Source: an optimization exercise on an open RTL-to-GDS flow (aim: small area and a short achievable clock period). Production flows keep margins and buffers that such runs may drop. RTL that was checked went through simulation tests only; none was proved equivalent to the original. The series may have gaps, and a smaller design here may also do less where the tests do not look. For runs 1 and 2, only the layout was checked, not whether the RTL still works.

==> flow/design.v <==
`timescale 1ns / 1ps
module Pipeline_1(
input clk,rst,
input [7:0]a,b,c,d,
output [7:0]out
    );
  wire [7:0] seg0_s;
  wire [7:0] seg0_t;
  Pipeline_1_seg0 u_seg0 (
    .a({a[7], a[6], a[5], a[4], a[3], a[2], a[1], a[0]}),
    .b({b[7], b[6], b[5], b[4], b[3], b[2], b[1], b[0]}),
    .c({c[7], c[6], c[5], c[4], c[3], c[2], c[1], c[0]}),
    .d({d[7], d[6], d[5], d[4], d[3], d[2], d[1], d[0]}),
    .o_s(seg0_s),
    .o_t(seg0_t)
  );
  reg [7:0] R1_s, R1_t, R1_d;
  reg R1_v;
  always @(posedge clk) begin
    R1_s <= {seg0_s[7], seg0_s[6], seg0_s[5], seg0_s[4], seg0_s[3], seg0_s[2], seg0_s[1], seg0_s[0]};
    R1_t <= {seg0_t[7], seg0_t[6], seg0_t[5], seg0_t[4], seg0_t[3], seg0_t[2], seg0_t[1], seg0_t[0]};
    R1_d <= d;
    R1_v <= ~rst & (|d);
  end
  wire pp1 = R1_s[0] & R1_t[0];
  wire pp2 = R1_s[1] & R1_t[0];
  wire pp3 = R1_s[2] & R1_t[0];
  wire pp4 = R1_s[3] & R1_t[0];
  wire pp5 = R1_s[4] & R1_t[0];
  wire pp6 = R1_s[5] & R1_t[0];
  wire pp7 = R1_s[6] & R1_t[0];
  wire pp8 = R1_s[7] & R1_t[0];
  wire pp9 = R1_s[0] & R1_t[1];
  wire pp10 = R1_s[1] & R1_t[1];
  wire pp11 = R1_s[2] & R1_t[1];
  wire pp12 = R1_s[3] & R1_t[1];
  wire pp13 = R1_s[4] & R1_t[1];
  wire pp14 = R1_s[5] & R1_t[1];
  wire pp15 = R1_s[6] & R1_t[1];
  wire pp16 = R1_s[7] & R1_t[1];
  wire pp17 = R1_s[0] & R1_t[2];
  wire pp18 = R1_s[1] & R1_t[2];
  wire pp19 = R1_s[2] & R1_t[2];
  wire pp20 = R1_s[3] & R1_t[2];
  wire pp21 = R1_s[4] & R1_t[2];
  wire pp22 = R1_s[5] & R1_t[2];
  wire pp23 = R1_s[6] & R1_t[2];
  wire pp24 = R1_s[7] & R1_t[2];
  wire pp25 = R1_s[0] & R1_t[3];
  wire pp26 = R1_s[1] & R1_t[3];
  wire pp27 = R1_s[2] & R1_t[3];
  wire pp28 = R1_s[3] & R1_t[3];
  wire pp29 = R1_s[4] & R1_t[3];
  wire pp30 = R1_s[5] & R1_t[3];
  wire pp31 = R1_s[6] & R1_t[3];
  wire pp32 = R1_s[7] & R1_t[3];
  wire pp33 = R1_s[0] & R1_t[4];
  wire pp34 = R1_s[1] & R1_t[4];
  wire pp35 = R1_s[2] & R1_t[4];
  wire pp36 = R1_s[3] & R1_t[4];
  wire pp37 = R1_s[4] & R1_t[4];
  wire pp38 = R1_s[5] & R1_t[4];
  wire pp39 = R1_s[6] & R1_t[4];
  wire pp40 = R1_s[7] & R1_t[4];
  wire pp41 = R1_s[0] & R1_t[5];
  wire pp42 = R1_s[1] & R1_t[5];
  wire pp43 = R1_s[2] & R1_t[5];
  wire pp44 = R1_s[3] & R1_t[5];
  wire pp45 = R1_s[4] & R1_t[5];
  wire pp46 = R1_s[5] & R1_t[5];
  wire pp47 = R1_s[6] & R1_t[5];
  wire pp48 = R1_s[7] & R1_t[5];
  wire pp49 = R1_s[0] & R1_t[6];
  wire pp50 = R1_s[1] & R1_t[6];
  wire pp51 = R1_s[2] & R1_t[6];
  wire pp52 = R1_s[3] & R1_t[6];
  wire pp53 = R1_s[4] & R1_t[6];
  wire pp54 = R1_s[5] & R1_t[6];
  wire pp55 = R1_s[6] & R1_t[6];
  wire pp56 = R1_s[7] & R1_t[6];
  wire pp57 = R1_s[0] & R1_t[7];
  wire pp58 = R1_s[1] & R1_t[7];
  wire pp59 = R1_s[2] & R1_t[7];
  wire pp60 = R1_s[3] & R1_t[7];
  wire pp61 = R1_s[4] & R1_t[7];
  wire pp62 = R1_s[5] & R1_t[7];
  wire pp63 = R1_s[6] & R1_t[7];
  wire pp64 = R1_s[7] & R1_t[7];
  wire s65 = pp7 ^ pp14;
  wire c66 = pp7 & pp14;
  wire s67 = pp8 ^ pp15 ^ pp22;
  wire c68 = (pp8 & pp15) | (pp22 & (pp8 ^ pp15));
  wire s69 = pp29 ^ pp36;
  wire c70 = pp29 & pp36;
  wire s71 = pp16 ^ pp23 ^ pp30;
  wire c72 = (pp16 & pp23) | (pp30 & (pp16 ^ pp23));
  wire s73 = pp37 ^ pp44;
  wire c74 = pp37 & pp44;
  wire s75 = pp24 ^ pp31 ^ pp38;
  wire c76 = (pp24 & pp31) | (pp38 & (pp24 ^ pp31));
  wire s77 = pp5 ^ pp12;
  wire c78 = pp5 & pp12;
  wire s79 = pp6 ^ pp13 ^ pp20;
  wire c80 = (pp6 & pp13) | (pp20 & (pp6 ^ pp13));
  wire s81 = pp27 ^ pp34;
  wire c82 = pp27 & pp34;
  wire s83 = pp21 ^ pp28 ^ pp35;
  wire c84 = (pp21 & pp28) | (pp35 & (pp21 ^ pp28));
  wire s85 = pp42 ^ pp49 ^ s65;
  wire c86 = (pp42 & pp49) | (s65 & (pp42 ^ pp49));
  wire s87 = pp43 ^ pp50 ^ pp57;
  wire c88 = (pp43 & pp50) | (pp57 & (pp43 ^ pp50));
  wire s89 = c66 ^ s67 ^ s69;
  wire c90 = (c66 & s67) | (s69 & (c66 ^ s67));
  wire s91 = pp51 ^ pp58 ^ c68;
  wire c92 = (pp51 & pp58) | (c68 & (pp51 ^ pp58));
  wire s93 = c70 ^ s71 ^ s73;
  wire c94 = (c70 & s71) | (s73 & (c70 ^ s71));
  wire s95 = pp45 ^ pp52 ^ pp59;
  wire c96 = (pp45 & pp52) | (pp59 & (pp45 ^ pp52));
  wire s97 = c72 ^ c74 ^ s75;
  wire c98 = (c72 & c74) | (s75 & (c72 ^ c74));
  wire s99 = pp32 ^ pp39 ^ pp46;
  wire c100 = (pp32 & pp39) | (pp46 & (pp32 ^ pp39));
  wire s101 = pp53 ^ pp60 ^ c76;
  wire c102 = (pp53 & pp60) | (c76 & (pp53 ^ pp60));
  wire s103 = pp40 ^ pp47 ^ pp54;
  wire c104 = (pp40 & pp47) | (pp54 & (pp40 ^ pp47));
  wire s105 = pp4 ^ pp11;
  wire c106 = pp4 & pp11;
  wire s107 = pp19 ^ pp26 ^ pp33;
  wire c108 = (pp19 & pp26) | (pp33 & (pp19 ^ pp26));
  wire s109 = pp41 ^ c78 ^ s79;
  wire c110 = (pp41 & c78) | (s79 & (pp41 ^ c78));
  wire s111 = c80 ^ c82 ^ s83;
  wire c112 = (c80 & c82) | (s83 & (c80 ^ c82));
  wire s113 = c84 ^ c86 ^ s87;
  wire c114 = (c84 & c86) | (s87 & (c84 ^ c86));
  wire s115 = c88 ^ c90 ^ s91;
  wire c116 = (c88 & c90) | (s91 & (c88 ^ c90));
  wire s117 = c92 ^ c94 ^ s95;
  wire c118 = (c92 & c94) | (s95 & (c92 ^ c94));
  wire s119 = c96 ^ c98 ^ s99;
  wire c120 = (c96 & c98) | (s99 & (c96 ^ c98));
  wire s121 = pp61 ^ c100 ^ c102;
  wire c122 = (pp61 & c100) | (c102 & (pp61 ^ c100));
  wire s123 = pp48 ^ pp55 ^ pp62;
  wire c124 = (pp48 & pp55) | (pp62 & (pp48 ^ pp55));
  wire s125 = pp3 ^ pp10;
  wire c126 = pp3 & pp10;
  wire s127 = pp18 ^ pp25 ^ s105;
  wire c128 = (pp18 & pp25) | (s105 & (pp18 ^ pp25));
  wire s129 = s77 ^ c106 ^ s107;
  wire c130 = (s77 & c106) | (s107 & (s77 ^ c106));
  wire s131 = s81 ^ c108 ^ s109;
  wire c132 = (s81 & c108) | (s109 & (s81 ^ c108));
  wire s133 = s85 ^ c110 ^ s111;
  wire c134 = (s85 & c110) | (s111 & (s85 ^ c110));
  wire s135 = s89 ^ c112 ^ s113;
  wire c136 = (s89 & c112) | (s113 & (s89 ^ c112));
  wire s137 = s93 ^ c114 ^ s115;
  wire c138 = (s93 & c114) | (s115 & (s93 ^ c114));
  wire s139 = s97 ^ c116 ^ s117;
  wire c140 = (s97 & c116) | (s117 & (s97 ^ c116));
  wire s141 = s101 ^ c118 ^ s119;
  wire c142 = (s101 & c118) | (s119 & (s101 ^ c118));
  wire s143 = s103 ^ c120 ^ s121;
  wire c144 = (s103 & c120) | (s121 & (s103 ^ c120));
  wire s145 = c104 ^ c122 ^ s123;
  wire c146 = (c104 & c122) | (s123 & (c104 ^ c122));
  wire s147 = pp56 ^ pp63 ^ c124;
  wire c148 = (pp56 & pp63) | (c124 & (pp56 ^ pp63));
  wire g149 = pp2 & pp9;
  wire g150 = pp17 & s125;
  wire g151 = c126 & s127;
  wire g152 = c128 & s129;
  wire g153 = c130 & s131;
  wire g154 = c132 & s133;
  wire g155 = c134 & s135;
  wire g156 = c136 & s137;
  wire g157 = c138 & s139;
  wire g158 = c140 & s141;
  wire g159 = c142 & s143;
  wire g160 = c144 & s145;
  wire g161 = c146 & s147;
  wire g162 = pp64 & c148;
  wire x163 = pp2 ^ pp9;
  wire x164 = pp17 ^ s125;
  wire x165 = c126 ^ s127;
  wire x166 = c128 ^ s129;
  wire x167 = c130 ^ s131;
  wire x168 = c132 ^ s133;
  wire x169 = c134 ^ s135;
  wire x170 = c136 ^ s137;
  wire x171 = c138 ^ s139;
  wire x172 = c140 ^ s141;
  wire x173 = c142 ^ s143;
  wire x174 = c144 ^ s145;
  wire x175 = c146 ^ s147;
  wire x176 = pp64 ^ c148;
  wire G177 = g149 | (x163 & 1'b0);
  wire P178 = x163 & pp1;
  wire G179 = g151 | (x165 & g150);
  wire P180 = x165 & x164;
  wire G181 = g150 | (x164 & G177);
  wire P182 = x164 & P178;
  wire G183 = G179 | (P180 & G177);
  wire P184 = P180 & P178;
  wire G185 = g153 | (x167 & g152);
  wire P186 = x167 & x166;
  wire G187 = g155 | (x169 & g154);
  wire P188 = x169 & x168;
  wire G189 = g154 | (x168 & G185);
  wire P190 = x168 & P186;
  wire G191 = G187 | (P188 & G185);
  wire P192 = P188 & P186;
  wire G193 = g152 | (x166 & G183);
  wire P194 = x166 & P184;
  wire G195 = G185 | (P186 & G183);
  wire P196 = P186 & P184;
  wire G197 = G189 | (P190 & G183);
  wire P198 = P190 & P184;
  wire G199 = G191 | (P192 & G183);
  wire P200 = P192 & P184;
  wire G201 = g157 | (x171 & g156);
  wire P202 = x171 & x170;
  wire G203 = g159 | (x173 & g158);
  wire P204 = x173 & x172;
  wire G205 = g158 | (x172 & G201);
  wire P206 = x172 & P202;
  wire G207 = G203 | (P204 & G201);
  wire P208 = P204 & P202;
  wire G209 = g161 | (x175 & g160);
  wire P210 = x175 & x174;
  wire G211 = 1'b0 | (1'b0 & g162);
  wire P212 = 1'b0 & x176;
  wire G213 = g162 | (x176 & G209);
  wire P214 = x176 & P210;
  wire G215 = G211 | (P212 & G209);
  wire P216 = P212 & P210;
  wire G217 = g160 | (x174 & G207);
  wire P218 = x174 & P208;
  wire G219 = G209 | (P210 & G207);
  wire P220 = P210 & P208;
  wire G221 = G213 | (P214 & G207);
  wire P222 = P214 & P208;
  wire G223 = G215 | (P216 & G207);
  wire P224 = P216 & P208;
  wire G225 = g156 | (x170 & G199);
  wire P226 = x170 & P200;
  wire G227 = G201 | (P202 & G199);
  wire P228 = P202 & P200;
  wire G229 = G205 | (P206 & G199);
  wire P230 = P206 & P200;
  wire G231 = G207 | (P208 & G199);
  wire P232 = P208 & P200;
  wire G233 = G217 | (P218 & G199);
  wire P234 = P218 & P200;
  wire G235 = G219 | (P220 & G199);
  wire P236 = P220 & P200;
  wire G237 = G221 | (P222 & G199);
  wire P238 = P222 & P200;
  wire G239 = G223 | (P224 & G199);
  wire P240 = P224 & P200;
  wire ps241 = x163 ^ 1'b0;
  wire ps242 = x164 ^ G177;
  wire ps243 = x165 ^ G181;
  wire ps244 = x166 ^ G183;
  wire ps245 = x167 ^ G193;
  wire ps246 = x168 ^ G195;
  wire ps247 = x169 ^ G197;
  wire ps248 = x170 ^ G199;
  wire ps249 = x171 ^ G225;
  wire ps250 = x172 ^ G227;
  wire ps251 = x173 ^ G229;
  wire ps252 = x174 ^ G231;
  wire ps253 = x175 ^ G233;
  wire ps254 = x176 ^ G235;
  wire ps255 = 1'b0 ^ G237;
  wire hz256 = ~(R1_d[1] | R1_d[2] | R1_d[3] | R1_d[4] | R1_d[5] | R1_d[6] | R1_d[7]);
  wire b257 = ~ps255 & R1_d[0];
  wire ge258 = ~b257 & hz256;
  wire r259 = ps255 ^ (ge258 & R1_d[0]);
  wire hz260 = ~(R1_d[2] | R1_d[3] | R1_d[4] | R1_d[5] | R1_d[6] | R1_d[7]);
  wire b261 = ~ps254 & R1_d[0];
  wire b262 = (r259 ^ R1_d[1]) ? ~r259 : b261;
  wire ge263 = ~b262 & hz260;
  wire r264 = ps254 ^ (ge263 & R1_d[0]);
  wire r265 = r259 ^ (ge263 & (R1_d[1] ^ b261));
  wire hz266 = ~(R1_d[3] | R1_d[4] | R1_d[5] | R1_d[6] | R1_d[7]);
  wire b267 = ~ps253 & R1_d[0];
  wire b268 = (r264 ^ R1_d[1]) ? ~r264 : b267;
  wire b269 = (r265 ^ R1_d[2]) ? ~r265 : b268;
  wire ge270 = ~b269 & hz266;
  wire r271 = ps253 ^ (ge270 & R1_d[0]);
  wire r272 = r264 ^ (ge270 & (R1_d[1] ^ b267));
  wire r273 = r265 ^ (ge270 & (R1_d[2] ^ b268));
  wire hz274 = ~(R1_d[4] | R1_d[5] | R1_d[6] | R1_d[7]);
  wire b275 = ~ps252 & R1_d[0];
  wire b276 = (r271 ^ R1_d[1]) ? ~r271 : b275;
  wire b277 = (r272 ^ R1_d[2]) ? ~r272 : b276;
  wire b278 = (r273 ^ R1_d[3]) ? ~r273 : b277;
  wire ge279 = ~b278 & hz274;
  wire r280 = ps252 ^ (ge279 & R1_d[0]);
  wire r281 = r271 ^ (ge279 & (R1_d[1] ^ b275));
  wire r282 = r272 ^ (ge279 & (R1_d[2] ^ b276));
  wire r283 = r273 ^ (ge279 & (R1_d[3] ^ b277));
  wire hz284 = ~(R1_d[5] | R1_d[6] | R1_d[7]);
  wire b285 = ~ps251 & R1_d[0];
  wire b286 = (r280 ^ R1_d[1]) ? ~r280 : b285;
  wire b287 = (r281 ^ R1_d[2]) ? ~r281 : b286;
  wire b288 = (r282 ^ R1_d[3]) ? ~r282 : b287;
  wire b289 = (r283 ^ R1_d[4]) ? ~r283 : b288;
  wire ge290 = ~b289 & hz284;
  wire r291 = ps251 ^ (ge290 & R1_d[0]);
  wire r292 = r280 ^ (ge290 & (R1_d[1] ^ b285));
  wire r293 = r281 ^ (ge290 & (R1_d[2] ^ b286));
  wire r294 = r282 ^ (ge290 & (R1_d[3] ^ b287));
  wire r295 = r283 ^ (ge290 & (R1_d[4] ^ b288));
  wire hz296 = ~(R1_d[6] | R1_d[7]);
  wire b297 = ~ps250 & R1_d[0];
  wire b298 = (r291 ^ R1_d[1]) ? ~r291 : b297;
  wire b299 = (r292 ^ R1_d[2]) ? ~r292 : b298;
  wire b300 = (r293 ^ R1_d[3]) ? ~r293 : b299;
  wire b301 = (r294 ^ R1_d[4]) ? ~r294 : b300;
  wire b302 = (r295 ^ R1_d[5]) ? ~r295 : b301;
  wire ge303 = ~b302 & hz296;
  wire r304 = ps250 ^ (ge303 & R1_d[0]);
  wire r305 = r291 ^ (ge303 & (R1_d[1] ^ b297));
  wire r306 = r292 ^ (ge303 & (R1_d[2] ^ b298));
  wire r307 = r293 ^ (ge303 & (R1_d[3] ^ b299));
  wire r308 = r294 ^ (ge303 & (R1_d[4] ^ b300));
  wire r309 = r295 ^ (ge303 & (R1_d[5] ^ b301));
  reg [9:0] R2_p;
  reg [5:0] R2_r;
  reg [7:0] R2_d;
  reg R2_v;
  always @(posedge clk) begin
    R2_p <= {ps249, ps248, ps247, ps246, ps245, ps244, ps243, ps242, ps241, pp1};
    R2_r <= {r309, r308, r307, r306, r305, r304};
    R2_d <= {R1_d[7], R1_d[6], R1_d[5], R1_d[4], R1_d[3], R1_d[2], R1_d[1], R1_d[0]};
    R2_v <= ~rst & R1_v;
  end
  wire hz310 = ~(R2_d[7]);
  wire b311 = ~R2_p[9] & R2_d[0];
  wire b312 = (R2_r[0] ^ R2_d[1]) ? ~R2_r[0] : b311;
  wire b313 = (R2_r[1] ^ R2_d[2]) ? ~R2_r[1] : b312;
  wire b314 = (R2_r[2] ^ R2_d[3]) ? ~R2_r[2] : b313;
  wire b315 = (R2_r[3] ^ R2_d[4]) ? ~R2_r[3] : b314;
  wire b316 = (R2_r[4] ^ R2_d[5]) ? ~R2_r[4] : b315;
  wire b317 = (R2_r[5] ^ R2_d[6]) ? ~R2_r[5] : b316;
  wire ge318 = ~b317 & hz310;
  wire r319 = R2_p[9] ^ (ge318 & R2_d[0]);
  wire r320 = R2_r[0] ^ (ge318 & (R2_d[1] ^ b311));
  wire r321 = R2_r[1] ^ (ge318 & (R2_d[2] ^ b312));
  wire r322 = R2_r[2] ^ (ge318 & (R2_d[3] ^ b313));
  wire r323 = R2_r[3] ^ (ge318 & (R2_d[4] ^ b314));
  wire r324 = R2_r[4] ^ (ge318 & (R2_d[5] ^ b315));
  wire r325 = R2_r[5] ^ (ge318 & (R2_d[6] ^ b316));
  wire b326 = ~R2_p[8] & R2_d[0];
  wire b327 = (r319 ^ R2_d[1]) ? ~r319 : b326;
  wire b328 = (r320 ^ R2_d[2]) ? ~r320 : b327;
  wire b329 = (r321 ^ R2_d[3]) ? ~r321 : b328;
  wire b330 = (r322 ^ R2_d[4]) ? ~r322 : b329;
  wire b331 = (r323 ^ R2_d[5]) ? ~r323 : b330;
  wire b332 = (r324 ^ R2_d[6]) ? ~r324 : b331;
  wire b333 = (r325 ^ R2_d[7]) ? ~r325 : b332;
  wire ge334 = ~b333;
  wire r335 = R2_p[8] ^ (ge334 & R2_d[0]);
  wire r336 = r319 ^ (ge334 & (R2_d[1] ^ b326));
  wire r337 = r320 ^ (ge334 & (R2_d[2] ^ b327));
  wire r338 = r321 ^ (ge334 & (R2_d[3] ^ b328));
  wire r339 = r322 ^ (ge334 & (R2_d[4] ^ b329));
  wire r340 = r323 ^ (ge334 & (R2_d[5] ^ b330));
  wire r341 = r324 ^ (ge334 & (R2_d[6] ^ b331));
  wire r342 = r325 ^ (ge334 & (R2_d[7] ^ b332));
  wire b343 = ~R2_p[7] & R2_d[0];
  wire b344 = (r335 ^ R2_d[1]) ? ~r335 : b343;
  wire b345 = (r336 ^ R2_d[2]) ? ~r336 : b344;
  wire b346 = (r337 ^ R2_d[3]) ? ~r337 : b345;
  wire b347 = (r338 ^ R2_d[4]) ? ~r338 : b346;
  wire b348 = (r339 ^ R2_d[5]) ? ~r339 : b347;
  wire b349 = (r340 ^ R2_d[6]) ? ~r340 : b348;
  wire b350 = (r341 ^ R2_d[7]) ? ~r341 : b349;
  wire ge351 = r342 | ~b350;
  wire r352 = R2_p[7] ^ (ge351 & R2_d[0]);
  wire r353 = r335 ^ (ge351 & (R2_d[1] ^ b343));
  wire r354 = r336 ^ (ge351 & (R2_d[2] ^ b344));
  wire r355 = r337 ^ (ge351 & (R2_d[3] ^ b345));
  wire r356 = r338 ^ (ge351 & (R2_d[4] ^ b346));
  wire r357 = r339 ^ (ge351 & (R2_d[5] ^ b347));
  wire r358 = r340 ^ (ge351 & (R2_d[6] ^ b348));
  wire r359 = r341 ^ (ge351 & (R2_d[7] ^ b349));
  wire b360 = ~R2_p[6] & R2_d[0];
  wire b361 = (r352 ^ R2_d[1]) ? ~r352 : b360;
  wire b362 = (r353 ^ R2_d[2]) ? ~r353 : b361;
  wire b363 = (r354 ^ R2_d[3]) ? ~r354 : b362;
  wire b364 = (r355 ^ R2_d[4]) ? ~r355 : b363;
  wire b365 = (r356 ^ R2_d[5]) ? ~r356 : b364;
  wire b366 = (r357 ^ R2_d[6]) ? ~r357 : b365;
  wire b367 = (r358 ^ R2_d[7]) ? ~r358 : b366;
  wire ge368 = r359 | ~b367;
  wire r369 = R2_p[6] ^ (ge368 & R2_d[0]);
  wire r370 = r352 ^ (ge368 & (R2_d[1] ^ b360));
  wire r371 = r353 ^ (ge368 & (R2_d[2] ^ b361));
  wire r372 = r354 ^ (ge368 & (R2_d[3] ^ b362));
  wire r373 = r355 ^ (ge368 & (R2_d[4] ^ b363));
  wire r374 = r356 ^ (ge368 & (R2_d[5] ^ b364));
  wire r375 = r357 ^ (ge368 & (R2_d[6] ^ b365));
  wire r376 = r358 ^ (ge368 & (R2_d[7] ^ b366));
  wire b377 = ~R2_p[5] & R2_d[0];
  wire b378 = (r369 ^ R2_d[1]) ? ~r369 : b377;
  wire b379 = (r370 ^ R2_d[2]) ? ~r370 : b378;
  wire b380 = (r371 ^ R2_d[3]) ? ~r371 : b379;
  wire b381 = (r372 ^ R2_d[4]) ? ~r372 : b380;
  wire b382 = (r373 ^ R2_d[5]) ? ~r373 : b381;
  wire b383 = (r374 ^ R2_d[6]) ? ~r374 : b382;
  wire b384 = (r375 ^ R2_d[7]) ? ~r375 : b383;
  wire ge385 = r376 | ~b384;
  wire r386 = R2_p[5] ^ (ge385 & R2_d[0]);
  wire r387 = r369 ^ (ge385 & (R2_d[1] ^ b377));
  wire r388 = r370 ^ (ge385 & (R2_d[2] ^ b378));
  wire r389 = r371 ^ (ge385 & (R2_d[3] ^ b379));
  wire r390 = r372 ^ (ge385 & (R2_d[4] ^ b380));
  wire r391 = r373 ^ (ge385 & (R2_d[5] ^ b381));
  wire r392 = r374 ^ (ge385 & (R2_d[6] ^ b382));
  wire r393 = r375 ^ (ge385 & (R2_d[7] ^ b383));
  wire b394 = ~R2_p[4] & R2_d[0];
  wire b395 = (r386 ^ R2_d[1]) ? ~r386 : b394;
  wire b396 = (r387 ^ R2_d[2]) ? ~r387 : b395;
  wire b397 = (r388 ^ R2_d[3]) ? ~r388 : b396;
  wire b398 = (r389 ^ R2_d[4]) ? ~r389 : b397;
  wire b399 = (r390 ^ R2_d[5]) ? ~r390 : b398;
  wire b400 = (r391 ^ R2_d[6]) ? ~r391 : b399;
  wire b401 = (r392 ^ R2_d[7]) ? ~r392 : b400;
  wire ge402 = r393 | ~b401;
  wire r403 = R2_p[4] ^ (ge402 & R2_d[0]);
  wire r404 = r386 ^ (ge402 & (R2_d[1] ^ b394));
  wire r405 = r387 ^ (ge402 & (R2_d[2] ^ b395));
  wire r406 = r388 ^ (ge402 & (R2_d[3] ^ b396));
  wire r407 = r389 ^ (ge402 & (R2_d[4] ^ b397));
  wire r408 = r390 ^ (ge402 & (R2_d[5] ^ b398));
  wire r409 = r391 ^ (ge402 & (R2_d[6] ^ b399));
  wire r410 = r392 ^ (ge402 & (R2_d[7] ^ b400));
  wire b411 = ~R2_p[3] & R2_d[0];
  wire b412 = (r403 ^ R2_d[1]) ? ~r403 : b411;
  wire b413 = (r404 ^ R2_d[2]) ? ~r404 : b412;
  wire b414 = (r405 ^ R2_d[3]) ? ~r405 : b413;
  wire b415 = (r406 ^ R2_d[4]) ? ~r406 : b414;
  wire b416 = (r407 ^ R2_d[5]) ? ~r407 : b415;
  wire b417 = (r408 ^ R2_d[6]) ? ~r408 : b416;
  wire b418 = (r409 ^ R2_d[7]) ? ~r409 : b417;
  wire ge419 = r410 | ~b418;
  wire r420 = R2_p[3] ^ (ge419 & R2_d[0]);
  wire r421 = r403 ^ (ge419 & (R2_d[1] ^ b411));
  wire r422 = r404 ^ (ge419 & (R2_d[2] ^ b412));
  wire r423 = r405 ^ (ge419 & (R2_d[3] ^ b413));
  wire r424 = r406 ^ (ge419 & (R2_d[4] ^ b414));
  wire r425 = r407 ^ (ge419 & (R2_d[5] ^ b415));
  wire r426 = r408 ^ (ge419 & (R2_d[6] ^ b416));
  wire r427 = r409 ^ (ge419 & (R2_d[7] ^ b417));
  wire b428 = ~R2_p[2] & R2_d[0];
  wire b429 = (r420 ^ R2_d[1]) ? ~r420 : b428;
  wire b430 = (r421 ^ R2_d[2]) ? ~r421 : b429;
  wire b431 = (r422 ^ R2_d[3]) ? ~r422 : b430;
  wire b432 = (r423 ^ R2_d[4]) ? ~r423 : b431;
  wire b433 = (r424 ^ R2_d[5]) ? ~r424 : b432;
  wire b434 = (r425 ^ R2_d[6]) ? ~r425 : b433;
  wire b435 = (r426 ^ R2_d[7]) ? ~r426 : b434;
  wire ge436 = r427 | ~b435;
  wire r437 = R2_p[2] ^ (ge436 & R2_d[0]);
  wire r438 = r420 ^ (ge436 & (R2_d[1] ^ b428));
  wire r439 = r421 ^ (ge436 & (R2_d[2] ^ b429));
  wire r440 = r422 ^ (ge436 & (R2_d[3] ^ b430));
  wire r441 = r423 ^ (ge436 & (R2_d[4] ^ b431));
  wire r442 = r424 ^ (ge436 & (R2_d[5] ^ b432));
  wire r443 = r425 ^ (ge436 & (R2_d[6] ^ b433));
  wire r444 = r426 ^ (ge436 & (R2_d[7] ^ b434));
  reg [1:0] R3_p;
  reg [7:0] R3_r;
  reg [5:0] R3_q;
  reg [7:0] R3_d;
  reg R3_v;
  always @(posedge clk) begin
    R3_p <= {R2_p[1], R2_p[0]};
    R3_r <= {r444, r443, r442, r441, r440, r439, r438, r437};
    R3_q <= {ge351, ge368, ge385, ge402, ge419, ge436};
    R3_d <= {R2_d[7], R2_d[6], R2_d[5], R2_d[4], R2_d[3], R2_d[2], R2_d[1], R2_d[0]};
    R3_v <= ~rst & R2_v;
  end
  wire [7:0] seg3_out;
  Pipeline_1_seg3 u_seg3 (
    .p({R3_p[1], R3_p[0]}),
    .r({R3_r[7], R3_r[6], R3_r[5], R3_r[4], R3_r[3], R3_r[2], R3_r[1], R3_r[0]}),
    .q({R3_q[5], R3_q[4], R3_q[3], R3_q[2], R3_q[1], R3_q[0]}),
    .d({R3_d[7], R3_d[6], R3_d[5], R3_d[4], R3_d[3], R3_d[2], R3_d[1], R3_d[0]}),
    .v({R3_v}),
    .o_out(seg3_out)
  );
  assign out = {seg3_out[7], seg3_out[6], seg3_out[5], seg3_out[4], seg3_out[3], seg3_out[2], seg3_out[1], seg3_out[0]};
endmodule
module Pipeline_1_seg0(
  input [7:0] a,
  input [7:0] b,
  input [7:0] c,
  input [7:0] d,
  output [7:0] o_s,
  output [7:0] o_t
);
  wire nd1 = ~d[0];
  wire nd2 = ~d[1];
  wire nd3 = ~d[2];
  wire nd4 = ~d[3];
  wire nd5 = ~d[4];
  wire nd6 = ~d[5];
  wire nd7 = ~d[6];
  wire nd8 = ~d[7];
  wire g9 = a[0] & b[0];
  wire g10 = a[1] & b[1];
  wire g11 = a[2] & b[2];
  wire g12 = a[3] & b[3];
  wire g13 = a[4] & b[4];
  wire g14 = a[5] & b[5];
  wire g15 = a[6] & b[6];
  wire g16 = a[7] & b[7];
  wire x17 = a[0] ^ b[0];
  wire x18 = a[1] ^ b[1];
  wire x19 = a[2] ^ b[2];
  wire x20 = a[3] ^ b[3];
  wire x21 = a[4] ^ b[4];
  wire x22 = a[5] ^ b[5];
  wire x23 = a[6] ^ b[6];
  wire x24 = a[7] ^ b[7];
  wire G25 = g10 | (x18 & g9);
  wire P26 = x18 & x17;
  wire G27 = g12 | (x20 & g11);
  wire P28 = x20 & x19;
  wire G29 = g11 | (x19 & G25);
  wire P30 = x19 & P26;
  wire G31 = G27 | (P28 & G25);
  wire P32 = P28 & P26;
  wire G33 = g14 | (x22 & g13);
  wire P34 = x22 & x21;
  wire G35 = g16 | (x24 & g15);
  wire P36 = x24 & x23;
  wire G37 = g15 | (x23 & G33);
  wire P38 = x23 & P34;
  wire G39 = G35 | (P36 & G33);
  wire P40 = P36 & P34;
  wire G41 = g13 | (x21 & G31);
  wire P42 = x21 & P32;
  wire G43 = G33 | (P34 & G31);
  wire P44 = P34 & P32;
  wire G45 = G37 | (P38 & G31);
  wire P46 = P38 & P32;
  wire G47 = G39 | (P40 & G31);
  wire P48 = P40 & P32;
  wire s49 = x18 ^ g9;
  wire s50 = x19 ^ G25;
  wire s51 = x20 ^ G29;
  wire s52 = x21 ^ G31;
  wire s53 = x22 ^ G41;
  wire s54 = x23 ^ G43;
  wire s55 = x24 ^ G45;
  wire g56 = c[0] & nd1;
  wire g57 = c[1] & nd2;
  wire g58 = c[2] & nd3;
  wire g59 = c[3] & nd4;
  wire g60 = c[4] & nd5;
  wire g61 = c[5] & nd6;
  wire g62 = c[6] & nd7;
  wire g63 = c[7] & nd8;
  wire x64 = c[0] ^ nd1;
  wire x65 = c[1] ^ nd2;
  wire x66 = c[2] ^ nd3;
  wire x67 = c[3] ^ nd4;
  wire x68 = c[4] ^ nd5;
  wire x69 = c[5] ^ nd6;
  wire x70 = c[6] ^ nd7;
  wire x71 = c[7] ^ nd8;
  wire g72 = c[0] | nd1;
  wire G73 = g57 | (x65 & g72);
  wire P74 = x65 & x64;
  wire G75 = g59 | (x67 & g58);
  wire P76 = x67 & x66;
  wire G77 = g58 | (x66 & G73);
  wire P78 = x66 & P74;
  wire G79 = G75 | (P76 & G73);
  wire P80 = P76 & P74;
  wire G81 = g61 | (x69 & g60);
  wire P82 = x69 & x68;
  wire G83 = g63 | (x71 & g62);
  wire P84 = x71 & x70;
  wire G85 = g62 | (x70 & G81);
  wire P86 = x70 & P82;
  wire G87 = G83 | (P84 & G81);
  wire P88 = P84 & P82;
  wire G89 = g60 | (x68 & G79);
  wire P90 = x68 & P80;
  wire G91 = G81 | (P82 & G79);
  wire P92 = P82 & P80;
  wire G93 = G85 | (P86 & G79);
  wire P94 = P86 & P80;
  wire G95 = G87 | (P88 & G79);
  wire P96 = P88 & P80;
  wire s97 = ~x64;
  wire s98 = x65 ^ g72;
  wire s99 = x66 ^ G73;
  wire s100 = x67 ^ G77;
  wire s101 = x68 ^ G79;
  wire s102 = x69 ^ G89;
  wire s103 = x70 ^ G91;
  wire s104 = x71 ^ G93;
  assign o_s = {s55, s54, s53, s52, s51, s50, s49, x17};
  assign o_t = {s104, s103, s102, s101, s100, s99, s98, s97};
endmodule
module Pipeline_1_seg3(
  input [1:0] p,
  input [7:0] r,
  input [5:0] q,
  input [7:0] d,
  input [0:0] v,
  output [7:0] o_out
);
  wire b1 = ~p[1] & d[0];
  wire b2 = (r[0] ^ d[1]) ? ~r[0] : b1;
  wire b3 = (r[1] ^ d[2]) ? ~r[1] : b2;
  wire b4 = (r[2] ^ d[3]) ? ~r[2] : b3;
  wire b5 = (r[3] ^ d[4]) ? ~r[3] : b4;
  wire b6 = (r[4] ^ d[5]) ? ~r[4] : b5;
  wire b7 = (r[5] ^ d[6]) ? ~r[5] : b6;
  wire b8 = (r[6] ^ d[7]) ? ~r[6] : b7;
  wire ge9 = r[7] | ~b8;
  wire r10 = p[1] ^ (ge9 & d[0]);
  wire r11 = r[0] ^ (ge9 & (d[1] ^ b1));
  wire r12 = r[1] ^ (ge9 & (d[2] ^ b2));
  wire r13 = r[2] ^ (ge9 & (d[3] ^ b3));
  wire r14 = r[3] ^ (ge9 & (d[4] ^ b4));
  wire r15 = r[4] ^ (ge9 & (d[5] ^ b5));
  wire r16 = r[5] ^ (ge9 & (d[6] ^ b6));
  wire r17 = r[6] ^ (ge9 & (d[7] ^ b7));
  wire b18 = ~p[0] & d[0];
  wire b19 = (r10 ^ d[1]) ? ~r10 : b18;
  wire b20 = (r11 ^ d[2]) ? ~r11 : b19;
  wire b21 = (r12 ^ d[3]) ? ~r12 : b20;
  wire b22 = (r13 ^ d[4]) ? ~r13 : b21;
  wire b23 = (r14 ^ d[5]) ? ~r14 : b22;
  wire b24 = (r15 ^ d[6]) ? ~r15 : b23;
  wire b25 = (r16 ^ d[7]) ? ~r16 : b24;
  wire ge26 = r17 | ~b25;
  wire r27 = p[0] ^ (ge26 & d[0]);
  wire r28 = r10 ^ (ge26 & (d[1] ^ b18));
  wire r29 = r11 ^ (ge26 & (d[2] ^ b19));
  wire r30 = r12 ^ (ge26 & (d[3] ^ b20));
  wire r31 = r13 ^ (ge26 & (d[4] ^ b21));
  wire r32 = r14 ^ (ge26 & (d[5] ^ b22));
  wire r33 = r15 ^ (ge26 & (d[6] ^ b23));
  wire r34 = r16 ^ (ge26 & (d[7] ^ b24));
  wire o35 = ge26 & v[0];
  wire o36 = ge9 & v[0];
  wire o37 = q[0] & v[0];
  wire o38 = q[1] & v[0];
  wire o39 = q[2] & v[0];
  wire o40 = q[3] & v[0];
  wire o41 = q[4] & v[0];
  wire o42 = q[5] & v[0];
  assign o_out = {o42, o41, o40, o39, o38, o37, o36, o35};
endmodule
==> flow/flow/run.sh <==
#!/bin/bash
# Own flow: the standard layout (standard.sh, unchanged synthesis, floorplan,
# power grid, placement, CTS and routing), except that the port buffers that
# global placement inserts are plain sky130_fd_sc_hd__buf_2 cells instead of the
# default delay-cell buffers. make's full output goes to standard.log here; ORFS
# also keeps each step's own log under orfs/logs/.
set -euo pipefail
export BUFFER_PORTS_ARGS="-buffer_cell sky130_fd_sc_hd__buf_2"
export SETUP_SLACK_MARGIN=25
bash standard.sh > standard.log 2>&1
==> flow/standard.sh <==
#!/bin/bash
# synth_recipe.tcl (not shown) runs the flow's synth.tcl, then flattens the netlist and writes it again
# the make line also repeats each setting of config.mk as NAME=value (left out here)
make -C /OpenROAD-flow-scripts/flow DESIGN_CONFIG=/design/flow/config.mk WORK_HOME=/design/flow/orfs CLKGATE_MAP_FILE= SYNTH_SCRIPT=/design/flow/synth_recipe.tcl "${@:-finish}"
==> flow/config.mk <==
export PLATFORM = sky130hd
export DESIGN_NAME = Pipeline_1
export DESIGN_NICKNAME = Pipeline_1
export VERILOG_FILES = /design/flow/design.v
export SDC_FILE = /design/flow/constraint.sdc
export NUM_CORES = 4
export LEC_CHECK = 0
export ABC_AREA = 1
export CAP_MARGIN = 20
export CORE_MARGIN = 2
export CORE_UTILIZATION = 60
export CTS_BUF_LIST = sky130_fd_sc_hd__clkbuf_8
export SLEW_MARGIN = 20
export SYNTH_HIERARCHICAL = 1
export SYNTH_MINIMUM_KEEP_SIZE = 0
==> flow/constraint.sdc <==
create_clock -name core_clock -period 36.0 [get_ports {clk}]
set_input_delay 7.2000 -clock core_clock [delete_from_list [all_inputs] [get_ports {clk}]]
set_output_delay 7.2000 -clock core_clock [all_outputs]
set_load 0.01 [all_outputs]
==> flow_metrics.env, run 1 <==
export IMPL_rsz0062_at_grt="no"
export IMPL_ctsLongestPathBuffers=2
export IMPL_fmax_mhz=102
export IMPL_avgSynthCellArea_sq_um=6.99
export IMPL_netlist_area_sq_um=9140
export IMPL_finalSetupTns_ns=0
export IMPL_root_buffer="clkbuf_8"
export IMPL_hold_viol=0
export IMPL_critPathKind="flop to flop"
export IMPL_path_max_fanout=16
export IMPL_reg2reg_depth=97
export IMPL_ys_types=51
export IMPL_cpMaxStageDelayCell="dfxtp_2"
export IMPL_synth_mux_area_share_pct=0
export IMPL_whs_path_depth=0
export IMPL_core_area_sq_um=15000
export IMPL_die_y_microns=127
export IMPL_drive_gt1_share_pct=18.8
export IMPL_synth_fa_ha_area_share_pct=14.3
export IMPL_max_stage_delay_ns=0.58
export IMPL_clkLatencyLatePin_ns=0.37
export IMPL_finClkSkew_ns=0.0123
export IMPL_synth_top_area_share_pct=16.4
export IMPL_maxSlewHeadroom_pct=48.5
export IMPL_ant_nets=0
export IMPL_min_period_ns=9.85
export IMPL_antenna_found_initial=0
export IMPL_wl_per_cell_microns=11.2
export IMPL_finalCoreUtilization_pct=62.0
export IMPL_nets=1418
export IMPL_num_io_pins=42
export IMPL_dp_hpwl_microns=14100
export IMPL_grt_pass1_vias=6656
export IMPL_whs_ns=0.331
export IMPL_synth_compound_area_share_pct=4.00
export IMPL_setup_viol=0
export IMPL_htree_levels=3
export IMPL_synthCells=1308
export IMPL_drtPass1Iterations=4
export IMPL_final_common_cell="nand2_1"
export IMPL_synth_top_family_by_area="simple AND/OR/NAND/NOR gates"
export IMPL_die_area_sq_um=16200
export IMPL_worstMarginPinSlew_ns=0.772
export IMPL_die_x_microns=127
export IMPL_pre_cts_slack_ns=25.68
export IMPL_grt_pass1_wl_microns=29300
export IMPL_cts_clk_slew_worst_paths_ns=0.08
export IMPL_finalWorstSetupSlack_ns=26.15
export IMPL_synth_area_top_cells="dfxtp_1 16%, nand2_1 15%, inv_1 10%, fa_1 9.6%, xor2_1 7.0%"
export IMPL_port_buffers=41
export IMPL_crit_required_ns=36.27
export IMPL_start_util_pct=60.8
export IMPL_cpMostUsedCell="nand2_2"
export IMPL_synth_nets=1419
export IMPL_area_delta_synth_final_pct=2.01
export IMPL_avgViaCountPerCell=4.82
export IMPL_synthSimpleGateAreaFrac_pct=37.6
export IMPL_drc=0
export IMPL_cp_arrival_ns=10.11
export IMPL_numClockSinks=75
export IMPL_num_rows=45
export IMPL_cts_tree="built"
export IMPL_slew_viol_final=0
export IMPL_cts_made_buffers=9
export IMPL_start_kind="flop"
export IMPL_outcome="no timing/DRC/antenna violations"
export IMPL_hold_class="flop to flop"
export IMPL_gr_total_overflow=0
export IMPL_nFillCells=1470
export IMPL_drtIter0Drc=281
export IMPL_crit_path_end_kind="flop"
export IMPL_wl_microns=16800
export IMPL_dr_total_vias=7231
export IMPL_yosysTopAreaCell="dfxtp_1"
export IMPL_most_common_layout_cells="355 x nand2_1, 251 x inv_1, 108 x nand3_1"
export IMPL_grt_total_usage_pct=22.0
export IMPL_ys_warn_count=7
export IMPL_drv_cap=0
export IMPL_yosysSeqAreaShare_pct=16.4
run 1: per-layer routing:
layer / wire, microns / track usage, % / part of all wire [%]
met2: 8510 / 40.4 / 51
met4: 172 / 5.75 / 1.0
met1: 7750 / 26.9 / 46
met3: 401 / 3.02 / 2.4
met5: 0 / 0 / 0
run 1: final timing paths:
check | from | end | slack [ns]
hold / removal | R2_p[1] | R3_p[1] | 0.33
setup reg to reg | R2_d[4] | R3_r[6] | 26.15
hold reg to reg | R2_p[1] | R3_p[1] | 0.33
setup / recovery | R2_d[4] | R3_r[6] | 26.15
run 1: cell families (layout without fill, tap and decap cells):
| logic type | after synthesis | count (layout) |
|---|---|---|
| AOI/OAI and AO/OA | 62 | 62 |
| and+or+nand+nor | 672 | 672 |
| adders and majority gates | 78 | 78 |
| buffers and inverters | 321 | 324 |
| DFF | 75 | 75 |
| xor gates and xnor gates | 100 | 100 |
run 1: Yosys cell counts, drive strengths merged:
cell type and number:
a21boi 1, a21o 3, a21oi 26, a31oi 1, buf 38, clkbuf 25, clkinv 2, dfxtp 75
fa 44, ha 33, inv 256, maj3 1, nand2 444, nand3 161, nand3b 7, nand4 3
nor2 40, nor3 1, nor4 2, o2111ai 1, o211ai 2, o21ai 25, o21bai 1, o22ai 2
or2 14, xnor2 16, xnor3 2, xor2 82
run 1: registers in the layout, indices dropped and copies added, names as in the netlist, 2 cells and up:
register  count
R1_d          8
R1_s          8
R1_t          8
R2_d          8
R2_p         10
R2_r          6
R3_d          8
R3_p          2
R3_q          6
R3_r          8
run 1: area by class of cell:
class | instances | area [sq um] | area share [%]
inverters | 258 | 981 | 10.5
well taps | 188 | 235 | 2.52
flip-flops and latches | 75 | 1500 | 16.1
repair buffers | 51 | 280 | 3.00
clock buffers | 9 | 124 | 1.33
multi-input cells | 912 | 6140 | 65.9
clock inverters | 6 | 60.1 | 0.644
run 1: per-module statistics from Yosys, one instance, submodules excluded:
module / cells / flip-flops and latches
Pipeline_1_seg3: 141 / 0
Pipeline_1_seg0: 109 / 0
Pipeline_1: 1058 / 75
run 1: metrics by stage:
step / area (sq um) / instances
6_report: 9330 / 1499
5_1_grt: 9330 / 1499
4_1_cts: 9270 / 1493
3_5_place_dp: 9090 / 1478
3_3_place_gp: 9090 / 1478
2_1_floorplan: 9140 / 1308
run 1: what timing repair did:
| action | in CTS | in global routing |
|---|---|---|
| setup buffers | 0 | 6 |
| endpoints found under the setup margin | 0 | 9 |
| hold buffers | 0 | 0 |
| resized for setup | 0 | 4 |
run 1: critical path: cells and delay by family (launching register included):
family,cells,cell delay [ns]
and+or+nand+nor,90,7.90
xor gates and xnor gates,3,0.69
DFF,1,0.58
buffers and inverters,4,0.51
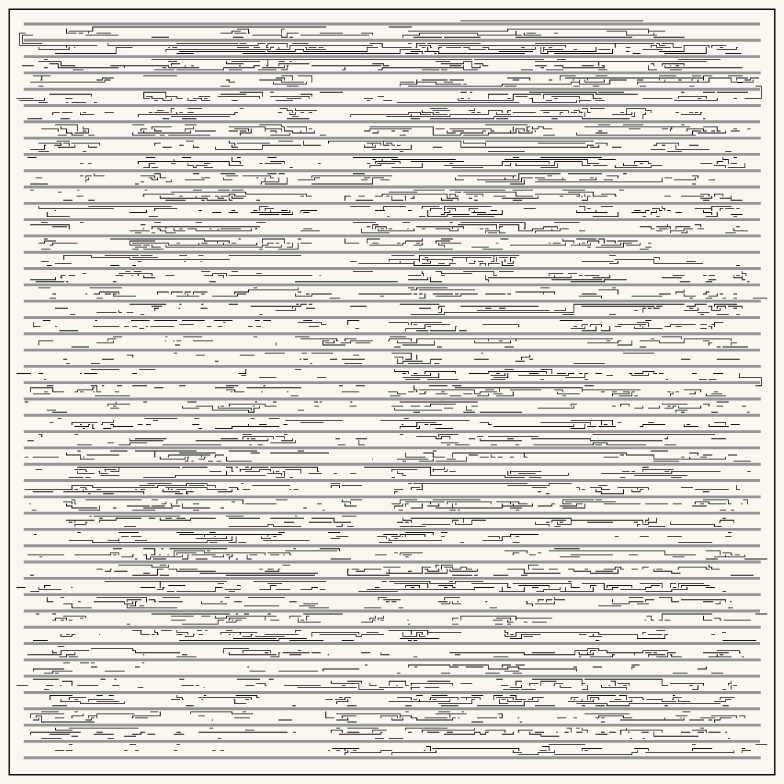
Figure 1: run 1, metal 1.
Supply wires on this layer in grey.
- nets with wire on the layer: 1326
- wire length on this layer: 7750 microns

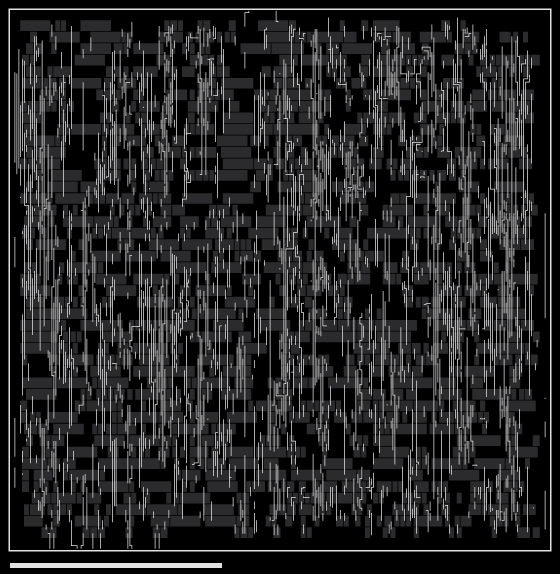
Figure 2: run 1, the metal 2 layer.
Bar = 50 microns. Cells faint in the background.
- wire length on this layer: 8510 microns
- share of all routed wire: 51%
- longest straight run: 70.7 microns
- main direction: vertical

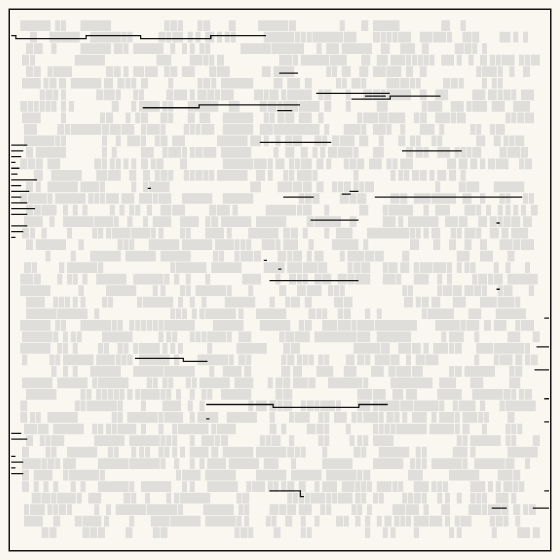
Figure 3: run 1, metal 3.
Cells faint in the background.
- nets with wire on the layer: 44
- share of all routed wire: 2.4%
- main direction: horizontal
- longest straight run: 34.5 microns
- wire length on this layer: 401 microns

## Run 2: what changed since run 1
--- a/flow/design.v
+++ b/flow/design.v
@@ -331,49 +331,49 @@
   wire r307 = r293 ^ (ge303 & (R1_d[3] ^ b299));
   wire r308 = r294 ^ (ge303 & (R1_d[4] ^ b300));
   wire r309 = r295 ^ (ge303 & (R1_d[5] ^ b301));
-  reg [9:0] R2_p;
-  reg [5:0] R2_r;
+  wire hz310 = ~(R1_d[7]);
+  wire b311 = ~ps249 & R1_d[0];
+  wire b312 = (r304 ^ R1_d[1]) ? ~r304 : b311;
+  wire b313 = (r305 ^ R1_d[2]) ? ~r305 : b312;
+  wire b314 = (r306 ^ R1_d[3]) ? ~r306 : b313;
+  wire b315 = (r307 ^ R1_d[4]) ? ~r307 : b314;
+  wire b316 = (r308 ^ R1_d[5]) ? ~r308 : b315;
+  wire b317 = (r309 ^ R1_d[6]) ? ~r309 : b316;
+  wire ge318 = ~b317 & hz310;
+  wire r319 = ps249 ^ (ge318 & R1_d[0]);
+  wire r320 = r304 ^ (ge318 & (R1_d[1] ^ b311));
+  wire r321 = r305 ^ (ge318 & (R1_d[2] ^ b312));
+  wire r322 = r306 ^ (ge318 & (R1_d[3] ^ b313));
+  wire r323 = r307 ^ (ge318 & (R1_d[4] ^ b314));
+  wire r324 = r308 ^ (ge318 & (R1_d[5] ^ b315));
+  wire r325 = r309 ^ (ge318 & (R1_d[6] ^ b316));
+  reg [8:0] R2_p;
+  reg [6:0] R2_r;
   reg [7:0] R2_d;
   reg R2_v;
   always @(posedge clk) begin
-    R2_p <= {ps249, ps248, ps247, ps246, ps245, ps244, ps243, ps242, ps241, pp1};
-    R2_r <= {r309, r308, r307, r306, r305, r304};
+    R2_p <= {ps248, ps247, ps246, ps245, ps244, ps243, ps242, ps241, pp1};
+    R2_r <= {r325, r324, r323, r322, r321, r320, r319};
     R2_d <= {R1_d[7], R1_d[6], R1_d[5], R1_d[4], R1_d[3], R1_d[2], R1_d[1], R1_d[0]};
     R2_v <= ~rst & R1_v;
   end
-  wire hz310 = ~(R2_d[7]);
-  wire b311 = ~R2_p[9] & R2_d[0];
-  wire b312 = (R2_r[0] ^ R2_d[1]) ? ~R2_r[0] : b311;
-  wire b313 = (R2_r[1] ^ R2_d[2]) ? ~R2_r[1] : b312;
-  wire b314 = (R2_r[2] ^ R2_d[3]) ? ~R2_r[2] : b313;
-  wire b315 = (R2_r[3] ^ R2_d[4]) ? ~R2_r[3] : b314;
-  wire b316 = (R2_r[4] ^ R2_d[5]) ? ~R2_r[4] : b315;
-  wire b317 = (R2_r[5] ^ R2_d[6]) ? ~R2_r[5] : b316;
-  wire ge318 = ~b317 & hz310;
-  wire r319 = R2_p[9] ^ (ge318 & R2_d[0]);
-  wire r320 = R2_r[0] ^ (ge318 & (R2_d[1] ^ b311));
-  wire r321 = R2_r[1] ^ (ge318 & (R2_d[2] ^ b312));
-  wire r322 = R2_r[2] ^ (ge318 & (R2_d[3] ^ b313));
-  wire r323 = R2_r[3] ^ (ge318 & (R2_d[4] ^ b314));
-  wire r324 = R2_r[4] ^ (ge318 & (R2_d[5] ^ b315));
-  wire r325 = R2_r[5] ^ (ge318 & (R2_d[6] ^ b316));
   wire b326 = ~R2_p[8] & R2_d[0];
-  wire b327 = (r319 ^ R2_d[1]) ? ~r319 : b326;
-  wire b328 = (r320 ^ R2_d[2]) ? ~r320 : b327;
-  wire b329 = (r321 ^ R2_d[3]) ? ~r321 : b328;
-  wire b330 = (r322 ^ R2_d[4]) ? ~r322 : b329;
-  wire b331 = (r323 ^ R2_d[5]) ? ~r323 : b330;
-  wire b332 = (r324 ^ R2_d[6]) ? ~r324 : b331;
-  wire b333 = (r325 ^ R2_d[7]) ? ~r325 : b332;
+  wire b327 = (R2_r[0] ^ R2_d[1]) ? ~R2_r[0] : b326;
+  wire b328 = (R2_r[1] ^ R2_d[2]) ? ~R2_r[1] : b327;
+  wire b329 = (R2_r[2] ^ R2_d[3]) ? ~R2_r[2] : b328;
+  wire b330 = (R2_r[3] ^ R2_d[4]) ? ~R2_r[3] : b329;
+  wire b331 = (R2_r[4] ^ R2_d[5]) ? ~R2_r[4] : b330;
+  wire b332 = (R2_r[5] ^ R2_d[6]) ? ~R2_r[5] : b331;
+  wire b333 = (R2_r[6] ^ R2_d[7]) ? ~R2_r[6] : b332;
   wire ge334 = ~b333;
   wire r335 = R2_p[8] ^ (ge334 & R2_d[0]);
-  wire r336 = r319 ^ (ge334 & (R2_d[1] ^ b326));
-  wire r337 = r320 ^ (ge334 & (R2_d[2] ^ b327));
-  wire r338 = r321 ^ (ge334 & (R2_d[3] ^ b328));
-  wire r339 = r322 ^ (ge334 & (R2_d[4] ^ b329));
-  wire r340 = r323 ^ (ge334 & (R2_d[5] ^ b330));
-  wire r341 = r324 ^ (ge334 & (R2_d[6] ^ b331));
-  wire r342 = r325 ^ (ge334 & (R2_d[7] ^ b332));
+  wire r336 = R2_r[0] ^ (ge334 & (R2_d[1] ^ b326));
+  wire r337 = R2_r[1] ^ (ge334 & (R2_d[2] ^ b327));
+  wire r338 = R2_r[2] ^ (ge334 & (R2_d[3] ^ b328));
+  wire r339 = R2_r[3] ^ (ge334 & (R2_d[4] ^ b329));
+  wire r340 = R2_r[4] ^ (ge334 & (R2_d[5] ^ b330));
+  wire r341 = R2_r[5] ^ (ge334 & (R2_d[6] ^ b331));
+  wire r342 = R2_r[6] ^ (ge334 & (R2_d[7] ^ b332));
   wire b343 = ~R2_p[7] & R2_d[0];
   wire b344 = (r335 ^ R2_d[1]) ? ~r335 : b343;
   wire b345 = (r336 ^ R2_d[2]) ? ~r336 : b344;
@@ -476,23 +476,40 @@
   wire r442 = r424 ^ (ge436 & (R2_d[5] ^ b432));
   wire r443 = r425 ^ (ge436 & (R2_d[6] ^ b433));
   wire r444 = r426 ^ (ge436 & (R2_d[7] ^ b434));
-  reg [1:0] R3_p;
+  wire b445 = ~R2_p[1] & R2_d[0];
+  wire b446 = (r437 ^ R2_d[1]) ? ~r437 : b445;
+  wire b447 = (r438 ^ R2_d[2]) ? ~r438 : b446;
+  wire b448 = (r439 ^ R2_d[3]) ? ~r439 : b447;
+  wire b449 = (r440 ^ R2_d[4]) ? ~r440 : b448;
+  wire b450 = (r441 ^ R2_d[5]) ? ~r441 : b449;
+  wire b451 = (r442 ^ R2_d[6]) ? ~r442 : b450;
+  wire b452 = (r443 ^ R2_d[7]) ? ~r443 : b451;
+  wire ge453 = r444 | ~b452;
+  wire r454 = R2_p[1] ^ (ge453 & R2_d[0]);
+  wire r455 = r437 ^ (ge453 & (R2_d[1] ^ b445));
+  wire r456 = r438 ^ (ge453 & (R2_d[2] ^ b446));
+  wire r457 = r439 ^ (ge453 & (R2_d[3] ^ b447));
+  wire r458 = r440 ^ (ge453 & (R2_d[4] ^ b448));
+  wire r459 = r441 ^ (ge453 & (R2_d[5] ^ b449));
+  wire r460 = r442 ^ (ge453 & (R2_d[6] ^ b450));
+  wire r461 = r443 ^ (ge453 & (R2_d[7] ^ b451));
+  reg [0:0] R3_p;
   reg [7:0] R3_r;
-  reg [5:0] R3_q;
+  reg [6:0] R3_q;
   reg [7:0] R3_d;
   reg R3_v;
   always @(posedge clk) begin
-    R3_p <= {R2_p[1], R2_p[0]};
-    R3_r <= {r444, r443, r442, r441, r440, r439, r438, r437};
-    R3_q <= {ge351, ge368, ge385, ge402, ge419, ge436};
+    R3_p <= {R2_p[0]};
+    R3_r <= {r461, r460, r459, r458, r457, r456, r455, r454};
+    R3_q <= {ge351, ge368, ge385, ge402, ge419, ge436, ge453};
     R3_d <= {R2_d[7], R2_d[6], R2_d[5], R2_d[4], R2_d[3], R2_d[2], R2_d[1], R2_d[0]};
     R3_v <= ~rst & R2_v;
   end
   wire [7:0] seg3_out;
   Pipeline_1_seg3 u_seg3 (
-    .p({R3_p[1], R3_p[0]}),
+    .p({R3_p[0]}),
     .r({R3_r[7], R3_r[6], R3_r[5], R3_r[4], R3_r[3], R3_r[2], R3_r[1], R3_r[0]}),
-    .q({R3_q[5], R3_q[4], R3_q[3], R3_q[2], R3_q[1], R3_q[0]}),
+    .q({R3_q[6], R3_q[5], R3_q[4], R3_q[3], R3_q[2], R3_q[1], R3_q[0]}),
     .d({R3_d[7], R3_d[6], R3_d[5], R3_d[4], R3_d[3], R3_d[2], R3_d[1], R3_d[0]}),
     .v({R3_v}),
     .o_out(seg3_out)
@@ -615,14 +632,14 @@
   assign o_t = {s104, s103, s102, s101, s100, s99, s98, s97};
 endmodule
 module Pipeline_1_seg3(
-  input [1:0] p,
+  input [0:0] p,
   input [7:0] r,
-  input [5:0] q,
+  input [6:0] q,
   input [7:0] d,
   input [0:0] v,
   output [7:0] o_out
 );
-  wire b1 = ~p[1] & d[0];
+  wire b1 = ~p[0] & d[0];
   wire b2 = (r[0] ^ d[1]) ? ~r[0] : b1;
   wire b3 = (r[1] ^ d[2]) ? ~r[1] : b2;
   wire b4 = (r[2] ^ d[3]) ? ~r[2] : b3;
@@ -631,7 +648,7 @@
   wire b7 = (r[5] ^ d[6]) ? ~r[5] : b6;
   wire b8 = (r[6] ^ d[7]) ? ~r[6] : b7;
   wire ge9 = r[7] | ~b8;
-  wire r10 = p[1] ^ (ge9 & d[0]);
+  wire r10 = p[0] ^ (ge9 & d[0]);
   wire r11 = r[0] ^ (ge9 & (d[1] ^ b1));
   wire r12 = r[1] ^ (ge9 & (d[2] ^ b2));
   wire r13 = r[2] ^ (ge9 & (d[3] ^ b3));
@@ -639,30 +656,13 @@
   wire r15 = r[4] ^ (ge9 & (d[5] ^ b5));
   wire r16 = r[5] ^ (ge9 & (d[6] ^ b6));
   wire r17 = r[6] ^ (ge9 & (d[7] ^ b7));
-  wire b18 = ~p[0] & d[0];
-  wire b19 = (r10 ^ d[1]) ? ~r10 : b18;
-  wire b20 = (r11 ^ d[2]) ? ~r11 : b19;
-  wire b21 = (r12 ^ d[3]) ? ~r12 : b20;
-  wire b22 = (r13 ^ d[4]) ? ~r13 : b21;
-  wire b23 = (r14 ^ d[5]) ? ~r14 : b22;
-  wire b24 = (r15 ^ d[6]) ? ~r15 : b23;
-  wire b25 = (r16 ^ d[7]) ? ~r16 : b24;
-  wire ge26 = r17 | ~b25;
-  wire r27 = p[0] ^ (ge26 & d[0]);
-  wire r28 = r10 ^ (ge26 & (d[1] ^ b18));
-  wire r29 = r11 ^ (ge26 & (d[2] ^ b19));
-  wire r30 = r12 ^ (ge26 & (d[3] ^ b20));
-  wire r31 = r13 ^ (ge26 & (d[4] ^ b21));
-  wire r32 = r14 ^ (ge26 & (d[5] ^ b22));
-  wire r33 = r15 ^ (ge26 & (d[6] ^ b23));
-  wire r34 = r16 ^ (ge26 & (d[7] ^ b24));
-  wire o35 = ge26 & v[0];
-  wire o36 = ge9 & v[0];
-  wire o37 = q[0] & v[0];
-  wire o38 = q[1] & v[0];
-  wire o39 = q[2] & v[0];
-  wire o40 = q[3] & v[0];
-  wire o41 = q[4] & v[0];
-  wire o42 = q[5] & v[0];
-  assign o_out = {o42, o41, o40, o39, o38, o37, o36, o35};
+  wire o18 = ge9 & v[0];
+  wire o19 = q[0] & v[0];
+  wire o20 = q[1] & v[0];
+  wire o21 = q[2] & v[0];
+  wire o22 = q[3] & v[0];
+  wire o23 = q[4] & v[0];
+  wire o24 = q[5] & v[0];
+  wire o25 = q[6] & v[0];
+  assign o_out = {o25, o24, o23, o22, o21, o20, o19, o18};
 endmodule
==> flow/flow/run.sh (replaced) <==
#!/bin/bash
# Own flow: the standard layout (standard.sh: ORFS synthesis with the standard flow's
# synthesis script, floorplan, power grid, placement, CTS, routing) with three
# settings changed:
#  - ADDER_MAP_FILE is empty, so synthesis does not extract full/half adder
#    cells and ABC maps the (bit-level) arithmetic like any other logic; the
#    registers are the same as in the standard synthesis;
#  - the port buffers that global placement inserts are sky130_fd_sc_hd__buf_2;
#  - timing repair aims for a setup slack of 25 ns at the design's 36 ns clock.
# make's full output goes to standard.log here; ORFS keeps each step's own log
# under orfs/logs/.
set -euo pipefail
export ADDER_MAP_FILE=
export BUFFER_PORTS_ARGS="-buffer_cell sky130_fd_sc_hd__buf_2"
export SETUP_SLACK_MARGIN=25
bash standard.sh > standard.log 2>&1
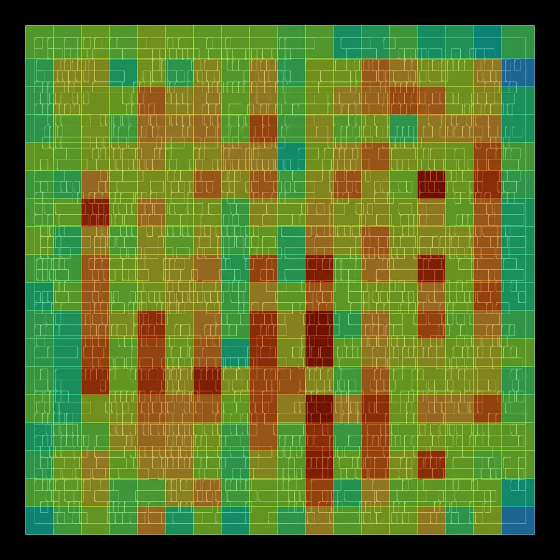
Figure 4: run 2, routing congestion map.
most crowded layer after global routing: met2
All-Layer GR Usage: 22.6%
M2 GR Usage: 42.8%

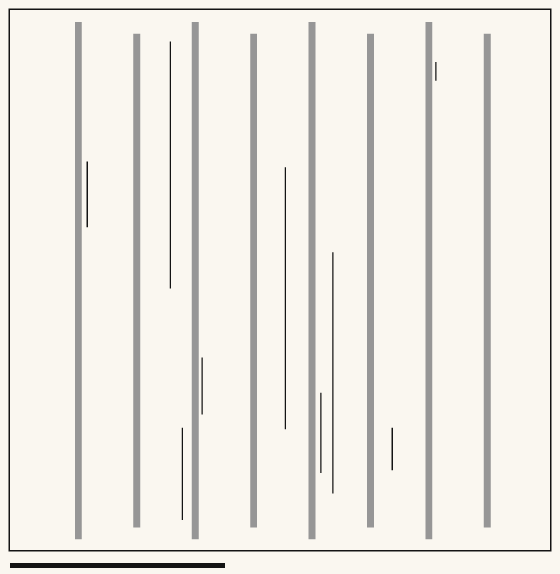
Figure 5: run 2, metal 4.
Bar = 50 microns. Supply wires on this layer in grey.
- share of all routed wire: 1.5%
- wire length on this layer: 254 microns
- nets with wire on the layer: 7
- longest straight run: 60.5 microns
- main direction: vertical

==> run 2 against run 1 <==
Sequential cell count stayed put. Register-to-register slack better by 0.23 ns.
==> flow_metrics.env, run 2 <==
export IMPL_outcome="no timing/DRC/antenna violations"
export IMPL_maxSlewHeadroom_pct=56.5
export IMPL_multi_input_area_sq_um=6110
export IMPL_max_stage_delay_ns=0.31
export IMPL_fmax_mhz=104
export IMPL_synth_edf_count=0
export IMPL_worstMarginPinSlew_ns=0.652
export IMPL_port_buffers=41
export IMPL_fin_cells=1659
export IMPL_root_buffer="clkbuf_8"
export IMPL_num_io_pins=42
export IMPL_drtIter0Drc=307
export IMPL_cts_tree="built"
export IMPL_path_max_fanout=15
export IMPL_wl_per_cell_microns=10.2
export IMPL_area_delta_synth_final_pct=2.18
export IMPL_ys_warn_count=7
export IMPL_cpMostUsedCell="nand2_2"
export IMPL_cp_arrival_ns=9.88
export IMPL_clkLatencyLatePin_ns=0.37
export IMPL_avgViaCountPerCell=4.94
export IMPL_synth_commonest_cells="502 x nand2_1, 193 x inv_1, 142 x nand3_1"
export IMPL_finalSetupTns_ns=0
export IMPL_die_y_microns=125
export IMPL_crit_required_ns=36.26
export IMPL_nFillCells=1452
export IMPL_nets=1505
export IMPL_drv_cap=0
export IMPL_pre_cts_slack_ns=25.83
export IMPL_drc=0
export IMPL_synthCells=1484
export IMPL_start_util_pct=61.1
export IMPL_netlist_area_sq_um=8850
export IMPL_avgSynthCellArea_sq_um=5.96
export IMPL_min_period_ns=9.62
export IMPL_yosysTopAreaCell="nand2_1"
export IMPL_synth_nets=1518
export IMPL_whs_ns=0.335
export IMPL_regArea_sq_um=1510
export IMPL_setup_viol=0
export IMPL_hold_class="flop to flop"
export IMPL_num_rows=44
export IMPL_grt_pass1_wl_microns=30700
export IMPL_most_common_layout_cells="502 x nand2_1, 194 x inv_1, 142 x nand3_1"
export IMPL_gr_total_overflow=0
export IMPL_antenna_found_initial=0
export IMPL_cts_made_buffers=9
export IMPL_ctsLongestPathBuffers=2
export IMPL_hold_viol=0
export IMPL_finalWorstSetupSlack_ns=26.38
export IMPL_critPathKind="flop to flop"
export IMPL_cpMaxStageDelayCell="inv_1"
export IMPL_ant_nets=0
export IMPL_slew_viol_final=0
export IMPL_start_kind="flop"
export IMPL_wl_microns=17000
export IMPL_finClkSkew_ns=0.0176
export IMPL_rsz0062_at_grt="no"
export IMPL_core_area_sq_um=14500
export IMPL_largest_register="R2_p"
export IMPL_synth_top_area_share_pct=21.3
export IMPL_ys_flop_type="dfxtp_1"
export IMPL_ys_types=54
export IMPL_place_inst=1644
export IMPL_cts_hold_buf=0
export IMPL_crit_path_end_kind="flop"
run 2: changes by cell type in the layout (fill, tap and decap cells not counted), sizes merged, moves of 5 or more:
cell and delta:
nand2 +125, inv -51, nor2 +48, fa -44
o21ai +34, ha -33, xor2 +27, xnor2 +16
nand3 +15, nand4 +9, buf -7, and2 +6
o22ai +5
run 2: worst max-delay path: cells and delay by family (launching register included):
kind | cells | cell delay (ns)
simple gates | 93 | 7.74
xor+xnor | 4 | 0.83
buf+inv | 3 | 0.57
flops | 1 | 0.30
run 2: cell families (layout without fill, tap and decap cells):
logic type	Yosys count	after routing	share of synthesized area, %
buffers and inverters	274	265	14.0
AO/OA/AOI/OAI	110	110	7.38
flip-flops	75	75	17.0
XOR/XNOR	144	144	15.4
AND/OR/NAND/NOR	877	877	45.8
adder cells (fa/ha/maj)	4	4	0.467
run 2: final cells by class:
type | count | share of cell area, %
clock inverters | 6 | 0.651
flip-flops and latches | 75 | 16.7
multi-input cells | 1135 | 67.6
clock buffers | 9 | 1.37
repair buffers | 44 | 2.52
inverters | 206 | 8.62
well taps | 184 | 2.55
run 2: what timing repair did:
| item | in CTS | in global routing |
|---|---|---|
| setup buffers | 0 | 0 |
| endpoints found under the setup margin | 0 | 16 |
| endpoints found under the hold margin | 0 | 0 |
| resized for setup | 0 | 6 |
run 2: Yosys stat by module, one instance, submodules excluded:
module           times used  area [sq um]  flip-flops and latches
Pipeline_1                1          7810                      75
Pipeline_1_seg0           1           754                       0
Pipeline_1_seg3           1           278                       0
run 2: per-stage QoR:
stage	area, sq um	util, %
2_1_floorplan	8850	-
3_3_place_gp	8850	61.1
3_5_place_dp	8850	61.1
4_1_cts	9030	62.4
5_1_grt	9040	62.4
6_report	9040	62.4
run 2: worst paths after layout:
path	to	startpoint	cells after the start	slack [ns]
setup reg to reg	R3_r[2]	R2_d[2]	100	26.38
hold reg to reg	R3_p	R2_p[0]	0	0.34
setup / recovery	R3_r[2]	R2_d[2]	100	26.38
hold / removal	R3_p	R2_p[0]	0	0.34
run 2: per-layer routing:
metal  track usage, %  share of wire [%]  routed length [microns]
met5                0                  0                        0
met4             6.27                1.5                      254
met3             2.78                2.3                      393
met1             26.5                 47                     7950
met2             42.8                 49                     8360
## Run 3: files that changed since run 2, shown whole
==> flow/design.v <==
`timescale 1ns / 1ps
module Pipeline_1(
input clk,rst,
input [7:0]a,b,c,d,
output [7:0]out
    );
  wire nd1 = ~d[0];
  wire nd2 = ~d[1];
  wire nd3 = ~d[2];
  wire nd4 = ~d[3];
  wire nd5 = ~d[4];
  wire nd6 = ~d[5];
  wire nd7 = ~d[6];
  wire nd8 = ~d[7];
  wire g9 = a[0] & b[0];
  wire g10 = a[1] & b[1];
  wire g11 = a[2] & b[2];
  wire g12 = a[3] & b[3];
  wire g13 = a[4] & b[4];
  wire g14 = a[5] & b[5];
  wire g15 = a[6] & b[6];
  wire g16 = a[7] & b[7];
  wire x17 = a[0] ^ b[0];
  wire x18 = a[1] ^ b[1];
  wire x19 = a[2] ^ b[2];
  wire x20 = a[3] ^ b[3];
  wire x21 = a[4] ^ b[4];
  wire x22 = a[5] ^ b[5];
  wire x23 = a[6] ^ b[6];
  wire x24 = a[7] ^ b[7];
  wire G25 = g10 | (x18 & g9);
  wire P26 = x18 & x17;
  wire G27 = g12 | (x20 & g11);
  wire P28 = x20 & x19;
  wire G29 = g11 | (x19 & G25);
  wire P30 = x19 & P26;
  wire G31 = G27 | (P28 & G25);
  wire P32 = P28 & P26;
  wire G33 = g14 | (x22 & g13);
  wire P34 = x22 & x21;
  wire G35 = g16 | (x24 & g15);
  wire P36 = x24 & x23;
  wire G37 = g15 | (x23 & G33);
  wire P38 = x23 & P34;
  wire G39 = G35 | (P36 & G33);
  wire P40 = P36 & P34;
  wire G41 = g13 | (x21 & G31);
  wire P42 = x21 & P32;
  wire G43 = G33 | (P34 & G31);
  wire P44 = P34 & P32;
  wire G45 = G37 | (P38 & G31);
  wire P46 = P38 & P32;
  wire G47 = G39 | (P40 & G31);
  wire P48 = P40 & P32;
  wire s49 = x18 ^ g9;
  wire s50 = x19 ^ G25;
  wire s51 = x20 ^ G29;
  wire s52 = x21 ^ G31;
  wire s53 = x22 ^ G41;
  wire s54 = x23 ^ G43;
  wire s55 = x24 ^ G45;
  wire g56 = c[0] & nd1;
  wire g57 = c[1] & nd2;
  wire g58 = c[2] & nd3;
  wire g59 = c[3] & nd4;
  wire g60 = c[4] & nd5;
  wire g61 = c[5] & nd6;
  wire g62 = c[6] & nd7;
  wire g63 = c[7] & nd8;
  wire x64 = c[0] ^ nd1;
  wire x65 = c[1] ^ nd2;
  wire x66 = c[2] ^ nd3;
  wire x67 = c[3] ^ nd4;
  wire x68 = c[4] ^ nd5;
  wire x69 = c[5] ^ nd6;
  wire x70 = c[6] ^ nd7;
  wire x71 = c[7] ^ nd8;
  wire g72 = c[0] | nd1;
  wire G73 = g57 | (x65 & g72);
  wire P74 = x65 & x64;
  wire G75 = g59 | (x67 & g58);
  wire P76 = x67 & x66;
  wire G77 = g58 | (x66 & G73);
  wire P78 = x66 & P74;
  wire G79 = G75 | (P76 & G73);
  wire P80 = P76 & P74;
  wire G81 = g61 | (x69 & g60);
  wire P82 = x69 & x68;
  wire G83 = g63 | (x71 & g62);
  wire P84 = x71 & x70;
  wire G85 = g62 | (x70 & G81);
  wire P86 = x70 & P82;
  wire G87 = G83 | (P84 & G81);
  wire P88 = P84 & P82;
  wire G89 = g60 | (x68 & G79);
  wire P90 = x68 & P80;
  wire G91 = G81 | (P82 & G79);
  wire P92 = P82 & P80;
  wire G93 = G85 | (P86 & G79);
  wire P94 = P86 & P80;
  wire G95 = G87 | (P88 & G79);
  wire P96 = P88 & P80;
  wire s97 = ~x64;
  wire s98 = x65 ^ g72;
  wire s99 = x66 ^ G73;
  wire s100 = x67 ^ G77;
  wire s101 = x68 ^ G79;
  wire s102 = x69 ^ G89;
  wire s103 = x70 ^ G91;
  wire s104 = x71 ^ G93;
  reg [7:0] R1_s, R1_t, R1_d;
  reg R1_v;
  always @(posedge clk) begin
    R1_s <= {s55, s54, s53, s52, s51, s50, s49, x17};
    R1_t <= {s104, s103, s102, s101, s100, s99, s98, s97};
    R1_d <= d;
    R1_v <= ~rst & (|d);
  end
  wire pp105 = R1_s[0] & R1_t[0];
  wire pp106 = R1_s[1] & R1_t[0];
  wire pp107 = R1_s[2] & R1_t[0];
  wire pp108 = R1_s[3] & R1_t[0];
  wire pp109 = R1_s[4] & R1_t[0];
  wire pp110 = R1_s[5] & R1_t[0];
  wire pp111 = R1_s[6] & R1_t[0];
  wire pp112 = R1_s[7] & R1_t[0];
  wire pp113 = R1_s[0] & R1_t[1];
  wire pp114 = R1_s[1] & R1_t[1];
  wire pp115 = R1_s[2] & R1_t[1];
  wire pp116 = R1_s[3] & R1_t[1];
  wire pp117 = R1_s[4] & R1_t[1];
  wire pp118 = R1_s[5] & R1_t[1];
  wire pp119 = R1_s[6] & R1_t[1];
  wire pp120 = R1_s[7] & R1_t[1];
  wire pp121 = R1_s[0] & R1_t[2];
  wire pp122 = R1_s[1] & R1_t[2];
  wire pp123 = R1_s[2] & R1_t[2];
  wire pp124 = R1_s[3] & R1_t[2];
  wire pp125 = R1_s[4] & R1_t[2];
  wire pp126 = R1_s[5] & R1_t[2];
  wire pp127 = R1_s[6] & R1_t[2];
  wire pp128 = R1_s[7] & R1_t[2];
  wire pp129 = R1_s[0] & R1_t[3];
  wire pp130 = R1_s[1] & R1_t[3];
  wire pp131 = R1_s[2] & R1_t[3];
  wire pp132 = R1_s[3] & R1_t[3];
  wire pp133 = R1_s[4] & R1_t[3];
  wire pp134 = R1_s[5] & R1_t[3];
  wire pp135 = R1_s[6] & R1_t[3];
  wire pp136 = R1_s[7] & R1_t[3];
  wire pp137 = R1_s[0] & R1_t[4];
  wire pp138 = R1_s[1] & R1_t[4];
  wire pp139 = R1_s[2] & R1_t[4];
  wire pp140 = R1_s[3] & R1_t[4];
  wire pp141 = R1_s[4] & R1_t[4];
  wire pp142 = R1_s[5] & R1_t[4];
  wire pp143 = R1_s[6] & R1_t[4];
  wire pp144 = R1_s[7] & R1_t[4];
  wire pp145 = R1_s[0] & R1_t[5];
  wire pp146 = R1_s[1] & R1_t[5];
  wire pp147 = R1_s[2] & R1_t[5];
  wire pp148 = R1_s[3] & R1_t[5];
  wire pp149 = R1_s[4] & R1_t[5];
  wire pp150 = R1_s[5] & R1_t[5];
  wire pp151 = R1_s[6] & R1_t[5];
  wire pp152 = R1_s[7] & R1_t[5];
  wire pp153 = R1_s[0] & R1_t[6];
  wire pp154 = R1_s[1] & R1_t[6];
  wire pp155 = R1_s[2] & R1_t[6];
  wire pp156 = R1_s[3] & R1_t[6];
  wire pp157 = R1_s[4] & R1_t[6];
  wire pp158 = R1_s[5] & R1_t[6];
  wire pp159 = R1_s[6] & R1_t[6];
  wire pp160 = R1_s[7] & R1_t[6];
  wire pp161 = R1_s[0] & R1_t[7];
  wire pp162 = R1_s[1] & R1_t[7];
  wire pp163 = R1_s[2] & R1_t[7];
  wire pp164 = R1_s[3] & R1_t[7];
  wire pp165 = R1_s[4] & R1_t[7];
  wire pp166 = R1_s[5] & R1_t[7];
  wire pp167 = R1_s[6] & R1_t[7];
  wire pp168 = R1_s[7] & R1_t[7];
  wire s169 = pp111 ^ pp118;
  wire c170 = pp111 & pp118;
  wire s171 = pp112 ^ pp119 ^ pp126;
  wire c172 = (pp112 & pp119) | (pp126 & (pp112 ^ pp119));
  wire s173 = pp133 ^ pp140;
  wire c174 = pp133 & pp140;
  wire s175 = pp120 ^ pp127 ^ pp134;
  wire c176 = (pp120 & pp127) | (pp134 & (pp120 ^ pp127));
  wire s177 = pp141 ^ pp148;
  wire c178 = pp141 & pp148;
  wire s179 = pp128 ^ pp135 ^ pp142;
  wire c180 = (pp128 & pp135) | (pp142 & (pp128 ^ pp135));
  wire s181 = pp109 ^ pp116;
  wire c182 = pp109 & pp116;
  wire s183 = pp110 ^ pp117 ^ pp124;
  wire c184 = (pp110 & pp117) | (pp124 & (pp110 ^ pp117));
  wire s185 = pp131 ^ pp138;
  wire c186 = pp131 & pp138;
  wire s187 = pp125 ^ pp132 ^ pp139;
  wire c188 = (pp125 & pp132) | (pp139 & (pp125 ^ pp132));
  wire s189 = pp146 ^ pp153 ^ s169;
  wire c190 = (pp146 & pp153) | (s169 & (pp146 ^ pp153));
  wire s191 = pp147 ^ pp154 ^ pp161;
  wire c192 = (pp147 & pp154) | (pp161 & (pp147 ^ pp154));
  wire s193 = c170 ^ s171 ^ s173;
  wire c194 = (c170 & s171) | (s173 & (c170 ^ s171));
  wire s195 = pp155 ^ pp162 ^ c172;
  wire c196 = (pp155 & pp162) | (c172 & (pp155 ^ pp162));
  wire s197 = c174 ^ s175 ^ s177;
  wire c198 = (c174 & s175) | (s177 & (c174 ^ s175));
  wire s199 = pp149 ^ pp156 ^ pp163;
  wire c200 = (pp149 & pp156) | (pp163 & (pp149 ^ pp156));
  wire s201 = c176 ^ c178 ^ s179;
  wire c202 = (c176 & c178) | (s179 & (c176 ^ c178));
  wire s203 = pp136 ^ pp143 ^ pp150;
  wire c204 = (pp136 & pp143) | (pp150 & (pp136 ^ pp143));
  wire s205 = pp157 ^ pp164 ^ c180;
  wire c206 = (pp157 & pp164) | (c180 & (pp157 ^ pp164));
  wire s207 = pp144 ^ pp151 ^ pp158;
  wire c208 = (pp144 & pp151) | (pp158 & (pp144 ^ pp151));
  wire s209 = pp108 ^ pp115;
  wire c210 = pp108 & pp115;
  wire s211 = pp123 ^ pp130 ^ pp137;
  wire c212 = (pp123 & pp130) | (pp137 & (pp123 ^ pp130));
  wire s213 = pp145 ^ c182 ^ s183;
  wire c214 = (pp145 & c182) | (s183 & (pp145 ^ c182));
  wire s215 = c184 ^ c186 ^ s187;
  wire c216 = (c184 & c186) | (s187 & (c184 ^ c186));
  wire s217 = c188 ^ c190 ^ s191;
  wire c218 = (c188 & c190) | (s191 & (c188 ^ c190));
  wire s219 = c192 ^ c194 ^ s195;
  wire c220 = (c192 & c194) | (s195 & (c192 ^ c194));
  wire s221 = c196 ^ c198 ^ s199;
  wire c222 = (c196 & c198) | (s199 & (c196 ^ c198));
  wire s223 = c200 ^ c202 ^ s203;
  wire c224 = (c200 & c202) | (s203 & (c200 ^ c202));
  wire s225 = pp165 ^ c204 ^ c206;
  wire c226 = (pp165 & c204) | (c206 & (pp165 ^ c204));
  wire s227 = pp152 ^ pp159 ^ pp166;
  wire c228 = (pp152 & pp159) | (pp166 & (pp152 ^ pp159));
  wire s229 = pp107 ^ pp114;
  wire c230 = pp107 & pp114;
  wire s231 = pp122 ^ pp129 ^ s209;
  wire c232 = (pp122 & pp129) | (s209 & (pp122 ^ pp129));
  wire s233 = s181 ^ c210 ^ s211;
  wire c234 = (s181 & c210) | (s211 & (s181 ^ c210));
  wire s235 = s185 ^ c212 ^ s213;
  wire c236 = (s185 & c212) | (s213 & (s185 ^ c212));
  wire s237 = s189 ^ c214 ^ s215;
  wire c238 = (s189 & c214) | (s215 & (s189 ^ c214));
  wire s239 = s193 ^ c216 ^ s217;
  wire c240 = (s193 & c216) | (s217 & (s193 ^ c216));
  wire s241 = s197 ^ c218 ^ s219;
  wire c242 = (s197 & c218) | (s219 & (s197 ^ c218));
  wire s243 = s201 ^ c220 ^ s221;
  wire c244 = (s201 & c220) | (s221 & (s201 ^ c220));
  wire s245 = s205 ^ c222 ^ s223;
  wire c246 = (s205 & c222) | (s223 & (s205 ^ c222));
  wire s247 = s207 ^ c224 ^ s225;
  wire c248 = (s207 & c224) | (s225 & (s207 ^ c224));
  wire s249 = c208 ^ c226 ^ s227;
  wire c250 = (c208 & c226) | (s227 & (c208 ^ c226));
  wire s251 = pp160 ^ pp167 ^ c228;
  wire c252 = (pp160 & pp167) | (c228 & (pp160 ^ pp167));
  wire g253 = pp106 & pp113;
  wire g254 = pp121 & s229;
  wire g255 = c230 & s231;
  wire g256 = c232 & s233;
  wire g257 = c234 & s235;
  wire g258 = c236 & s237;
  wire g259 = c238 & s239;
  wire g260 = c240 & s241;
  wire g261 = c242 & s243;
  wire g262 = c244 & s245;
  wire g263 = c246 & s247;
  wire g264 = c248 & s249;
  wire g265 = c250 & s251;
  wire g266 = pp168 & c252;
  wire x267 = pp106 ^ pp113;
  wire x268 = pp121 ^ s229;
  wire x269 = c230 ^ s231;
  wire x270 = c232 ^ s233;
  wire x271 = c234 ^ s235;
  wire x272 = c236 ^ s237;
  wire x273 = c238 ^ s239;
  wire x274 = c240 ^ s241;
  wire x275 = c242 ^ s243;
  wire x276 = c244 ^ s245;
  wire x277 = c246 ^ s247;
  wire x278 = c248 ^ s249;
  wire x279 = c250 ^ s251;
  wire x280 = pp168 ^ c252;
  wire G281 = g253 | (x267 & 1'b0);
  wire P282 = x267 & pp105;
  wire G283 = g255 | (x269 & g254);
  wire P284 = x269 & x268;
  wire G285 = g254 | (x268 & G281);
  wire P286 = x268 & P282;
  wire G287 = G283 | (P284 & G281);
  wire P288 = P284 & P282;
  wire G289 = g257 | (x271 & g256);
  wire P290 = x271 & x270;
  wire G291 = g259 | (x273 & g258);
  wire P292 = x273 & x272;
  wire G293 = g258 | (x272 & G289);
  wire P294 = x272 & P290;
  wire G295 = G291 | (P292 & G289);
  wire P296 = P292 & P290;
  wire G297 = g256 | (x270 & G287);
  wire P298 = x270 & P288;
  wire G299 = G289 | (P290 & G287);
  wire P300 = P290 & P288;
  wire G301 = G293 | (P294 & G287);
  wire P302 = P294 & P288;
  wire G303 = G295 | (P296 & G287);
  wire P304 = P296 & P288;
  wire G305 = g261 | (x275 & g260);
  wire P306 = x275 & x274;
  wire G307 = g263 | (x277 & g262);
  wire P308 = x277 & x276;
  wire G309 = g262 | (x276 & G305);
  wire P310 = x276 & P306;
  wire G311 = G307 | (P308 & G305);
  wire P312 = P308 & P306;
  wire G313 = g265 | (x279 & g264);
  wire P314 = x279 & x278;
  wire G315 = 1'b0 | (1'b0 & g266);
  wire P316 = 1'b0 & x280;
  wire G317 = g266 | (x280 & G313);
  wire P318 = x280 & P314;
  wire G319 = G315 | (P316 & G313);
  wire P320 = P316 & P314;
  wire G321 = g264 | (x278 & G311);
  wire P322 = x278 & P312;
  wire G323 = G313 | (P314 & G311);
  wire P324 = P314 & P312;
  wire G325 = G317 | (P318 & G311);
  wire P326 = P318 & P312;
  wire G327 = G319 | (P320 & G311);
  wire P328 = P320 & P312;
  wire G329 = g260 | (x274 & G303);
  wire P330 = x274 & P304;
  wire G331 = G305 | (P306 & G303);
  wire P332 = P306 & P304;
  wire G333 = G309 | (P310 & G303);
  wire P334 = P310 & P304;
  wire G335 = G311 | (P312 & G303);
  wire P336 = P312 & P304;
  wire G337 = G321 | (P322 & G303);
  wire P338 = P322 & P304;
  wire G339 = G323 | (P324 & G303);
  wire P340 = P324 & P304;
  wire G341 = G325 | (P326 & G303);
  wire P342 = P326 & P304;
  wire G343 = G327 | (P328 & G303);
  wire P344 = P328 & P304;
  wire ps345 = x267 ^ 1'b0;
  wire ps346 = x268 ^ G281;
  wire ps347 = x269 ^ G285;
  wire ps348 = x270 ^ G287;
  wire ps349 = x271 ^ G297;
  wire ps350 = x272 ^ G299;
  wire ps351 = x273 ^ G301;
  wire ps352 = x274 ^ G303;
  wire ps353 = x275 ^ G329;
  wire ps354 = x276 ^ G331;
  wire ps355 = x277 ^ G333;
  wire ps356 = x278 ^ G335;
  wire ps357 = x279 ^ G337;
  wire ps358 = x280 ^ G339;
  wire ps359 = 1'b0 ^ G341;
  wire hz360 = ~(R1_d[1] | R1_d[2] | R1_d[3] | R1_d[4] | R1_d[5] | R1_d[6] | R1_d[7]);
  wire b361 = ~ps359 & R1_d[0];
  wire ge362 = ~b361 & hz360;
  wire r363 = ps359 ^ (ge362 & R1_d[0]);
  wire hz364 = ~(R1_d[2] | R1_d[3] | R1_d[4] | R1_d[5] | R1_d[6] | R1_d[7]);
  wire b365 = ~ps358 & R1_d[0];
  wire b366 = (r363 ^ R1_d[1]) ? ~r363 : b365;
  wire ge367 = ~b366 & hz364;
  wire r368 = ps358 ^ (ge367 & R1_d[0]);
  wire r369 = r363 ^ (ge367 & (R1_d[1] ^ b365));
  wire hz370 = ~(R1_d[3] | R1_d[4] | R1_d[5] | R1_d[6] | R1_d[7]);
  wire b371 = ~ps357 & R1_d[0];
  wire b372 = (r368 ^ R1_d[1]) ? ~r368 : b371;
  wire b373 = (r369 ^ R1_d[2]) ? ~r369 : b372;
  wire ge374 = ~b373 & hz370;
  wire r375 = ps357 ^ (ge374 & R1_d[0]);
  wire r376 = r368 ^ (ge374 & (R1_d[1] ^ b371));
  wire r377 = r369 ^ (ge374 & (R1_d[2] ^ b372));
  wire hz378 = ~(R1_d[4] | R1_d[5] | R1_d[6] | R1_d[7]);
  wire b379 = ~ps356 & R1_d[0];
  wire b380 = (r375 ^ R1_d[1]) ? ~r375 : b379;
  wire b381 = (r376 ^ R1_d[2]) ? ~r376 : b380;
  wire b382 = (r377 ^ R1_d[3]) ? ~r377 : b381;
  wire ge383 = ~b382 & hz378;
  wire r384 = ps356 ^ (ge383 & R1_d[0]);
  wire r385 = r375 ^ (ge383 & (R1_d[1] ^ b379));
  wire r386 = r376 ^ (ge383 & (R1_d[2] ^ b380));
  wire r387 = r377 ^ (ge383 & (R1_d[3] ^ b381));
  wire hz388 = ~(R1_d[5] | R1_d[6] | R1_d[7]);
  wire b389 = ~ps355 & R1_d[0];
  wire b390 = (r384 ^ R1_d[1]) ? ~r384 : b389;
  wire b391 = (r385 ^ R1_d[2]) ? ~r385 : b390;
  wire b392 = (r386 ^ R1_d[3]) ? ~r386 : b391;
  wire b393 = (r387 ^ R1_d[4]) ? ~r387 : b392;
  wire ge394 = ~b393 & hz388;
  wire r395 = ps355 ^ (ge394 & R1_d[0]);
  wire r396 = r384 ^ (ge394 & (R1_d[1] ^ b389));
  wire r397 = r385 ^ (ge394 & (R1_d[2] ^ b390));
  wire r398 = r386 ^ (ge394 & (R1_d[3] ^ b391));
  wire r399 = r387 ^ (ge394 & (R1_d[4] ^ b392));
  wire hz400 = ~(R1_d[6] | R1_d[7]);
  wire b401 = ~ps354 & R1_d[0];
  wire b402 = (r395 ^ R1_d[1]) ? ~r395 : b401;
  wire b403 = (r396 ^ R1_d[2]) ? ~r396 : b402;
  wire b404 = (r397 ^ R1_d[3]) ? ~r397 : b403;
  wire b405 = (r398 ^ R1_d[4]) ? ~r398 : b404;
  wire b406 = (r399 ^ R1_d[5]) ? ~r399 : b405;
  wire ge407 = ~b406 & hz400;
  wire r408 = ps354 ^ (ge407 & R1_d[0]);
  wire r409 = r395 ^ (ge407 & (R1_d[1] ^ b401));
  wire r410 = r396 ^ (ge407 & (R1_d[2] ^ b402));
  wire r411 = r397 ^ (ge407 & (R1_d[3] ^ b403));
  wire r412 = r398 ^ (ge407 & (R1_d[4] ^ b404));
  wire r413 = r399 ^ (ge407 & (R1_d[5] ^ b405));
  reg [9:0] R2_p;
  reg [5:0] R2_r;
  reg [7:0] R2_d;
  reg R2_v;
  always @(posedge clk) begin
    R2_p <= {ps353, ps352, ps351, ps350, ps349, ps348, ps347, ps346, ps345, pp105};
    R2_r <= {r413, r412, r411, r410, r409, r408};
    R2_d <= {R1_d[7], R1_d[6], R1_d[5], R1_d[4], R1_d[3], R1_d[2], R1_d[1], R1_d[0]};
    R2_v <= ~rst & R1_v;
  end
  wire hz414 = ~(R2_d[7]);
  wire b415 = ~R2_p[9] & R2_d[0];
  wire b416 = (R2_r[0] ^ R2_d[1]) ? ~R2_r[0] : b415;
  wire b417 = (R2_r[1] ^ R2_d[2]) ? ~R2_r[1] : b416;
  wire b418 = (R2_r[2] ^ R2_d[3]) ? ~R2_r[2] : b417;
  wire b419 = (R2_r[3] ^ R2_d[4]) ? ~R2_r[3] : b418;
  wire b420 = (R2_r[4] ^ R2_d[5]) ? ~R2_r[4] : b419;
  wire b421 = (R2_r[5] ^ R2_d[6]) ? ~R2_r[5] : b420;
  wire ge422 = ~b421 & hz414;
  wire r423 = R2_p[9] ^ (ge422 & R2_d[0]);
  wire r424 = R2_r[0] ^ (ge422 & (R2_d[1] ^ b415));
  wire r425 = R2_r[1] ^ (ge422 & (R2_d[2] ^ b416));
  wire r426 = R2_r[2] ^ (ge422 & (R2_d[3] ^ b417));
  wire r427 = R2_r[3] ^ (ge422 & (R2_d[4] ^ b418));
  wire r428 = R2_r[4] ^ (ge422 & (R2_d[5] ^ b419));
  wire r429 = R2_r[5] ^ (ge422 & (R2_d[6] ^ b420));
  wire b430 = ~R2_p[8] & R2_d[0];
  wire b431 = (r423 ^ R2_d[1]) ? ~r423 : b430;
  wire b432 = (r424 ^ R2_d[2]) ? ~r424 : b431;
  wire b433 = (r425 ^ R2_d[3]) ? ~r425 : b432;
  wire b434 = (r426 ^ R2_d[4]) ? ~r426 : b433;
  wire b435 = (r427 ^ R2_d[5]) ? ~r427 : b434;
  wire b436 = (r428 ^ R2_d[6]) ? ~r428 : b435;
  wire b437 = (r429 ^ R2_d[7]) ? ~r429 : b436;
  wire ge438 = ~b437;
  wire r439 = R2_p[8] ^ (ge438 & R2_d[0]);
  wire r440 = r423 ^ (ge438 & (R2_d[1] ^ b430));
  wire r441 = r424 ^ (ge438 & (R2_d[2] ^ b431));
  wire r442 = r425 ^ (ge438 & (R2_d[3] ^ b432));
  wire r443 = r426 ^ (ge438 & (R2_d[4] ^ b433));
  wire r444 = r427 ^ (ge438 & (R2_d[5] ^ b434));
  wire r445 = r428 ^ (ge438 & (R2_d[6] ^ b435));
  wire r446 = r429 ^ (ge438 & (R2_d[7] ^ b436));
  wire b447 = ~R2_p[7] & R2_d[0];
  wire b448 = (r439 ^ R2_d[1]) ? ~r439 : b447;
  wire b449 = (r440 ^ R2_d[2]) ? ~r440 : b448;
  wire b450 = (r441 ^ R2_d[3]) ? ~r441 : b449;
  wire b451 = (r442 ^ R2_d[4]) ? ~r442 : b450;
  wire b452 = (r443 ^ R2_d[5]) ? ~r443 : b451;
  wire b453 = (r444 ^ R2_d[6]) ? ~r444 : b452;
  wire b454 = (r445 ^ R2_d[7]) ? ~r445 : b453;
  wire ge455 = r446 | ~b454;
  wire r456 = R2_p[7] ^ (ge455 & R2_d[0]);
  wire r457 = r439 ^ (ge455 & (R2_d[1] ^ b447));
  wire r458 = r440 ^ (ge455 & (R2_d[2] ^ b448));
  wire r459 = r441 ^ (ge455 & (R2_d[3] ^ b449));
  wire r460 = r442 ^ (ge455 & (R2_d[4] ^ b450));
  wire r461 = r443 ^ (ge455 & (R2_d[5] ^ b451));
  wire r462 = r444 ^ (ge455 & (R2_d[6] ^ b452));
  wire r463 = r445 ^ (ge455 & (R2_d[7] ^ b453));
  wire b464 = ~R2_p[6] & R2_d[0];
  wire b465 = (r456 ^ R2_d[1]) ? ~r456 : b464;
  wire b466 = (r457 ^ R2_d[2]) ? ~r457 : b465;
  wire b467 = (r458 ^ R2_d[3]) ? ~r458 : b466;
  wire b468 = (r459 ^ R2_d[4]) ? ~r459 : b467;
  wire b469 = (r460 ^ R2_d[5]) ? ~r460 : b468;
  wire b470 = (r461 ^ R2_d[6]) ? ~r461 : b469;
  wire b471 = (r462 ^ R2_d[7]) ? ~r462 : b470;
  wire ge472 = r463 | ~b471;
  wire r473 = R2_p[6] ^ (ge472 & R2_d[0]);
  wire r474 = r456 ^ (ge472 & (R2_d[1] ^ b464));
  wire r475 = r457 ^ (ge472 & (R2_d[2] ^ b465));
  wire r476 = r458 ^ (ge472 & (R2_d[3] ^ b466));
  wire r477 = r459 ^ (ge472 & (R2_d[4] ^ b467));
  wire r478 = r460 ^ (ge472 & (R2_d[5] ^ b468));
  wire r479 = r461 ^ (ge472 & (R2_d[6] ^ b469));
  wire r480 = r462 ^ (ge472 & (R2_d[7] ^ b470));
  wire b481 = ~R2_p[5] & R2_d[0];
  wire b482 = (r473 ^ R2_d[1]) ? ~r473 : b481;
  wire b483 = (r474 ^ R2_d[2]) ? ~r474 : b482;
  wire b484 = (r475 ^ R2_d[3]) ? ~r475 : b483;
  wire b485 = (r476 ^ R2_d[4]) ? ~r476 : b484;
  wire b486 = (r477 ^ R2_d[5]) ? ~r477 : b485;
  wire b487 = (r478 ^ R2_d[6]) ? ~r478 : b486;
  wire b488 = (r479 ^ R2_d[7]) ? ~r479 : b487;
  wire ge489 = r480 | ~b488;
  wire r490 = R2_p[5] ^ (ge489 & R2_d[0]);
  wire r491 = r473 ^ (ge489 & (R2_d[1] ^ b481));
  wire r492 = r474 ^ (ge489 & (R2_d[2] ^ b482));
  wire r493 = r475 ^ (ge489 & (R2_d[3] ^ b483));
  wire r494 = r476 ^ (ge489 & (R2_d[4] ^ b484));
  wire r495 = r477 ^ (ge489 & (R2_d[5] ^ b485));
  wire r496 = r478 ^ (ge489 & (R2_d[6] ^ b486));
  wire r497 = r479 ^ (ge489 & (R2_d[7] ^ b487));
  wire b498 = ~R2_p[4] & R2_d[0];
  wire b499 = (r490 ^ R2_d[1]) ? ~r490 : b498;
  wire b500 = (r491 ^ R2_d[2]) ? ~r491 : b499;
  wire b501 = (r492 ^ R2_d[3]) ? ~r492 : b500;
  wire b502 = (r493 ^ R2_d[4]) ? ~r493 : b501;
  wire b503 = (r494 ^ R2_d[5]) ? ~r494 : b502;
  wire b504 = (r495 ^ R2_d[6]) ? ~r495 : b503;
  wire b505 = (r496 ^ R2_d[7]) ? ~r496 : b504;
  wire ge506 = r497 | ~b505;
  wire r507 = R2_p[4] ^ (ge506 & R2_d[0]);
  wire r508 = r490 ^ (ge506 & (R2_d[1] ^ b498));
  wire r509 = r491 ^ (ge506 & (R2_d[2] ^ b499));
  wire r510 = r492 ^ (ge506 & (R2_d[3] ^ b500));
  wire r511 = r493 ^ (ge506 & (R2_d[4] ^ b501));
  wire r512 = r494 ^ (ge506 & (R2_d[5] ^ b502));
  wire r513 = r495 ^ (ge506 & (R2_d[6] ^ b503));
  wire r514 = r496 ^ (ge506 & (R2_d[7] ^ b504));
  wire b515 = ~R2_p[3] & R2_d[0];
  wire b516 = (r507 ^ R2_d[1]) ? ~r507 : b515;
  wire b517 = (r508 ^ R2_d[2]) ? ~r508 : b516;
  wire b518 = (r509 ^ R2_d[3]) ? ~r509 : b517;
  wire b519 = (r510 ^ R2_d[4]) ? ~r510 : b518;
  wire b520 = (r511 ^ R2_d[5]) ? ~r511 : b519;
  wire b521 = (r512 ^ R2_d[6]) ? ~r512 : b520;
  wire b522 = (r513 ^ R2_d[7]) ? ~r513 : b521;
  wire ge523 = r514 | ~b522;
  wire r524 = R2_p[3] ^ (ge523 & R2_d[0]);
  wire r525 = r507 ^ (ge523 & (R2_d[1] ^ b515));
  wire r526 = r508 ^ (ge523 & (R2_d[2] ^ b516));
  wire r527 = r509 ^ (ge523 & (R2_d[3] ^ b517));
  wire r528 = r510 ^ (ge523 & (R2_d[4] ^ b518));
  wire r529 = r511 ^ (ge523 & (R2_d[5] ^ b519));
  wire r530 = r512 ^ (ge523 & (R2_d[6] ^ b520));
  wire r531 = r513 ^ (ge523 & (R2_d[7] ^ b521));
  wire b532 = ~R2_p[2] & R2_d[0];
  wire b533 = (r524 ^ R2_d[1]) ? ~r524 : b532;
  wire b534 = (r525 ^ R2_d[2]) ? ~r525 : b533;
  wire b535 = (r526 ^ R2_d[3]) ? ~r526 : b534;
  wire b536 = (r527 ^ R2_d[4]) ? ~r527 : b535;
  wire b537 = (r528 ^ R2_d[5]) ? ~r528 : b536;
  wire b538 = (r529 ^ R2_d[6]) ? ~r529 : b537;
  wire b539 = (r530 ^ R2_d[7]) ? ~r530 : b538;
  wire ge540 = r531 | ~b539;
  wire r541 = R2_p[2] ^ (ge540 & R2_d[0]);
  wire r542 = r524 ^ (ge540 & (R2_d[1] ^ b532));
  wire r543 = r525 ^ (ge540 & (R2_d[2] ^ b533));
  wire r544 = r526 ^ (ge540 & (R2_d[3] ^ b534));
  wire r545 = r527 ^ (ge540 & (R2_d[4] ^ b535));
  wire r546 = r528 ^ (ge540 & (R2_d[5] ^ b536));
  wire r547 = r529 ^ (ge540 & (R2_d[6] ^ b537));
  wire r548 = r530 ^ (ge540 & (R2_d[7] ^ b538));
  reg [1:0] R3_p;
  reg [7:0] R3_r;
  reg [5:0] R3_q;
  reg [7:0] R3_d;
  reg R3_v;
  always @(posedge clk) begin
    R3_p <= {R2_p[1], R2_p[0]};
    R3_r <= {r548, r547, r546, r545, r544, r543, r542, r541};
    R3_q <= {ge455, ge472, ge489, ge506, ge523, ge540};
    R3_d <= {R2_d[7], R2_d[6], R2_d[5], R2_d[4], R2_d[3], R2_d[2], R2_d[1], R2_d[0]};
    R3_v <= ~rst & R2_v;
  end
  wire [7:0] seg3_out;
  Pipeline_1_seg3 u_seg3 (
    .p({R3_p[1], R3_p[0]}),
    .r({R3_r[7], R3_r[6], R3_r[5], R3_r[4], R3_r[3], R3_r[2], R3_r[1], R3_r[0]}),
    .q({R3_q[5], R3_q[4], R3_q[3], R3_q[2], R3_q[1], R3_q[0]}),
    .d({R3_d[7], R3_d[6], R3_d[5], R3_d[4], R3_d[3], R3_d[2], R3_d[1], R3_d[0]}),
    .v({R3_v}),
    .o_out(seg3_out)
  );
  assign out = {seg3_out[7], seg3_out[6], seg3_out[5], seg3_out[4], seg3_out[3], seg3_out[2], seg3_out[1], seg3_out[0]};
endmodule
module Pipeline_1_seg3(
  input [1:0] p,
  input [7:0] r,
  input [5:0] q,
  input [7:0] d,
  input [0:0] v,
  output [7:0] o_out
);
  wire b1 = ~p[1] & d[0];
  wire b2 = (r[0] ^ d[1]) ? ~r[0] : b1;
  wire b3 = (r[1] ^ d[2]) ? ~r[1] : b2;
  wire b4 = (r[2] ^ d[3]) ? ~r[2] : b3;
  wire b5 = (r[3] ^ d[4]) ? ~r[3] : b4;
  wire b6 = (r[4] ^ d[5]) ? ~r[4] : b5;
  wire b7 = (r[5] ^ d[6]) ? ~r[5] : b6;
  wire b8 = (r[6] ^ d[7]) ? ~r[6] : b7;
  wire ge9 = r[7] | ~b8;
  wire r10 = p[1] ^ (ge9 & d[0]);
  wire r11 = r[0] ^ (ge9 & (d[1] ^ b1));
  wire r12 = r[1] ^ (ge9 & (d[2] ^ b2));
  wire r13 = r[2] ^ (ge9 & (d[3] ^ b3));
  wire r14 = r[3] ^ (ge9 & (d[4] ^ b4));
  wire r15 = r[4] ^ (ge9 & (d[5] ^ b5));
  wire r16 = r[5] ^ (ge9 & (d[6] ^ b6));
  wire r17 = r[6] ^ (ge9 & (d[7] ^ b7));
  wire b18 = ~p[0] & d[0];
  wire b19 = (r10 ^ d[1]) ? ~r10 : b18;
  wire b20 = (r11 ^ d[2]) ? ~r11 : b19;
  wire b21 = (r12 ^ d[3]) ? ~r12 : b20;
  wire b22 = (r13 ^ d[4]) ? ~r13 : b21;
  wire b23 = (r14 ^ d[5]) ? ~r14 : b22;
  wire b24 = (r15 ^ d[6]) ? ~r15 : b23;
  wire b25 = (r16 ^ d[7]) ? ~r16 : b24;
  wire ge26 = r17 | ~b25;
  wire r27 = p[0] ^ (ge26 & d[0]);
  wire r28 = r10 ^ (ge26 & (d[1] ^ b18));
  wire r29 = r11 ^ (ge26 & (d[2] ^ b19));
  wire r30 = r12 ^ (ge26 & (d[3] ^ b20));
  wire r31 = r13 ^ (ge26 & (d[4] ^ b21));
  wire r32 = r14 ^ (ge26 & (d[5] ^ b22));
  wire r33 = r15 ^ (ge26 & (d[6] ^ b23));
  wire r34 = r16 ^ (ge26 & (d[7] ^ b24));
  wire o35 = ge26 & v[0];
  wire o36 = ge9 & v[0];
  wire o37 = q[0] & v[0];
  wire o38 = q[1] & v[0];
  wire o39 = q[2] & v[0];
  wire o40 = q[3] & v[0];
  wire o41 = q[4] & v[0];
  wire o42 = q[5] & v[0];
  assign o_out = {o42, o41, o40, o39, o38, o37, o36, o35};
endmodule
==> flow/flow/run.sh <==
#!/bin/bash
# Own flow: the standard layout (standard.sh, unchanged synthesis, floorplan,
# power grid, placement, CTS and routing), except that the port buffers that
# global placement inserts are plain sky130_fd_sc_hd__buf_2 cells instead of the
# default delay-cell buffers. make's full output goes to standard.log here; ORFS
# also keeps each step's own log under orfs/logs/.
set -euo pipefail
export BUFFER_PORTS_ARGS="-buffer_cell sky130_fd_sc_hd__buf_2"
export SETUP_SLACK_MARGIN=25.5
bash standard.sh > standard.log 2>&1
==> flow/config.mk <==
export PLATFORM = sky130hd
export DESIGN_NAME = Pipeline_1
export DESIGN_NICKNAME = Pipeline_1
export VERILOG_FILES = /design/flow/design.v
export SDC_FILE = /design/flow/constraint.sdc
export NUM_CORES = 4
export LEC_CHECK = 0
export ABC_AREA = 1
export CAP_MARGIN = 20
export CORE_MARGIN = 2
export CORE_UTILIZATION = 75
export CTS_BUF_LIST = sky130_fd_sc_hd__clkbuf_8
export PLACE_DENSITY = 0.85
export SLEW_MARGIN = 20
export SYNTH_HIERARCHICAL = 1
export SYNTH_MINIMUM_KEEP_SIZE = 0
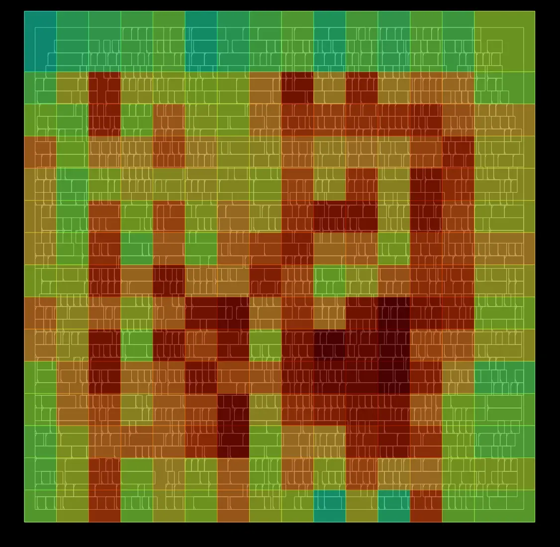
Figure 6: run 3, routing congestion map.
M2 GR Usage: 56.8%
WL/cell: 13.7 microns

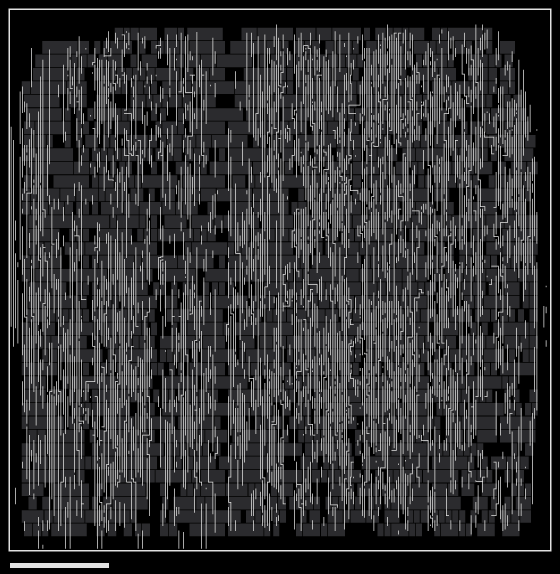
Figure 7: run 3, the metal 2 layer.
Bar = 20 microns. Cells faint in the background.
- main direction: vertical
- nets with wire on the layer: 1189

==> run 3 against run 2 <==
Synthesized cell count shrank 16%. Critical endpoint unchanged. Non-clock buffer count grew 42. Critical path type unchanged.
==> flow_metrics.env, run 3 <==
export IMPL_outcome="no timing/DRC/antenna violations"
export IMPL_synth_compound_area_share_pct=4.14
export IMPL_finalWorstSetupSlack_ns=25.70
export IMPL_synth_nets=1363
export IMPL_drv_cap=0
export IMPL_crit_required_ns=36.28
export IMPL_synth_xor_area_share_pct=12.2
export IMPL_numClockSinks=75
export IMPL_num_io_pins=42
export IMPL_ctsLongestPathBuffers=2
export IMPL_finalSetupTns_ns=0
export IMPL_largest_reg_flops=10
export IMPL_ant_nets=0
export IMPL_min_period_ns=10.30
export IMPL_die_y_microns=110
export IMPL_synth_top_area_share_pct=18.0
export IMPL_port_buffers=41
export IMPL_fin_cells=1451
export IMPL_grt_total_usage_pct=29.6
export IMPL_antenna_found_initial=0
export IMPL_fmax_mhz=97.1
export IMPL_rsz0062_at_grt="no"
export IMPL_finClkSkew_ns=0.0126
export IMPL_cts_clk_slew_worst_paths_ns=0.09
export IMPL_path_buf_inv=2
export IMPL_synth_edf_count=0
export IMPL_yosysTopAreaCell="dfxtp_1"
export IMPL_cpMaxStageDelayCell="dfxtp_4"
export IMPL_ys_flop_type="dfxtp_1"
export IMPL_cpMostUsedCell="nand2_2"
export IMPL_slew_viol_final=0
export IMPL_worstMarginPinSlew_ns=0.847
export IMPL_synth_fa_ha_area_share_pct=15.6
export IMPL_area_delta_synth_final_pct=11.2
export IMPL_drc=0
export IMPL_synthSimpleGateAreaFrac_pct=35.6
export IMPL_pre_cts_slack_ns=25.39
export IMPL_hold_class="flop to flop"
export IMPL_htree_levels=3
export IMPL_grt_pass1_wl_microns=28200
export IMPL_die_x_microns=110
export IMPL_avgViaCountPerCell=5.39
export IMPL_synthArstFlopShare_pct=0
export IMPL_max_stage_delay_ns=0.36
export IMPL_drive_gt1_share_pct=19.7
export IMPL_synthCells=1252
export IMPL_core_area_sq_um=10800
export IMPL_cts_hold_buf=0
export IMPL_synth_area_top_cells="dfxtp_1 18%, nand2_1 16%, inv_1 11%, fa_1 11%, xor2_1 9.0%"
export IMPL_ys_warn_count=7
export IMPL_crit_path_end_kind="flop"
export IMPL_yosysSeqAreaShare_pct=18.0
export IMPL_synth_top_family_by_area="simple AND/OR/NAND/NOR gates"
export IMPL_start_kind="flop"
export IMPL_gr_total_overflow=0
export IMPL_most_common_layout_cells="345 x nand2_1, 243 x inv_1, 117 x nand3_1"
export IMPL_die_area_sq_um=12000
export IMPL_netlist_area_sq_um=8360
export IMPL_critical_path_top_delay_family="simple AND/OR/NAND/NOR gates"
export IMPL_drtIter0Drc=524
export IMPL_root_buffer="clkbuf_8"
export IMPL_path_max_fanout=12
export IMPL_grt_pass1_vias=6911
export IMPL_critPathKind="flop to flop"
export IMPL_dr_total_vias=7826
export IMPL_nets=1417
export IMPL_synth_mux_area_share_pct=0
export IMPL_start_util_pct=77.1
export IMPL_largest_register="R2_p"
export IMPL_setup_viol=0
export IMPL_wl_microns=19900
export IMPL_cts_made_buffers=9
export IMPL_maxSlewHeadroom_pct=43.4
==> run 3: cell count changes after synthesis, sizes merged, moves of 33 or more <==
cell	previous run	this run
buf	61	26
fa	0	44
ha	0	33
inv	205	247
nand2	569	423
nor2	88	37
==> run 3: path summary, 6_finish.rpt <==
path | startpoint | slack, ns | to | cells past startpoint
worst min-delay path | R2_p[0] | 0.33 | R3_p[0] | 0
worst max register to register | R2_d[0] | 25.70 | R3_r[2] | 110
worst max-delay path | R2_d[0] | 25.70 | R3_r[2] | 110
worst min register to register | R2_p[0] | 0.33 | R3_p[0] | 0
==> run 3: cells by family after synthesis <==
kind of cell    count (synthesis)
fa+ha+maj                      78
buf+inv                       297
xor+xnor                      108
flops                          75
simple gates                  632
compound gates                 62
==> run 3: stage by stage <==
stage / util (%) / instance area (sq um) / hold slack [ns]
after floorplan: - / 8360 / 0.310
after global placement: 78.5 / 8500 / 0.311
after detailed placement: 78.5 / 8500 / 0.316
after CTS: 80.5 / 8730 / 0.334
after global routing: 85.8 / 9300 / 0.338
final: 85.8 / 9300 / 0.331
==> run 3: cell type report <==
type,instances,area (sq um)
multi-input combinational,883,5840
timing repair inverter,2,10.0
tap,140,175
clock buffer,11,151
sequential,75,1520
inverter,249,942
timing repair buffer,86,602
clock inverter,5,60.1
fill,657,1540
==> run 3: per-layer routing <==
| metal | vias up | track usage [%] | wire length (microns) |
|---|---|---|---|
| li1 | 3858 | - | - |
| met1 | 3592 | 31.8 | 7460 |
| met2 | 302 | 56.8 | 10600 |
| met3 | 74 | 4.62 | 1060 |
| met4 | 0 | 12.3 | 783 |
| met5 | - | 0 | 0 |
==> run 3: worst register-to-register path: cells and delay by family (launching register included) <==
| kind | cells | cell delay (ns) |
|---|---|---|
| simple gates | 105 | 8.95 |
| xor+xnor | 2 | 0.51 |
| flops | 1 | 0.36 |
| buf+inv | 2 | 0.20 |
| compound gates | 1 | 0.17 |
==> run 3: timing repair <==
item                                    CTS  global route
gates cloned                              1             5
pin swaps                                 0            14
resized for setup                         2            58
buffers inserted                          0            38
endpoints found under the setup margin    7            15
==> run 3: Yosys stat by module (local to each module, per instance) <==
module | times used | flops+latches
Pipeline_1 | 1 | 75
Pipeline_1_seg3 | 1 | 0
## Run 4: what changed since run 3
--- a/flow/config.mk
+++ b/flow/config.mk
@@ -8,9 +8,8 @@
 export ABC_AREA = 1
 export CAP_MARGIN = 20
 export CORE_MARGIN = 2
-export CORE_UTILIZATION = 75
+export CORE_UTILIZATION = 60
 export CTS_BUF_LIST = sky130_fd_sc_hd__clkbuf_8
-export PLACE_DENSITY = 0.85
 export SLEW_MARGIN = 20
 export SYNTH_HIERARCHICAL = 1
 export SYNTH_MINIMUM_KEEP_SIZE = 0
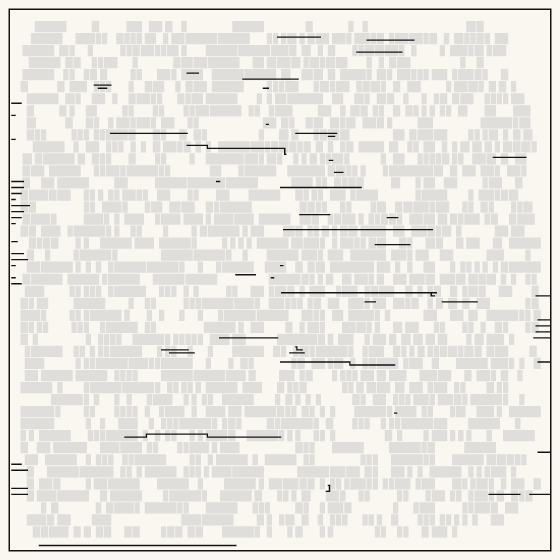
Figure 8: run 4, metal 3.
Cells faint in the background.
DR vias: 7216
met3 Usage GRT: 3.65%
Routed Wire Length: 16800 microns

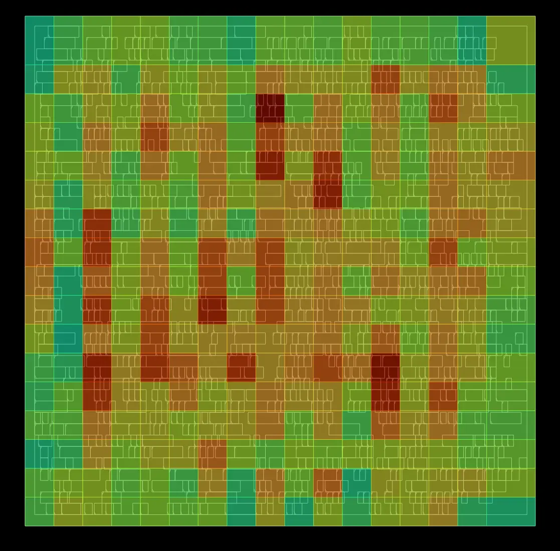
Figure 9: run 4, routing congestion map.
M2 GR Usage: 42.2%
WL/cell: 11.4 microns
final core utilization: 66.1%
All-Layer GR Usage: 23.1%

==> run 4 against run 3 <==
Critical path depth is 90 lower. Via count shrank 7.8%. Final area is 2.1% lower. Synthesized cell count did not move. Sequential cell count unchanged. Final cell count increased by 1.7%. First-iteration DRC count shrank 52%. Largest cell class unchanged. Still clean.
==> flow_metrics.env, run 4 <==
export IMPL_nets=1401
export IMPL_fin_cells=1475
export IMPL_worstMarginPinSlew_ns=0.866
export IMPL_root_buffer="clkbuf_8"
export IMPL_synth_area_top_cells="dfxtp_1 18%, nand2_1 16%, inv_1 11%, fa_1 11%, xor2_1 9.0%"
export IMPL_nFillCells=1308
export IMPL_drtIter0Drc=249
export IMPL_cpMostUsedCell="nand3_2"
export IMPL_ys_types=41
export IMPL_grt_pass1_vias=6498
export IMPL_num_io_pins=42
export IMPL_antenna_cells=0
export IMPL_largest_reg_flops=10
export IMPL_grt_max_degree=25
export IMPL_start_util_pct=60.7
export IMPL_die_x_microns=122
export IMPL_cts_tree="built"
export IMPL_outcome="no timing/DRC/antenna violations"
export IMPL_maxSlewHeadroom_pct=42.2
export IMPL_htree_levels=3
export IMPL_cp_arrival_ns=2.63
export IMPL_cts_made_buffers=9
export IMPL_drv_cap=0
export IMPL_min_period_ns=9.83
export IMPL_rr_startpoint="R2_d[2]"
export IMPL_ant_nets=0
export IMPL_max_stage_delay_ns=0.39
export IMPL_place_inst=1430
export IMPL_synth_edf_count=0
export IMPL_synth_top_area_share_pct=18.0
export IMPL_slew_viol_final=0
export IMPL_reg2reg_depth=105
export IMPL_ys_flop_type="dfxtp_1"
export IMPL_critical_path_top_delay_family="simple AND/OR/NAND/NOR gates"
export IMPL_finalSetupTns_ns=0
export IMPL_clkLatencyLatePin_ns=0.37
export IMPL_dp_hpwl_microns=13200
export IMPL_ys_warn_count=7
export IMPL_largest_register="R2_p"
export IMPL_finClkSkew_ns=0.0158
export IMPL_die_y_microns=122
export IMPL_avgSynthCellArea_sq_um=6.68
export IMPL_final_common_cell="nand2_1"
export IMPL_gp_congestion=0.834
export IMPL_crit_required_ns=28.80
export IMPL_path_max_fanout=12
export IMPL_area_delta_synth_final_pct=8.80
export IMPL_cts_hold_buf=0
export IMPL_num_rows=43
export IMPL_multi_input_area_sq_um=5790
export IMPL_setup_viol=0
export IMPL_avgViaCountPerCell=4.89
export IMPL_synth_commonest_cells="357 x nand2_1, 245 x inv_1, 120 x nand3_1"
export IMPL_numClockSinks=75
export IMPL_gr_total_overflow=0
export IMPL_most_common_layout_cells="351 x nand2_1, 245 x inv_1, 118 x nand3_1"
export IMPL_drc=0
export IMPL_yosysTopAreaCell="dfxtp_1"
export IMPL_start_kind="flop"
export IMPL_regArea_sq_um=1520
export IMPL_fmax_mhz=102
export IMPL_port_buffers=41
export IMPL_path_buf_inv=3
export IMPL_synth_nets=1363
export IMPL_cts_clk_slew_worst_paths_ns=0.07
export IMPL_critPathKind="flop to primary output"
export IMPL_yosysSeqAreaShare_pct=18.0
export IMPL_whs_path_depth=0
export IMPL_antenna_found_initial=0
export IMPL_crit_start="R3_d[1]"
export IMPL_crit_path_end_kind="primary output"
export IMPL_synthArstFlopShare_pct=0
export IMPL_hold_viol=0
export IMPL_ys_ff_latch=75
export IMPL_rsz0062_at_grt="yes"
export IMPL_synth_most_common_cell="nand2_1"
export IMPL_drive_gt1_share_pct=17.8
export IMPL_drtPass1Iterations=4
export IMPL_worstHoldStart="R2_p[0]"
export IMPL_hold_class="flop to flop"
export IMPL_ctsLongestPathBuffers=2
export IMPL_cp_depth=20
export IMPL_synthCells=1252
export IMPL_grt_pass1_wl_microns=28000
export IMPL_netlist_area_sq_um=8360
export IMPL_core_area_sq_um=13800
export IMPL_fin_crit_sh_pct=27.3
export IMPL_cpMaxStageDelayCell="dfxtp_1"
export IMPL_die_area_sq_um=14900
[run 4: worst paths after layout]
path | to | slack [ns]
worst max-delay path | out[0] | 26.17
worst min-delay path | R3_p[0] | 0.33
worst max register to register | R3_r[4] | 26.49
worst min register to register | R3_p[0] | 0.33
[run 4: cells by family (layout without fill, tap and decap cells)]
kind of cell | Yosys count | after routing | share of synthesized area [%]
adders and majority gates | 78 | 78 | 15.6
AOI/OAI and AO/OA | 62 | 62 | 4.14
xor gates and xnor gates | 108 | 108 | 12.2
DFF | 75 | 75 | 18.0
and+or+nand+nor | 632 | 638 | 35.6
buffers and inverters | 297 | 334 | 14.6
[run 4: what timing repair did]
item | 4_1_cts | 5_1_grt
resized for setup | 1 | 40
pin swaps | 0 | 10
setup buffers | 0 | 21
gates cloned | 0 | 8
endpoints found under the setup margin | 7 | 15
[run 4: per-module statistics from Yosys (local to each module, per instance)]
module           cells  times used  flip-flops and latches  area, sq um
Pipeline_1_seg3    141           1                       0          708
Pipeline_1        1111           1                      75         7650
[run 4: area by class of cell]
class	count	share of cell area, %
multi-input cells	886	63.7
flip-flops and latches	75	16.7
inverters	249	10.4
repair buffers	68	4.95
well taps	180	2.48
clock buffers	9	1.36
clock inverters	7	0.426
repair inverters	1	0.0550
[run 4: metal layers]
layer	vias up	wire length [microns]	global-route usage, %
met2	94	8530	42.2
met3	19	449	3.65
met1	3275	7630	28.3
met5	-	0	0
met4	0	245	5.75
li1	3828	-	-
[run 4: metrics by stage]
stage,hold slack (ns),instance area [sq um],worst slack [ns]
final,0.330,9100,26.17
after CTS,0.333,8710,25.79
after global placement,0.312,8550,25.72
after global routing,0.339,9100,25.43
after detailed placement,0.316,8550,25.50
after floorplan,0.310,8360,26.89
## Run 5: what changed since run 4
--- a/flow/flow/run.sh
+++ b/flow/flow/run.sh
@@ -6,5 +6,4 @@
 # also keeps each step's own log under orfs/logs/.
 set -euo pipefail
 export BUFFER_PORTS_ARGS="-buffer_cell sky130_fd_sc_hd__buf_2"
-export SETUP_SLACK_MARGIN=25.5
 bash standard.sh > standard.log 2>&1
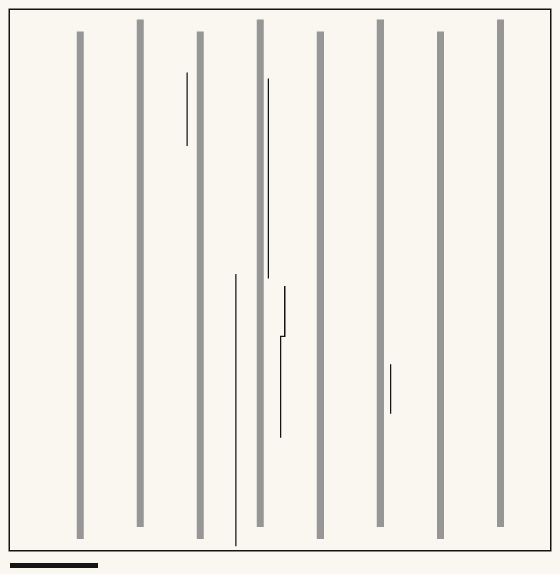
Figure 10: run 5, metal 4.
Bar = 20 microns. Supply wires on this layer in grey.
- share of all routed wire: 1.1%
- longest straight run: 61.2 microns

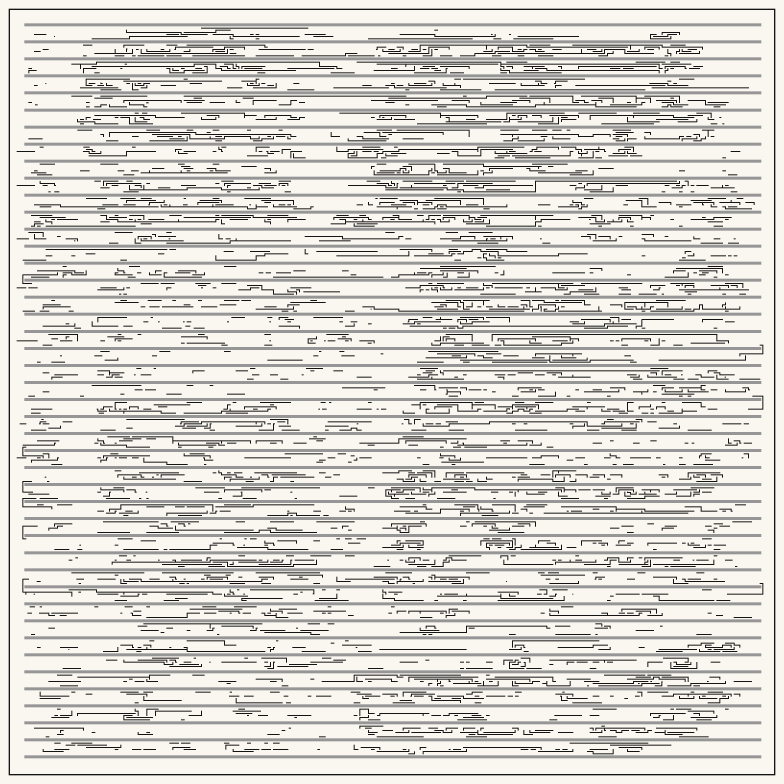
Figure 11: run 5, metal 1.
Supply wires on this layer in grey.
- wire length on this layer: 7290 microns
- main direction: horizontal
- longest straight run: 35.9 microns

==> run 5 against run 4 <==
Critical path depth up 84. Largest cell class unchanged. Via count down 3.3%. First-iteration DRC count unchanged. Register-to-register slack worse by 0.98 ns. Routed wire length down 5.7%. Area after synthesis unchanged. Non-clock buffer count down 22. Final cell count down 2.0%. Final area down 4.3%. Critical endpoint is now R3_r[4].
==> flow_metrics.env, run 5 <==
export IMPL_clkLatencyLatePin_ns=0.37
export IMPL_final_common_cell="nand2_1"
export IMPL_maxSlewHeadroom_pct=44.2
export IMPL_synth_commonest_cells="357 x nand2_1, 245 x inv_1, 120 x nand3_1"
export IMPL_rsz0062_at_grt="no"
export IMPL_gp_congestion=0.834
export IMPL_fmax_mhz=95.3
export IMPL_outcome="no timing/DRC/antenna violations"
export IMPL_numClockSinks=75
export IMPL_yosysSeqAreaShare_pct=18.0
export IMPL_crit_path_end_kind="flop"
export IMPL_finalSetupTns_ns=0
export IMPL_cts_setup_buffers=0
export IMPL_die_x_microns=122
export IMPL_fin_cells=1446
export IMPL_gr_total_overflow=0
export IMPL_place_inst=1430
export IMPL_cts_clk_slew_worst_paths_ns=0.09
export IMPL_ys_ff_latch=75
export IMPL_nets=1372
export IMPL_crit_required_ns=36.27
export IMPL_synth_nets=1363
export IMPL_finalWorstSetupSlack_ns=25.51
export IMPL_synth_top_area_share_pct=18.0
export IMPL_synth_most_common_cell="nand2_1"
export IMPL_fin_crit_sh_pct=29.1
export IMPL_dp_hpwl_microns=13200
export IMPL_path_max_fanout=20
export IMPL_core_area_sq_um=13800
export IMPL_synthArstFlopShare_pct=0
export IMPL_drive_gt1_share_pct=14.1
export IMPL_cts_made_buffers=9
export IMPL_die_y_microns=122
export IMPL_num_rows=43
export IMPL_antenna_found_initial=0
export IMPL_whs_ns=0.330
export IMPL_dr_total_vias=6979
export IMPL_synth_area_top_cells="dfxtp_1 18%, nand2_1 16%, inv_1 11%, fa_1 11%, xor2_1 9.0%"
export IMPL_hold_class="flop to flop"
export IMPL_wl_per_cell_microns=11.0
export IMPL_avgSynthCellArea_sq_um=6.68
export IMPL_drtPass1Iterations=4
export IMPL_grt_pass1_vias=6498
export IMPL_min_period_ns=10.49
export IMPL_num_io_pins=42
export IMPL_drv_cap=0
export IMPL_port_buffers=41
export IMPL_antenna_cells=0
export IMPL_drtIter0Drc=249
export IMPL_synthCells=1252
export IMPL_drc=0
export IMPL_yosysTopAreaCell="dfxtp_1"
export IMPL_cpMaxStageDelayCell="dfxtp_1"
export IMPL_grt_total_usage_pct=23.1
export IMPL_start_kind="flop"
export IMPL_htree_levels=3
export IMPL_synth_edf_count=0
export IMPL_hold_viol=0
export IMPL_avgViaCountPerCell=4.83
export IMPL_die_area_sq_um=14900
export IMPL_start_util_pct=60.7
export IMPL_max_stage_delay_ns=0.70
export IMPL_setup_viol=0
export IMPL_wl_microns=15900
export IMPL_ant_nets=0
export IMPL_netlist_area_sq_um=8360
export IMPL_worstMarginPinSlew_ns=0.836
export IMPL_ys_flop_type="dfxtp_1"
export IMPL_grt_pass1_wl_microns=28000
export IMPL_grt_max_degree=25
export IMPL_cp_arrival_ns=10.76
export IMPL_ctsLongestPathBuffers=2
export IMPL_pre_cts_slack_ns=25.50
export IMPL_cts_hold_buf=0
export IMPL_ctsResizeCount=0
export IMPL_largest_register="R2_p"
export IMPL_area_delta_synth_final_pct=4.14
export IMPL_ys_types=41
export IMPL_most_common_layout_cells="357 x nand2_1, 248 x inv_1, 120 x nand3_1"
export IMPL_root_buffer="clkbuf_8"
export IMPL_finClkSkew_ns=0.0169
export IMPL_largest_reg_flops=10
export IMPL_critPathKind="flop to flop"
export IMPL_slew_viol_final=0
export IMPL_ys_warn_count=7
export IMPL_cts_tree="built"
export IMPL_cpMostUsedCell="nand2_2"
## run 5: cell count changes in the layout (fill, tap and decap cells not counted), moves of 3 or more
cell,change
buf_4,-19
dfxtp_1,+7
nand2_1,+6
nand2_4,-6
nand2_2,-5
dfxtp_2,-4
clkinvlp_4,-3
dfxtp_4,-3
inv_1,+3
## run 5: final timing paths
| kind | cells past startpoint | from | slack (ns) | end |
|---|---|---|---|---|
| setup / recovery | 104 | R2_d[3] | 25.51 | R3_r[4] |
| hold / removal | 0 | R2_p[0] | 0.33 | R3_p[0] |
| setup reg to reg | 104 | R2_d[3] | 25.51 | R3_r[4] |
| hold reg to reg | 0 | R2_p[0] | 0.33 | R3_p[0] |
## run 5: routing by layer
layer / vias to the layer above / routed length [microns] / GRT usage, % / share of wire, %
met5: - / 0 / 0 / 0
met3: 12 / 356 / 3.65 / 2.2
li1: 3766 / - / - / -
met4: 0 / 168 / 5.75 / 1.1
met1: 3126 / 7290 / 28.3 / 46
met2: 75 / 8070 / 42.2 / 51
## run 5: logic make-up after synthesis
group / count (synthesis) / share of synthesized area (%)
flip-flops: 75 / 18.0
adder cells (fa/ha/maj): 78 / 15.6
AO/OA/AOI/OAI: 62 / 4.14
buffers and inverters: 297 / 14.6
XOR/XNOR: 108 / 12.2
AND/OR/NAND/NOR: 632 / 35.6
## run 5: modules after synthesis (local to each module, per instance)
module	flops+latches	area (sq um)
Pipeline_1	75	7650
Pipeline_1_seg3	0	708
## run 5: worst max-delay path, delay by kind of cell, from the launching register on
kind	cells	cell delay, ns
xor+xnor	2	0.48
buf+inv	1	0.44
simple gates	101	8.78
flops	1	0.70
## run 5: area by class of cell
class | count | area (sq um)
multi-input combinational | 880 | 5640
fill | 1343 | 5060
sequential | 75 | 1500
inverter | 249 | 935
timing repair buffer | 46 | 243
tap | 180 | 225
clock buffer | 9 | 124
clock inverter | 7 | 38.8
## run 5: metrics by stage
stage	area (sq um)	util, %
after floorplan	8360	-
after global placement	8550	62.1
after detailed placement	8550	62.1
after CTS	8710	63.2
after global routing	8710	63.2
final	8710	63.2
## Run 6: what changed since run 5
--- a/flow/flow/run.sh
+++ b/flow/flow/run.sh
@@ -6,4 +6,5 @@
 # also keeps each step's own log under orfs/logs/.
 set -euo pipefail
 export BUFFER_PORTS_ARGS="-buffer_cell sky130_fd_sc_hd__buf_2"
+export SETUP_SLACK_MARGIN=26.5
 bash standard.sh > standard.log 2>&1
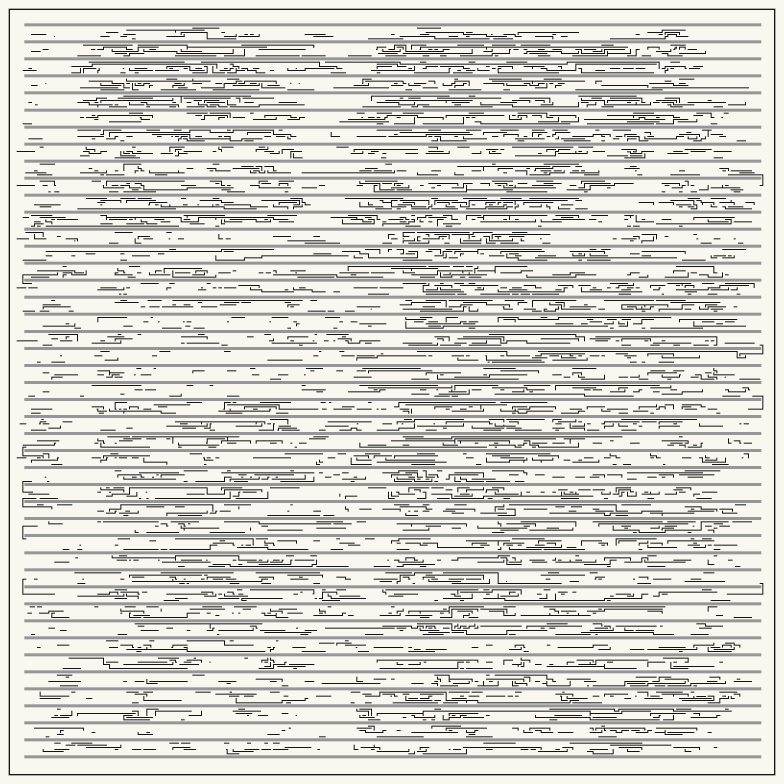
Figure 12: run 6, metal 1.
Supply wires on this layer in grey.
- main direction: horizontal
- nets with wire on the layer: 1379

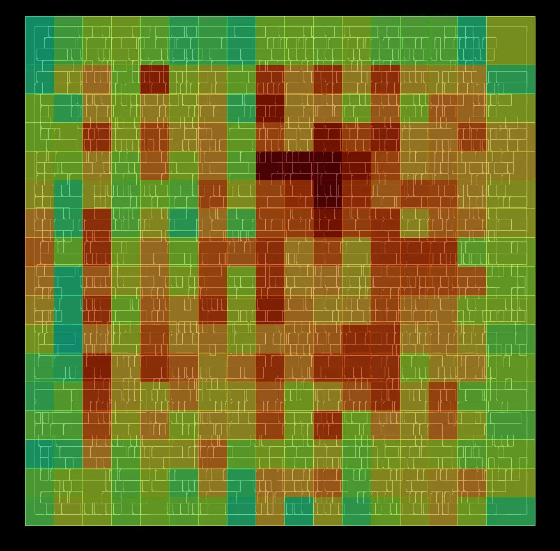
Figure 13: run 6, routing congestion map.
WL/cell: 13.3 microns
met3 Usage GRT: 3.70%
routing usage on met1: 29.8%

==> run 6 against run 5 <==
Register-to-register slack improved by 0.69 ns. Via count increased by 12%. Routed wire length increased by 28%. First-iteration DRC count increased by 45%. Final area increased by 19%. Synthesized cell count unchanged. Critical endpoint is now R3_r[1].
==> flow_metrics.env, run 6 <==
export IMPL_wl_met3_microns=751
export IMPL_fin_crit_sh_pct=27.2
export IMPL_cpMostUsedCell="nand2_2"
export IMPL_synth_nets=1363
export IMPL_rsz0062_at_grt="yes"
export IMPL_port_buffers=41
export IMPL_avgSynthCellArea_sq_um=6.68
export IMPL_clkLatencyLatePin_ns=0.38
export IMPL_netlist_area_sq_um=8360
export IMPL_final_common_cell="nand2_1"
export IMPL_routed_top_layer="met4"
export IMPL_path_buf_inv=2
export IMPL_cts_made_buffers=9
export IMPL_min_period_ns=9.80
export IMPL_hold_viol=0
export IMPL_ant_nets=0
export IMPL_cts_hold_buf=0
export IMPL_synthCells=1252
export IMPL_cts_tree="built"
export IMPL_num_io_pins=42
export IMPL_ys_ff_latch=75
export IMPL_maxSlewHeadroom_pct=41.0
export IMPL_cp_arrival_ns=10.08
export IMPL_hold_class="flop to flop"
export IMPL_drtIter0Drc=360
export IMPL_grt_pass1_wl_microns=29500
export IMPL_synthArstFlopShare_pct=0
export IMPL_finalSetupTns_ns=0
export IMPL_finalCoreUtilization_pct=75.3
export IMPL_wl_microns=20400
export IMPL_ys_types=41
export IMPL_gr_total_overflow=0
export IMPL_antenna_cells=0
export IMPL_gp_congestion=0.834
export IMPL_ff2ff_setup_slack_ns=26.20
export IMPL_dp_hpwl_microns=13200
export IMPL_numClockSinks=75
export IMPL_htree_levels=3
export IMPL_avgViaCountPerCell=5.09
export IMPL_ctsLongestPathBuffers=2
export IMPL_yosysSeqAreaShare_pct=18.0
export IMPL_worstMarginPinSlew_ns=0.884
export IMPL_ys_flop_type="dfxtp_1"
export IMPL_reg2reg_depth=102
export IMPL_die_area_sq_um=14900
export IMPL_drtPass1Iterations=5
export IMPL_drc=0
export IMPL_yosysTopAreaCell="dfxtp_1"
export IMPL_drive_gt1_share_pct=31.9
export IMPL_synth_top_area_share_pct=18.0
export IMPL_synth_area_top_cells="dfxtp_1 18%, nand2_1 16%, inv_1 11%, fa_1 11%, xor2_1 9.0%"
export IMPL_regArea_sq_um=1560
export IMPL_outcome="no timing/DRC/antenna violations"
export IMPL_core_area_sq_um=13800
export IMPL_most_common_layout_cells="286 x nand2_1, 235 x inv_1, 108 x nand2_2"
export IMPL_whs_path_depth=0
export IMPL_multi_input_area_sq_um=6520
export IMPL_grt_max_degree=25
export IMPL_start_util_pct=60.7
export IMPL_critical_path_top_delay_family="simple AND/OR/NAND/NOR gates"
export IMPL_nFillCells=1071
export IMPL_fmax_mhz=102
export IMPL_grt_pass1_vias=6732
export IMPL_synth_commonest_cells="357 x nand2_1, 245 x inv_1, 120 x nand3_1"
export IMPL_root_buffer="clkbuf_8"
export IMPL_slew_viol_final=0
export IMPL_cpMaxStageDelayCell="dfxtp_4"
export IMPL_worstHoldStart="R2_p[0]"
export IMPL_r2r_end="R3_r[1]"
export IMPL_dr_total_vias=7838
export IMPL_cts_clk_slew_worst_paths_ns=0.09
export IMPL_critPathKind="flop to flop"
export IMPL_die_x_microns=122
export IMPL_setup_viol=0
export IMPL_max_stage_delay_ns=0.44
export IMPL_synth_edf_count=0
export IMPL_grt_total_usage_pct=24.4
export IMPL_min_to="R3_p[0]"
export IMPL_nets=1465
export IMPL_die_y_microns=122
export IMPL_path_max_fanout=9
export IMPL_drt_met1_wl_microns=8330
export IMPL_drv_cap=0
export IMPL_wl_met2_microns=10800
run 6: cell counts after synthesis:
Identical to the previous run, type by type.
run 6: metal layers:
layer	track usage [%]	vias to the layer above
met5	0	-
met3	3.70	45
met4	6.54	0
met2	44.5	180
met1	29.8	3658
li1	-	3955
run 6: cell families after synthesis:
group / count (synthesis) / synth area share (%)
and+or+nand+nor: 632 / 35.6
buffers and inverters: 297 / 14.6
xor gates and xnor gates: 108 / 12.2
adders and majority gates: 78 / 15.6
DFF: 75 / 18.0
AOI/OAI and AO/OA: 62 / 4.14
run 6: metrics by stage:
step,instance area [sq um],instances,worst slack [ns],hold slack (ns)
after global placement,8550,1430,25.72,0.312
after global routing,10400,1539,25.50,0.340
after floorplan,8360,1252,26.89,0.310
after CTS,9020,1467,26.32,0.333
final,10400,1539,26.20,0.330
after detailed placement,8550,1430,25.50,0.316
run 6: layout make-up:
class                   instances  area share [%]
clock inverters                 7           0.374
flip-flops and latches         75            15.0
inverters                     249            9.17
repair buffers                132            9.19
well taps                     180            2.17
multi-input cells             886            62.9
clock buffers                   9            1.19
repair inverters                1          0.0482
run 6: worst max path at each step:
| stage | to | startpoint | slack (ns) | cells past startpoint |
|---|---|---|---|---|
| floorplan | out[0] | R3_d[1] | 26.89 | 18 |
| global placement | R3_r[0] | R2_d[3] | 25.72 | 97 |
| detailed placement | R3_r[5] | R2_d[3] | 25.50 | 102 |
| CTS | out[0] | R3_d[1] | 26.32 | 20 |
| global route | R3_r[1] | R2_d[3] | 25.50 | 104 |
| finish | R3_r[1] | R2_d[3] | 26.20 | 102 |
run 6: repair_timing:
item,in CTS,in global routing
buffers inserted,17,68
setup endpoints to repair,14,16
gates cloned,4,4
pin swaps,11,79
resized for setup,37,211
hold endpoints to repair,0,0
run 6: per-module statistics from Yosys (local to each module, per instance):
module	flip-flops and latches	copies in the design
Pipeline_1	75	1
Pipeline_1_seg3	0	1
run 6: worst reg2reg max path: cells and delay by family (launching register included):
family	cells	cell delay, ns
flops	1	0.44
xor+xnor	4	0.90
simple gates	96	8.12
buf+inv	2	0.27
## Run 7: what changed since run 6
--- a/flow/flow/run.sh
+++ b/flow/flow/run.sh
@@ -6,5 +6,5 @@
 # also keeps each step's own log under orfs/logs/.
 set -euo pipefail
 export BUFFER_PORTS_ARGS="-buffer_cell sky130_fd_sc_hd__buf_2"
-export SETUP_SLACK_MARGIN=26.5
+export SETUP_SLACK_MARGIN=26
 bash standard.sh > standard.log 2>&1
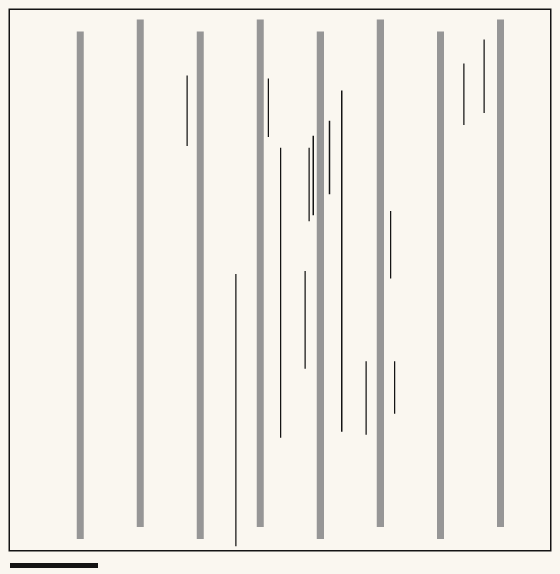
Figure 14: run 7, metal 4.
Bar = 20 microns. Supply wires on this layer in grey.
- main direction: vertical
- longest straight run: 76.8 microns
- nets with wire on the layer: 11
- wire length on this layer: 377 microns

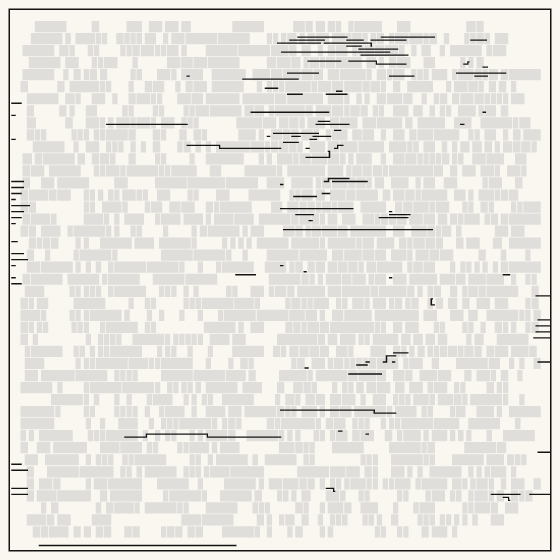
Figure 15: run 7, metal 3.
Cells faint in the background.
- wire length on this layer: 589 microns
- longest straight run: 44.4 microns
- main direction: horizontal
- nets with wire on the layer: 79
- share of all routed wire: 3.1%

==> run 7 against run 6 <==
Still clean on timing, DRC and antenna. Area after synthesis is the same. Non-clock buffer count shrank 35. Final cell count shrank 2.2%. Critical path type is now flop to primary output.
==> flow_metrics.env, run 7 <==
export IMPL_outcome="no timing/DRC/antenna violations"
export IMPL_die_area_sq_um=14900
export IMPL_hold_class="flop to flop"
export IMPL_antenna_found_initial=0
export IMPL_grt_use_met1_pct=28.2
export IMPL_ys_flop_type="dfxtp_1"
export IMPL_wl_per_cell_microns=12.5
export IMPL_largest_register="R2_p"
export IMPL_grt_max_degree=25
export IMPL_ant_nets=0
export IMPL_ys_ff_latch=75
export IMPL_pre_cts_slack_ns=25.50
export IMPL_cts_clk_slew_worst_paths_ns=0.07
export IMPL_most_common_layout_cells="314 x nand2_1, 239 x inv_1, 101 x nand3_1"
export IMPL_fin_crit_sh_pct=27.1
export IMPL_grtUsageMet3_pct=3.75
export IMPL_avgViaCountPerCell=5.00
export IMPL_drtPass1Iterations=5
export IMPL_ys_warn_count=7
export IMPL_drv_cap=0
export IMPL_wl_microns=18800
export IMPL_grt_total_usage_pct=23.2
export IMPL_netlist_area_sq_um=8360
export IMPL_final_common_cell="nand2_1"
export IMPL_num_rows=43
export IMPL_die_y_microns=122
export IMPL_largest_reg_flops=10
export IMPL_clkLatencyLatePin_ns=0.37
export IMPL_hold_viol=0
export IMPL_start_kind="flop"
export IMPL_ctsLongestPathBuffers=2
export IMPL_drive_gt1_share_pct=26.3
export IMPL_synth_commonest_cells="357 x nand2_1, 245 x inv_1, 120 x nand3_1"
export IMPL_core_area_sq_um=13800
export IMPL_nFillCells=1177
export IMPL_slew_viol_final=0
export IMPL_cp_arrival_ns=2.55
export IMPL_finalWorstSetupSlack_ns=26.25
export IMPL_drc=0
export IMPL_die_x_microns=122
export IMPL_root_buffer="clkbuf_8"
export IMPL_numClockSinks=75
export IMPL_synth_nets=1363
export IMPL_finalCoreUtilization_pct=71.8
export IMPL_yosysTopAreaCell="dfxtp_1"
export IMPL_drtIter0Drc=342
export IMPL_grt_pass1_vias=6539
export IMPL_htree_levels=3
export IMPL_setup_viol=0
export IMPL_nets=1431
export IMPL_synth_top_area_share_pct=18.0
export IMPL_fmax_mhz=103
export IMPL_path_max_fanout=6
export IMPL_maxSlewHeadroom_pct=42.7
export IMPL_synthCells=1252
export IMPL_use_met2_pct=42.3
export IMPL_critPathKind="flop to primary output"
export IMPL_cts_tree="built"
export IMPL_antenna_cells=0
export IMPL_area_delta_synth_final_pct=18.3
export IMPL_finalSetupTns_ns=0
export IMPL_synth_area_top_cells="dfxtp_1 18%, nand2_1 16%, inv_1 11%, fa_1 11%, xor2_1 9.0%"
export IMPL_worstMarginPinSlew_ns=0.858
export IMPL_dr_total_vias=7524
export IMPL_cts_made_buffers=9
export IMPL_synthArstFlopShare_pct=0
export IMPL_multi_input_area_sq_um=6350
export IMPL_gr_total_overflow=0
export IMPL_rsz0062_at_grt="yes"
export IMPL_min_period_ns=9.75
export IMPL_regArea_sq_um=1530
export IMPL_grt_pass1_wl_microns=28100
export IMPL_gp_congestion=0.834
export IMPL_yosysSeqAreaShare_pct=18.0
export IMPL_dp_hpwl_microns=13200
export IMPL_num_io_pins=42
export IMPL_crit_path_end_kind="primary output"
export IMPL_finClkSkew_ns=0.0200
export IMPL_synth_most_common_cell="nand2_1"
export IMPL_top_usage_layer="met2"
export IMPL_crit_required_ns=28.80
run 7: final cells by class:
type	count	share of cell area (%)
timing repair buffer	97	6.79
timing repair inverter	1	0.0506
clock inverter	7	0.392
inverter	249	9.59
clock buffer	9	1.25
multi-input combinational	887	64.2
sequential	75	15.5
tap	180	2.28
run 7: layer usage:
layer / vias up / share of wire [%] / wire length, microns
li1: 3891 / - / -
met1: 3446 / 43 / 7980
met2: 154 / 52 / 9800
met3: 33 / 3.1 / 589
met4: 0 / 2.0 / 376
met5: - / 0 / 0
run 7: per-stage QoR:
stage	hold WS, ns	area [sq um]	std cells
final	0.330	9890	1505
after global routing	0.339	9890	1505
after CTS	0.333	8730	1447
after detailed placement	0.316	8550	1430
after global placement	0.312	8550	1430
after floorplan	0.310	8360	1252
run 7: kinds of logic (layout without fill, tap and decap cells):
| group | after synthesis | count (layout) | share of synthesized area (%) |
|---|---|---|---|
| fa+ha+maj | 78 | 78 | 15.6 |
| compound gates | 62 | 62 | 4.14 |
| flops | 75 | 75 | 18.0 |
| xor+xnor | 108 | 108 | 12.2 |
| buf+inv | 297 | 363 | 14.6 |
| simple gates | 632 | 639 | 35.6 |
run 7: final timing paths:
kind	startpoint	endpoint	slack, ns	cells past startpoint
setup / recovery	R3_d[1]	out[0]	26.25	20
hold / removal	R2_p[0]	R3_p[0]	0.33	0
setup reg to reg	R2_d[3]	R3_r[4]	26.45	103
hold reg to reg	R2_p[0]	R3_p[0]	0.33	0
run 7: worst max-delay path, stage by stage (launching register included):
cell	delay [ns]
dfxtp_2	0.36
inv_1	0.06
nand2_2	0.10
nand3_2	0.11
nand3_2	0.09
nand3_2	0.08
nand3_2	0.09
nand3_2	0.08
nand3_2	0.08
nand3_2	0.14
nand2_4	0.14
nand2_1	0.09
xor2_2	0.15
nand2_1	0.06
o21ai_0	0.07
inv_1	0.05
nand2_1	0.06
nand2_1	0.06
nand2_1	0.06
a21oi_2	0.10
buf_2	0.13
run 7: what timing repair did:
item,CTS,global route
pin swaps,0,61
gates resized for setup,4,171
setup endpoints to repair,9,16
gates cloned,1,8
buffers inserted,0,50
run 7: modules after synthesis (local to each module, per instance):
module | cell area, sq um | times used | flops+latches | cells
Pipeline_1 | 7650 | 1 | 75 | 1111
Pipeline_1_seg3 | 708 | 1 | 0 | 141
## Run 8: what changed since run 7
--- a/flow/flow/run.sh
+++ b/flow/flow/run.sh
@@ -6,5 +6,5 @@
 # also keeps each step's own log under orfs/logs/.
 set -euo pipefail
 export BUFFER_PORTS_ARGS="-buffer_cell sky130_fd_sc_hd__buf_2"
-export SETUP_SLACK_MARGIN=26
+export SETUP_SLACK_MARGIN=24.5
 bash standard.sh > standard.log 2>&1
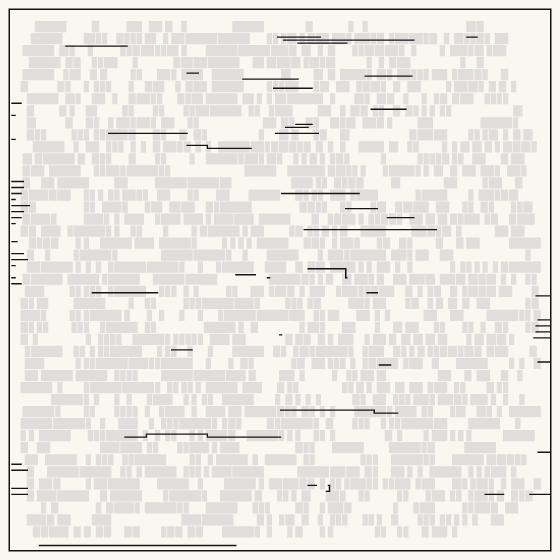
Figure 16: run 8, metal 3.
Cells faint in the background.
- share of all routed wire: 2.8%
- longest straight run: 44.4 microns
- nets with wire on the layer: 51
- wire length on this layer: 444 microns
- main direction: horizontal

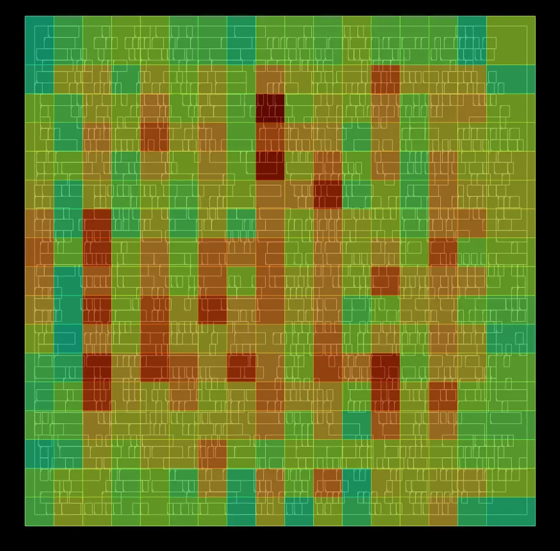
Figure 17: run 8, routing congestion map.
final core utilization: 63.4%
routing usage on met1: 28.3%
met3 Usage GRT: 3.65%
WL/cell: 11.0 microns

==> run 8 against run 7 <==
Global-route usage down 0.12 points. Final cell count is 3.9% lower. Highest routed layer unchanged. Worst hold slack about the same. Sequential share of layout area up 1.8 points.
==> flow_metrics.env, run 8 <==
export IMPL_netlist_area_sq_um=8360
export IMPL_num_io_pins=42
export IMPL_nets=1373
export IMPL_path_max_fanout=15
export IMPL_critPathKind="flop to flop"
export IMPL_ys_flop_type="dfxtp_1"
export IMPL_ys_ff_latch=75
export IMPL_cts_tree="built"
export IMPL_slew_viol_final=0
export IMPL_synth_top_area_share_pct=18.0
export IMPL_grt_pass1_vias=6498
export IMPL_cts_made_buffers=9
export IMPL_grt_pass1_wl_microns=28000
export IMPL_fin_cells=1447
export IMPL_start_util_pct=60.7
export IMPL_clkLatencyLatePin_ns=0.37
export IMPL_pre_cts_slack_ns=25.50
export IMPL_whs_ns=0.330
export IMPL_htree_levels=3
export IMPL_drc=0
export IMPL_largest_register="R2_p"
export IMPL_ctsLongestPathBuffers=2
export IMPL_final_common_cell="nand2_1"
export IMPL_dp_hpwl_microns=13200
export IMPL_most_common_layout_cells="357 x nand2_1, 246 x inv_1, 120 x nand3_1"
export IMPL_drtIter0Drc=280
export IMPL_synth_commonest_cells="357 x nand2_1, 245 x inv_1, 120 x nand3_1"
export IMPL_drive_gt1_share_pct=14.4
export IMPL_hold_viol=0
export IMPL_place_inst=1430
export IMPL_largest_reg_flops=10
export IMPL_gr_total_overflow=0
export IMPL_regArea_sq_um=1510
export IMPL_fin_crit_sh_pct=27.8
export IMPL_yosysSeqAreaShare_pct=18.0
export IMPL_synthArstFlopShare_pct=0
export IMPL_synthCells=1252
export IMPL_area_delta_synth_final_pct=4.34
export IMPL_max_stage_delay_ns=0.31
export IMPL_cp_arrival_ns=10.27
export IMPL_finalSetupTns_ns=0
export IMPL_synth_area_top_cells="dfxtp_1 18%, nand2_1 16%, inv_1 11%, fa_1 11%, xor2_1 9.0%"
export IMPL_cpMaxStageDelayCell="dfxtp_1"
export IMPL_avgSynthCellArea_sq_um=6.68
export IMPL_worstMarginPinSlew_ns=0.845
export IMPL_nFillCells=1337
export IMPL_die_x_microns=122
export IMPL_dr_total_vias=6988
export IMPL_synth_nets=1363
export IMPL_avgViaCountPerCell=4.83
export IMPL_ys_warn_count=7
export IMPL_num_rows=43
export IMPL_finalWorstSetupSlack_ns=26.00
export IMPL_grt_max_degree=25
export IMPL_grt_total_usage_pct=23.1
export IMPL_die_y_microns=122
export IMPL_ys_types=41
export IMPL_port_buffers=41
export IMPL_core_area_sq_um=13800
export IMPL_drv_cap=0
export IMPL_gp_congestion=0.834
export IMPL_fmax_mhz=100
export IMPL_finClkSkew_ns=0.0155
export IMPL_crit_path_end_kind="flop"
export IMPL_setup_viol=0
export IMPL_die_area_sq_um=14900
export IMPL_min_period_ns=10.0
export IMPL_antenna_cells=0
export IMPL_root_buffer="clkbuf_8"
export IMPL_drtPass1Iterations=4
export IMPL_multi_input_area_sq_um=5640
export IMPL_ant_nets=0
export IMPL_fin_area_sq_um=8730
export IMPL_antenna_found_initial=0
export IMPL_wl_microns=16000
export IMPL_cpMostUsedCell="nand2_2"
export IMPL_synth_edf_count=0
export IMPL_cts_clk_slew_worst_paths_ns=0.08
export IMPL_yosysTopAreaCell="dfxtp_1"
export IMPL_hold_class="flop to flop"
export IMPL_outcome="no timing/DRC/antenna violations"
export IMPL_cts_hold_buf=0
export IMPL_postPlaceCellArea_sq_um=8550
export IMPL_start_kind="flop"
export IMPL_rsz0062_at_grt="no"
export IMPL_maxSlewHeadroom_pct=43.6
export IMPL_synth_most_common_cell="nand2_1"
export IMPL_numClockSinks=75
export IMPL_crit_required_ns=36.27
-- run 8: path summary, 6_finish.rpt --
path | start | end | slack, ns | depth (start not counted)
worst min-delay path | R2_p[0] | R3_p[0] | 0.33 | 0
worst min register to register | R2_p[0] | R3_p[0] | 0.33 | 0
worst max-delay path | R2_d[2] | R3_r[4] | 26.00 | 108
worst max register to register | R2_d[2] | R3_r[4] | 26.00 | 108
-- run 8: area by class of cell --
class,count,share of cell area (%)
Multi-Input combinational cell,880,64.7
Sequential cell,75,17.2
Inverter,249,10.8
Timing Repair Buffer,46,2.78
Tap cell,180,2.58
Clock buffer,9,1.42
Clock inverter,7,0.445
Timing Repair inverter,1,0.0574
-- run 8: worst max-delay path, delay by kind of cell (launching register included) --
family,cells,cell delay [ns]
XOR/XNOR,3,0.72
flip-flops,1,0.31
AND/OR/NAND/NOR,103,8.36
buffers and inverters,2,0.53
-- run 8: logic make-up (layout without fill, tap and decap cells) --
group	count (synthesis)	in the layout	synth area share, %
buffers and inverters	297	312	14.6
and+or+nand+nor	632	632	35.6
DFF	75	75	18.0
AOI/OAI and AO/OA	62	62	4.14
xor gates and xnor gates	108	108	12.2
adders and majority gates	78	78	15.6
-- run 8: metal layers --
metal  routed length, microns  GRT usage (%)  share of wire (%)  vias up
met5                        0              0                  0        -
met4                      170           5.75                1.1        0
met3                      444           3.65                2.8       14
met2                     8110           42.2                 51       86
met1                     7240           28.3                 45     3121
li1                         -              -                  -     3767
-- run 8: Yosys stat by module, one instance, submodules excluded --
module	copies in the design	flip-flops and latches	cells	cell area (sq um)
Pipeline_1	1	75	1111	7650
Pipeline_1_seg3	1	0	141	708
-- run 8: what timing repair did --
| item | in CTS | in global routing |
|---|---|---|
| resized for setup | 0 | 4 |
| setup endpoints to repair | 0 | 9 |
| setup buffers | 0 | 0 |
## Run 9: what changed since run 8
--- a/flow/flow/run.sh
+++ b/flow/flow/run.sh
@@ -6,5 +6,5 @@
 # also keeps each step's own log under orfs/logs/.
 set -euo pipefail
 export BUFFER_PORTS_ARGS="-buffer_cell sky130_fd_sc_hd__buf_2"
-export SETUP_SLACK_MARGIN=24.5
+export SETUP_SLACK_MARGIN=25
 bash standard.sh > standard.log 2>&1
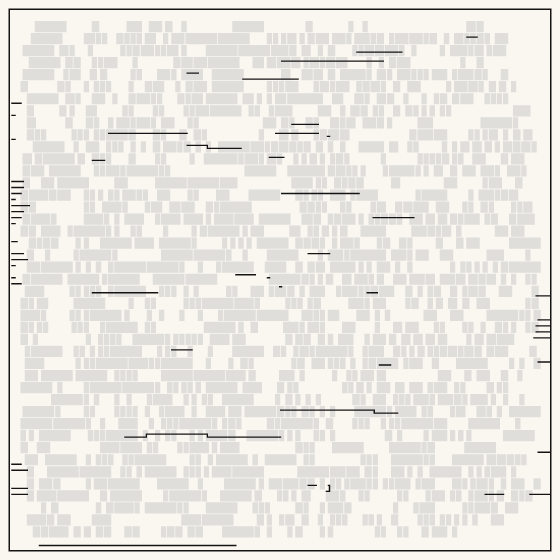
Figure 18: run 9, metal 3.
Cells faint in the background.
- nets with wire on the layer: 47
- share of all routed wire: 2.2%
- main direction: horizontal

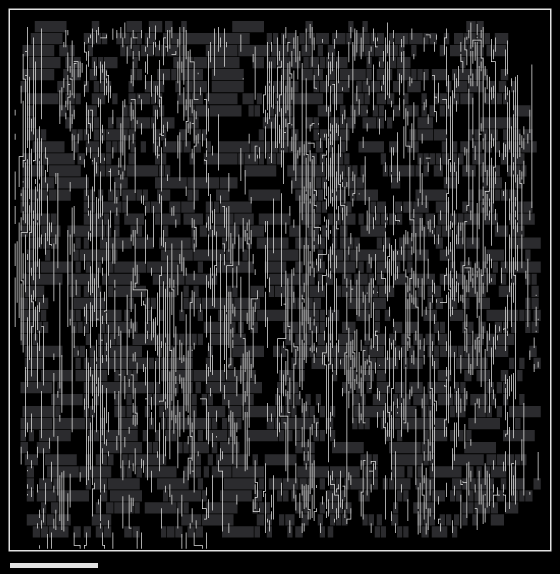
Figure 19: run 9, the metal 2 layer.
Bar = 20 microns. Cells faint in the background.
DR vias: 7024
Routed Wire Length: 16000 microns

==> run 9 against run 8 <==
Still clean. Fmax grew 1.7%. Critical endpoint is now out[0]. Final cell count grew 0.41%. Synthesized cell count is the same. First-iteration DRC count shrank 1.8%. Worst hold slack is essentially flat. Via count grew 0.52%. Critical path depth shrank 88. Area after synthesis is the same. Critical path type is now flop to primary output. Routed wire length grew 0.53%. Count of clock-buffer cells in the layout is the same.
==> flow_metrics.env, run 9 <==
export IMPL_outcome="no timing/DRC/antenna violations"
export IMPL_maxSlewHeadroom_pct=42.2
export IMPL_cts_hold_buf=0
export IMPL_dp_hpwl_microns=13200
export IMPL_fmax_mhz=102
export IMPL_slew_viol_final=0
export IMPL_finClkSkew_ns=0.0165
export IMPL_ys_flop_type="dfxtp_1"
export IMPL_r2r_end="R3_r[4]"
export IMPL_nFillCells=1325
export IMPL_nets=1379
export IMPL_grtUsageMet3_pct=3.65
export IMPL_core_area_sq_um=13800
export IMPL_netlist_area_sq_um=8360
export IMPL_synth_most_common_cell="nand2_1"
export IMPL_die_area_sq_um=14900
export IMPL_ys_types=41
export IMPL_synthArstFlopShare_pct=0
export IMPL_num_rows=43
export IMPL_wl_per_cell_microns=11.0
export IMPL_clkLatencyLatePin_ns=0.37
export IMPL_use_met2_pct=42.2
export IMPL_die_y_microns=122
export IMPL_synth_nets=1363
export IMPL_cts_tree="built"
export IMPL_crit_path_end_kind="primary output"
export IMPL_yosysTopAreaCell="dfxtp_1"
export IMPL_numClockSinks=75
export IMPL_avgSynthCellArea_sq_um=6.68
export IMPL_die_x_microns=122
export IMPL_root_buffer="clkbuf_8"
export IMPL_synth_area_top_cells="dfxtp_1 18%, nand2_1 16%, inv_1 11%, fa_1 11%, xor2_1 9.0%"
export IMPL_finalWorstSetupSlack_ns=26.17
export IMPL_postPlaceCellArea_sq_um=8550
export IMPL_drive_gt1_share_pct=15.0
export IMPL_finalCoreUtilization_pct=63.9
export IMPL_min_to="R3_p[0]"
export IMPL_cpMostUsedCell="nand3_2"
export IMPL_drtPass1Iterations=5
export IMPL_largest_reg_flops=10
export IMPL_pre_cts_slack_ns=25.50
export IMPL_synth_edf_count=0
==> run 9: cell count changes in the layout (fill, tap and decap cells not counted), sizes merged <==
cell / before / now
buf: 46 / 52
clkinvlp: 3 / 4
inv: 248 / 247
==> run 9: layout make-up <==
cell class                      count  area [sq um]  share of cell area, %
Multi-Input combinational cell    880          5660                   64.3
Inverter                          249           946                   10.8
Tap cell                          180           225                   2.56
Sequential cell                    75          1510                   17.1
Timing Repair inverter              1          5.00                 0.0569
Clock inverter                      7          38.8                  0.441
Timing Repair Buffer               52           292                   3.31
Clock buffer                        9           124                   1.41
==> run 9: how the worst max path moves through the flow <==
stage / startpoint / endpoint / depth (start not counted) / slack (ns)
final: R3_d[1] / out[0] / 20 / 26.17
after global routing: R2_d[0] / R3_r[4] / 114 / 25.01
after CTS: R2_d[3] / R3_r[4] / 102 / 25.45
after detailed placement: R2_d[3] / R3_r[5] / 102 / 25.50
after global placement: R2_d[3] / R3_r[0] / 97 / 25.72
after floorplan: R3_d[1] / out[0] / 18 / 26.89
==> run 9: cell families (layout without fill, tap and decap cells) <==
logic type / after synthesis / count (layout) / synth area share [%]
DFF: 75 / 75 / 18.0
AOI/OAI and AO/OA: 62 / 62 / 4.14
buffers and inverters: 297 / 318 / 14.6
adders and majority gates: 78 / 78 / 15.6
xor gates and xnor gates: 108 / 108 / 12.2
and+or+nand+nor: 632 / 632 / 35.6
==> run 9: worst max-delay path: cells and delay by family, from the launching register on <==
kind | cells | cell delay (ns)
DFF | 1 | 0.39
and+or+nand+nor | 14 | 1.30
buffers and inverters | 3 | 0.26
AOI/OAI and AO/OA | 2 | 0.12
xor gates and xnor gates | 1 | 0.19
==> run 9: stage by stage <==
stage | instances
after global routing | 1453
after global placement | 1430
after detailed placement | 1430
after floorplan | 1252
after CTS | 1446
final | 1453
==> run 9: layer usage <==
metal	vias up	wire [microns]
li1	3778	-
met1	3156	7350
met2	76	8150
met3	14	347
met4	0	193
met5	-	0
==> run 9: timing repair <==
action                                  4_1_cts  5_1_grt
buffers inserted                              0        6
resized for setup                             0       10
endpoints found under the setup margin        0        9
==> run 9: modules after synthesis, one instance, submodules excluded <==
module	times used	cells inside
Pipeline_1	1	1111
Pipeline_1_seg3	1	141
## Run 10: what changed since run 9
--- a/flow/config.mk
+++ b/flow/config.mk
@@ -10,6 +10,8 @@
 export CORE_MARGIN = 2
 export CORE_UTILIZATION = 60
 export CTS_BUF_LIST = sky130_fd_sc_hd__clkbuf_8
+export CTS_CLUSTER_DIAMETER = 100
+export CTS_CLUSTER_SIZE = 40
 export SLEW_MARGIN = 20
 export SYNTH_HIERARCHICAL = 1
 export SYNTH_MINIMUM_KEEP_SIZE = 0
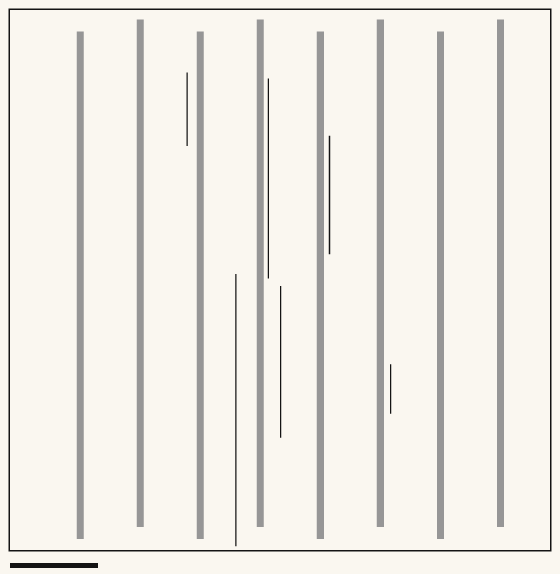
Figure 20: run 10, metal 4.
Bar = 20 microns. Supply wires on this layer in grey.
- nets with wire on the layer: 4
- share of all routed wire: 1.2%

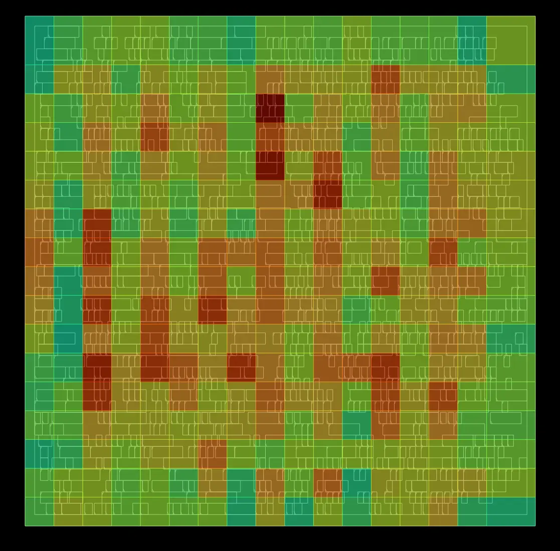
Figure 21: run 10, routing congestion map.
final core utilization: 63.9%
WL/cell: 11.0 microns

==> run 10 against run 9 <==
Still clean on timing, DRC and antenna. Global-route usage is the same. Synthesized cell count is the same. Area after synthesis unchanged. Die area did not move. Sequential cell count unchanged. Via count stayed put. Clock skew unchanged. First-iteration DRC count is the same. Largest cell class unchanged. Highest routed layer unchanged.
==> flow_metrics.env, run 10 <==
export IMPL_drc=0
export IMPL_area_delta_synth_final_pct=5.16
export IMPL_drtIter0Drc=275
export IMPL_clkLatencyLatePin_ns=0.37
export IMPL_crit_required_ns=28.80
export IMPL_whs_ns=0.330
export IMPL_final_common_cell="nand2_1"
export IMPL_hold_viol=0
export IMPL_ys_flop_type="dfxtp_1"
export IMPL_die_y_microns=122
export IMPL_largest_register="R2_p"
export IMPL_synth_commonest_cells="357 x nand2_1, 245 x inv_1, 120 x nand3_1"
export IMPL_rr_startpoint="R2_d[0]"
export IMPL_avgSynthCellArea_sq_um=6.68
export IMPL_gp_congestion=0.834
export IMPL_gr_total_overflow=0
export IMPL_avgViaCountPerCell=4.83
export IMPL_antenna_cells=0
export IMPL_numClockSinks=75
export IMPL_cpMostUsedCell="nand3_2"
export IMPL_synth_xor_area_share_pct=12.2
export IMPL_min_period_ns=9.83
export IMPL_drive_gt1_share_pct=15.0
export IMPL_synthArstFlopShare_pct=0
export IMPL_largest_reg_flops=10
export IMPL_path_max_fanout=12
export IMPL_worstMarginPinSlew_ns=0.865
export IMPL_num_rows=43
export IMPL_ys_warn_count=7
export IMPL_die_x_microns=122
export IMPL_reg2reg_depth=102
export IMPL_synthSimpleGateAreaFrac_pct=35.6
export IMPL_synth_compound_area_share_pct=4.14
export IMPL_r2r_end="R3_r[4]"
export IMPL_hold_class="flop to flop"
export IMPL_ys_types=41
export IMPL_ys_ff_latch=75
export IMPL_port_buffers=41
export IMPL_finalSetupTns_ns=0
export IMPL_drv_cap=0
export IMPL_nets=1379
export IMPL_cts_hold_buf=0
export IMPL_min_to="R3_p[0]"
export IMPL_worstHoldStart="R2_p[0]"
export IMPL_wl_microns=16000
export IMPL_dr_total_vias=7024
export IMPL_grt_total_usage_pct=23.1
export IMPL_core_area_sq_um=13800
export IMPL_root_buffer="clkbuf_8"
export IMPL_pre_cts_slack_ns=25.50
export IMPL_synth_fa_ha_area_share_pct=15.6
export IMPL_cts_made_buffers=9
export IMPL_drtPass1Iterations=5
export IMPL_ff2ff_setup_slack_ns=26.35
export IMPL_ctsLongestPathBuffers=2
export IMPL_yosysSeqAreaShare_pct=18.0
export IMPL_yosysTopAreaCell="dfxtp_1"
export IMPL_slew_viol_final=0
export IMPL_most_common_layout_cells="357 x nand2_1, 245 x inv_1, 120 x nand3_1"
export IMPL_synth_most_common_cell="nand2_1"
export IMPL_synth_top_family_by_area="simple AND/OR/NAND/NOR gates"
export IMPL_fmax_mhz=102
export IMPL_cpMaxStageDelayCell="dfxtp_1"
export IMPL_maxSlewHeadroom_pct=42.2
export IMPL_rsz0062_at_grt="no"
export IMPL_synth_top_area_share_pct=18.0
export IMPL_grt_max_degree=25
export IMPL_netlist_area_sq_um=8360
export IMPL_outcome="no timing/DRC/antenna violations"
export IMPL_synth_mux_area_share_pct=0
export IMPL_start_util_pct=60.7
export IMPL_die_area_sq_um=14900
export IMPL_finClkSkew_ns=0.0165
export IMPL_grt_pass1_wl_microns=28000
export IMPL_synth_area_top_cells="dfxtp_1 18%, nand2_1 16%, inv_1 11%, fa_1 11%, xor2_1 9.0%"
export IMPL_synth_edf_count=0
export IMPL_grt_pass1_vias=6498
export IMPL_whs_path_depth=0
export IMPL_critPathKind="flop to primary output"
export IMPL_antenna_found_initial=0
export IMPL_setup_viol=0
export IMPL_htree_levels=3
run 10: routing by layer:
layer | wire, microns | track usage, %
met5 | 0 | 0
met4 | 193 | 5.75
met3 | 347 | 3.65
met2 | 8150 | 42.2
met1 | 7350 | 28.3
run 10: area by class of cell:
| type | count | area [sq um] |
|---|---|---|
| Clock buffer | 9 | 124 |
| Tap cell | 180 | 225 |
| Sequential cell | 75 | 1510 |
| Inverter | 249 | 946 |
| Clock inverter | 7 | 38.8 |
| Timing Repair inverter | 1 | 5.00 |
| Timing Repair Buffer | 52 | 292 |
| Fill cell | 1325 | 4980 |
| Multi-Input combinational cell | 880 | 5660 |
run 10: worst max-delay path by stage:
stage,start,end,slack (ns),cells after the start
after global routing,R2_d[0],R3_r[4],25.01,114
after detailed placement,R2_d[3],R3_r[5],25.50,102
after global placement,R2_d[3],R3_r[0],25.72,97
final,R3_d[1],out[0],26.17,20
after floorplan,R3_d[1],out[0],26.89,18
after CTS,R2_d[3],R3_r[4],25.45,102
run 10: metrics by stage:
step / instances / cell area [sq um] / util (%)
4_1_cts: 1446 / 8710 / 63.2
3_5_place_dp: 1430 / 8550 / 62.1
5_1_grt: 1453 / 8790 / 63.9
3_3_place_gp: 1430 / 8550 / 62.1
2_1_floorplan: 1252 / 8360 / -
6_report: 1453 / 8790 / 63.9
run 10: kinds of logic (layout without fill, tap and decap cells):
group	Yosys count	in the layout
AND/OR/NAND/NOR	632	632
flip-flops	75	75
buffers and inverters	297	318
AO/OA/AOI/OAI	62	62
XOR/XNOR	108	108
adder cells (fa/ha/maj)	78	78
run 10: critical path: cells and delay by family (launching register included):
kind	cells	cell delay [ns]
and+or+nand+nor	14	1.30
AOI/OAI and AO/OA	2	0.12
buffers and inverters	3	0.26
DFF	1	0.39
xor gates and xnor gates	1	0.19
run 10: modules after synthesis, one instance, submodules excluded:
module	times used	cell area, sq um	flops+latches	cells
Pipeline_1	1	7650	75	1111
Pipeline_1_seg3	1	708	0	141
run 10: repair_timing:
item | in CTS | in global routing
setup buffers | 0 | 6
resized for setup | 0 | 10
setup endpoints to repair | 0 | 9
## Run 11: what changed since run 10
--- a/flow/config.mk
+++ b/flow/config.mk
@@ -8,10 +8,8 @@
 export ABC_AREA = 1
 export CAP_MARGIN = 20
 export CORE_MARGIN = 2
-export CORE_UTILIZATION = 60
+export CORE_UTILIZATION = 50
 export CTS_BUF_LIST = sky130_fd_sc_hd__clkbuf_8
-export CTS_CLUSTER_DIAMETER = 100
-export CTS_CLUSTER_SIZE = 40
 export SLEW_MARGIN = 20
 export SYNTH_HIERARCHICAL = 1
 export SYNTH_MINIMUM_KEEP_SIZE = 0
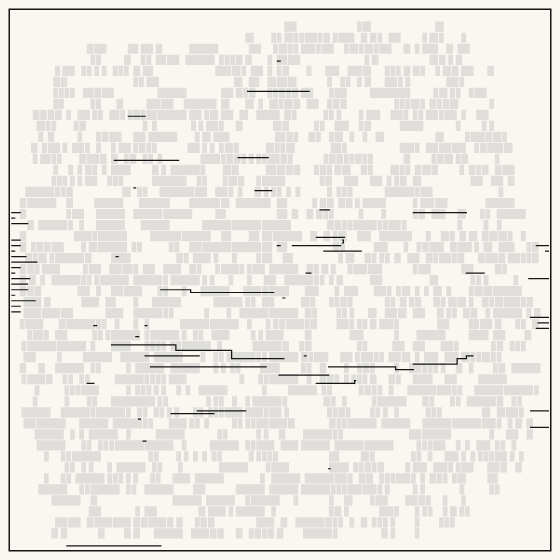
Figure 22: run 11, metal 3.
Cells faint in the background.
DR vias: 6974
met3 Usage GRT: 3.01%
Routed Wire Length: 16800 microns

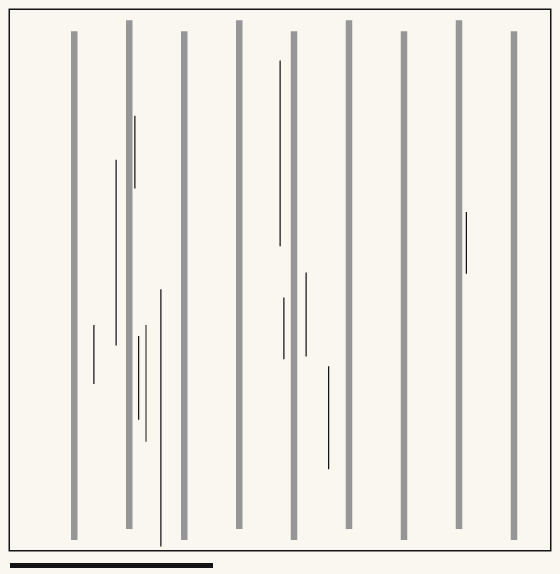
Figure 23: run 11, metal 4.
Bar = 50 microns. Supply wires on this layer in grey.
- nets with wire on the layer: 9
- wire length on this layer: 311 microns

==> run 11 against run 10 <==
Worst hold slack better by 0.0021 ns. Synthesized cell count unchanged. Area after synthesis unchanged. Global-route usage decreased by 2.9 points. Still clean. Count of clock-buffer cells in the layout did not move. Routed wire length grew 4.9%. First-iteration DRC count fell by 7.6%. Non-clock buffer count rose by 3. Via count is 0.71% lower. Critical path depth did not move.
==> flow_metrics.env, run 11 <==
export IMPL_outcome="no timing/DRC/antenna violations"
export IMPL_clkLatencyLatePin_ns=0.37
export IMPL_synth_area_top_cells="dfxtp_1 18%, nand2_1 16%, inv_1 11%, fa_1 11%, xor2_1 9.0%"
export IMPL_ys_flop_type="dfxtp_1"
export IMPL_die_x_microns=133
export IMPL_hold_class="flop to flop"
export IMPL_drv_cap=0
export IMPL_regArea_sq_um=1520
export IMPL_avgViaCountPerCell=4.66
export IMPL_grt_max_degree=25
export IMPL_largest_reg_flops=10
export IMPL_ant_nets=0
export IMPL_die_y_microns=133
export IMPL_dp_hpwl_microns=13500
export IMPL_avgSynthCellArea_sq_um=6.68
export IMPL_area_delta_synth_final_pct=6.88
export IMPL_synth_most_common_cell="nand2_1"
export IMPL_finalSetupTns_ns=0
export IMPL_min_period_ns=9.76
export IMPL_yosysSeqAreaShare_pct=18.0
export IMPL_drc=0
export IMPL_multi_input_area_sq_um=5680
export IMPL_root_buffer="clkbuf_8"
export IMPL_pre_cts_slack_ns=25.26
export IMPL_htree_levels=3
export IMPL_critPathKind="flop to primary output"
export IMPL_num_io_pins=42
export IMPL_wl_met2_microns=8590
export IMPL_reg2reg_depth=96
export IMPL_grt_total_usage_pct=20.3
export IMPL_ys_warn_count=7
export IMPL_final_common_cell="nand2_1"
export IMPL_whs_ns=0.332
export IMPL_die_area_sq_um=17800
export IMPL_max_stage_delay_ns=0.40
export IMPL_numClockSinks=75
export IMPL_worstMarginPinSlew_ns=0.653
export IMPL_crit_required_ns=28.80
export IMPL_routed_top_layer="met4"
export IMPL_synthArstFlopShare_pct=0
export IMPL_grt_pass1_wl_microns=29600
export IMPL_cpMostUsedCell="nand3_2"
export IMPL_path_max_fanout=12
export IMPL_rsz0062_at_grt="no"
export IMPL_core_area_sq_um=16500
export IMPL_crit_path_end_kind="primary output"
export IMPL_cpMaxStageDelayCell="dfxtp_1"
export IMPL_wl_met3_microns=400
export IMPL_nFillCells=1652
export IMPL_antenna_found_initial=0
export IMPL_cts_tree="built"
export IMPL_whs_path_depth=0
export IMPL_wl_per_cell_microns=11.3
export IMPL_fin_crit_sh_pct=27.1
export IMPL_drtPass1Iterations=6
export IMPL_gr_total_overflow=0
export IMPL_slew_viol_final=0
export IMPL_synthCells=1252
export IMPL_maxSlewHeadroom_pct=56.4
export IMPL_finClkSkew_ns=0.0138
export IMPL_hold_viol=0
-- run 11: worst paths after layout --
path              startpoint  endpoint  slack [ns]
setup / recovery     R3_d[1]    out[0]       26.24
hold / removal       R2_p[0]   R3_p[0]        0.33
setup reg to reg     R2_d[6]   R3_r[4]       26.37
hold reg to reg      R2_p[0]   R3_p[0]        0.33
-- run 11: per-layer routing --
layer	global-route usage, %	up-vias
met3	3.01	24
met2	37.5	83
met5	0	-
met4	5.91	0
li1	-	3781
met1	24.3	3086
-- run 11: area by class of cell --
class | instances | area share (%)
clock buffers | 9 | 1.39
clock inverters | 7 | 0.854
inverters | 249 | 10.6
multi-input cells | 880 | 63.5
flip-flops and latches | 75 | 17.0
well taps | 220 | 3.08
repair buffers | 55 | 3.61
-- run 11: cell families (layout without fill, tap and decap cells) --
group	Yosys count	after routing	synth area share (%)
buffers and inverters	297	320	14.6
XOR/XNOR	108	108	12.2
adder cells (fa/ha/maj)	78	78	15.6
AO/OA/AOI/OAI	62	62	4.14
flip-flops	75	75	18.0
AND/OR/NAND/NOR	632	632	35.6
-- run 11: modules after synthesis (local to each module, per instance) --
module	area (sq um)	copies in the design	cells	flip-flops and latches
Pipeline_1_seg3	708	1	141	0
Pipeline_1	7650	1	1111	75
-- run 11: critical path: cells and delay by family (launching register included) --
family	cells	cell delay, ns
compound gates	2	0.17
xor+xnor	1	0.17
buf+inv	3	0.27
flops	1	0.40
simple gates	14	1.17
-- run 11: metrics by stage --
stage,cells,area (sq um)
2_1_floorplan,1252,8360
3_3_place_gp,1468,8580
3_5_place_dp,1468,8580
4_1_cts,1484,8780
5_1_grt,1495,8940
6_report,1495,8940
-- run 11: what timing repair did --
item / in CTS / in global routing
buffers inserted: 0 / 11
gates resized for setup: 0 / 20
endpoints found under the setup margin: 0 / 9
hold buffers: 0 / 0
## Run 12: what changed since run 11
--- a/flow/config.mk
+++ b/flow/config.mk
@@ -8,7 +8,7 @@
 export ABC_AREA = 1
 export CAP_MARGIN = 20
 export CORE_MARGIN = 2
-export CORE_UTILIZATION = 50
+export CORE_UTILIZATION = 65
 export CTS_BUF_LIST = sky130_fd_sc_hd__clkbuf_8
 export SLEW_MARGIN = 20
 export SYNTH_HIERARCHICAL = 1
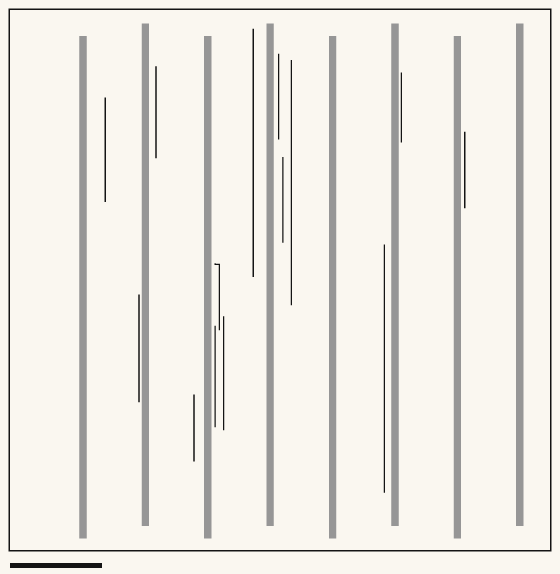
Figure 24: run 12, metal 4.
Bar = 20 microns. Supply wires on this layer in grey.
- main direction: vertical
- nets with wire on the layer: 11

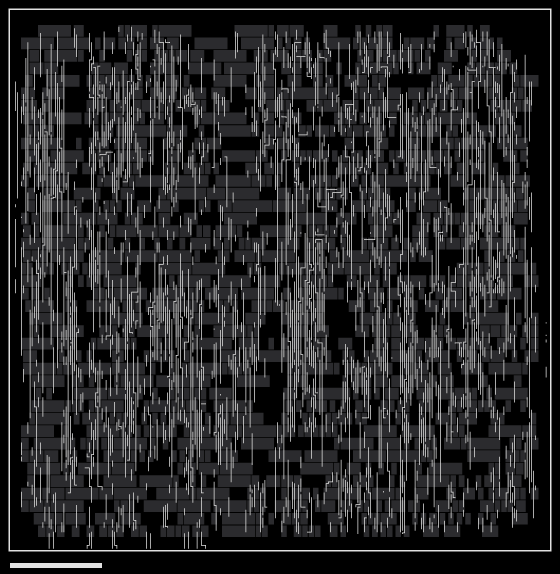
Figure 25: run 12, the metal 2 layer.
Bar = 20 microns. Cells faint in the background.
M2 GR Usage: 45.4%
Routed Wire Length: 16000 microns
DR vias: 7144

==> run 12 against run 11 <==
Still clean. Die area down 22%. Critical path depth unchanged. Synthesized cell count unchanged. Via count up 2.4%. First-iteration DRC count up 7.5%.
==> flow_metrics.env, run 12 <==
export IMPL_place_inst=1423
export IMPL_nets=1383
export IMPL_avgViaCountPerCell=4.93
export IMPL_fin_crit_sh_pct=27.4
export IMPL_pre_cts_slack_ns=25.54
export IMPL_antenna_found_initial=0
export IMPL_grt_pass1_wl_microns=28600
export IMPL_synth_nets=1363
export IMPL_cts_made_buffers=9
export IMPL_final_common_cell="nand2_1"
export IMPL_cp_arrival_ns=2.67
export IMPL_synth_xor_area_share_pct=12.2
export IMPL_yosysSeqAreaShare_pct=18.0
export IMPL_yosysTopAreaCell="dfxtp_1"
export IMPL_most_common_layout_cells="357 x nand2_1, 244 x inv_1, 120 x nand3_1"
export IMPL_synth_commonest_cells="357 x nand2_1, 245 x inv_1, 120 x nand3_1"
export IMPL_grt_pass1_vias=6778
export IMPL_synthCells=1252
export IMPL_synth_most_common_cell="nand2_1"
export IMPL_hold_class="flop to flop"
export IMPL_drive_gt1_share_pct=15.3
export IMPL_nFillCells=1162
export IMPL_synthSimpleGateAreaFrac_pct=35.6
export IMPL_setup_viol=0
export IMPL_worstMarginPinSlew_ns=0.874
export IMPL_min_period_ns=9.87
export IMPL_synth_mux_area_share_pct=0
export IMPL_start_kind="flop"
export IMPL_finalWorstSetupSlack_ns=26.13
export IMPL_die_x_microns=117
export IMPL_synthArstFlopShare_pct=0
export IMPL_ctsLongestPathBuffers=2
export IMPL_cts_tree="built"
export IMPL_area_delta_synth_final_pct=6.01
export IMPL_finClkSkew_ns=0.0135
export IMPL_gr_total_overflow=0
export IMPL_rsz0062_at_grt="no"
export IMPL_whs_ns=0.333
export IMPL_start_util_pct=66.5
export IMPL_cts_clk_slew_worst_paths_ns=0.08
export IMPL_port_buffers=41
export IMPL_wl_per_cell_microns=11.1
export IMPL_hold_viol=0
export IMPL_numClockSinks=75
export IMPL_drc=0
export IMPL_htree_levels=3
export IMPL_synth_top_area_share_pct=18.0
export IMPL_crit_path_end_kind="primary output"
export IMPL_slew_viol_final=0
export IMPL_maxSlewHeadroom_pct=41.6
export IMPL_ys_flop_type="dfxtp_1"
export IMPL_synth_edf_count=0
export IMPL_num_rows=41
export IMPL_largest_reg_flops=10
export IMPL_grt_max_degree=25
export IMPL_die_area_sq_um=13800
export IMPL_synth_area_top_cells="dfxtp_1 18%, nand2_1 16%, inv_1 11%, fa_1 11%, xor2_1 9.0%"
export IMPL_largest_register="R2_p"
export IMPL_ys_ff_latch=75
export IMPL_crit_required_ns=28.80
export IMPL_avgSynthCellArea_sq_um=6.68
export IMPL_gp_congestion=0.870
export IMPL_drtPass1Iterations=5
export IMPL_die_y_microns=117
export IMPL_fin_cells=1449
export IMPL_synth_top_family_by_area="simple AND/OR/NAND/NOR gates"
export IMPL_core_area_sq_um=12600
export IMPL_drtIter0Drc=273
export IMPL_num_io_pins=42
export IMPL_critPathKind="flop to primary output"
export IMPL_ys_types=41
export IMPL_dp_hpwl_microns=12900
export IMPL_cts_hold_buf=0
export IMPL_ant_nets=0
export IMPL_antenna_cells=0
export IMPL_outcome="no timing/DRC/antenna violations"
export IMPL_drv_cap=0
export IMPL_synth_fa_ha_area_share_pct=15.6
export IMPL_netlist_area_sq_um=8360
export IMPL_multi_input_area_sq_um=5660
export IMPL_root_buffer="clkbuf_8"
export IMPL_synth_compound_area_share_pct=4.14
export IMPL_path_max_fanout=12
export IMPL_fmax_mhz=101
export IMPL_grt_total_usage_pct=24.7
export IMPL_ys_warn_count=7
export IMPL_regArea_sq_um=1510
export IMPL_finalSetupTns_ns=0
export IMPL_clkLatencyLatePin_ns=0.38
==> run 12: cell counts after synthesis <==
No cell type changed its count.
==> run 12: worst max-delay path, cell delays in order, from the launching register on <==
cell and delay [ns]:
dfxtp_1 0.39, inv_1 0.08, nand2_2 0.09, nand3_2 0.10, nand3_2 0.08, nand3_2 0.08, nand3_2 0.09, nand3_2 0.08
nand3_2 0.08, nand3_2 0.06, nand2_2 0.22, nand2_1 0.10, xor2_1 0.19, nand2_1 0.09, o21ai_0 0.11, inv_1 0.06
nand2_1 0.07, nand2_1 0.05, nand2_1 0.08, a21oi_2 0.05, buf_2 0.13
==> run 12: cells by family after synthesis <==
family | after synthesis
AO/OA/AOI/OAI | 62
adder cells (fa/ha/maj) | 78
flip-flops | 75
buffers and inverters | 297
XOR/XNOR | 108
AND/OR/NAND/NOR | 632
==> run 12: timing repair <==
action	CTS	global route
hold endpoints to repair	0	0
setup buffers	0	9
setup endpoints to repair	0	9
resized for setup	0	9
==> run 12: final timing paths <==
check	start	to	slack, ns	cells past startpoint
setup / recovery	R3_d[1]	out[0]	26.13	20
setup reg to reg	R2_d[2]	R3_r[3]	26.27	103
hold reg to reg	R2_p[1]	R3_p[1]	0.33	0
hold / removal	R2_p[1]	R3_p[1]	0.33	0
==> run 12: per-module statistics from Yosys (local to each module, per instance) <==
module	times used	flip-flops and latches	area (sq um)	cells inside
Pipeline_1_seg3	1	0	708	141
Pipeline_1	1	75	7650	1111
==> run 12: per-stage QoR <==
stage               instance area (sq um)  util, %
floorplan                            8360        -
global placement                     8540     68.0
detailed placement                   8540     68.0
CTS                                  8760     69.7
global route                         8870     70.5
finish                               8870     70.5
==> run 12: area by class of cell <==
| cell class | count | share of cell area (%) |
|---|---|---|
| Multi-Input combinational cell | 880 | 63.9 |
| Sequential cell | 75 | 17.0 |
| Inverter | 249 | 10.6 |
| Timing Repair Buffer | 56 | 3.63 |
| Tap cell | 172 | 2.43 |
| Clock buffer | 11 | 1.71 |
| Clock inverter | 5 | 0.677 |
| Timing Repair inverter | 1 | 0.0564 |
==> run 12: routing by layer <==
| metal | vias up | GRT usage [%] | wire, microns |
|---|---|---|---|
| met5 | - | 0 | 0 |
| met4 | 0 | 8.73 | 369 |
| met3 | 30 | 4.13 | 541 |
| met2 | 95 | 45.4 | 8180 |
| met1 | 3234 | 28.8 | 6950 |
| li1 | 3785 | - | - |
## Run 13: what changed since run 12
--- a/flow/flow/run.sh
+++ b/flow/flow/run.sh
@@ -6,5 +6,5 @@
 # also keeps each step's own log under orfs/logs/.
 set -euo pipefail
 export BUFFER_PORTS_ARGS="-buffer_cell sky130_fd_sc_hd__buf_2"
-export SETUP_SLACK_MARGIN=25
+export SETUP_SLACK_MARGIN=25.25
 bash standard.sh > standard.log 2>&1
--- a/flow/config.mk
+++ b/flow/config.mk
@@ -8,7 +8,7 @@
 export ABC_AREA = 1
 export CAP_MARGIN = 20
 export CORE_MARGIN = 2
-export CORE_UTILIZATION = 65
+export CORE_UTILIZATION = 60
 export CTS_BUF_LIST = sky130_fd_sc_hd__clkbuf_8
 export SLEW_MARGIN = 20
 export SYNTH_HIERARCHICAL = 1
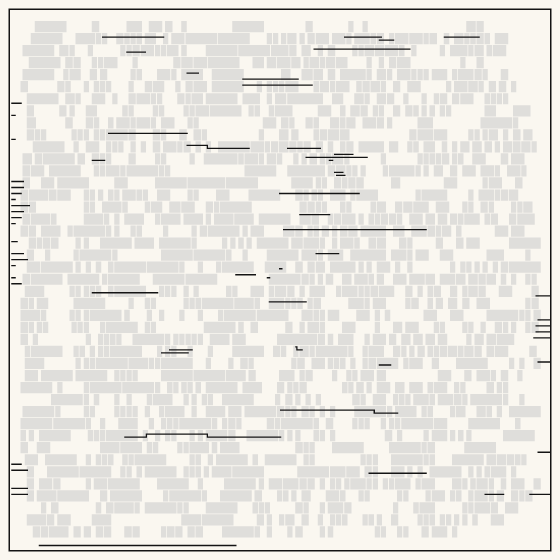
Figure 26: run 13, metal 3.
Cells faint in the background.
Routed Wire Length: 16200 microns
met3 Usage GRT: 3.65%

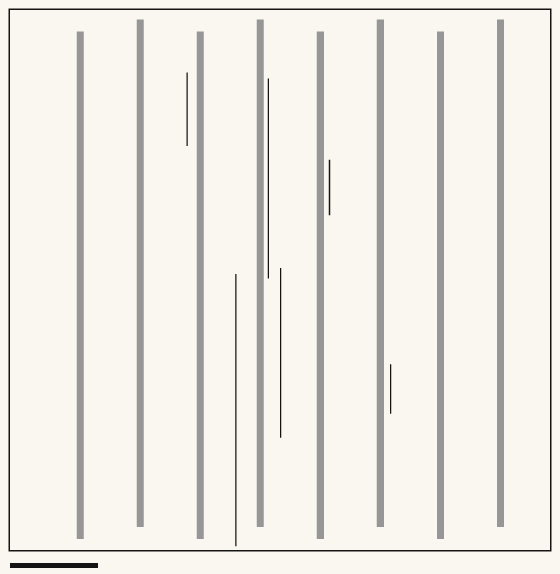
Figure 27: run 13, metal 4.
Bar = 20 microns. Supply wires on this layer in grey.
DR vias: 7065

==> run 13 against run 12 <==
Final area is 0.41% higher. Fmax is 0.47% higher. Via count shrank 1.1%. Sequential cell count did not move. Still clean. Highest routed layer unchanged. Die area grew 8.0%. Register-to-register slack improved by 0.16 ns. Worst setup slack better by 0.047 ns. Critical path depth did not move.
==> flow_metrics.env, run 13 <==
export IMPL_outcome="no timing/DRC/antenna violations"
export IMPL_crit_required_ns=28.80
export IMPL_worstMarginPinSlew_ns=0.846
export IMPL_cts_clk_slew_worst_paths_ns=0.07
export IMPL_gr_total_overflow=0
export IMPL_top_usage_layer="met2"
export IMPL_htree_levels=3
export IMPL_fin_crit_sh_pct=27.3
export IMPL_numClockSinks=75
export IMPL_cpMostUsedCell="nand3_2"
export IMPL_regArea_sq_um=1510
export IMPL_avgSynthCellArea_sq_um=6.68
export IMPL_min_period_ns=9.83
export IMPL_synth_top_area_share_pct=18.0
export IMPL_largest_register="R2_p"
export IMPL_cts_made_buffers=9
export IMPL_use_met2_pct=42.2
export IMPL_synth_area_top_cells="dfxtp_1 18%, nand2_1 16%, inv_1 11%, fa_1 11%, xor2_1 9.0%"
export IMPL_nFillCells=1313
export IMPL_grt_max_degree=25
export IMPL_critPathKind="flop to primary output"
export IMPL_most_common_layout_cells="355 x nand2_1, 245 x inv_1, 118 x nand3_1"
export IMPL_synthArstFlopShare_pct=0
export IMPL_ys_warn_count=7
export IMPL_dp_hpwl_microns=13200
export IMPL_synth_commonest_cells="357 x nand2_1, 245 x inv_1, 120 x nand3_1"
export IMPL_die_area_sq_um=14900
export IMPL_cpMaxStageDelayCell="dfxtp_1"
export IMPL_port_buffers=41
export IMPL_cp_arrival_ns=2.63
export IMPL_drtPass1Iterations=4
export IMPL_path_max_fanout=12
export IMPL_die_x_microns=122
export IMPL_num_rows=43
export IMPL_hold_class="flop to flop"
export IMPL_hold_viol=0
export IMPL_ys_types=41
export IMPL_start_kind="flop"
export IMPL_gp_congestion=0.834
export IMPL_grt_use_met1_pct=28.3
export IMPL_yosysTopAreaCell="dfxtp_1"
export IMPL_ant_nets=0
export IMPL_yosysSeqAreaShare_pct=18.0
export IMPL_fmax_mhz=102
export IMPL_grt_pass1_wl_microns=28000
export IMPL_num_io_pins=42
export IMPL_largest_reg_flops=10
export IMPL_synth_most_common_cell="nand2_1"
export IMPL_ctsLongestPathBuffers=2
export IMPL_final_common_cell="nand2_1"
export IMPL_finClkSkew_ns=0.0153
export IMPL_area_delta_synth_final_pct=6.45
export IMPL_cts_hold_buf=0
export IMPL_drive_gt1_share_pct=15.9
export IMPL_setup_viol=0
export IMPL_ys_flop_type="dfxtp_1"
export IMPL_maxSlewHeadroom_pct=43.5
export IMPL_slew_viol_final=0
export IMPL_wl_per_cell_microns=11.1
export IMPL_avgViaCountPerCell=4.84
export IMPL_start_util_pct=60.7
export IMPL_multi_input_area_sq_um=5690
export IMPL_die_y_microns=122
export IMPL_nets=1385
export IMPL_grt_pass1_vias=6498
export IMPL_rsz0062_at_grt="no"
export IMPL_drtIter0Drc=269
export IMPL_clkLatencyLatePin_ns=0.37
export IMPL_path_cells="inv_1, nand2_2, nand3_2, nand3_2, nand3_2, nand3_2, nand3_2, nand3_2, nand3_2, nand2_2, nand2_1, xor2_1, nand2_1, o21ai_0, inv_1, nand2_1, nand2_1, nand2_1, a21oi_2, buf_2"
export IMPL_cts_tree="built"
export IMPL_drv_cap=0
export IMPL_grt_total_usage_pct=23.1
export IMPL_netlist_area_sq_um=8360
export IMPL_antenna_cells=0
export IMPL_ys_ff_latch=75
export IMPL_core_area_sq_um=13800
export IMPL_synthCells=1252
export IMPL_antenna_found_initial=0
export IMPL_root_buffer="clkbuf_8"
export IMPL_drc=0
export IMPL_finalSetupTns_ns=0
export IMPL_synth_edf_count=0
export IMPL_synth_nets=1363
export IMPL_max_stage_delay_ns=0.39
export IMPL_crit_path_end_kind="primary output"
==> run 13: cell types whose count changed in the layout (fill, tap and decap cells not counted), moves of 2 or more <==
cell | before | now
clkbuf_8 | 11 | 9
clkinv_2 | 0 | 2
nand3_1 | 120 | 118
nand2_1 | 357 | 355
inv_6 | 2 | 0
nand3_2 | 34 | 36
==> run 13: what timing repair did <==
| item | 4_1_cts | 5_1_grt |
|---|---|---|
| setup endpoints to repair | 0 | 14 |
| buffers inserted | 0 | 11 |
| resized for setup | 0 | 22 |
==> run 13: modules after synthesis (local to each module, per instance) <==
module / cells inside / copies in the design
Pipeline_1: 1111 / 1
Pipeline_1_seg3: 141 / 1
==> run 13: cells by family (layout without fill, tap and decap cells) <==
kind of cell / after synthesis / in the layout / synth area share (%)
buffers and inverters: 297 / 324 / 14.6
adders and majority gates: 78 / 78 / 15.6
and+or+nand+nor: 632 / 632 / 35.6
AOI/OAI and AO/OA: 62 / 62 / 4.14
DFF: 75 / 75 / 18.0
xor gates and xnor gates: 108 / 108 / 12.2
==> run 13: path summary, 6_finish.rpt <==
path / startpoint / end / slack (ns) / cells past startpoint
worst max-delay path: R3_d[1] / out[0] / 26.17 / 20
worst min-delay path: R2_p[0] / R3_p[0] / 0.33 / 0
worst max register to register: R2_d[0] / R3_r[4] / 26.43 / 104
worst min register to register: R2_p[0] / R3_p[0] / 0.33 / 0
==> run 13: critical path, delay by kind of cell (launching register included) <==
family / cells / cell delay, ns
AND/OR/NAND/NOR: 14 / 1.29
flip-flops: 1 / 0.39
buffers and inverters: 3 / 0.26
XOR/XNOR: 1 / 0.19
AO/OA/AOI/OAI: 2 / 0.12
==> run 13: through the flow <==
step           instances  util, %  setup WS [ns]  instance area, sq um  hold WS, ns
6_report            1459     64.6          26.17                  8900        0.330
4_1_cts             1446     63.2          25.45                  8710        0.333
3_3_place_gp        1430     62.1          25.72                  8550        0.312
2_1_floorplan       1252        -          26.89                  8360        0.310
3_5_place_dp        1430     62.1          25.50                  8550        0.316
5_1_grt             1459     64.6          25.23                  8900        0.339
==> run 13: metal layers <==
metal / vias up / part of all wire [%]
li1: 3790 / -
met1: 3170 / 45
met2: 91 / 51
met3: 14 / 2.8
met4: 0 / 1.1
met5: - / 0
==> run 13: cell type report <==
cell class	instances	area share (%)
clock inverters	7	0.436
multi-input cells	880	63.9
flip-flops and latches	75	17.0
inverters	249	10.6
clock buffers	9	1.39
repair buffers	58	4.12
repair inverters	1	0.0562
well taps	180	2.53
## Run 14: what changed since run 13
--- a/flow/flow/run.sh
+++ b/flow/flow/run.sh
@@ -6,5 +6,5 @@
 # also keeps each step's own log under orfs/logs/.
 set -euo pipefail
 export BUFFER_PORTS_ARGS="-buffer_cell sky130_fd_sc_hd__buf_2"
-export SETUP_SLACK_MARGIN=25.25
+export SETUP_SLACK_MARGIN=25
 bash standard.sh > standard.log 2>&1
--- a/flow/config.mk
+++ b/flow/config.mk
@@ -9,7 +9,7 @@
 export CAP_MARGIN = 20
 export CORE_MARGIN = 2
 export CORE_UTILIZATION = 60
-export CTS_BUF_LIST = sky130_fd_sc_hd__clkbuf_8
+export CTS_BUF_LIST = sky130_fd_sc_hd__clkbuf_16
 export SLEW_MARGIN = 20
 export SYNTH_HIERARCHICAL = 1
 export SYNTH_MINIMUM_KEEP_SIZE = 0
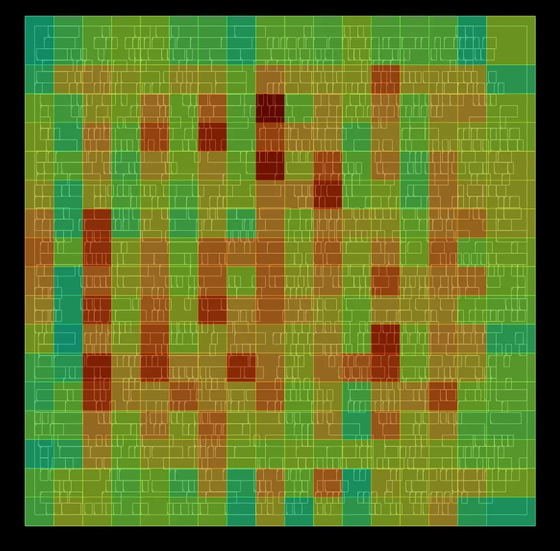
Figure 28: run 14, routing congestion map.
routing usage on met1: 28.4%
met3 Usage GRT: 3.51%

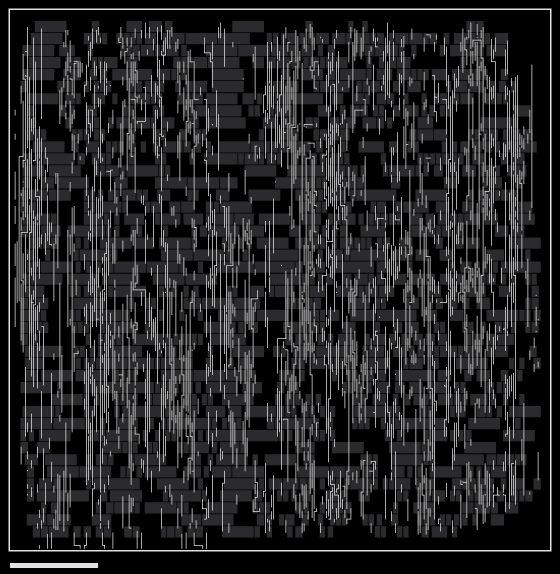
Figure 29: run 14, the metal 2 layer.
Bar = 20 microns. Cells faint in the background.
M2 GR Usage: 42.6%
DR vias: 7014
Routed Wire Length: 16100 microns

==> run 14 against run 13 <==
Area after synthesis unchanged. Critical path depth unchanged. Non-clock buffer count down 6.
==> flow_metrics.env, run 14 <==
export IMPL_outcome="no timing/DRC/antenna violations"
export IMPL_cts_clk_slew_worst_paths_ns=0.05
export IMPL_synth_most_common_cell="nand2_1"
export IMPL_drc=0
export IMPL_clkLatencyLatePin_ns=0.34
export IMPL_num_rows=43
export IMPL_crit_path_end_kind="primary output"
export IMPL_setup_viol=0
export IMPL_gp_congestion=0.834
export IMPL_ys_types=41
export IMPL_rsz0062_at_grt="no"
export IMPL_netlist_area_sq_um=8360
export IMPL_area_delta_synth_final_pct=6.60
export IMPL_finalCoreUtilization_pct=64.7
export IMPL_min_to="R3_p[0]"
export IMPL_finClkSkew_ns=0.00923
export IMPL_wl_per_cell_microns=11.1
export IMPL_largest_reg_flops=10
export IMPL_start_util_pct=60.7
export IMPL_fin_crit_sh_pct=27.2
export IMPL_grt_total_usage_pct=23.2
export IMPL_crit_required_ns=28.80
export IMPL_ys_flop_type="dfxtp_1"
export IMPL_grt_pass1_wl_microns=28200
export IMPL_synth_nets=1363
export IMPL_synth_top_area_share_pct=18.0
export IMPL_dp_hpwl_microns=13200
export IMPL_critPathKind="flop to primary output"
export IMPL_whs_path_depth=0
export IMPL_rr_startpoint="R2_d[2]"
export IMPL_reg2reg_depth=102
export IMPL_drtIter0Drc=285
export IMPL_die_y_microns=122
export IMPL_yosysSeqAreaShare_pct=18.0
-- run 14: metal layers --
layer  global-route usage, %  vias up  share of wire [%]
met3                    3.51       17                2.5
li1                        -     3775                  -
met1                    28.4     3135                 45
met4                    5.75        0                1.4
met2                    42.6       87                 51
met5                       0        -                  0
-- run 14: repair_timing --
item,CTS,global route
hold buffers,0,0
setup buffers,0,6
setup endpoints to repair,0,9
resized for setup,0,12
-- run 14: logic make-up after synthesis --
kind of cell	count (synthesis)	synth area share (%)
flops	75	18.0
compound gates	62	4.14
simple gates	632	35.6
xor+xnor	108	12.2
buf+inv	297	14.6
fa+ha+maj	78	15.6
-- run 14: how the worst max path moves through the flow --
stage / depth (start not counted) / end / start / slack (ns)
after floorplan: 18 / out[0] / R3_d[1] / 26.89
after global placement: 97 / R3_r[0] / R2_d[3] / 25.72
after detailed placement: 102 / R3_r[5] / R2_d[3] / 25.50
after CTS: 102 / R3_r[4] / R2_d[3] / 25.45
after global routing: 114 / R3_r[0] / R2_d[0] / 25.01
final: 20 / out[0] / R3_d[1] / 26.20
-- run 14: final cells by class --
type                            count  area (sq um)
Multi-Input combinational cell    880          5680
Timing Repair inverter              1          5.00
Clock buffer                        9           225
Timing Repair Buffer               52           292
Clock inverter                      7          38.8
Fill cell                        1314          4860
Inverter                          249           946
Sequential cell                    75          1510
Tap cell                          180           225
-- run 14: stage by stage --
| stage | setup WS, ns | area (sq um) |
|---|---|---|
| 2_1_floorplan | 26.89 | 8360 |
| 3_3_place_gp | 25.72 | 8550 |
| 3_5_place_dp | 25.50 | 8550 |
| 4_1_cts | 25.45 | 8810 |
| 5_1_grt | 25.01 | 8910 |
| 6_report | 26.20 | 8910 |
-- run 14: Yosys stat by module (local to each module, per instance) --
| module | flops+latches | cells | times used |
|---|---|---|---|
| Pipeline_1_seg3 | 0 | 141 | 1 |
| Pipeline_1 | 75 | 1111 | 1 |
-- run 14: worst max-delay path, stage by stage (launching register included) --
cell	delay, ns
dfxtp_1	0.38
inv_1	0.08
nand2_2	0.10
nand3_2	0.11
nand3_2	0.08
nand3_2	0.08
nand3_2	0.09
nand3_2	0.08
nand3_2	0.08
nand3_2	0.06
nand2_2	0.23
nand2_1	0.10
xor2_1	0.19
nand2_1	0.08
o21ai_0	0.07
inv_1	0.05
nand2_1	0.08
nand2_1	0.05
nand2_1	0.07
a21oi_2	0.05
buf_2	0.13
## Run 15: what changed since run 14
--- a/flow/config.mk
+++ b/flow/config.mk
@@ -9,7 +9,7 @@
 export CAP_MARGIN = 20
 export CORE_MARGIN = 2
 export CORE_UTILIZATION = 60
-export CTS_BUF_LIST = sky130_fd_sc_hd__clkbuf_16
+export CTS_BUF_LIST = sky130_fd_sc_hd__clkbuf_4 sky130_fd_sc_hd__clkbuf_8
 export SLEW_MARGIN = 20
 export SYNTH_HIERARCHICAL = 1
 export SYNTH_MINIMUM_KEEP_SIZE = 0
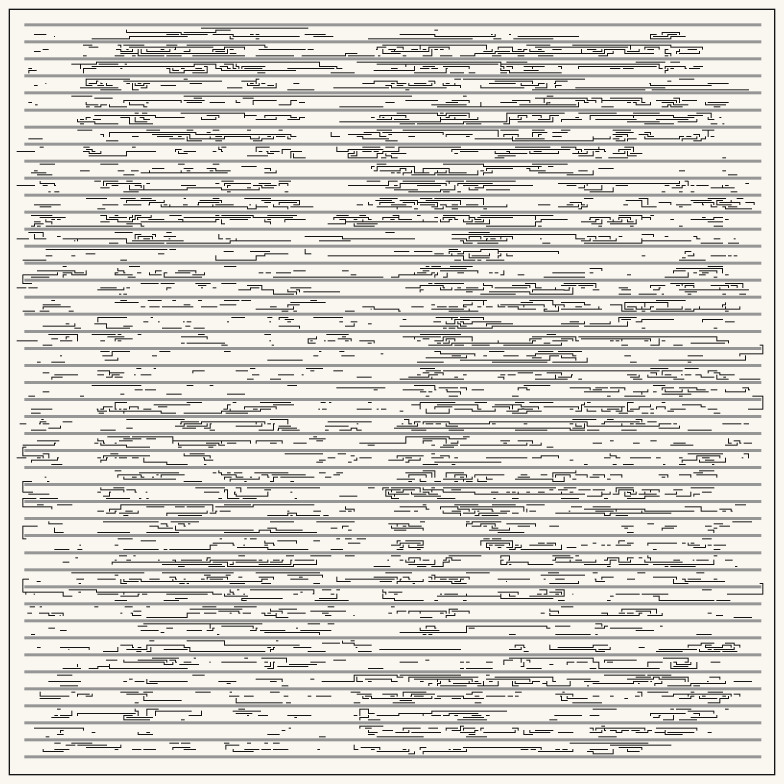
Figure 30: run 15, metal 1.
Supply wires on this layer in grey.
routing usage on met1: 28.3%
Routed Wire Length: 16100 microns
DR vias: 7011

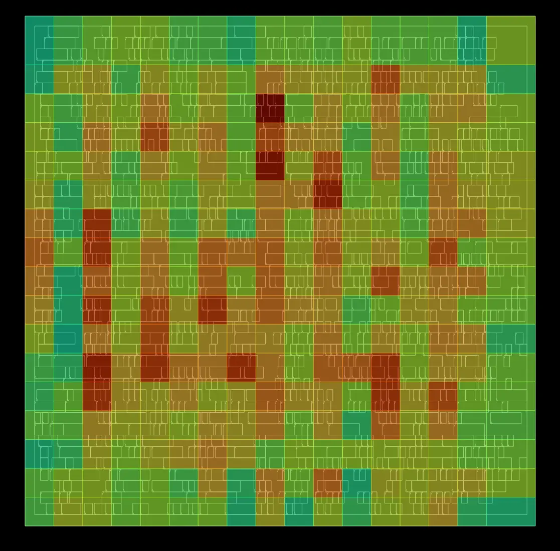
Figure 31: run 15, routing congestion map.
final core utilization: 63.9%
M2 GR Usage: 42.2%

==> run 15 against run 14 <==
Final area shrank 1.2%. Via count is essentially flat. Global-route usage shrank 0.099 points. Final cell count is the same. Worst setup slack lost 0.026 ns. Utilization shrank 0.79 points. Critical path depth is the same. Sequential cell count is the same. Clock skew grew 0.0065 ns. Count of clock-buffer cells in the layout grew 3.
==> flow_metrics.env, run 15 <==
export IMPL_slew_viol_final=0
export IMPL_ys_types=41
export IMPL_ctsLongestPathBuffers=2
export IMPL_fin_area_sq_um=8810
export IMPL_finalSetupTns_ns=0
export IMPL_pre_cts_slack_ns=25.50
export IMPL_numClockSinks=75
export IMPL_final_common_cell="nand2_1"
export IMPL_gp_congestion=0.834
export IMPL_num_rows=43
export IMPL_finalWorstSetupSlack_ns=26.17
export IMPL_synthArstFlopShare_pct=0
export IMPL_synth_area_top_cells="dfxtp_1 18%, nand2_1 16%, inv_1 11%, fa_1 11%, xor2_1 9.0%"
export IMPL_drive_gt1_share_pct=15.2
export IMPL_area_delta_synth_final_pct=5.30
export IMPL_ys_flop_type="dfxtp_1"
export IMPL_yosysTopAreaCell="dfxtp_1"
export IMPL_drtPass1Iterations=4
export IMPL_drtIter0Drc=246
export IMPL_hold_class="flop to flop"
export IMPL_synth_commonest_cells="357 x nand2_1, 245 x inv_1, 120 x nand3_1"
export IMPL_yosysSeqAreaShare_pct=18.0
export IMPL_die_area_sq_um=14900
export IMPL_ff2ff_setup_slack_ns=26.36
export IMPL_largest_reg_flops=10
export IMPL_synth_most_common_cell="nand2_1"
export IMPL_min_period_ns=9.83
export IMPL_fin_crit_sh_pct=27.3
export IMPL_dp_hpwl_microns=13200
export IMPL_htree_levels=3
export IMPL_netlist_area_sq_um=8360
export IMPL_synthCells=1252
export IMPL_outcome="no timing/DRC/antenna violations"
export IMPL_nets=1379
export IMPL_drv_cap=0
export IMPL_cts_tree="built"
export IMPL_drc=0
export IMPL_clkLatencyLatePin_ns=0.37
export IMPL_root_buffer="clkbuf_8"
export IMPL_critPathKind="flop to primary output"
export IMPL_antenna_found_initial=0
export IMPL_multi_input_area_sq_um=5660
export IMPL_regArea_sq_um=1510
export IMPL_cp_arrival_ns=2.63
export IMPL_ant_nets=0
export IMPL_wl_per_cell_microns=11.1
export IMPL_rsz0062_at_grt="no"
export IMPL_die_y_microns=122
export IMPL_maxSlewHeadroom_pct=43.8
export IMPL_core_area_sq_um=13800
export IMPL_die_x_microns=122
export IMPL_start_kind="flop"
export IMPL_setup_viol=0
export IMPL_start_util_pct=60.7
export IMPL_avgSynthCellArea_sq_um=6.68
export IMPL_nFillCells=1328
export IMPL_synth_edf_count=0
export IMPL_cts_clk_slew_worst_paths_ns=0.07
export IMPL_most_common_layout_cells="357 x nand2_1, 242 x inv_1, 120 x nand3_1"
export IMPL_antenna_cells=0
export IMPL_postPlaceCellArea_sq_um=8550
export IMPL_grt_pass1_vias=6499
export IMPL_crit_required_ns=28.80
export IMPL_finClkSkew_ns=0.0157
export IMPL_largest_register="R2_p"
export IMPL_synth_top_area_share_pct=18.0
export IMPL_ys_ff_latch=75
export IMPL_crit_path_end_kind="primary output"
export IMPL_num_io_pins=42
export IMPL_gr_total_overflow=0
export IMPL_ys_warn_count=7
export IMPL_path_max_fanout=12
export IMPL_worstMarginPinSlew_ns=0.842
export IMPL_hold_viol=0
export IMPL_synth_nets=1363
export IMPL_fmax_mhz=102
export IMPL_avgViaCountPerCell=4.83
export IMPL_grt_pass1_wl_microns=28000
export IMPL_port_buffers=41
export IMPL_grt_total_usage_pct=23.1
export IMPL_grt_max_degree=25
export IMPL_cts_made_buffers=9
[run 15: cell counts after synthesis]
No cell type changed its count.
[run 15: metal layers]
metal / wire (microns) / track usage [%] / vias up / share of wire [%]
li1: - / - / 3777 / -
met1: 7290 / 28.3 / 3143 / 45
met2: 8140 / 42.2 / 77 / 51
met3: 430 / 3.65 / 14 / 2.7
met4: 197 / 5.75 / 0 / 1.2
met5: 0 / 0 / - / 0
[run 15: worst paths after layout]
path,from,depth (start not counted),to
worst min-delay path,R2_p[0],0,R3_p[0]
worst max-delay path,R3_d[1],20,out[0]
worst min register to register,R2_p[0],0,R3_p[0]
worst max register to register,R2_d[2],102,R3_r[5]
[run 15: repair_timing]
action / 4_1_cts / 5_1_grt
gates resized for setup: 0 / 10
endpoints found under the setup margin: 0 / 9
setup buffers: 0 / 6
hold buffers: 0 / 0
[run 15: through the flow]
step           instances  hold WS, ns
6_report            1453        0.330
5_1_grt             1453        0.339
4_1_cts             1446        0.333
3_5_place_dp        1430        0.316
3_3_place_gp        1430        0.312
2_1_floorplan       1252        0.310
[run 15: critical path: stages, from the launching register on]
cell,delay (ns)
dfxtp_1,0.39
inv_1,0.08
nand2_2,0.10
nand3_2,0.11
nand3_2,0.09
nand3_2,0.08
nand3_2,0.09
nand3_2,0.08
nand3_2,0.08
nand3_2,0.06
nand2_2,0.22
nand2_1,0.10
xor2_1,0.19
nand2_1,0.08
o21ai_0,0.07
inv_1,0.05
nand2_1,0.08
nand2_1,0.05
nand2_1,0.07
a21oi_2,0.05
buf_2,0.13
[run 15: layout make-up]
cell class / count / share of cell area (%)
Clock buffer: 12 / 1.66
Clock inverter: 4 / 0.313
Inverter: 249 / 10.7
Multi-Input combinational cell: 880 / 64.3
Sequential cell: 75 / 17.1
Tap cell: 180 / 2.56
Timing Repair Buffer: 52 / 3.31
Timing Repair inverter: 1 / 0.0568
[run 15: logic make-up after synthesis]
kind of cell	after synthesis	share of synthesized area, %
buffers and inverters	297	14.6
AND/OR/NAND/NOR	632	35.6
adder cells (fa/ha/maj)	78	15.6
flip-flops	75	18.0
XOR/XNOR	108	12.2
AO/OA/AOI/OAI	62	4.14
[run 15: per-module statistics from Yosys, one instance, submodules excluded]
module / copies in the design / flip-flops and latches
Pipeline_1_seg3: 1 / 0
Pipeline_1: 1 / 75
## Run 16: what changed since run 15
==> flow/flow/run.sh (replaced) <==
#!/bin/bash
# Own flow: the standard layout (standard.sh, unchanged synthesis, floorplan,
# power grid, placement, CTS and routing), except that the port buffers that
# global placement inserts are plain sky130_fd_sc_hd__buf_1 cells instead of the
# default delay-cell buffers. make's full output goes to standard.log here; ORFS
# also keeps each step's own log under orfs/logs/.
set -euo pipefail
export BUFFER_PORTS_ARGS="-buffer_cell sky130_fd_sc_hd__buf_1"
export SETUP_SLACK_MARGIN=25
bash standard.sh > standard.log 2>&1
--- a/flow/config.mk
+++ b/flow/config.mk
@@ -9,7 +9,7 @@
 export CAP_MARGIN = 20
 export CORE_MARGIN = 2
 export CORE_UTILIZATION = 60
-export CTS_BUF_LIST = sky130_fd_sc_hd__clkbuf_4 sky130_fd_sc_hd__clkbuf_8
+export CTS_BUF_LIST = sky130_fd_sc_hd__clkbuf_8
 export SLEW_MARGIN = 20
 export SYNTH_HIERARCHICAL = 1
 export SYNTH_MINIMUM_KEEP_SIZE = 0
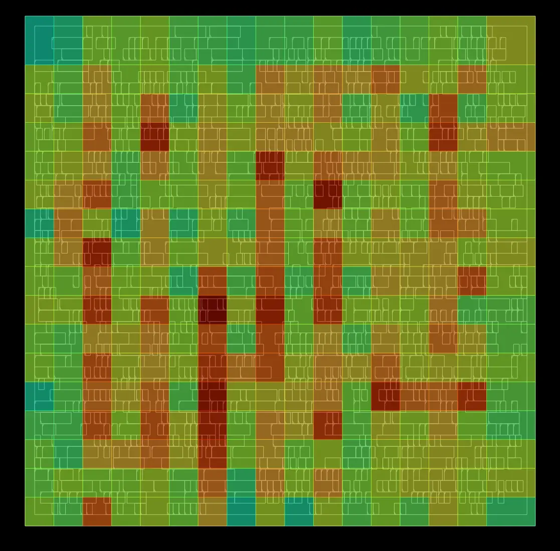
Figure 32: run 16, routing congestion map.
routing usage on met1: 26.7%
WL/cell: 10.9 microns
met3 Usage GRT: 3.84%

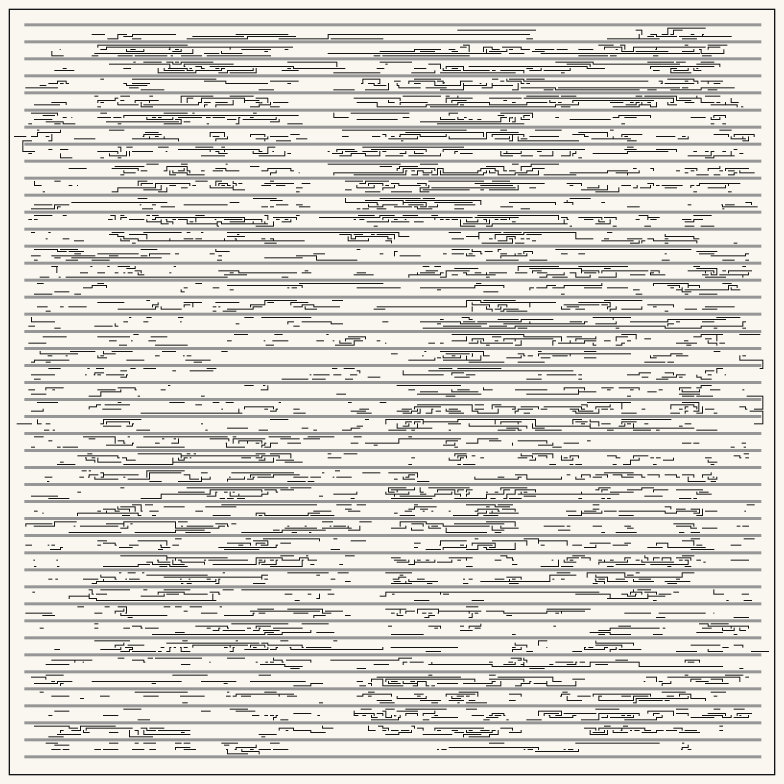
Figure 33: run 16, metal 1.
Supply wires on this layer in grey.
DR vias: 7056
Routed Wire Length: 15800 microns

==> run 16 against run 15 <==
Still clean. Register-to-register slack got worse by 0.02 ns. Final area stayed put. Non-clock buffer count is the same. Clock skew decreased by 0.0047 ns. Sequential cell count stayed put. Via count rose by 0.64%. Critical path depth unchanged. Global-route usage decreased by 0.21 points. Fmax down 0.30%. Sequential share of layout area stayed put. Critical path type unchanged.
==> flow_metrics.env, run 16 <==
export IMPL_hold_class="flop to flop"
export IMPL_setup_viol=0
export IMPL_reg2reg_depth=113
export IMPL_hold_viol=0
export IMPL_drtPass1Iterations=4
export IMPL_ctsLongestPathBuffers=2
export IMPL_worstMarginPinSlew_ns=0.834
export IMPL_synthArstFlopShare_pct=0
export IMPL_regArea_sq_um=1510
export IMPL_drive_gt1_share_pct=11.9
export IMPL_num_rows=43
export IMPL_clkLatencyLatePin_ns=0.36
export IMPL_synth_commonest_cells="357 x nand2_1, 245 x inv_1, 120 x nand3_1"
export IMPL_cp_arrival_ns=2.66
export IMPL_grt_total_usage_pct=22.9
export IMPL_drtIter0Drc=189
export IMPL_dp_hpwl_microns=13000
export IMPL_critPathKind="flop to primary output"
export IMPL_crit_required_ns=28.80
export IMPL_grt_pass1_wl_microns=27600
export IMPL_multi_input_area_sq_um=5680
export IMPL_fin_crit_sh_pct=27.4
export IMPL_netlist_area_sq_um=8360
export IMPL_synth_area_top_cells="dfxtp_1 18%, nand2_1 16%, inv_1 11%, fa_1 11%, xor2_1 9.0%"
export IMPL_cp_depth=20
export IMPL_slew_viol_final=0
export IMPL_antenna_cells=0
export IMPL_synth_nets=1363
export IMPL_max_stage_delay_ns=0.40
export IMPL_yosysSeqAreaShare_pct=18.0
export IMPL_crit_path_end_kind="primary output"
export IMPL_synth_top_area_share_pct=18.0
export IMPL_ant_nets=0
export IMPL_die_area_sq_um=14900
export IMPL_finalSetupTns_ns=0
export IMPL_ys_warn_count=7
export IMPL_min_period_ns=9.86
export IMPL_path_max_fanout=12
export IMPL_area_delta_synth_final_pct=5.30
export IMPL_start_util_pct=60.7
export IMPL_grt_pass1_vias=6496
export IMPL_largest_reg_flops=10
export IMPL_gp_congestion=0.854
export IMPL_cpMostUsedCell="nand3_2"
export IMPL_most_common_layout_cells="357 x nand2_1, 244 x inv_1, 120 x nand3_1"
export IMPL_yosysTopAreaCell="dfxtp_1"
export IMPL_whs_path_depth=0
export IMPL_path_cells="inv_1, nand2_2, nand3_2, nand3_2, nand3_2, nand3_2, nand3_2, nand3_2, nand3_2, nand2_2, nand2_1, xor2_1, nand2_1, o21ai_0, inv_1, nand2_1, nand2_1, nand2_1, a21oi_2, buf_1"
export IMPL_maxSlewHeadroom_pct=44.3
export IMPL_ys_types=41
export IMPL_cts_tree="built"
export IMPL_final_common_cell="nand2_1"
export IMPL_rsz0062_at_grt="no"
export IMPL_ys_flop_type="dfxtp_1"
export IMPL_largest_register="R2_p"
export IMPL_path_buf_inv=3
export IMPL_drv_cap=0
export IMPL_nets=1379
export IMPL_synth_edf_count=0
export IMPL_antenna_found_initial=0
export IMPL_ys_ff_latch=75
export IMPL_core_area_sq_um=13800
export IMPL_die_x_microns=122
export IMPL_finClkSkew_ns=0.0111
export IMPL_whs_ns=0.329
export IMPL_outcome="no timing/DRC/antenna violations"
export IMPL_fin_area_sq_um=8810
export IMPL_synthCells=1252
export IMPL_die_y_microns=122
export IMPL_gr_total_overflow=0
export IMPL_grt_max_degree=25
export IMPL_root_buffer="clkbuf_8"
export IMPL_avgViaCountPerCell=4.86
export IMPL_cts_made_buffers=9
export IMPL_htree_levels=3
export IMPL_nFillCells=1343
export IMPL_drc=0
export IMPL_port_buffers=41
export IMPL_start_kind="flop"
export IMPL_numClockSinks=75
export IMPL_critical_path_top_delay_family="simple AND/OR/NAND/NOR gates"
export IMPL_cpMaxStageDelayCell="dfxtp_1"
export IMPL_postPlaceCellArea_sq_um=8500
export IMPL_fmax_mhz=101
export IMPL_cts_clk_slew_worst_paths_ns=0.08
export IMPL_num_io_pins=42
export IMPL_synth_most_common_cell="nand2_1"
export IMPL_avgSynthCellArea_sq_um=6.68
[run 16: cell count changes in the layout (fill, tap and decap cells not counted), moves of 2 or more]
cell,change
buf_2,-41
clkbuf_4,-3
buf_1,+41
xor2_4,+2
inv_1,+2
clkbuf_8,+2
[run 16: final cells by class]
class                      instances  share of cell area [%]
timing repair buffer              52                    2.73
inverter                         249                    10.7
timing repair inverter             1                  0.0568
clock inverter                     5                   0.597
clock buffer                      11                    1.72
sequential                        75                    17.1
tap                              180                    2.56
multi-input combinational        880                    64.5
[run 16: path summary, 6_finish.rpt]
path,from,to,slack (ns)
max,R3_d[1],out[0],26.14
min,R2_p[0],R3_p[0],0.33
min reg2reg,R2_p[0],R3_p[0],0.33
max reg2reg,R2_d[0],R3_r[4],26.34
[run 16: repair_timing]
item,4_1_cts,5_1_grt
hold buffers,0,0
buffers inserted,0,5
resized for setup,0,11
setup endpoints to repair,0,9
[run 16: modules after synthesis (local to each module, per instance)]
module	copies in the design	cell area, sq um	cells	flops+latches
Pipeline_1_seg3	1	708	141	0
Pipeline_1	1	7650	1111	75
[run 16: routing by layer]
metal | share of wire (%) | vias up | track usage, % | routed length (microns)
met2 | 53 | 76 | 43.4 | 8290
met4 | 0.89 | 0 | 5.32 | 140
met3 | 2.3 | 11 | 3.84 | 367
met1 | 44 | 3196 | 26.7 | 6980
met5 | 0 | - | 0 | 0
li1 | - | 3773 | - | -
[run 16: cells by family after synthesis]
kind of cell	Yosys count	synth area share (%)
flip-flops	75	18.0
adder cells (fa/ha/maj)	78	15.6
buffers and inverters	297	14.6
AO/OA/AOI/OAI	62	4.14
XOR/XNOR	108	12.2
AND/OR/NAND/NOR	632	35.6
[run 16: per-stage QoR]
stage / worst slack, ns / util [%] / cells
6_report: 26.14 / 63.9 / 1453
5_1_grt: 25.01 / 63.9 / 1453
4_1_cts: 25.40 / 63.2 / 1447
3_5_place_dp: 25.45 / 61.7 / 1431
3_3_place_gp: 25.72 / 61.7 / 1431
2_1_floorplan: 26.89 / - / 1252
## Run 17: what changed since run 16
==> flow/run.sh (new file) <==
#!/bin/bash
# synth_recipe.tcl (not shown) runs the flow's synth.tcl, then flattens the netlist and writes it again
# the make line also repeats each setting of config.mk as NAME=value (left out here)
make -C /OpenROAD-flow-scripts/flow DESIGN_CONFIG=/design/flow/config.mk WORK_HOME=/design/flow/orfs CLKGATE_MAP_FILE= SYNTH_SCRIPT=/design/flow/synth_recipe.tcl finish
removed: flow/flow/run.sh
removed: flow/standard.sh
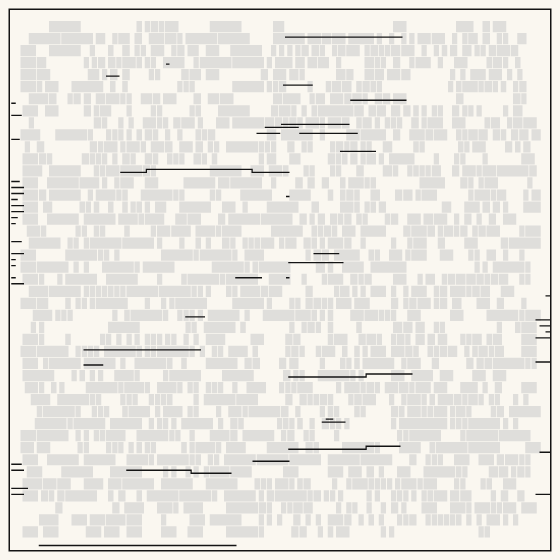
Figure 34: run 17, metal 3.
Cells faint in the background.
- share of all routed wire: 2.4%
- nets with wire on the layer: 46
- longest straight run: 44.4 microns
- main direction: horizontal
- wire length on this layer: 388 microns

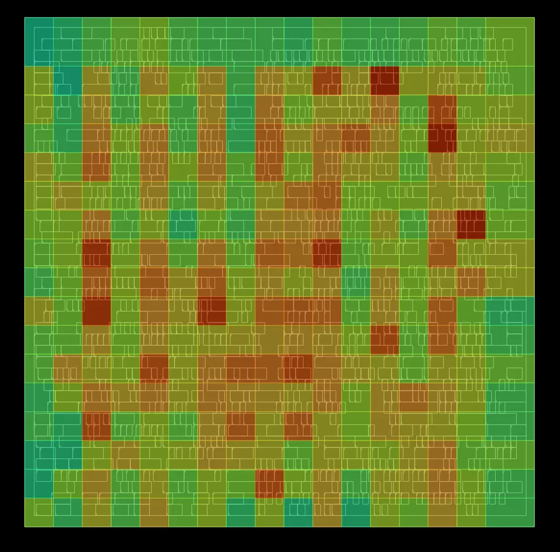
Figure 35: run 17, routing congestion map.
routing usage on met1: 27.0%
All-Layer GR Usage: 23.1%

==> run 17 against run 16 <==
Still clean. Fmax fell by 6.3%. Worst setup slack got worse by 0.66 ns. Synthesized cell count did not move. Critical path depth rose by 82. Highest routed layer unchanged.
==> flow_metrics.env, run 17 <==
export IMPL_outcome="no timing/DRC/antenna violations"
export IMPL_whs_path_depth=0
export IMPL_die_y_microns=122
export IMPL_synthArstFlopShare_pct=0
export IMPL_synthCells=1252
export IMPL_wl_microns=16000
export IMPL_max_stage_delay_ns=0.69
export IMPL_largest_register="R2_p"
export IMPL_fin_cells=1446
export IMPL_avgViaCountPerCell=4.91
export IMPL_critPathKind="flop to flop"
export IMPL_antenna_found_initial=0
export IMPL_yosysTopAreaCell="dfxtp_1"
export IMPL_cpMostUsedCell="nand2_2"
export IMPL_worstHoldStart="R2_p[0]"
export IMPL_place_inst=1430
export IMPL_cts_setup_buffers=0
export IMPL_num_rows=43
export IMPL_slew_viol_final=0
export IMPL_dp_hpwl_microns=13200
export IMPL_cp_arrival_ns=10.78
export IMPL_min_period_ns=10.52
export IMPL_cts_tree="built"
export IMPL_gp_congestion=0.874
export IMPL_start_util_pct=60.7
export IMPL_crit_path_end_kind="flop"
export IMPL_area_delta_synth_final_pct=7.18
export IMPL_drive_gt1_share_pct=11.1
export IMPL_synth_edf_count=0
export IMPL_r2r_end="R3_r[0]"
export IMPL_ys_flop_type="dfxtp_1"
export IMPL_synth_area_top_cells="dfxtp_1 18%, nand2_1 16%, inv_1 11%, fa_1 11%, xor2_1 9.0%"
export IMPL_ant_nets=0
export IMPL_num_io_pins=42
export IMPL_setup_viol=0
export IMPL_cts_made_buffers=9
export IMPL_drv_cap=0
export IMPL_cts_hold_buf=0
export IMPL_drtPass1Iterations=5
export IMPL_drc=0
export IMPL_wl_met2_microns=8230
export IMPL_hold_viol=0
export IMPL_ys_warn_count=7
export IMPL_synth_commonest_cells="357 x nand2_1, 245 x inv_1, 120 x nand3_1"
export IMPL_grt_pass1_wl_microns=28000
export IMPL_rr_startpoint="R2_d[3]"
export IMPL_synth_nets=1363
export IMPL_ff2ff_setup_slack_ns=25.48
export IMPL_die_x_microns=122
export IMPL_gr_total_overflow=0
export IMPL_path_max_fanout=20
export IMPL_final_common_cell="nand2_1"
export IMPL_synth_top_area_share_pct=18.0
export IMPL_netlist_area_sq_um=8360
export IMPL_fmax_mhz=95.1
export IMPL_hold_class="flop to flop"
export IMPL_largest_reg_flops=10
export IMPL_root_buffer="clkbuf_8"
export IMPL_grt_pass1_vias=6490
export IMPL_drtIter0Drc=262
export IMPL_cts_clk_slew_worst_paths_ns=0.09
export IMPL_start_kind="flop"
export IMPL_die_area_sq_um=14900
export IMPL_most_common_layout_cells="357 x nand2_1, 245 x inv_1, 120 x nand3_1"
export IMPL_htree_levels=3
export IMPL_routed_top_layer="met4"
export IMPL_min_to="R3_p[0]"
export IMPL_ys_ff_latch=75
export IMPL_core_area_sq_um=13800
export IMPL_wl_per_cell_microns=11.1
export IMPL_cpMaxStageDelayCell="dfxtp_1"
export IMPL_ys_types=41
export IMPL_nFillCells=1313
export IMPL_numClockSinks=75
export IMPL_maxSlewHeadroom_pct=44.5
export IMPL_fin_crit_sh_pct=29.2
export IMPL_ctsResizeCount=0
export IMPL_worstMarginPinSlew_ns=0.831
export IMPL_rsz0062_at_grt="no"
export IMPL_clkLatencyLatePin_ns=0.38
[run 17: layer usage]
layer	vias up	track usage, %
met4	0	5.10
met1	3243	27.0
met3	11	3.93
met2	76	43.9
met5	-	0
li1	3768	-
[run 17: final cells by class]
cell class | instances | area (sq um) | area share, %
clock buffer | 11 | 151 | 1.69
clock inverter | 5 | 60.1 | 0.670
timing repair buffer | 46 | 448 | 5.00
inverter | 249 | 935 | 10.4
multi-input combinational | 880 | 5640 | 63.0
sequential | 75 | 1500 | 16.8
tap | 180 | 225 | 2.51
[run 17: kinds of logic after synthesis]
kind of cell | count (synthesis) | share of synthesized area, %
and+or+nand+nor | 632 | 35.6
adders and majority gates | 78 | 15.6
DFF | 75 | 18.0
buffers and inverters | 297 | 14.6
AOI/OAI and AO/OA | 62 | 4.14
xor gates and xnor gates | 108 | 12.2
[run 17: how the worst max path moves through the flow]
| stage | to | startpoint | cells after the start | slack [ns] |
|---|---|---|---|---|
| 6_report | R3_r[0] | R2_d[3] | 102 | 25.48 |
| 5_1_grt | R3_r[0] | R2_d[3] | 108 | 24.10 |
| 4_1_cts | R3_r[0] | R2_d[3] | 102 | 25.46 |
| 3_5_place_dp | R3_r[0] | R2_d[3] | 102 | 25.48 |
| 3_3_place_gp | R3_r[5] | R2_d[3] | 102 | 25.74 |
| 2_1_floorplan | out[0] | R3_d[1] | 18 | 26.89 |
[run 17: metrics by stage]
stage | worst slack, ns | util, % | cell area [sq um] | hold WS (ns)
floorplan | 26.89 | - | 8360 | 0.310
global placement | 25.74 | 63.5 | 8750 | 0.314
detailed placement | 25.48 | 63.5 | 8750 | 0.315
CTS | 25.46 | 65.1 | 8960 | 0.335
global route | 24.10 | 65.1 | 8960 | 0.340
finish | 25.48 | 65.1 | 8960 | 0.332
[run 17: per-module statistics from Yosys, one instance, submodules excluded]
module	cell area [sq um]	flip-flops and latches	copies in the design	cells
Pipeline_1_seg3	708	0	1	141
Pipeline_1	7650	75	1	1111
[run 17: critical path, delay by kind of cell, from the launching register on]
kind,cells,cell delay (ns)
XOR/XNOR,3,0.74
buffers and inverters,2,0.54
flip-flops,1,0.69
AND/OR/NAND/NOR,97,8.41
## Run 18: what changed since run 17
==> flow/flow/run.sh (new file) <==
#!/bin/bash
# Own flow: the standard layout (standard.sh: ORFS synthesis with the standard flow's
# synthesis script, floorplan, power grid, placement, CTS, routing) with three
# settings changed:
#  - ADDER_MAP_FILE is empty, so synthesis does not extract full/half adder
#    cells and ABC maps the (bit-level) arithmetic like any other logic; the
#    registers are the same as in the standard synthesis;
#  - the port buffers that global placement inserts are sky130_fd_sc_hd__buf_2;
#  - timing repair aims for a setup slack of 25 ns at the design's 36 ns clock.
# make's full output goes to standard.log here; ORFS keeps each step's own log
# under orfs/logs/.
set -euo pipefail
export ADDER_MAP_FILE=
export BUFFER_PORTS_ARGS="-buffer_cell sky130_fd_sc_hd__buf_2"
export SETUP_SLACK_MARGIN=25
bash standard.sh > standard.log 2>&1
==> flow/standard.sh (new file) <==
#!/bin/bash
# synth_recipe.tcl (not shown) runs the flow's synth.tcl, then flattens the netlist and writes it again
# the make line also repeats each setting of config.mk as NAME=value (left out here)
make -C /OpenROAD-flow-scripts/flow DESIGN_CONFIG=/design/flow/config.mk WORK_HOME=/design/flow/orfs CLKGATE_MAP_FILE= SYNTH_SCRIPT=/design/flow/synth_recipe.tcl "${@:-finish}"
removed: flow/run.sh
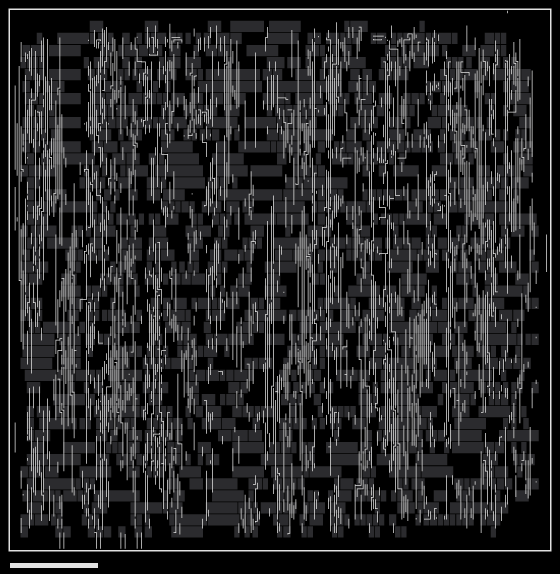
Figure 36: run 18, the metal 2 layer.
Bar = 20 microns. Cells faint in the background.
M2 GR Usage: 45.3%
Routed Wire Length: 17100 microns
DR vias: 7866

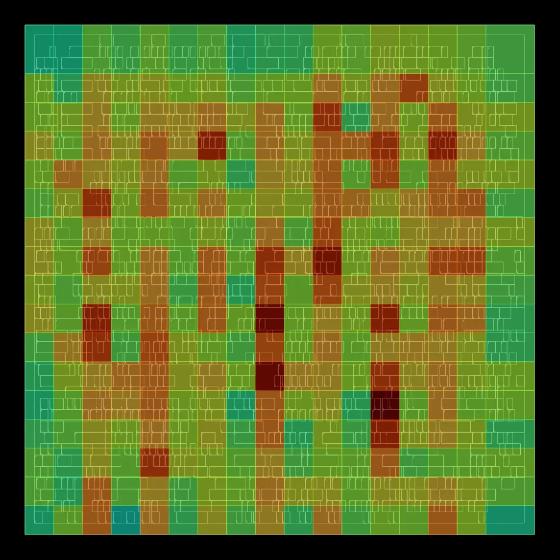
Figure 37: run 18, routing congestion map.
routing usage on met1: 29.8%
All-Layer GR Usage: 24.6%
WL/cell: 10.9 microns

==> run 18 against run 17 <==
Still clean. Utilization is 0.99 points lower. Non-clock buffer count unchanged. Area after synthesis about the same. Via count grew 11%. Register-to-register slack improved by 0.83 ns. Die area about the same. Sequential share of layout area up 0.34 points.
==> flow_metrics.env, run 18 <==
export IMPL_outcome="no timing/DRC/antenna violations"
export IMPL_crit_path_end_kind="primary output"
export IMPL_gr_total_overflow=0
export IMPL_routed_top_layer="met4"
export IMPL_crit_start="R3_d[1]"
export IMPL_whs_ns=0.330
export IMPL_cts_clk_slew_worst_paths_ns=0.07
export IMPL_cts_tree="built"
export IMPL_drc=0
export IMPL_largest_register="R2_p"
export IMPL_num_io_pins=42
export IMPL_grt_pass1_vias=7148
export IMPL_synth_area_top_cells="nand2_1 21%, dfxtp_1 18%, xor2_1 12%, nand3_1 8.2%, inv_1 7.5%"
export IMPL_die_x_microns=122
export IMPL_r2r_end="R3_r[4]"
export IMPL_cts_hold_buf=0
export IMPL_htree_levels=3
export IMPL_grt_pass1_wl_microns=30400
export IMPL_avgViaCountPerCell=5.01
export IMPL_place_inst=1555
export IMPL_avgSynthCellArea_sq_um=6.09
export IMPL_yosysTopAreaCell="nand2_1"
export IMPL_fmax_mhz=102
export IMPL_port_buffers=41
export IMPL_cts_made_buffers=9
export IMPL_synth_top_area_share_pct=20.6
export IMPL_cts_setup_buffers=0
export IMPL_yosysSeqAreaShare_pct=18.0
export IMPL_fin_area_sq_um=8790
export IMPL_ant_nets=0
export IMPL_critPathKind="flop to primary output"
export IMPL_most_common_layout_cells="458 x nand2_1, 166 x inv_1, 137 x nand3_1"
export IMPL_gp_congestion=0.854
export IMPL_worstMarginPinSlew_ns=0.774
export IMPL_clkLatencyLatePin_ns=0.37
export IMPL_start_kind="flop"
export IMPL_hold_viol=0
export IMPL_min_period_ns=9.82
export IMPL_ctsLongestPathBuffers=2
export IMPL_core_area_sq_um=13700
export IMPL_num_rows=43
export IMPL_finalSetupTns_ns=0
export IMPL_synthCells=1373
export IMPL_drv_cap=0
export IMPL_rsz0062_at_grt="no"
export IMPL_antenna_cells=0
export IMPL_die_y_microns=122
export IMPL_ys_ff_latch=75
export IMPL_setup_viol=0
export IMPL_fin_cells=1571
export IMPL_synthArstFlopShare_pct=0
export IMPL_largest_reg_flops=10
export IMPL_postPlaceCellArea_sq_um=8530
export IMPL_ff2ff_setup_slack_ns=26.31
export IMPL_wl_met2_microns=8450
export IMPL_ys_flop_type="dfxtp_1"
export IMPL_drive_gt1_share_pct=13.9
export IMPL_wl_met3_microns=552
export IMPL_start_util_pct=60.9
export IMPL_drt_met1_wl_microns=7930
export IMPL_finClkSkew_ns=0.0145
export IMPL_reg2reg_depth=93
export IMPL_hold_class="flop to flop"
export IMPL_rr_startpoint="R2_d[5]"
export IMPL_synth_most_common_cell="nand2_1"
export IMPL_maxSlewHeadroom_pct=48.3
export IMPL_synth_commonest_cells="458 x nand2_1, 166 x inv_1, 137 x nand3_1"
export IMPL_cp_arrival_ns=2.62
export IMPL_die_area_sq_um=14900
export IMPL_netlist_area_sq_um=8360
export IMPL_synth_edf_count=0
export IMPL_area_delta_synth_final_pct=5.18
export IMPL_root_buffer="clkbuf_8"
export IMPL_synth_nets=1407
export IMPL_path_max_fanout=12
export IMPL_final_common_cell="nand2_1"
export IMPL_min_to="R3_p[1]"
export IMPL_drtIter0Drc=320
export IMPL_grt_max_degree=26
export IMPL_numClockSinks=75
export IMPL_ys_types=52
export IMPL_crit_required_ns=28.80
export IMPL_dp_hpwl_microns=14100
export IMPL_ys_warn_count=7
export IMPL_slew_viol_final=0
export IMPL_nets=1420
export IMPL_antenna_found_initial=0
export IMPL_worstHoldStart="R2_p[1]"
export IMPL_drtPass1Iterations=4
export IMPL_finalCoreUtilization_pct=64.1
export IMPL_whs_path_depth=0
export IMPL_nFillCells=1356
export IMPL_fin_crit_sh_pct=27.3
==> run 18: cell types whose count changed after synthesis, moves of 7 or more <==
cell | before | now
xnor2_1 | 14 | 34
o21ai_0 | 25 | 43
nand2_1 | 357 | 458
or2_2 | 7 | 16
nor2_1 | 36 | 80
fa_1 | 44 | 0
xor2_1 | 86 | 110
inv_1 | 245 | 166
ha_1 | 33 | 0
nand2_2 | 62 | 45
maj3_1 | 1 | 9
nand2_4 | 4 | 11
nand3_1 | 120 | 137
==> run 18: how the worst max path moves through the flow <==
stage / endpoint / slack [ns] / cells after the start
3_3_place_gp: R3_r[5] / 26.44 / 94
3_5_place_dp: R3_r[3] / 26.21 / 96
6_report: out[0] / 26.18 / 20
4_1_cts: out[0] / 26.13 / 20
5_1_grt: R3_r[3] / 25.03 / 93
2_1_floorplan: R1_s[7] / 26.69 / 11
==> run 18: cell families after synthesis <==
family                   count (synthesis)  share of synthesized area [%]
adder cells (fa/ha/maj)                  9                           1.08
AND/OR/NAND/NOR                        813                           45.4
XOR/XNOR                               152                           16.7
AO/OA/AOI/OAI                          106                           7.50
flip-flops                              75                           18.0
buffers and inverters                  218                           11.4
==> run 18: cell type report <==
class | count | area [sq um] | area share (%)
multi-input cells | 1080 | 5910 | 67.2
flip-flops and latches | 75 | 1500 | 17.1
inverters | 174 | 653 | 7.43
repair buffers | 46 | 243 | 2.76
well taps | 180 | 225 | 2.56
clock buffers | 12 | 165 | 1.88
clock inverters | 4 | 95.1 | 1.08
==> run 18: stage by stage <==
stage / setup WS (ns)
6_report: 26.18
5_1_grt: 25.03
4_1_cts: 26.13
3_5_place_dp: 26.21
3_3_place_gp: 26.44
2_1_floorplan: 26.69
==> run 18: layer usage <==
layer / track usage (%) / up-vias
met3: 4.03 / 14
met4: 5.68 / 0
li1: - / 4298
met2: 45.3 / 115
met1: 29.8 / 3439
met5: 0 / -
==> run 18: Yosys stat by module, one instance, submodules excluded <==
module           flip-flops and latches  area [sq um]  copies in the design
Pipeline_1_seg3                       0           708                     1
Pipeline_1                           75          7650                     1
==> run 18: repair_timing <==
item                       in CTS  in global routing
resized for setup               0                  1
setup endpoints to repair       0                  7
hold endpoints to repair        0                  0
==> run 18: worst max-delay path, cell delays in order (launching register included) <==
cell     delay (ns)
dfxtp_1        0.39
inv_1          0.08
nand2_2        0.10
nand3_2        0.10
nand3_2        0.08
nand3_2        0.08
nand3_2        0.09
nand3_2        0.08
nand3_2        0.08
nand3_2        0.06
nand2_2        0.22
nand2_1        0.10
xor2_1         0.17
nand2_1        0.06
o21ai_0        0.07
inv_1          0.05
nand2_1        0.06
nand2_1        0.05
nand2_1        0.06
a21oi_2        0.11
buf_2          0.13
## Run 19: what changed since run 18
--- a/flow/flow/run.sh
+++ b/flow/flow/run.sh
@@ -6,11 +6,11 @@
 #    cells and ABC maps the (bit-level) arithmetic like any other logic; the
 #    registers are the same as in the standard synthesis;
 #  - the port buffers that global placement inserts are sky130_fd_sc_hd__buf_2;
-#  - timing repair aims for a setup slack of 25 ns at the design's 36 ns clock.
+#  - timing repair aims for a setup slack of 25.6 ns at the design's 36 ns clock.
 # make's full output goes to standard.log here; ORFS keeps each step's own log
 # under orfs/logs/.
 set -euo pipefail
 export ADDER_MAP_FILE=
 export BUFFER_PORTS_ARGS="-buffer_cell sky130_fd_sc_hd__buf_2"
-export SETUP_SLACK_MARGIN=25
+export SETUP_SLACK_MARGIN=25.6
 bash standard.sh > standard.log 2>&1
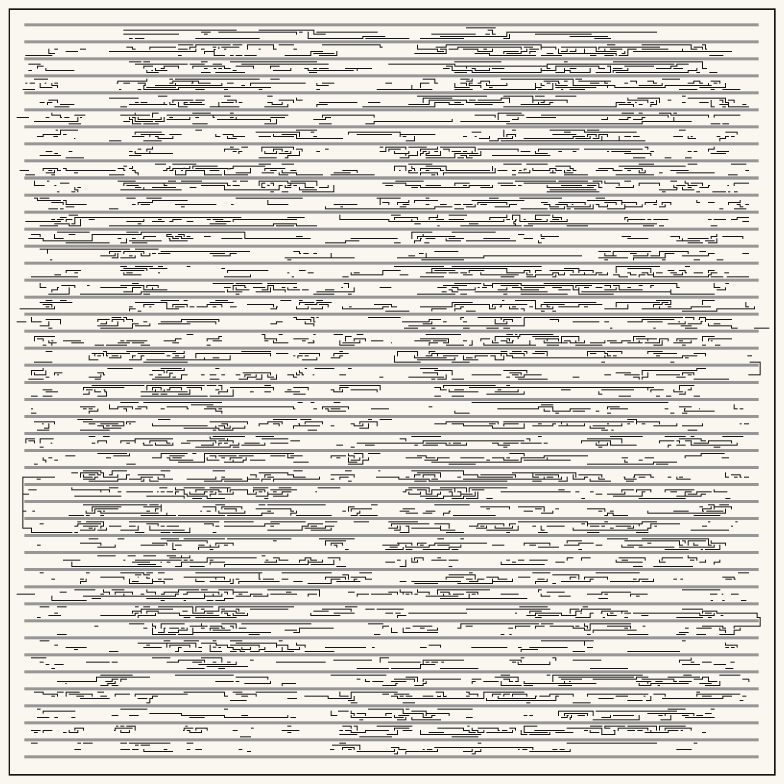
Figure 38: run 19, metal 1.
Supply wires on this layer in grey.
DR vias: 7915
Routed Wire Length: 17400 microns

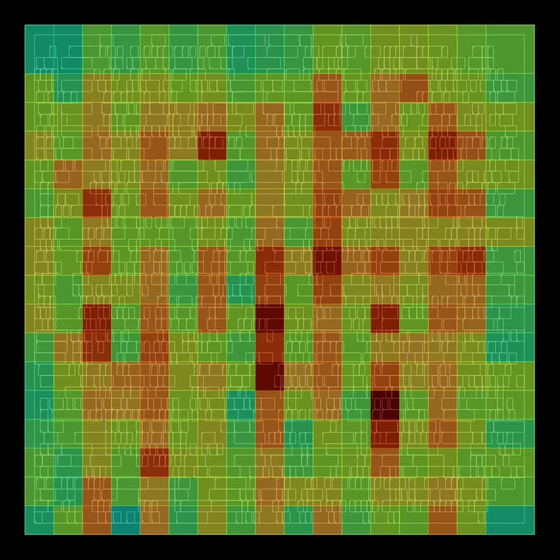
Figure 39: run 19, routing congestion map.
final core utilization: 65.2%
met3 Usage GRT: 4.03%
WL/cell: 11.0 microns

==> run 19 against run 18 <==
First-iteration DRC count down 5.6%. Final area up 1.8%. Worst hold slack hardly changed. Area after synthesis is the same. Final cell count is 0.51% higher. Clock skew barely moved. Worst setup slack worse by 0.0066 ns.
==> flow_metrics.env, run 19 <==
export IMPL_fmax_mhz=102
export IMPL_drtIter0Drc=302
export IMPL_ys_warn_count=7
export IMPL_start_util_pct=60.9
export IMPL_drtPass1Iterations=5
export IMPL_hold_class="flop to flop"
export IMPL_netlist_area_sq_um=8360
export IMPL_worstHoldStart="R2_p[1]"
export IMPL_hold_viol=0
export IMPL_finalSetupTns_ns=0
export IMPL_yosysTopAreaCell="nand2_1"
export IMPL_drv_cap=0
export IMPL_num_rows=43
export IMPL_root_buffer="clkbuf_8"
export IMPL_whs_path_depth=0
export IMPL_clkLatencyLatePin_ns=0.37
export IMPL_grt_total_usage_pct=24.6
export IMPL_outcome="no timing/DRC/antenna violations"
export IMPL_synth_edf_count=0
export IMPL_most_common_layout_cells="456 x nand2_1, 164 x inv_1, 137 x nand3_1"
export IMPL_antenna_found_initial=0
export IMPL_synth_most_common_cell="nand2_1"
export IMPL_htree_levels=3
export IMPL_grt_max_degree=26
export IMPL_crit_path_end_kind="primary output"
export IMPL_nets=1428
export IMPL_ant_nets=0
export IMPL_slew_viol_final=0
export IMPL_port_buffers=41
export IMPL_setup_viol=0
export IMPL_cts_clk_slew_worst_paths_ns=0.07
export IMPL_rr_startpoint="R2_d[3]"
export IMPL_yosysSeqAreaShare_pct=18.0
export IMPL_synth_nets=1407
export IMPL_rsz0062_at_grt="yes"
export IMPL_path_max_fanout=12
export IMPL_maxSlewHeadroom_pct=67.0
export IMPL_avgSynthCellArea_sq_um=6.09
export IMPL_cts_hold_buf=0
export IMPL_cp_arrival_ns=2.62
export IMPL_antenna_cells=0
export IMPL_finClkSkew_ns=0.0142
export IMPL_cts_tree="built"
export IMPL_synth_area_top_cells="nand2_1 21%, dfxtp_1 18%, xor2_1 12%, nand3_1 8.2%, inv_1 7.5%"
export IMPL_drive_gt1_share_pct=15.3
export IMPL_whs_ns=0.330
export IMPL_synth_top_area_share_pct=20.6
export IMPL_ys_flop_type="dfxtp_1"
export IMPL_dp_hpwl_microns=14100
export IMPL_largest_register="R2_p"
export IMPL_core_area_sq_um=13700
export IMPL_min_period_ns=9.82
export IMPL_synthCells=1373
export IMPL_grt_pass1_wl_microns=30400
export IMPL_cts_made_buffers=9
export IMPL_ys_types=52
export IMPL_worstMarginPinSlew_ns=0.494
export IMPL_area_delta_synth_final_pct=7.05
export IMPL_die_y_microns=122
export IMPL_min_to="R3_p[1]"
export IMPL_drc=0
export IMPL_r2r_end="R3_r[4]"
export IMPL_grt_pass1_vias=7148
export IMPL_die_x_microns=122
export IMPL_avgViaCountPerCell=5.01
export IMPL_synthArstFlopShare_pct=0
export IMPL_critPathKind="flop to primary output"
export IMPL_fin_crit_sh_pct=27.3
export IMPL_start_kind="flop"
export IMPL_final_common_cell="nand2_1"
export IMPL_largest_reg_flops=10
export IMPL_die_area_sq_um=14900
export IMPL_ff2ff_setup_slack_ns=26.60
export IMPL_num_io_pins=42
export IMPL_crit_required_ns=28.80
export IMPL_gp_congestion=0.854
==> run 19: worst max-delay path: stages (launching register included) <==
cell and delay, ns:
dfxtp_1 0.39, inv_1 0.08, nand2_2 0.10, nand3_2 0.10, nand3_2 0.08, nand3_2 0.08, nand3_2 0.10, nand3_2 0.08
nand3_2 0.08, nand3_2 0.06, nand2_2 0.22, nand2_1 0.11, xor2_1 0.17, nand2_1 0.07, o21ai_0 0.07, inv_1 0.05
nand2_1 0.06, nand2_1 0.05, nand2_1 0.06, a21oi_2 0.11, buf_2 0.13
==> run 19: per-stage QoR <==
stage	cell area (sq um)	setup slack (ns)	std cells
after CTS	8790	26.13	1571
after floorplan	8360	26.69	1373
after global routing	8950	25.54	1579
after global placement	8530	26.44	1555
final	8950	26.18	1579
after detailed placement	8530	26.21	1555
==> run 19: worst max path at each step <==
stage / startpoint / to / slack, ns / depth (start not counted)
detailed placement: R2_d[4] / R3_r[3] / 26.21 / 96
finish: R3_d[1] / out[0] / 26.18 / 20
floorplan: a[0] / R1_s[7] / 26.69 / 11
CTS: R3_d[1] / out[0] / 26.13 / 20
global placement: R2_d[4] / R3_r[5] / 26.44 / 94
global route: R2_d[2] / R3_r[3] / 25.54 / 105
==> run 19: per-module statistics from Yosys (local to each module, per instance) <==
module	copies in the design	cell area, sq um
Pipeline_1	1	7650
Pipeline_1_seg3	1	708
==> run 19: kinds of logic (layout without fill, tap and decap cells) <==
| group | count (synthesis) | in the layout | share of synthesized area (%) |
|---|---|---|---|
| XOR/XNOR | 152 | 152 | 16.7 |
| AND/OR/NAND/NOR | 813 | 814 | 45.4 |
| buffers and inverters | 218 | 243 | 11.4 |
| AO/OA/AOI/OAI | 106 | 106 | 7.50 |
| adder cells (fa/ha/maj) | 9 | 9 | 1.08 |
| flip-flops | 75 | 75 | 18.0 |
==> run 19: timing repair <==
item                       4_1_cts  5_1_grt
resized for setup                0       24
setup endpoints to repair        0       11
setup buffers                    0        7
==> run 19: layout make-up <==
type                            count  area (sq um)
Clock buffer                       12           165
Sequential cell                    75          1510
Clock inverter                      4          95.1
Tap cell                          180           225
Inverter                          174           666
Timing Repair Buffer               53           324
Multi-Input combinational cell   1081          5960
Fill cell                        1340          4770
==> run 19: routing by layer <==
layer | part of all wire, % | global-route usage, % | routed length, microns | vias up
met5 | 0 | 0 | 0 | -
met4 | 1.2 | 5.68 | 214 | 0
met3 | 3.3 | 4.03 | 570 | 14
met2 | 50 | 45.3 | 8640 | 120
met1 | 46 | 29.8 | 8020 | 3468
li1 | - | - | - | 4313

==> gallery <==
Metal 4.
Bar = 20 microns. Supply wires on this layer in grey.
Plate I
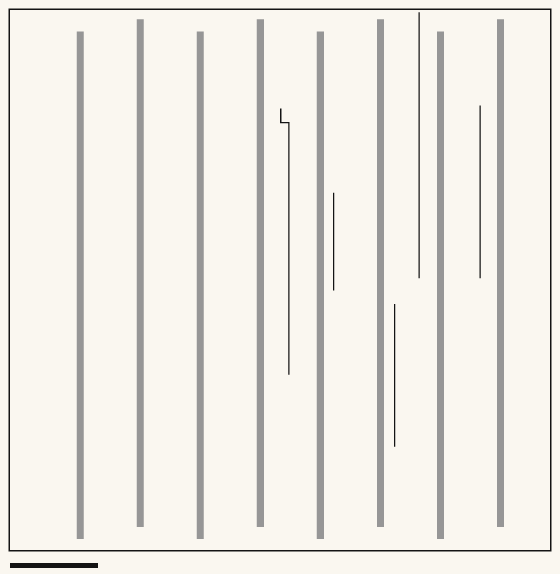
Plate II
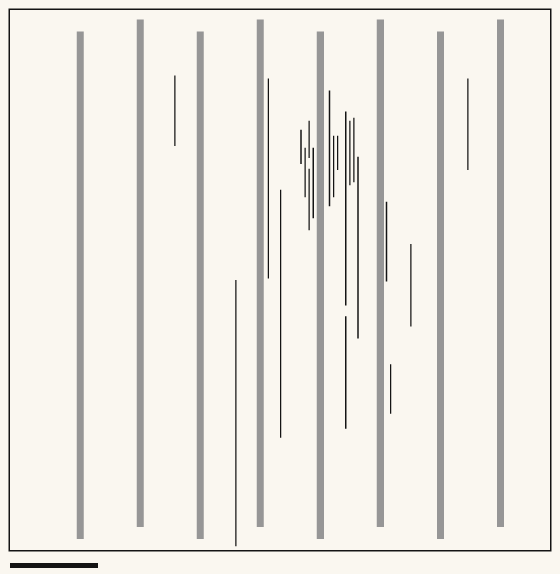
Plate III
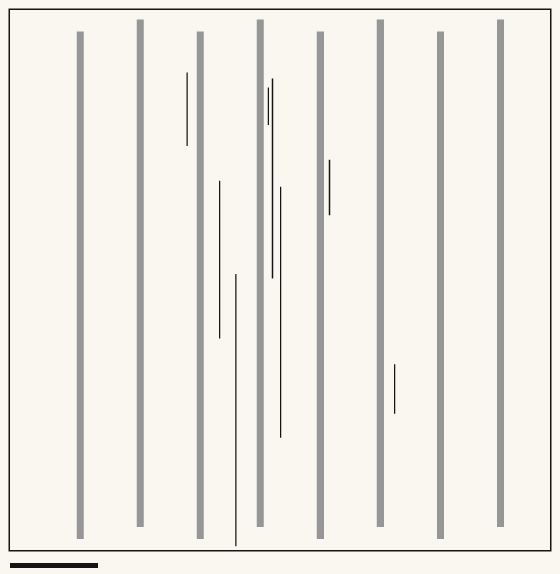
Plate IV
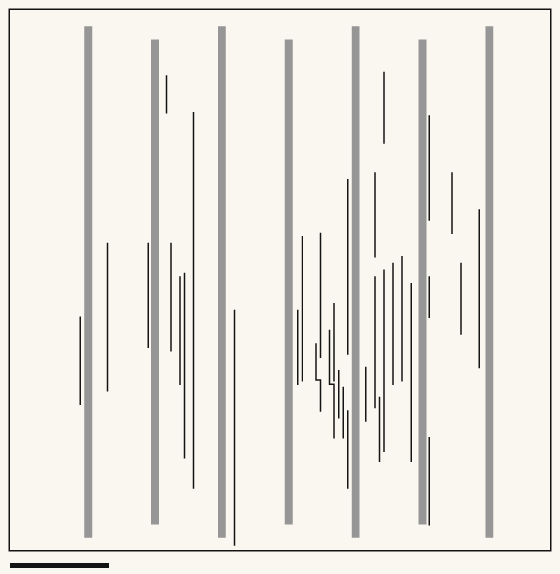
run 6: Plate II
run 19: Plate I
run 4: Plate III
run 3: Plate IV
Of these, smallest die: Plate IV


==> gallery <==
Metal 3.
Cells faint in the background.
image #1
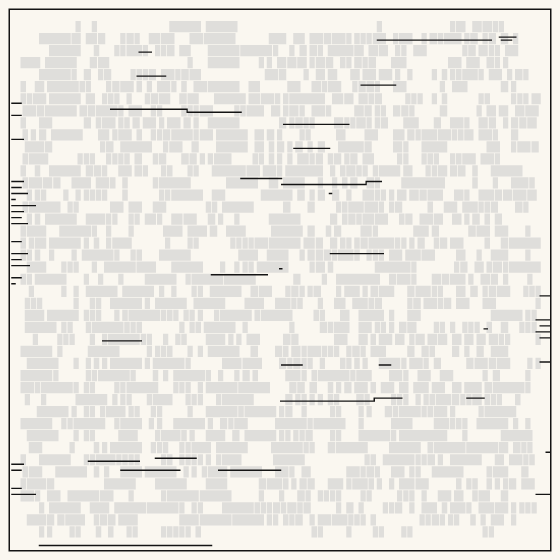
image #2
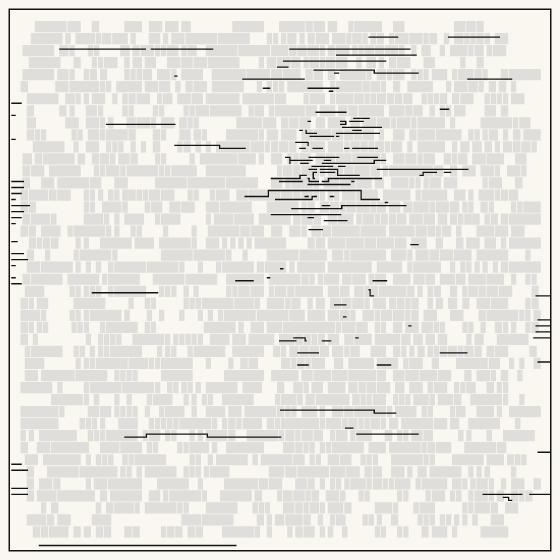
image #3
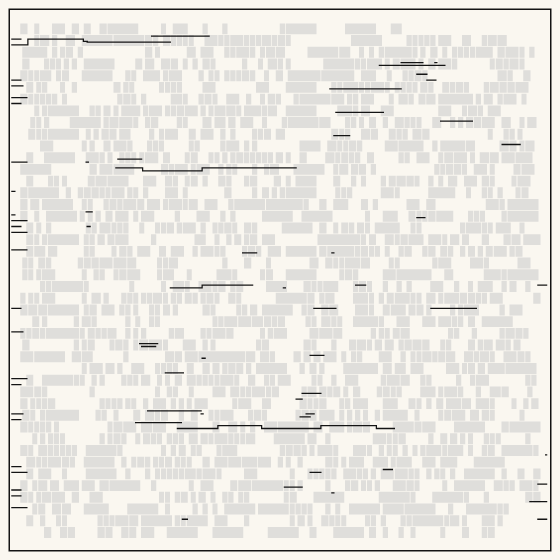
image #4
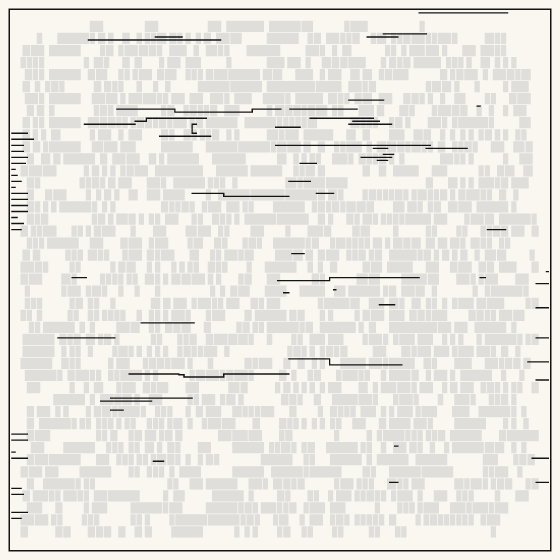
image #5
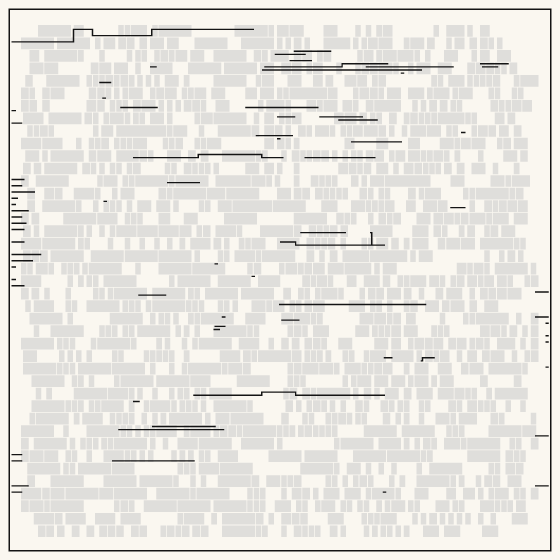
image #6
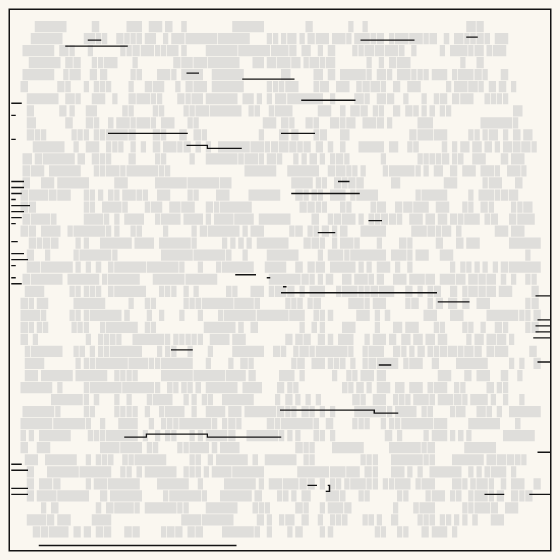
For run 5, see image #6.
For run 16, see image #1.
For run 2, see image #3.
For run 19, see image #4.
For run 12, see image #5.
For run 6, see image #2.

Key to image #4:
- nets with wire on the layer: 65
- longest straight run: 35.0 microns

==> port drivers added, routing unchanged <==
No port has a modelled driver above. Below, the same layouts with a new extraction and two added sets of constraints. Step 1 assumes that a clkbuf_16 drives the clock port and a buf_2 every other input. Step 2 adds t to the input delays and takes it off the output delays; t is the mean of the earliest and latest rising clock arrival at the registers after step 1. Input paths then give back, and output paths get back, about the clock's delay inside the block. Slacks: ideal ports / drivers / drivers and shift; pairs: ideal ports / drivers.
run	shift t [ns]	setup slack, ns	worst setup path after step 2	slew at the worst register clock pin (ns)	worst slew at a driven data input, ns
run 1	0.403	26.152 / 26.135 / 26.152	register to register	0.08 / 0.08	0.04
run 2	0.401	26.377 / 26.377 / 26.377	register to register	0.09 / 0.09	0.03
run 3	0.409	25.701 / 25.701 / 25.701	register to register	0.09 / 0.09	0.04
run 4	0.396	26.167 / 26.133 / 26.487	register to register	0.08 / 0.08	0.03
run 5	0.395	25.512 / 25.512 / 25.512	register to register	0.09 / 0.09	0.03
run 6	0.408	26.201 / 26.201 / 26.201	register to register	0.09 / 0.09	0.03
run 7	0.398	26.250 / 26.215 / 26.452	register to register	0.09 / 0.09	0.03
run 8	0.393	26.003 / 26.003 / 26.003	register to register	0.08 / 0.08	0.03
run 9	0.395	26.170 / 26.135 / 26.352	register to register	0.09 / 0.09	0.03
run 10	0.395	26.170 / 26.135 / 26.352	register to register	0.09 / 0.09	0.03
run 11	0.400	26.239 / 26.203 / 26.366	register to register	0.09 / 0.09	0.03
run 12	0.405	26.128 / 26.091 / 26.272	register to register	0.09 / 0.09	0.04
run 13	0.395	26.175 / 26.140 / 26.430	register to register	0.08 / 0.08	0.03
run 14	0.376	26.199 / 26.160 / 26.344	register to register	0.06 / 0.06	0.03
run 15	0.396	26.173 / 26.138 / 26.363	register to register	0.09 / 0.09	0.03
run 16	0.396	26.143 / 26.107 / 26.338	register to register	0.08 / 0.08	0.03
run 17	0.402	25.483 / 25.483 / 25.483	register to register	0.09 / 0.09	0.05
run 18	0.401	26.182 / 26.146 / 26.313	register to register	0.09 / 0.09	0.04
run 19	0.401	26.176 / 26.139 / 26.470	input to register	0.09 / 0.09	0.04
After both steps every run listed still meets setup and hold.
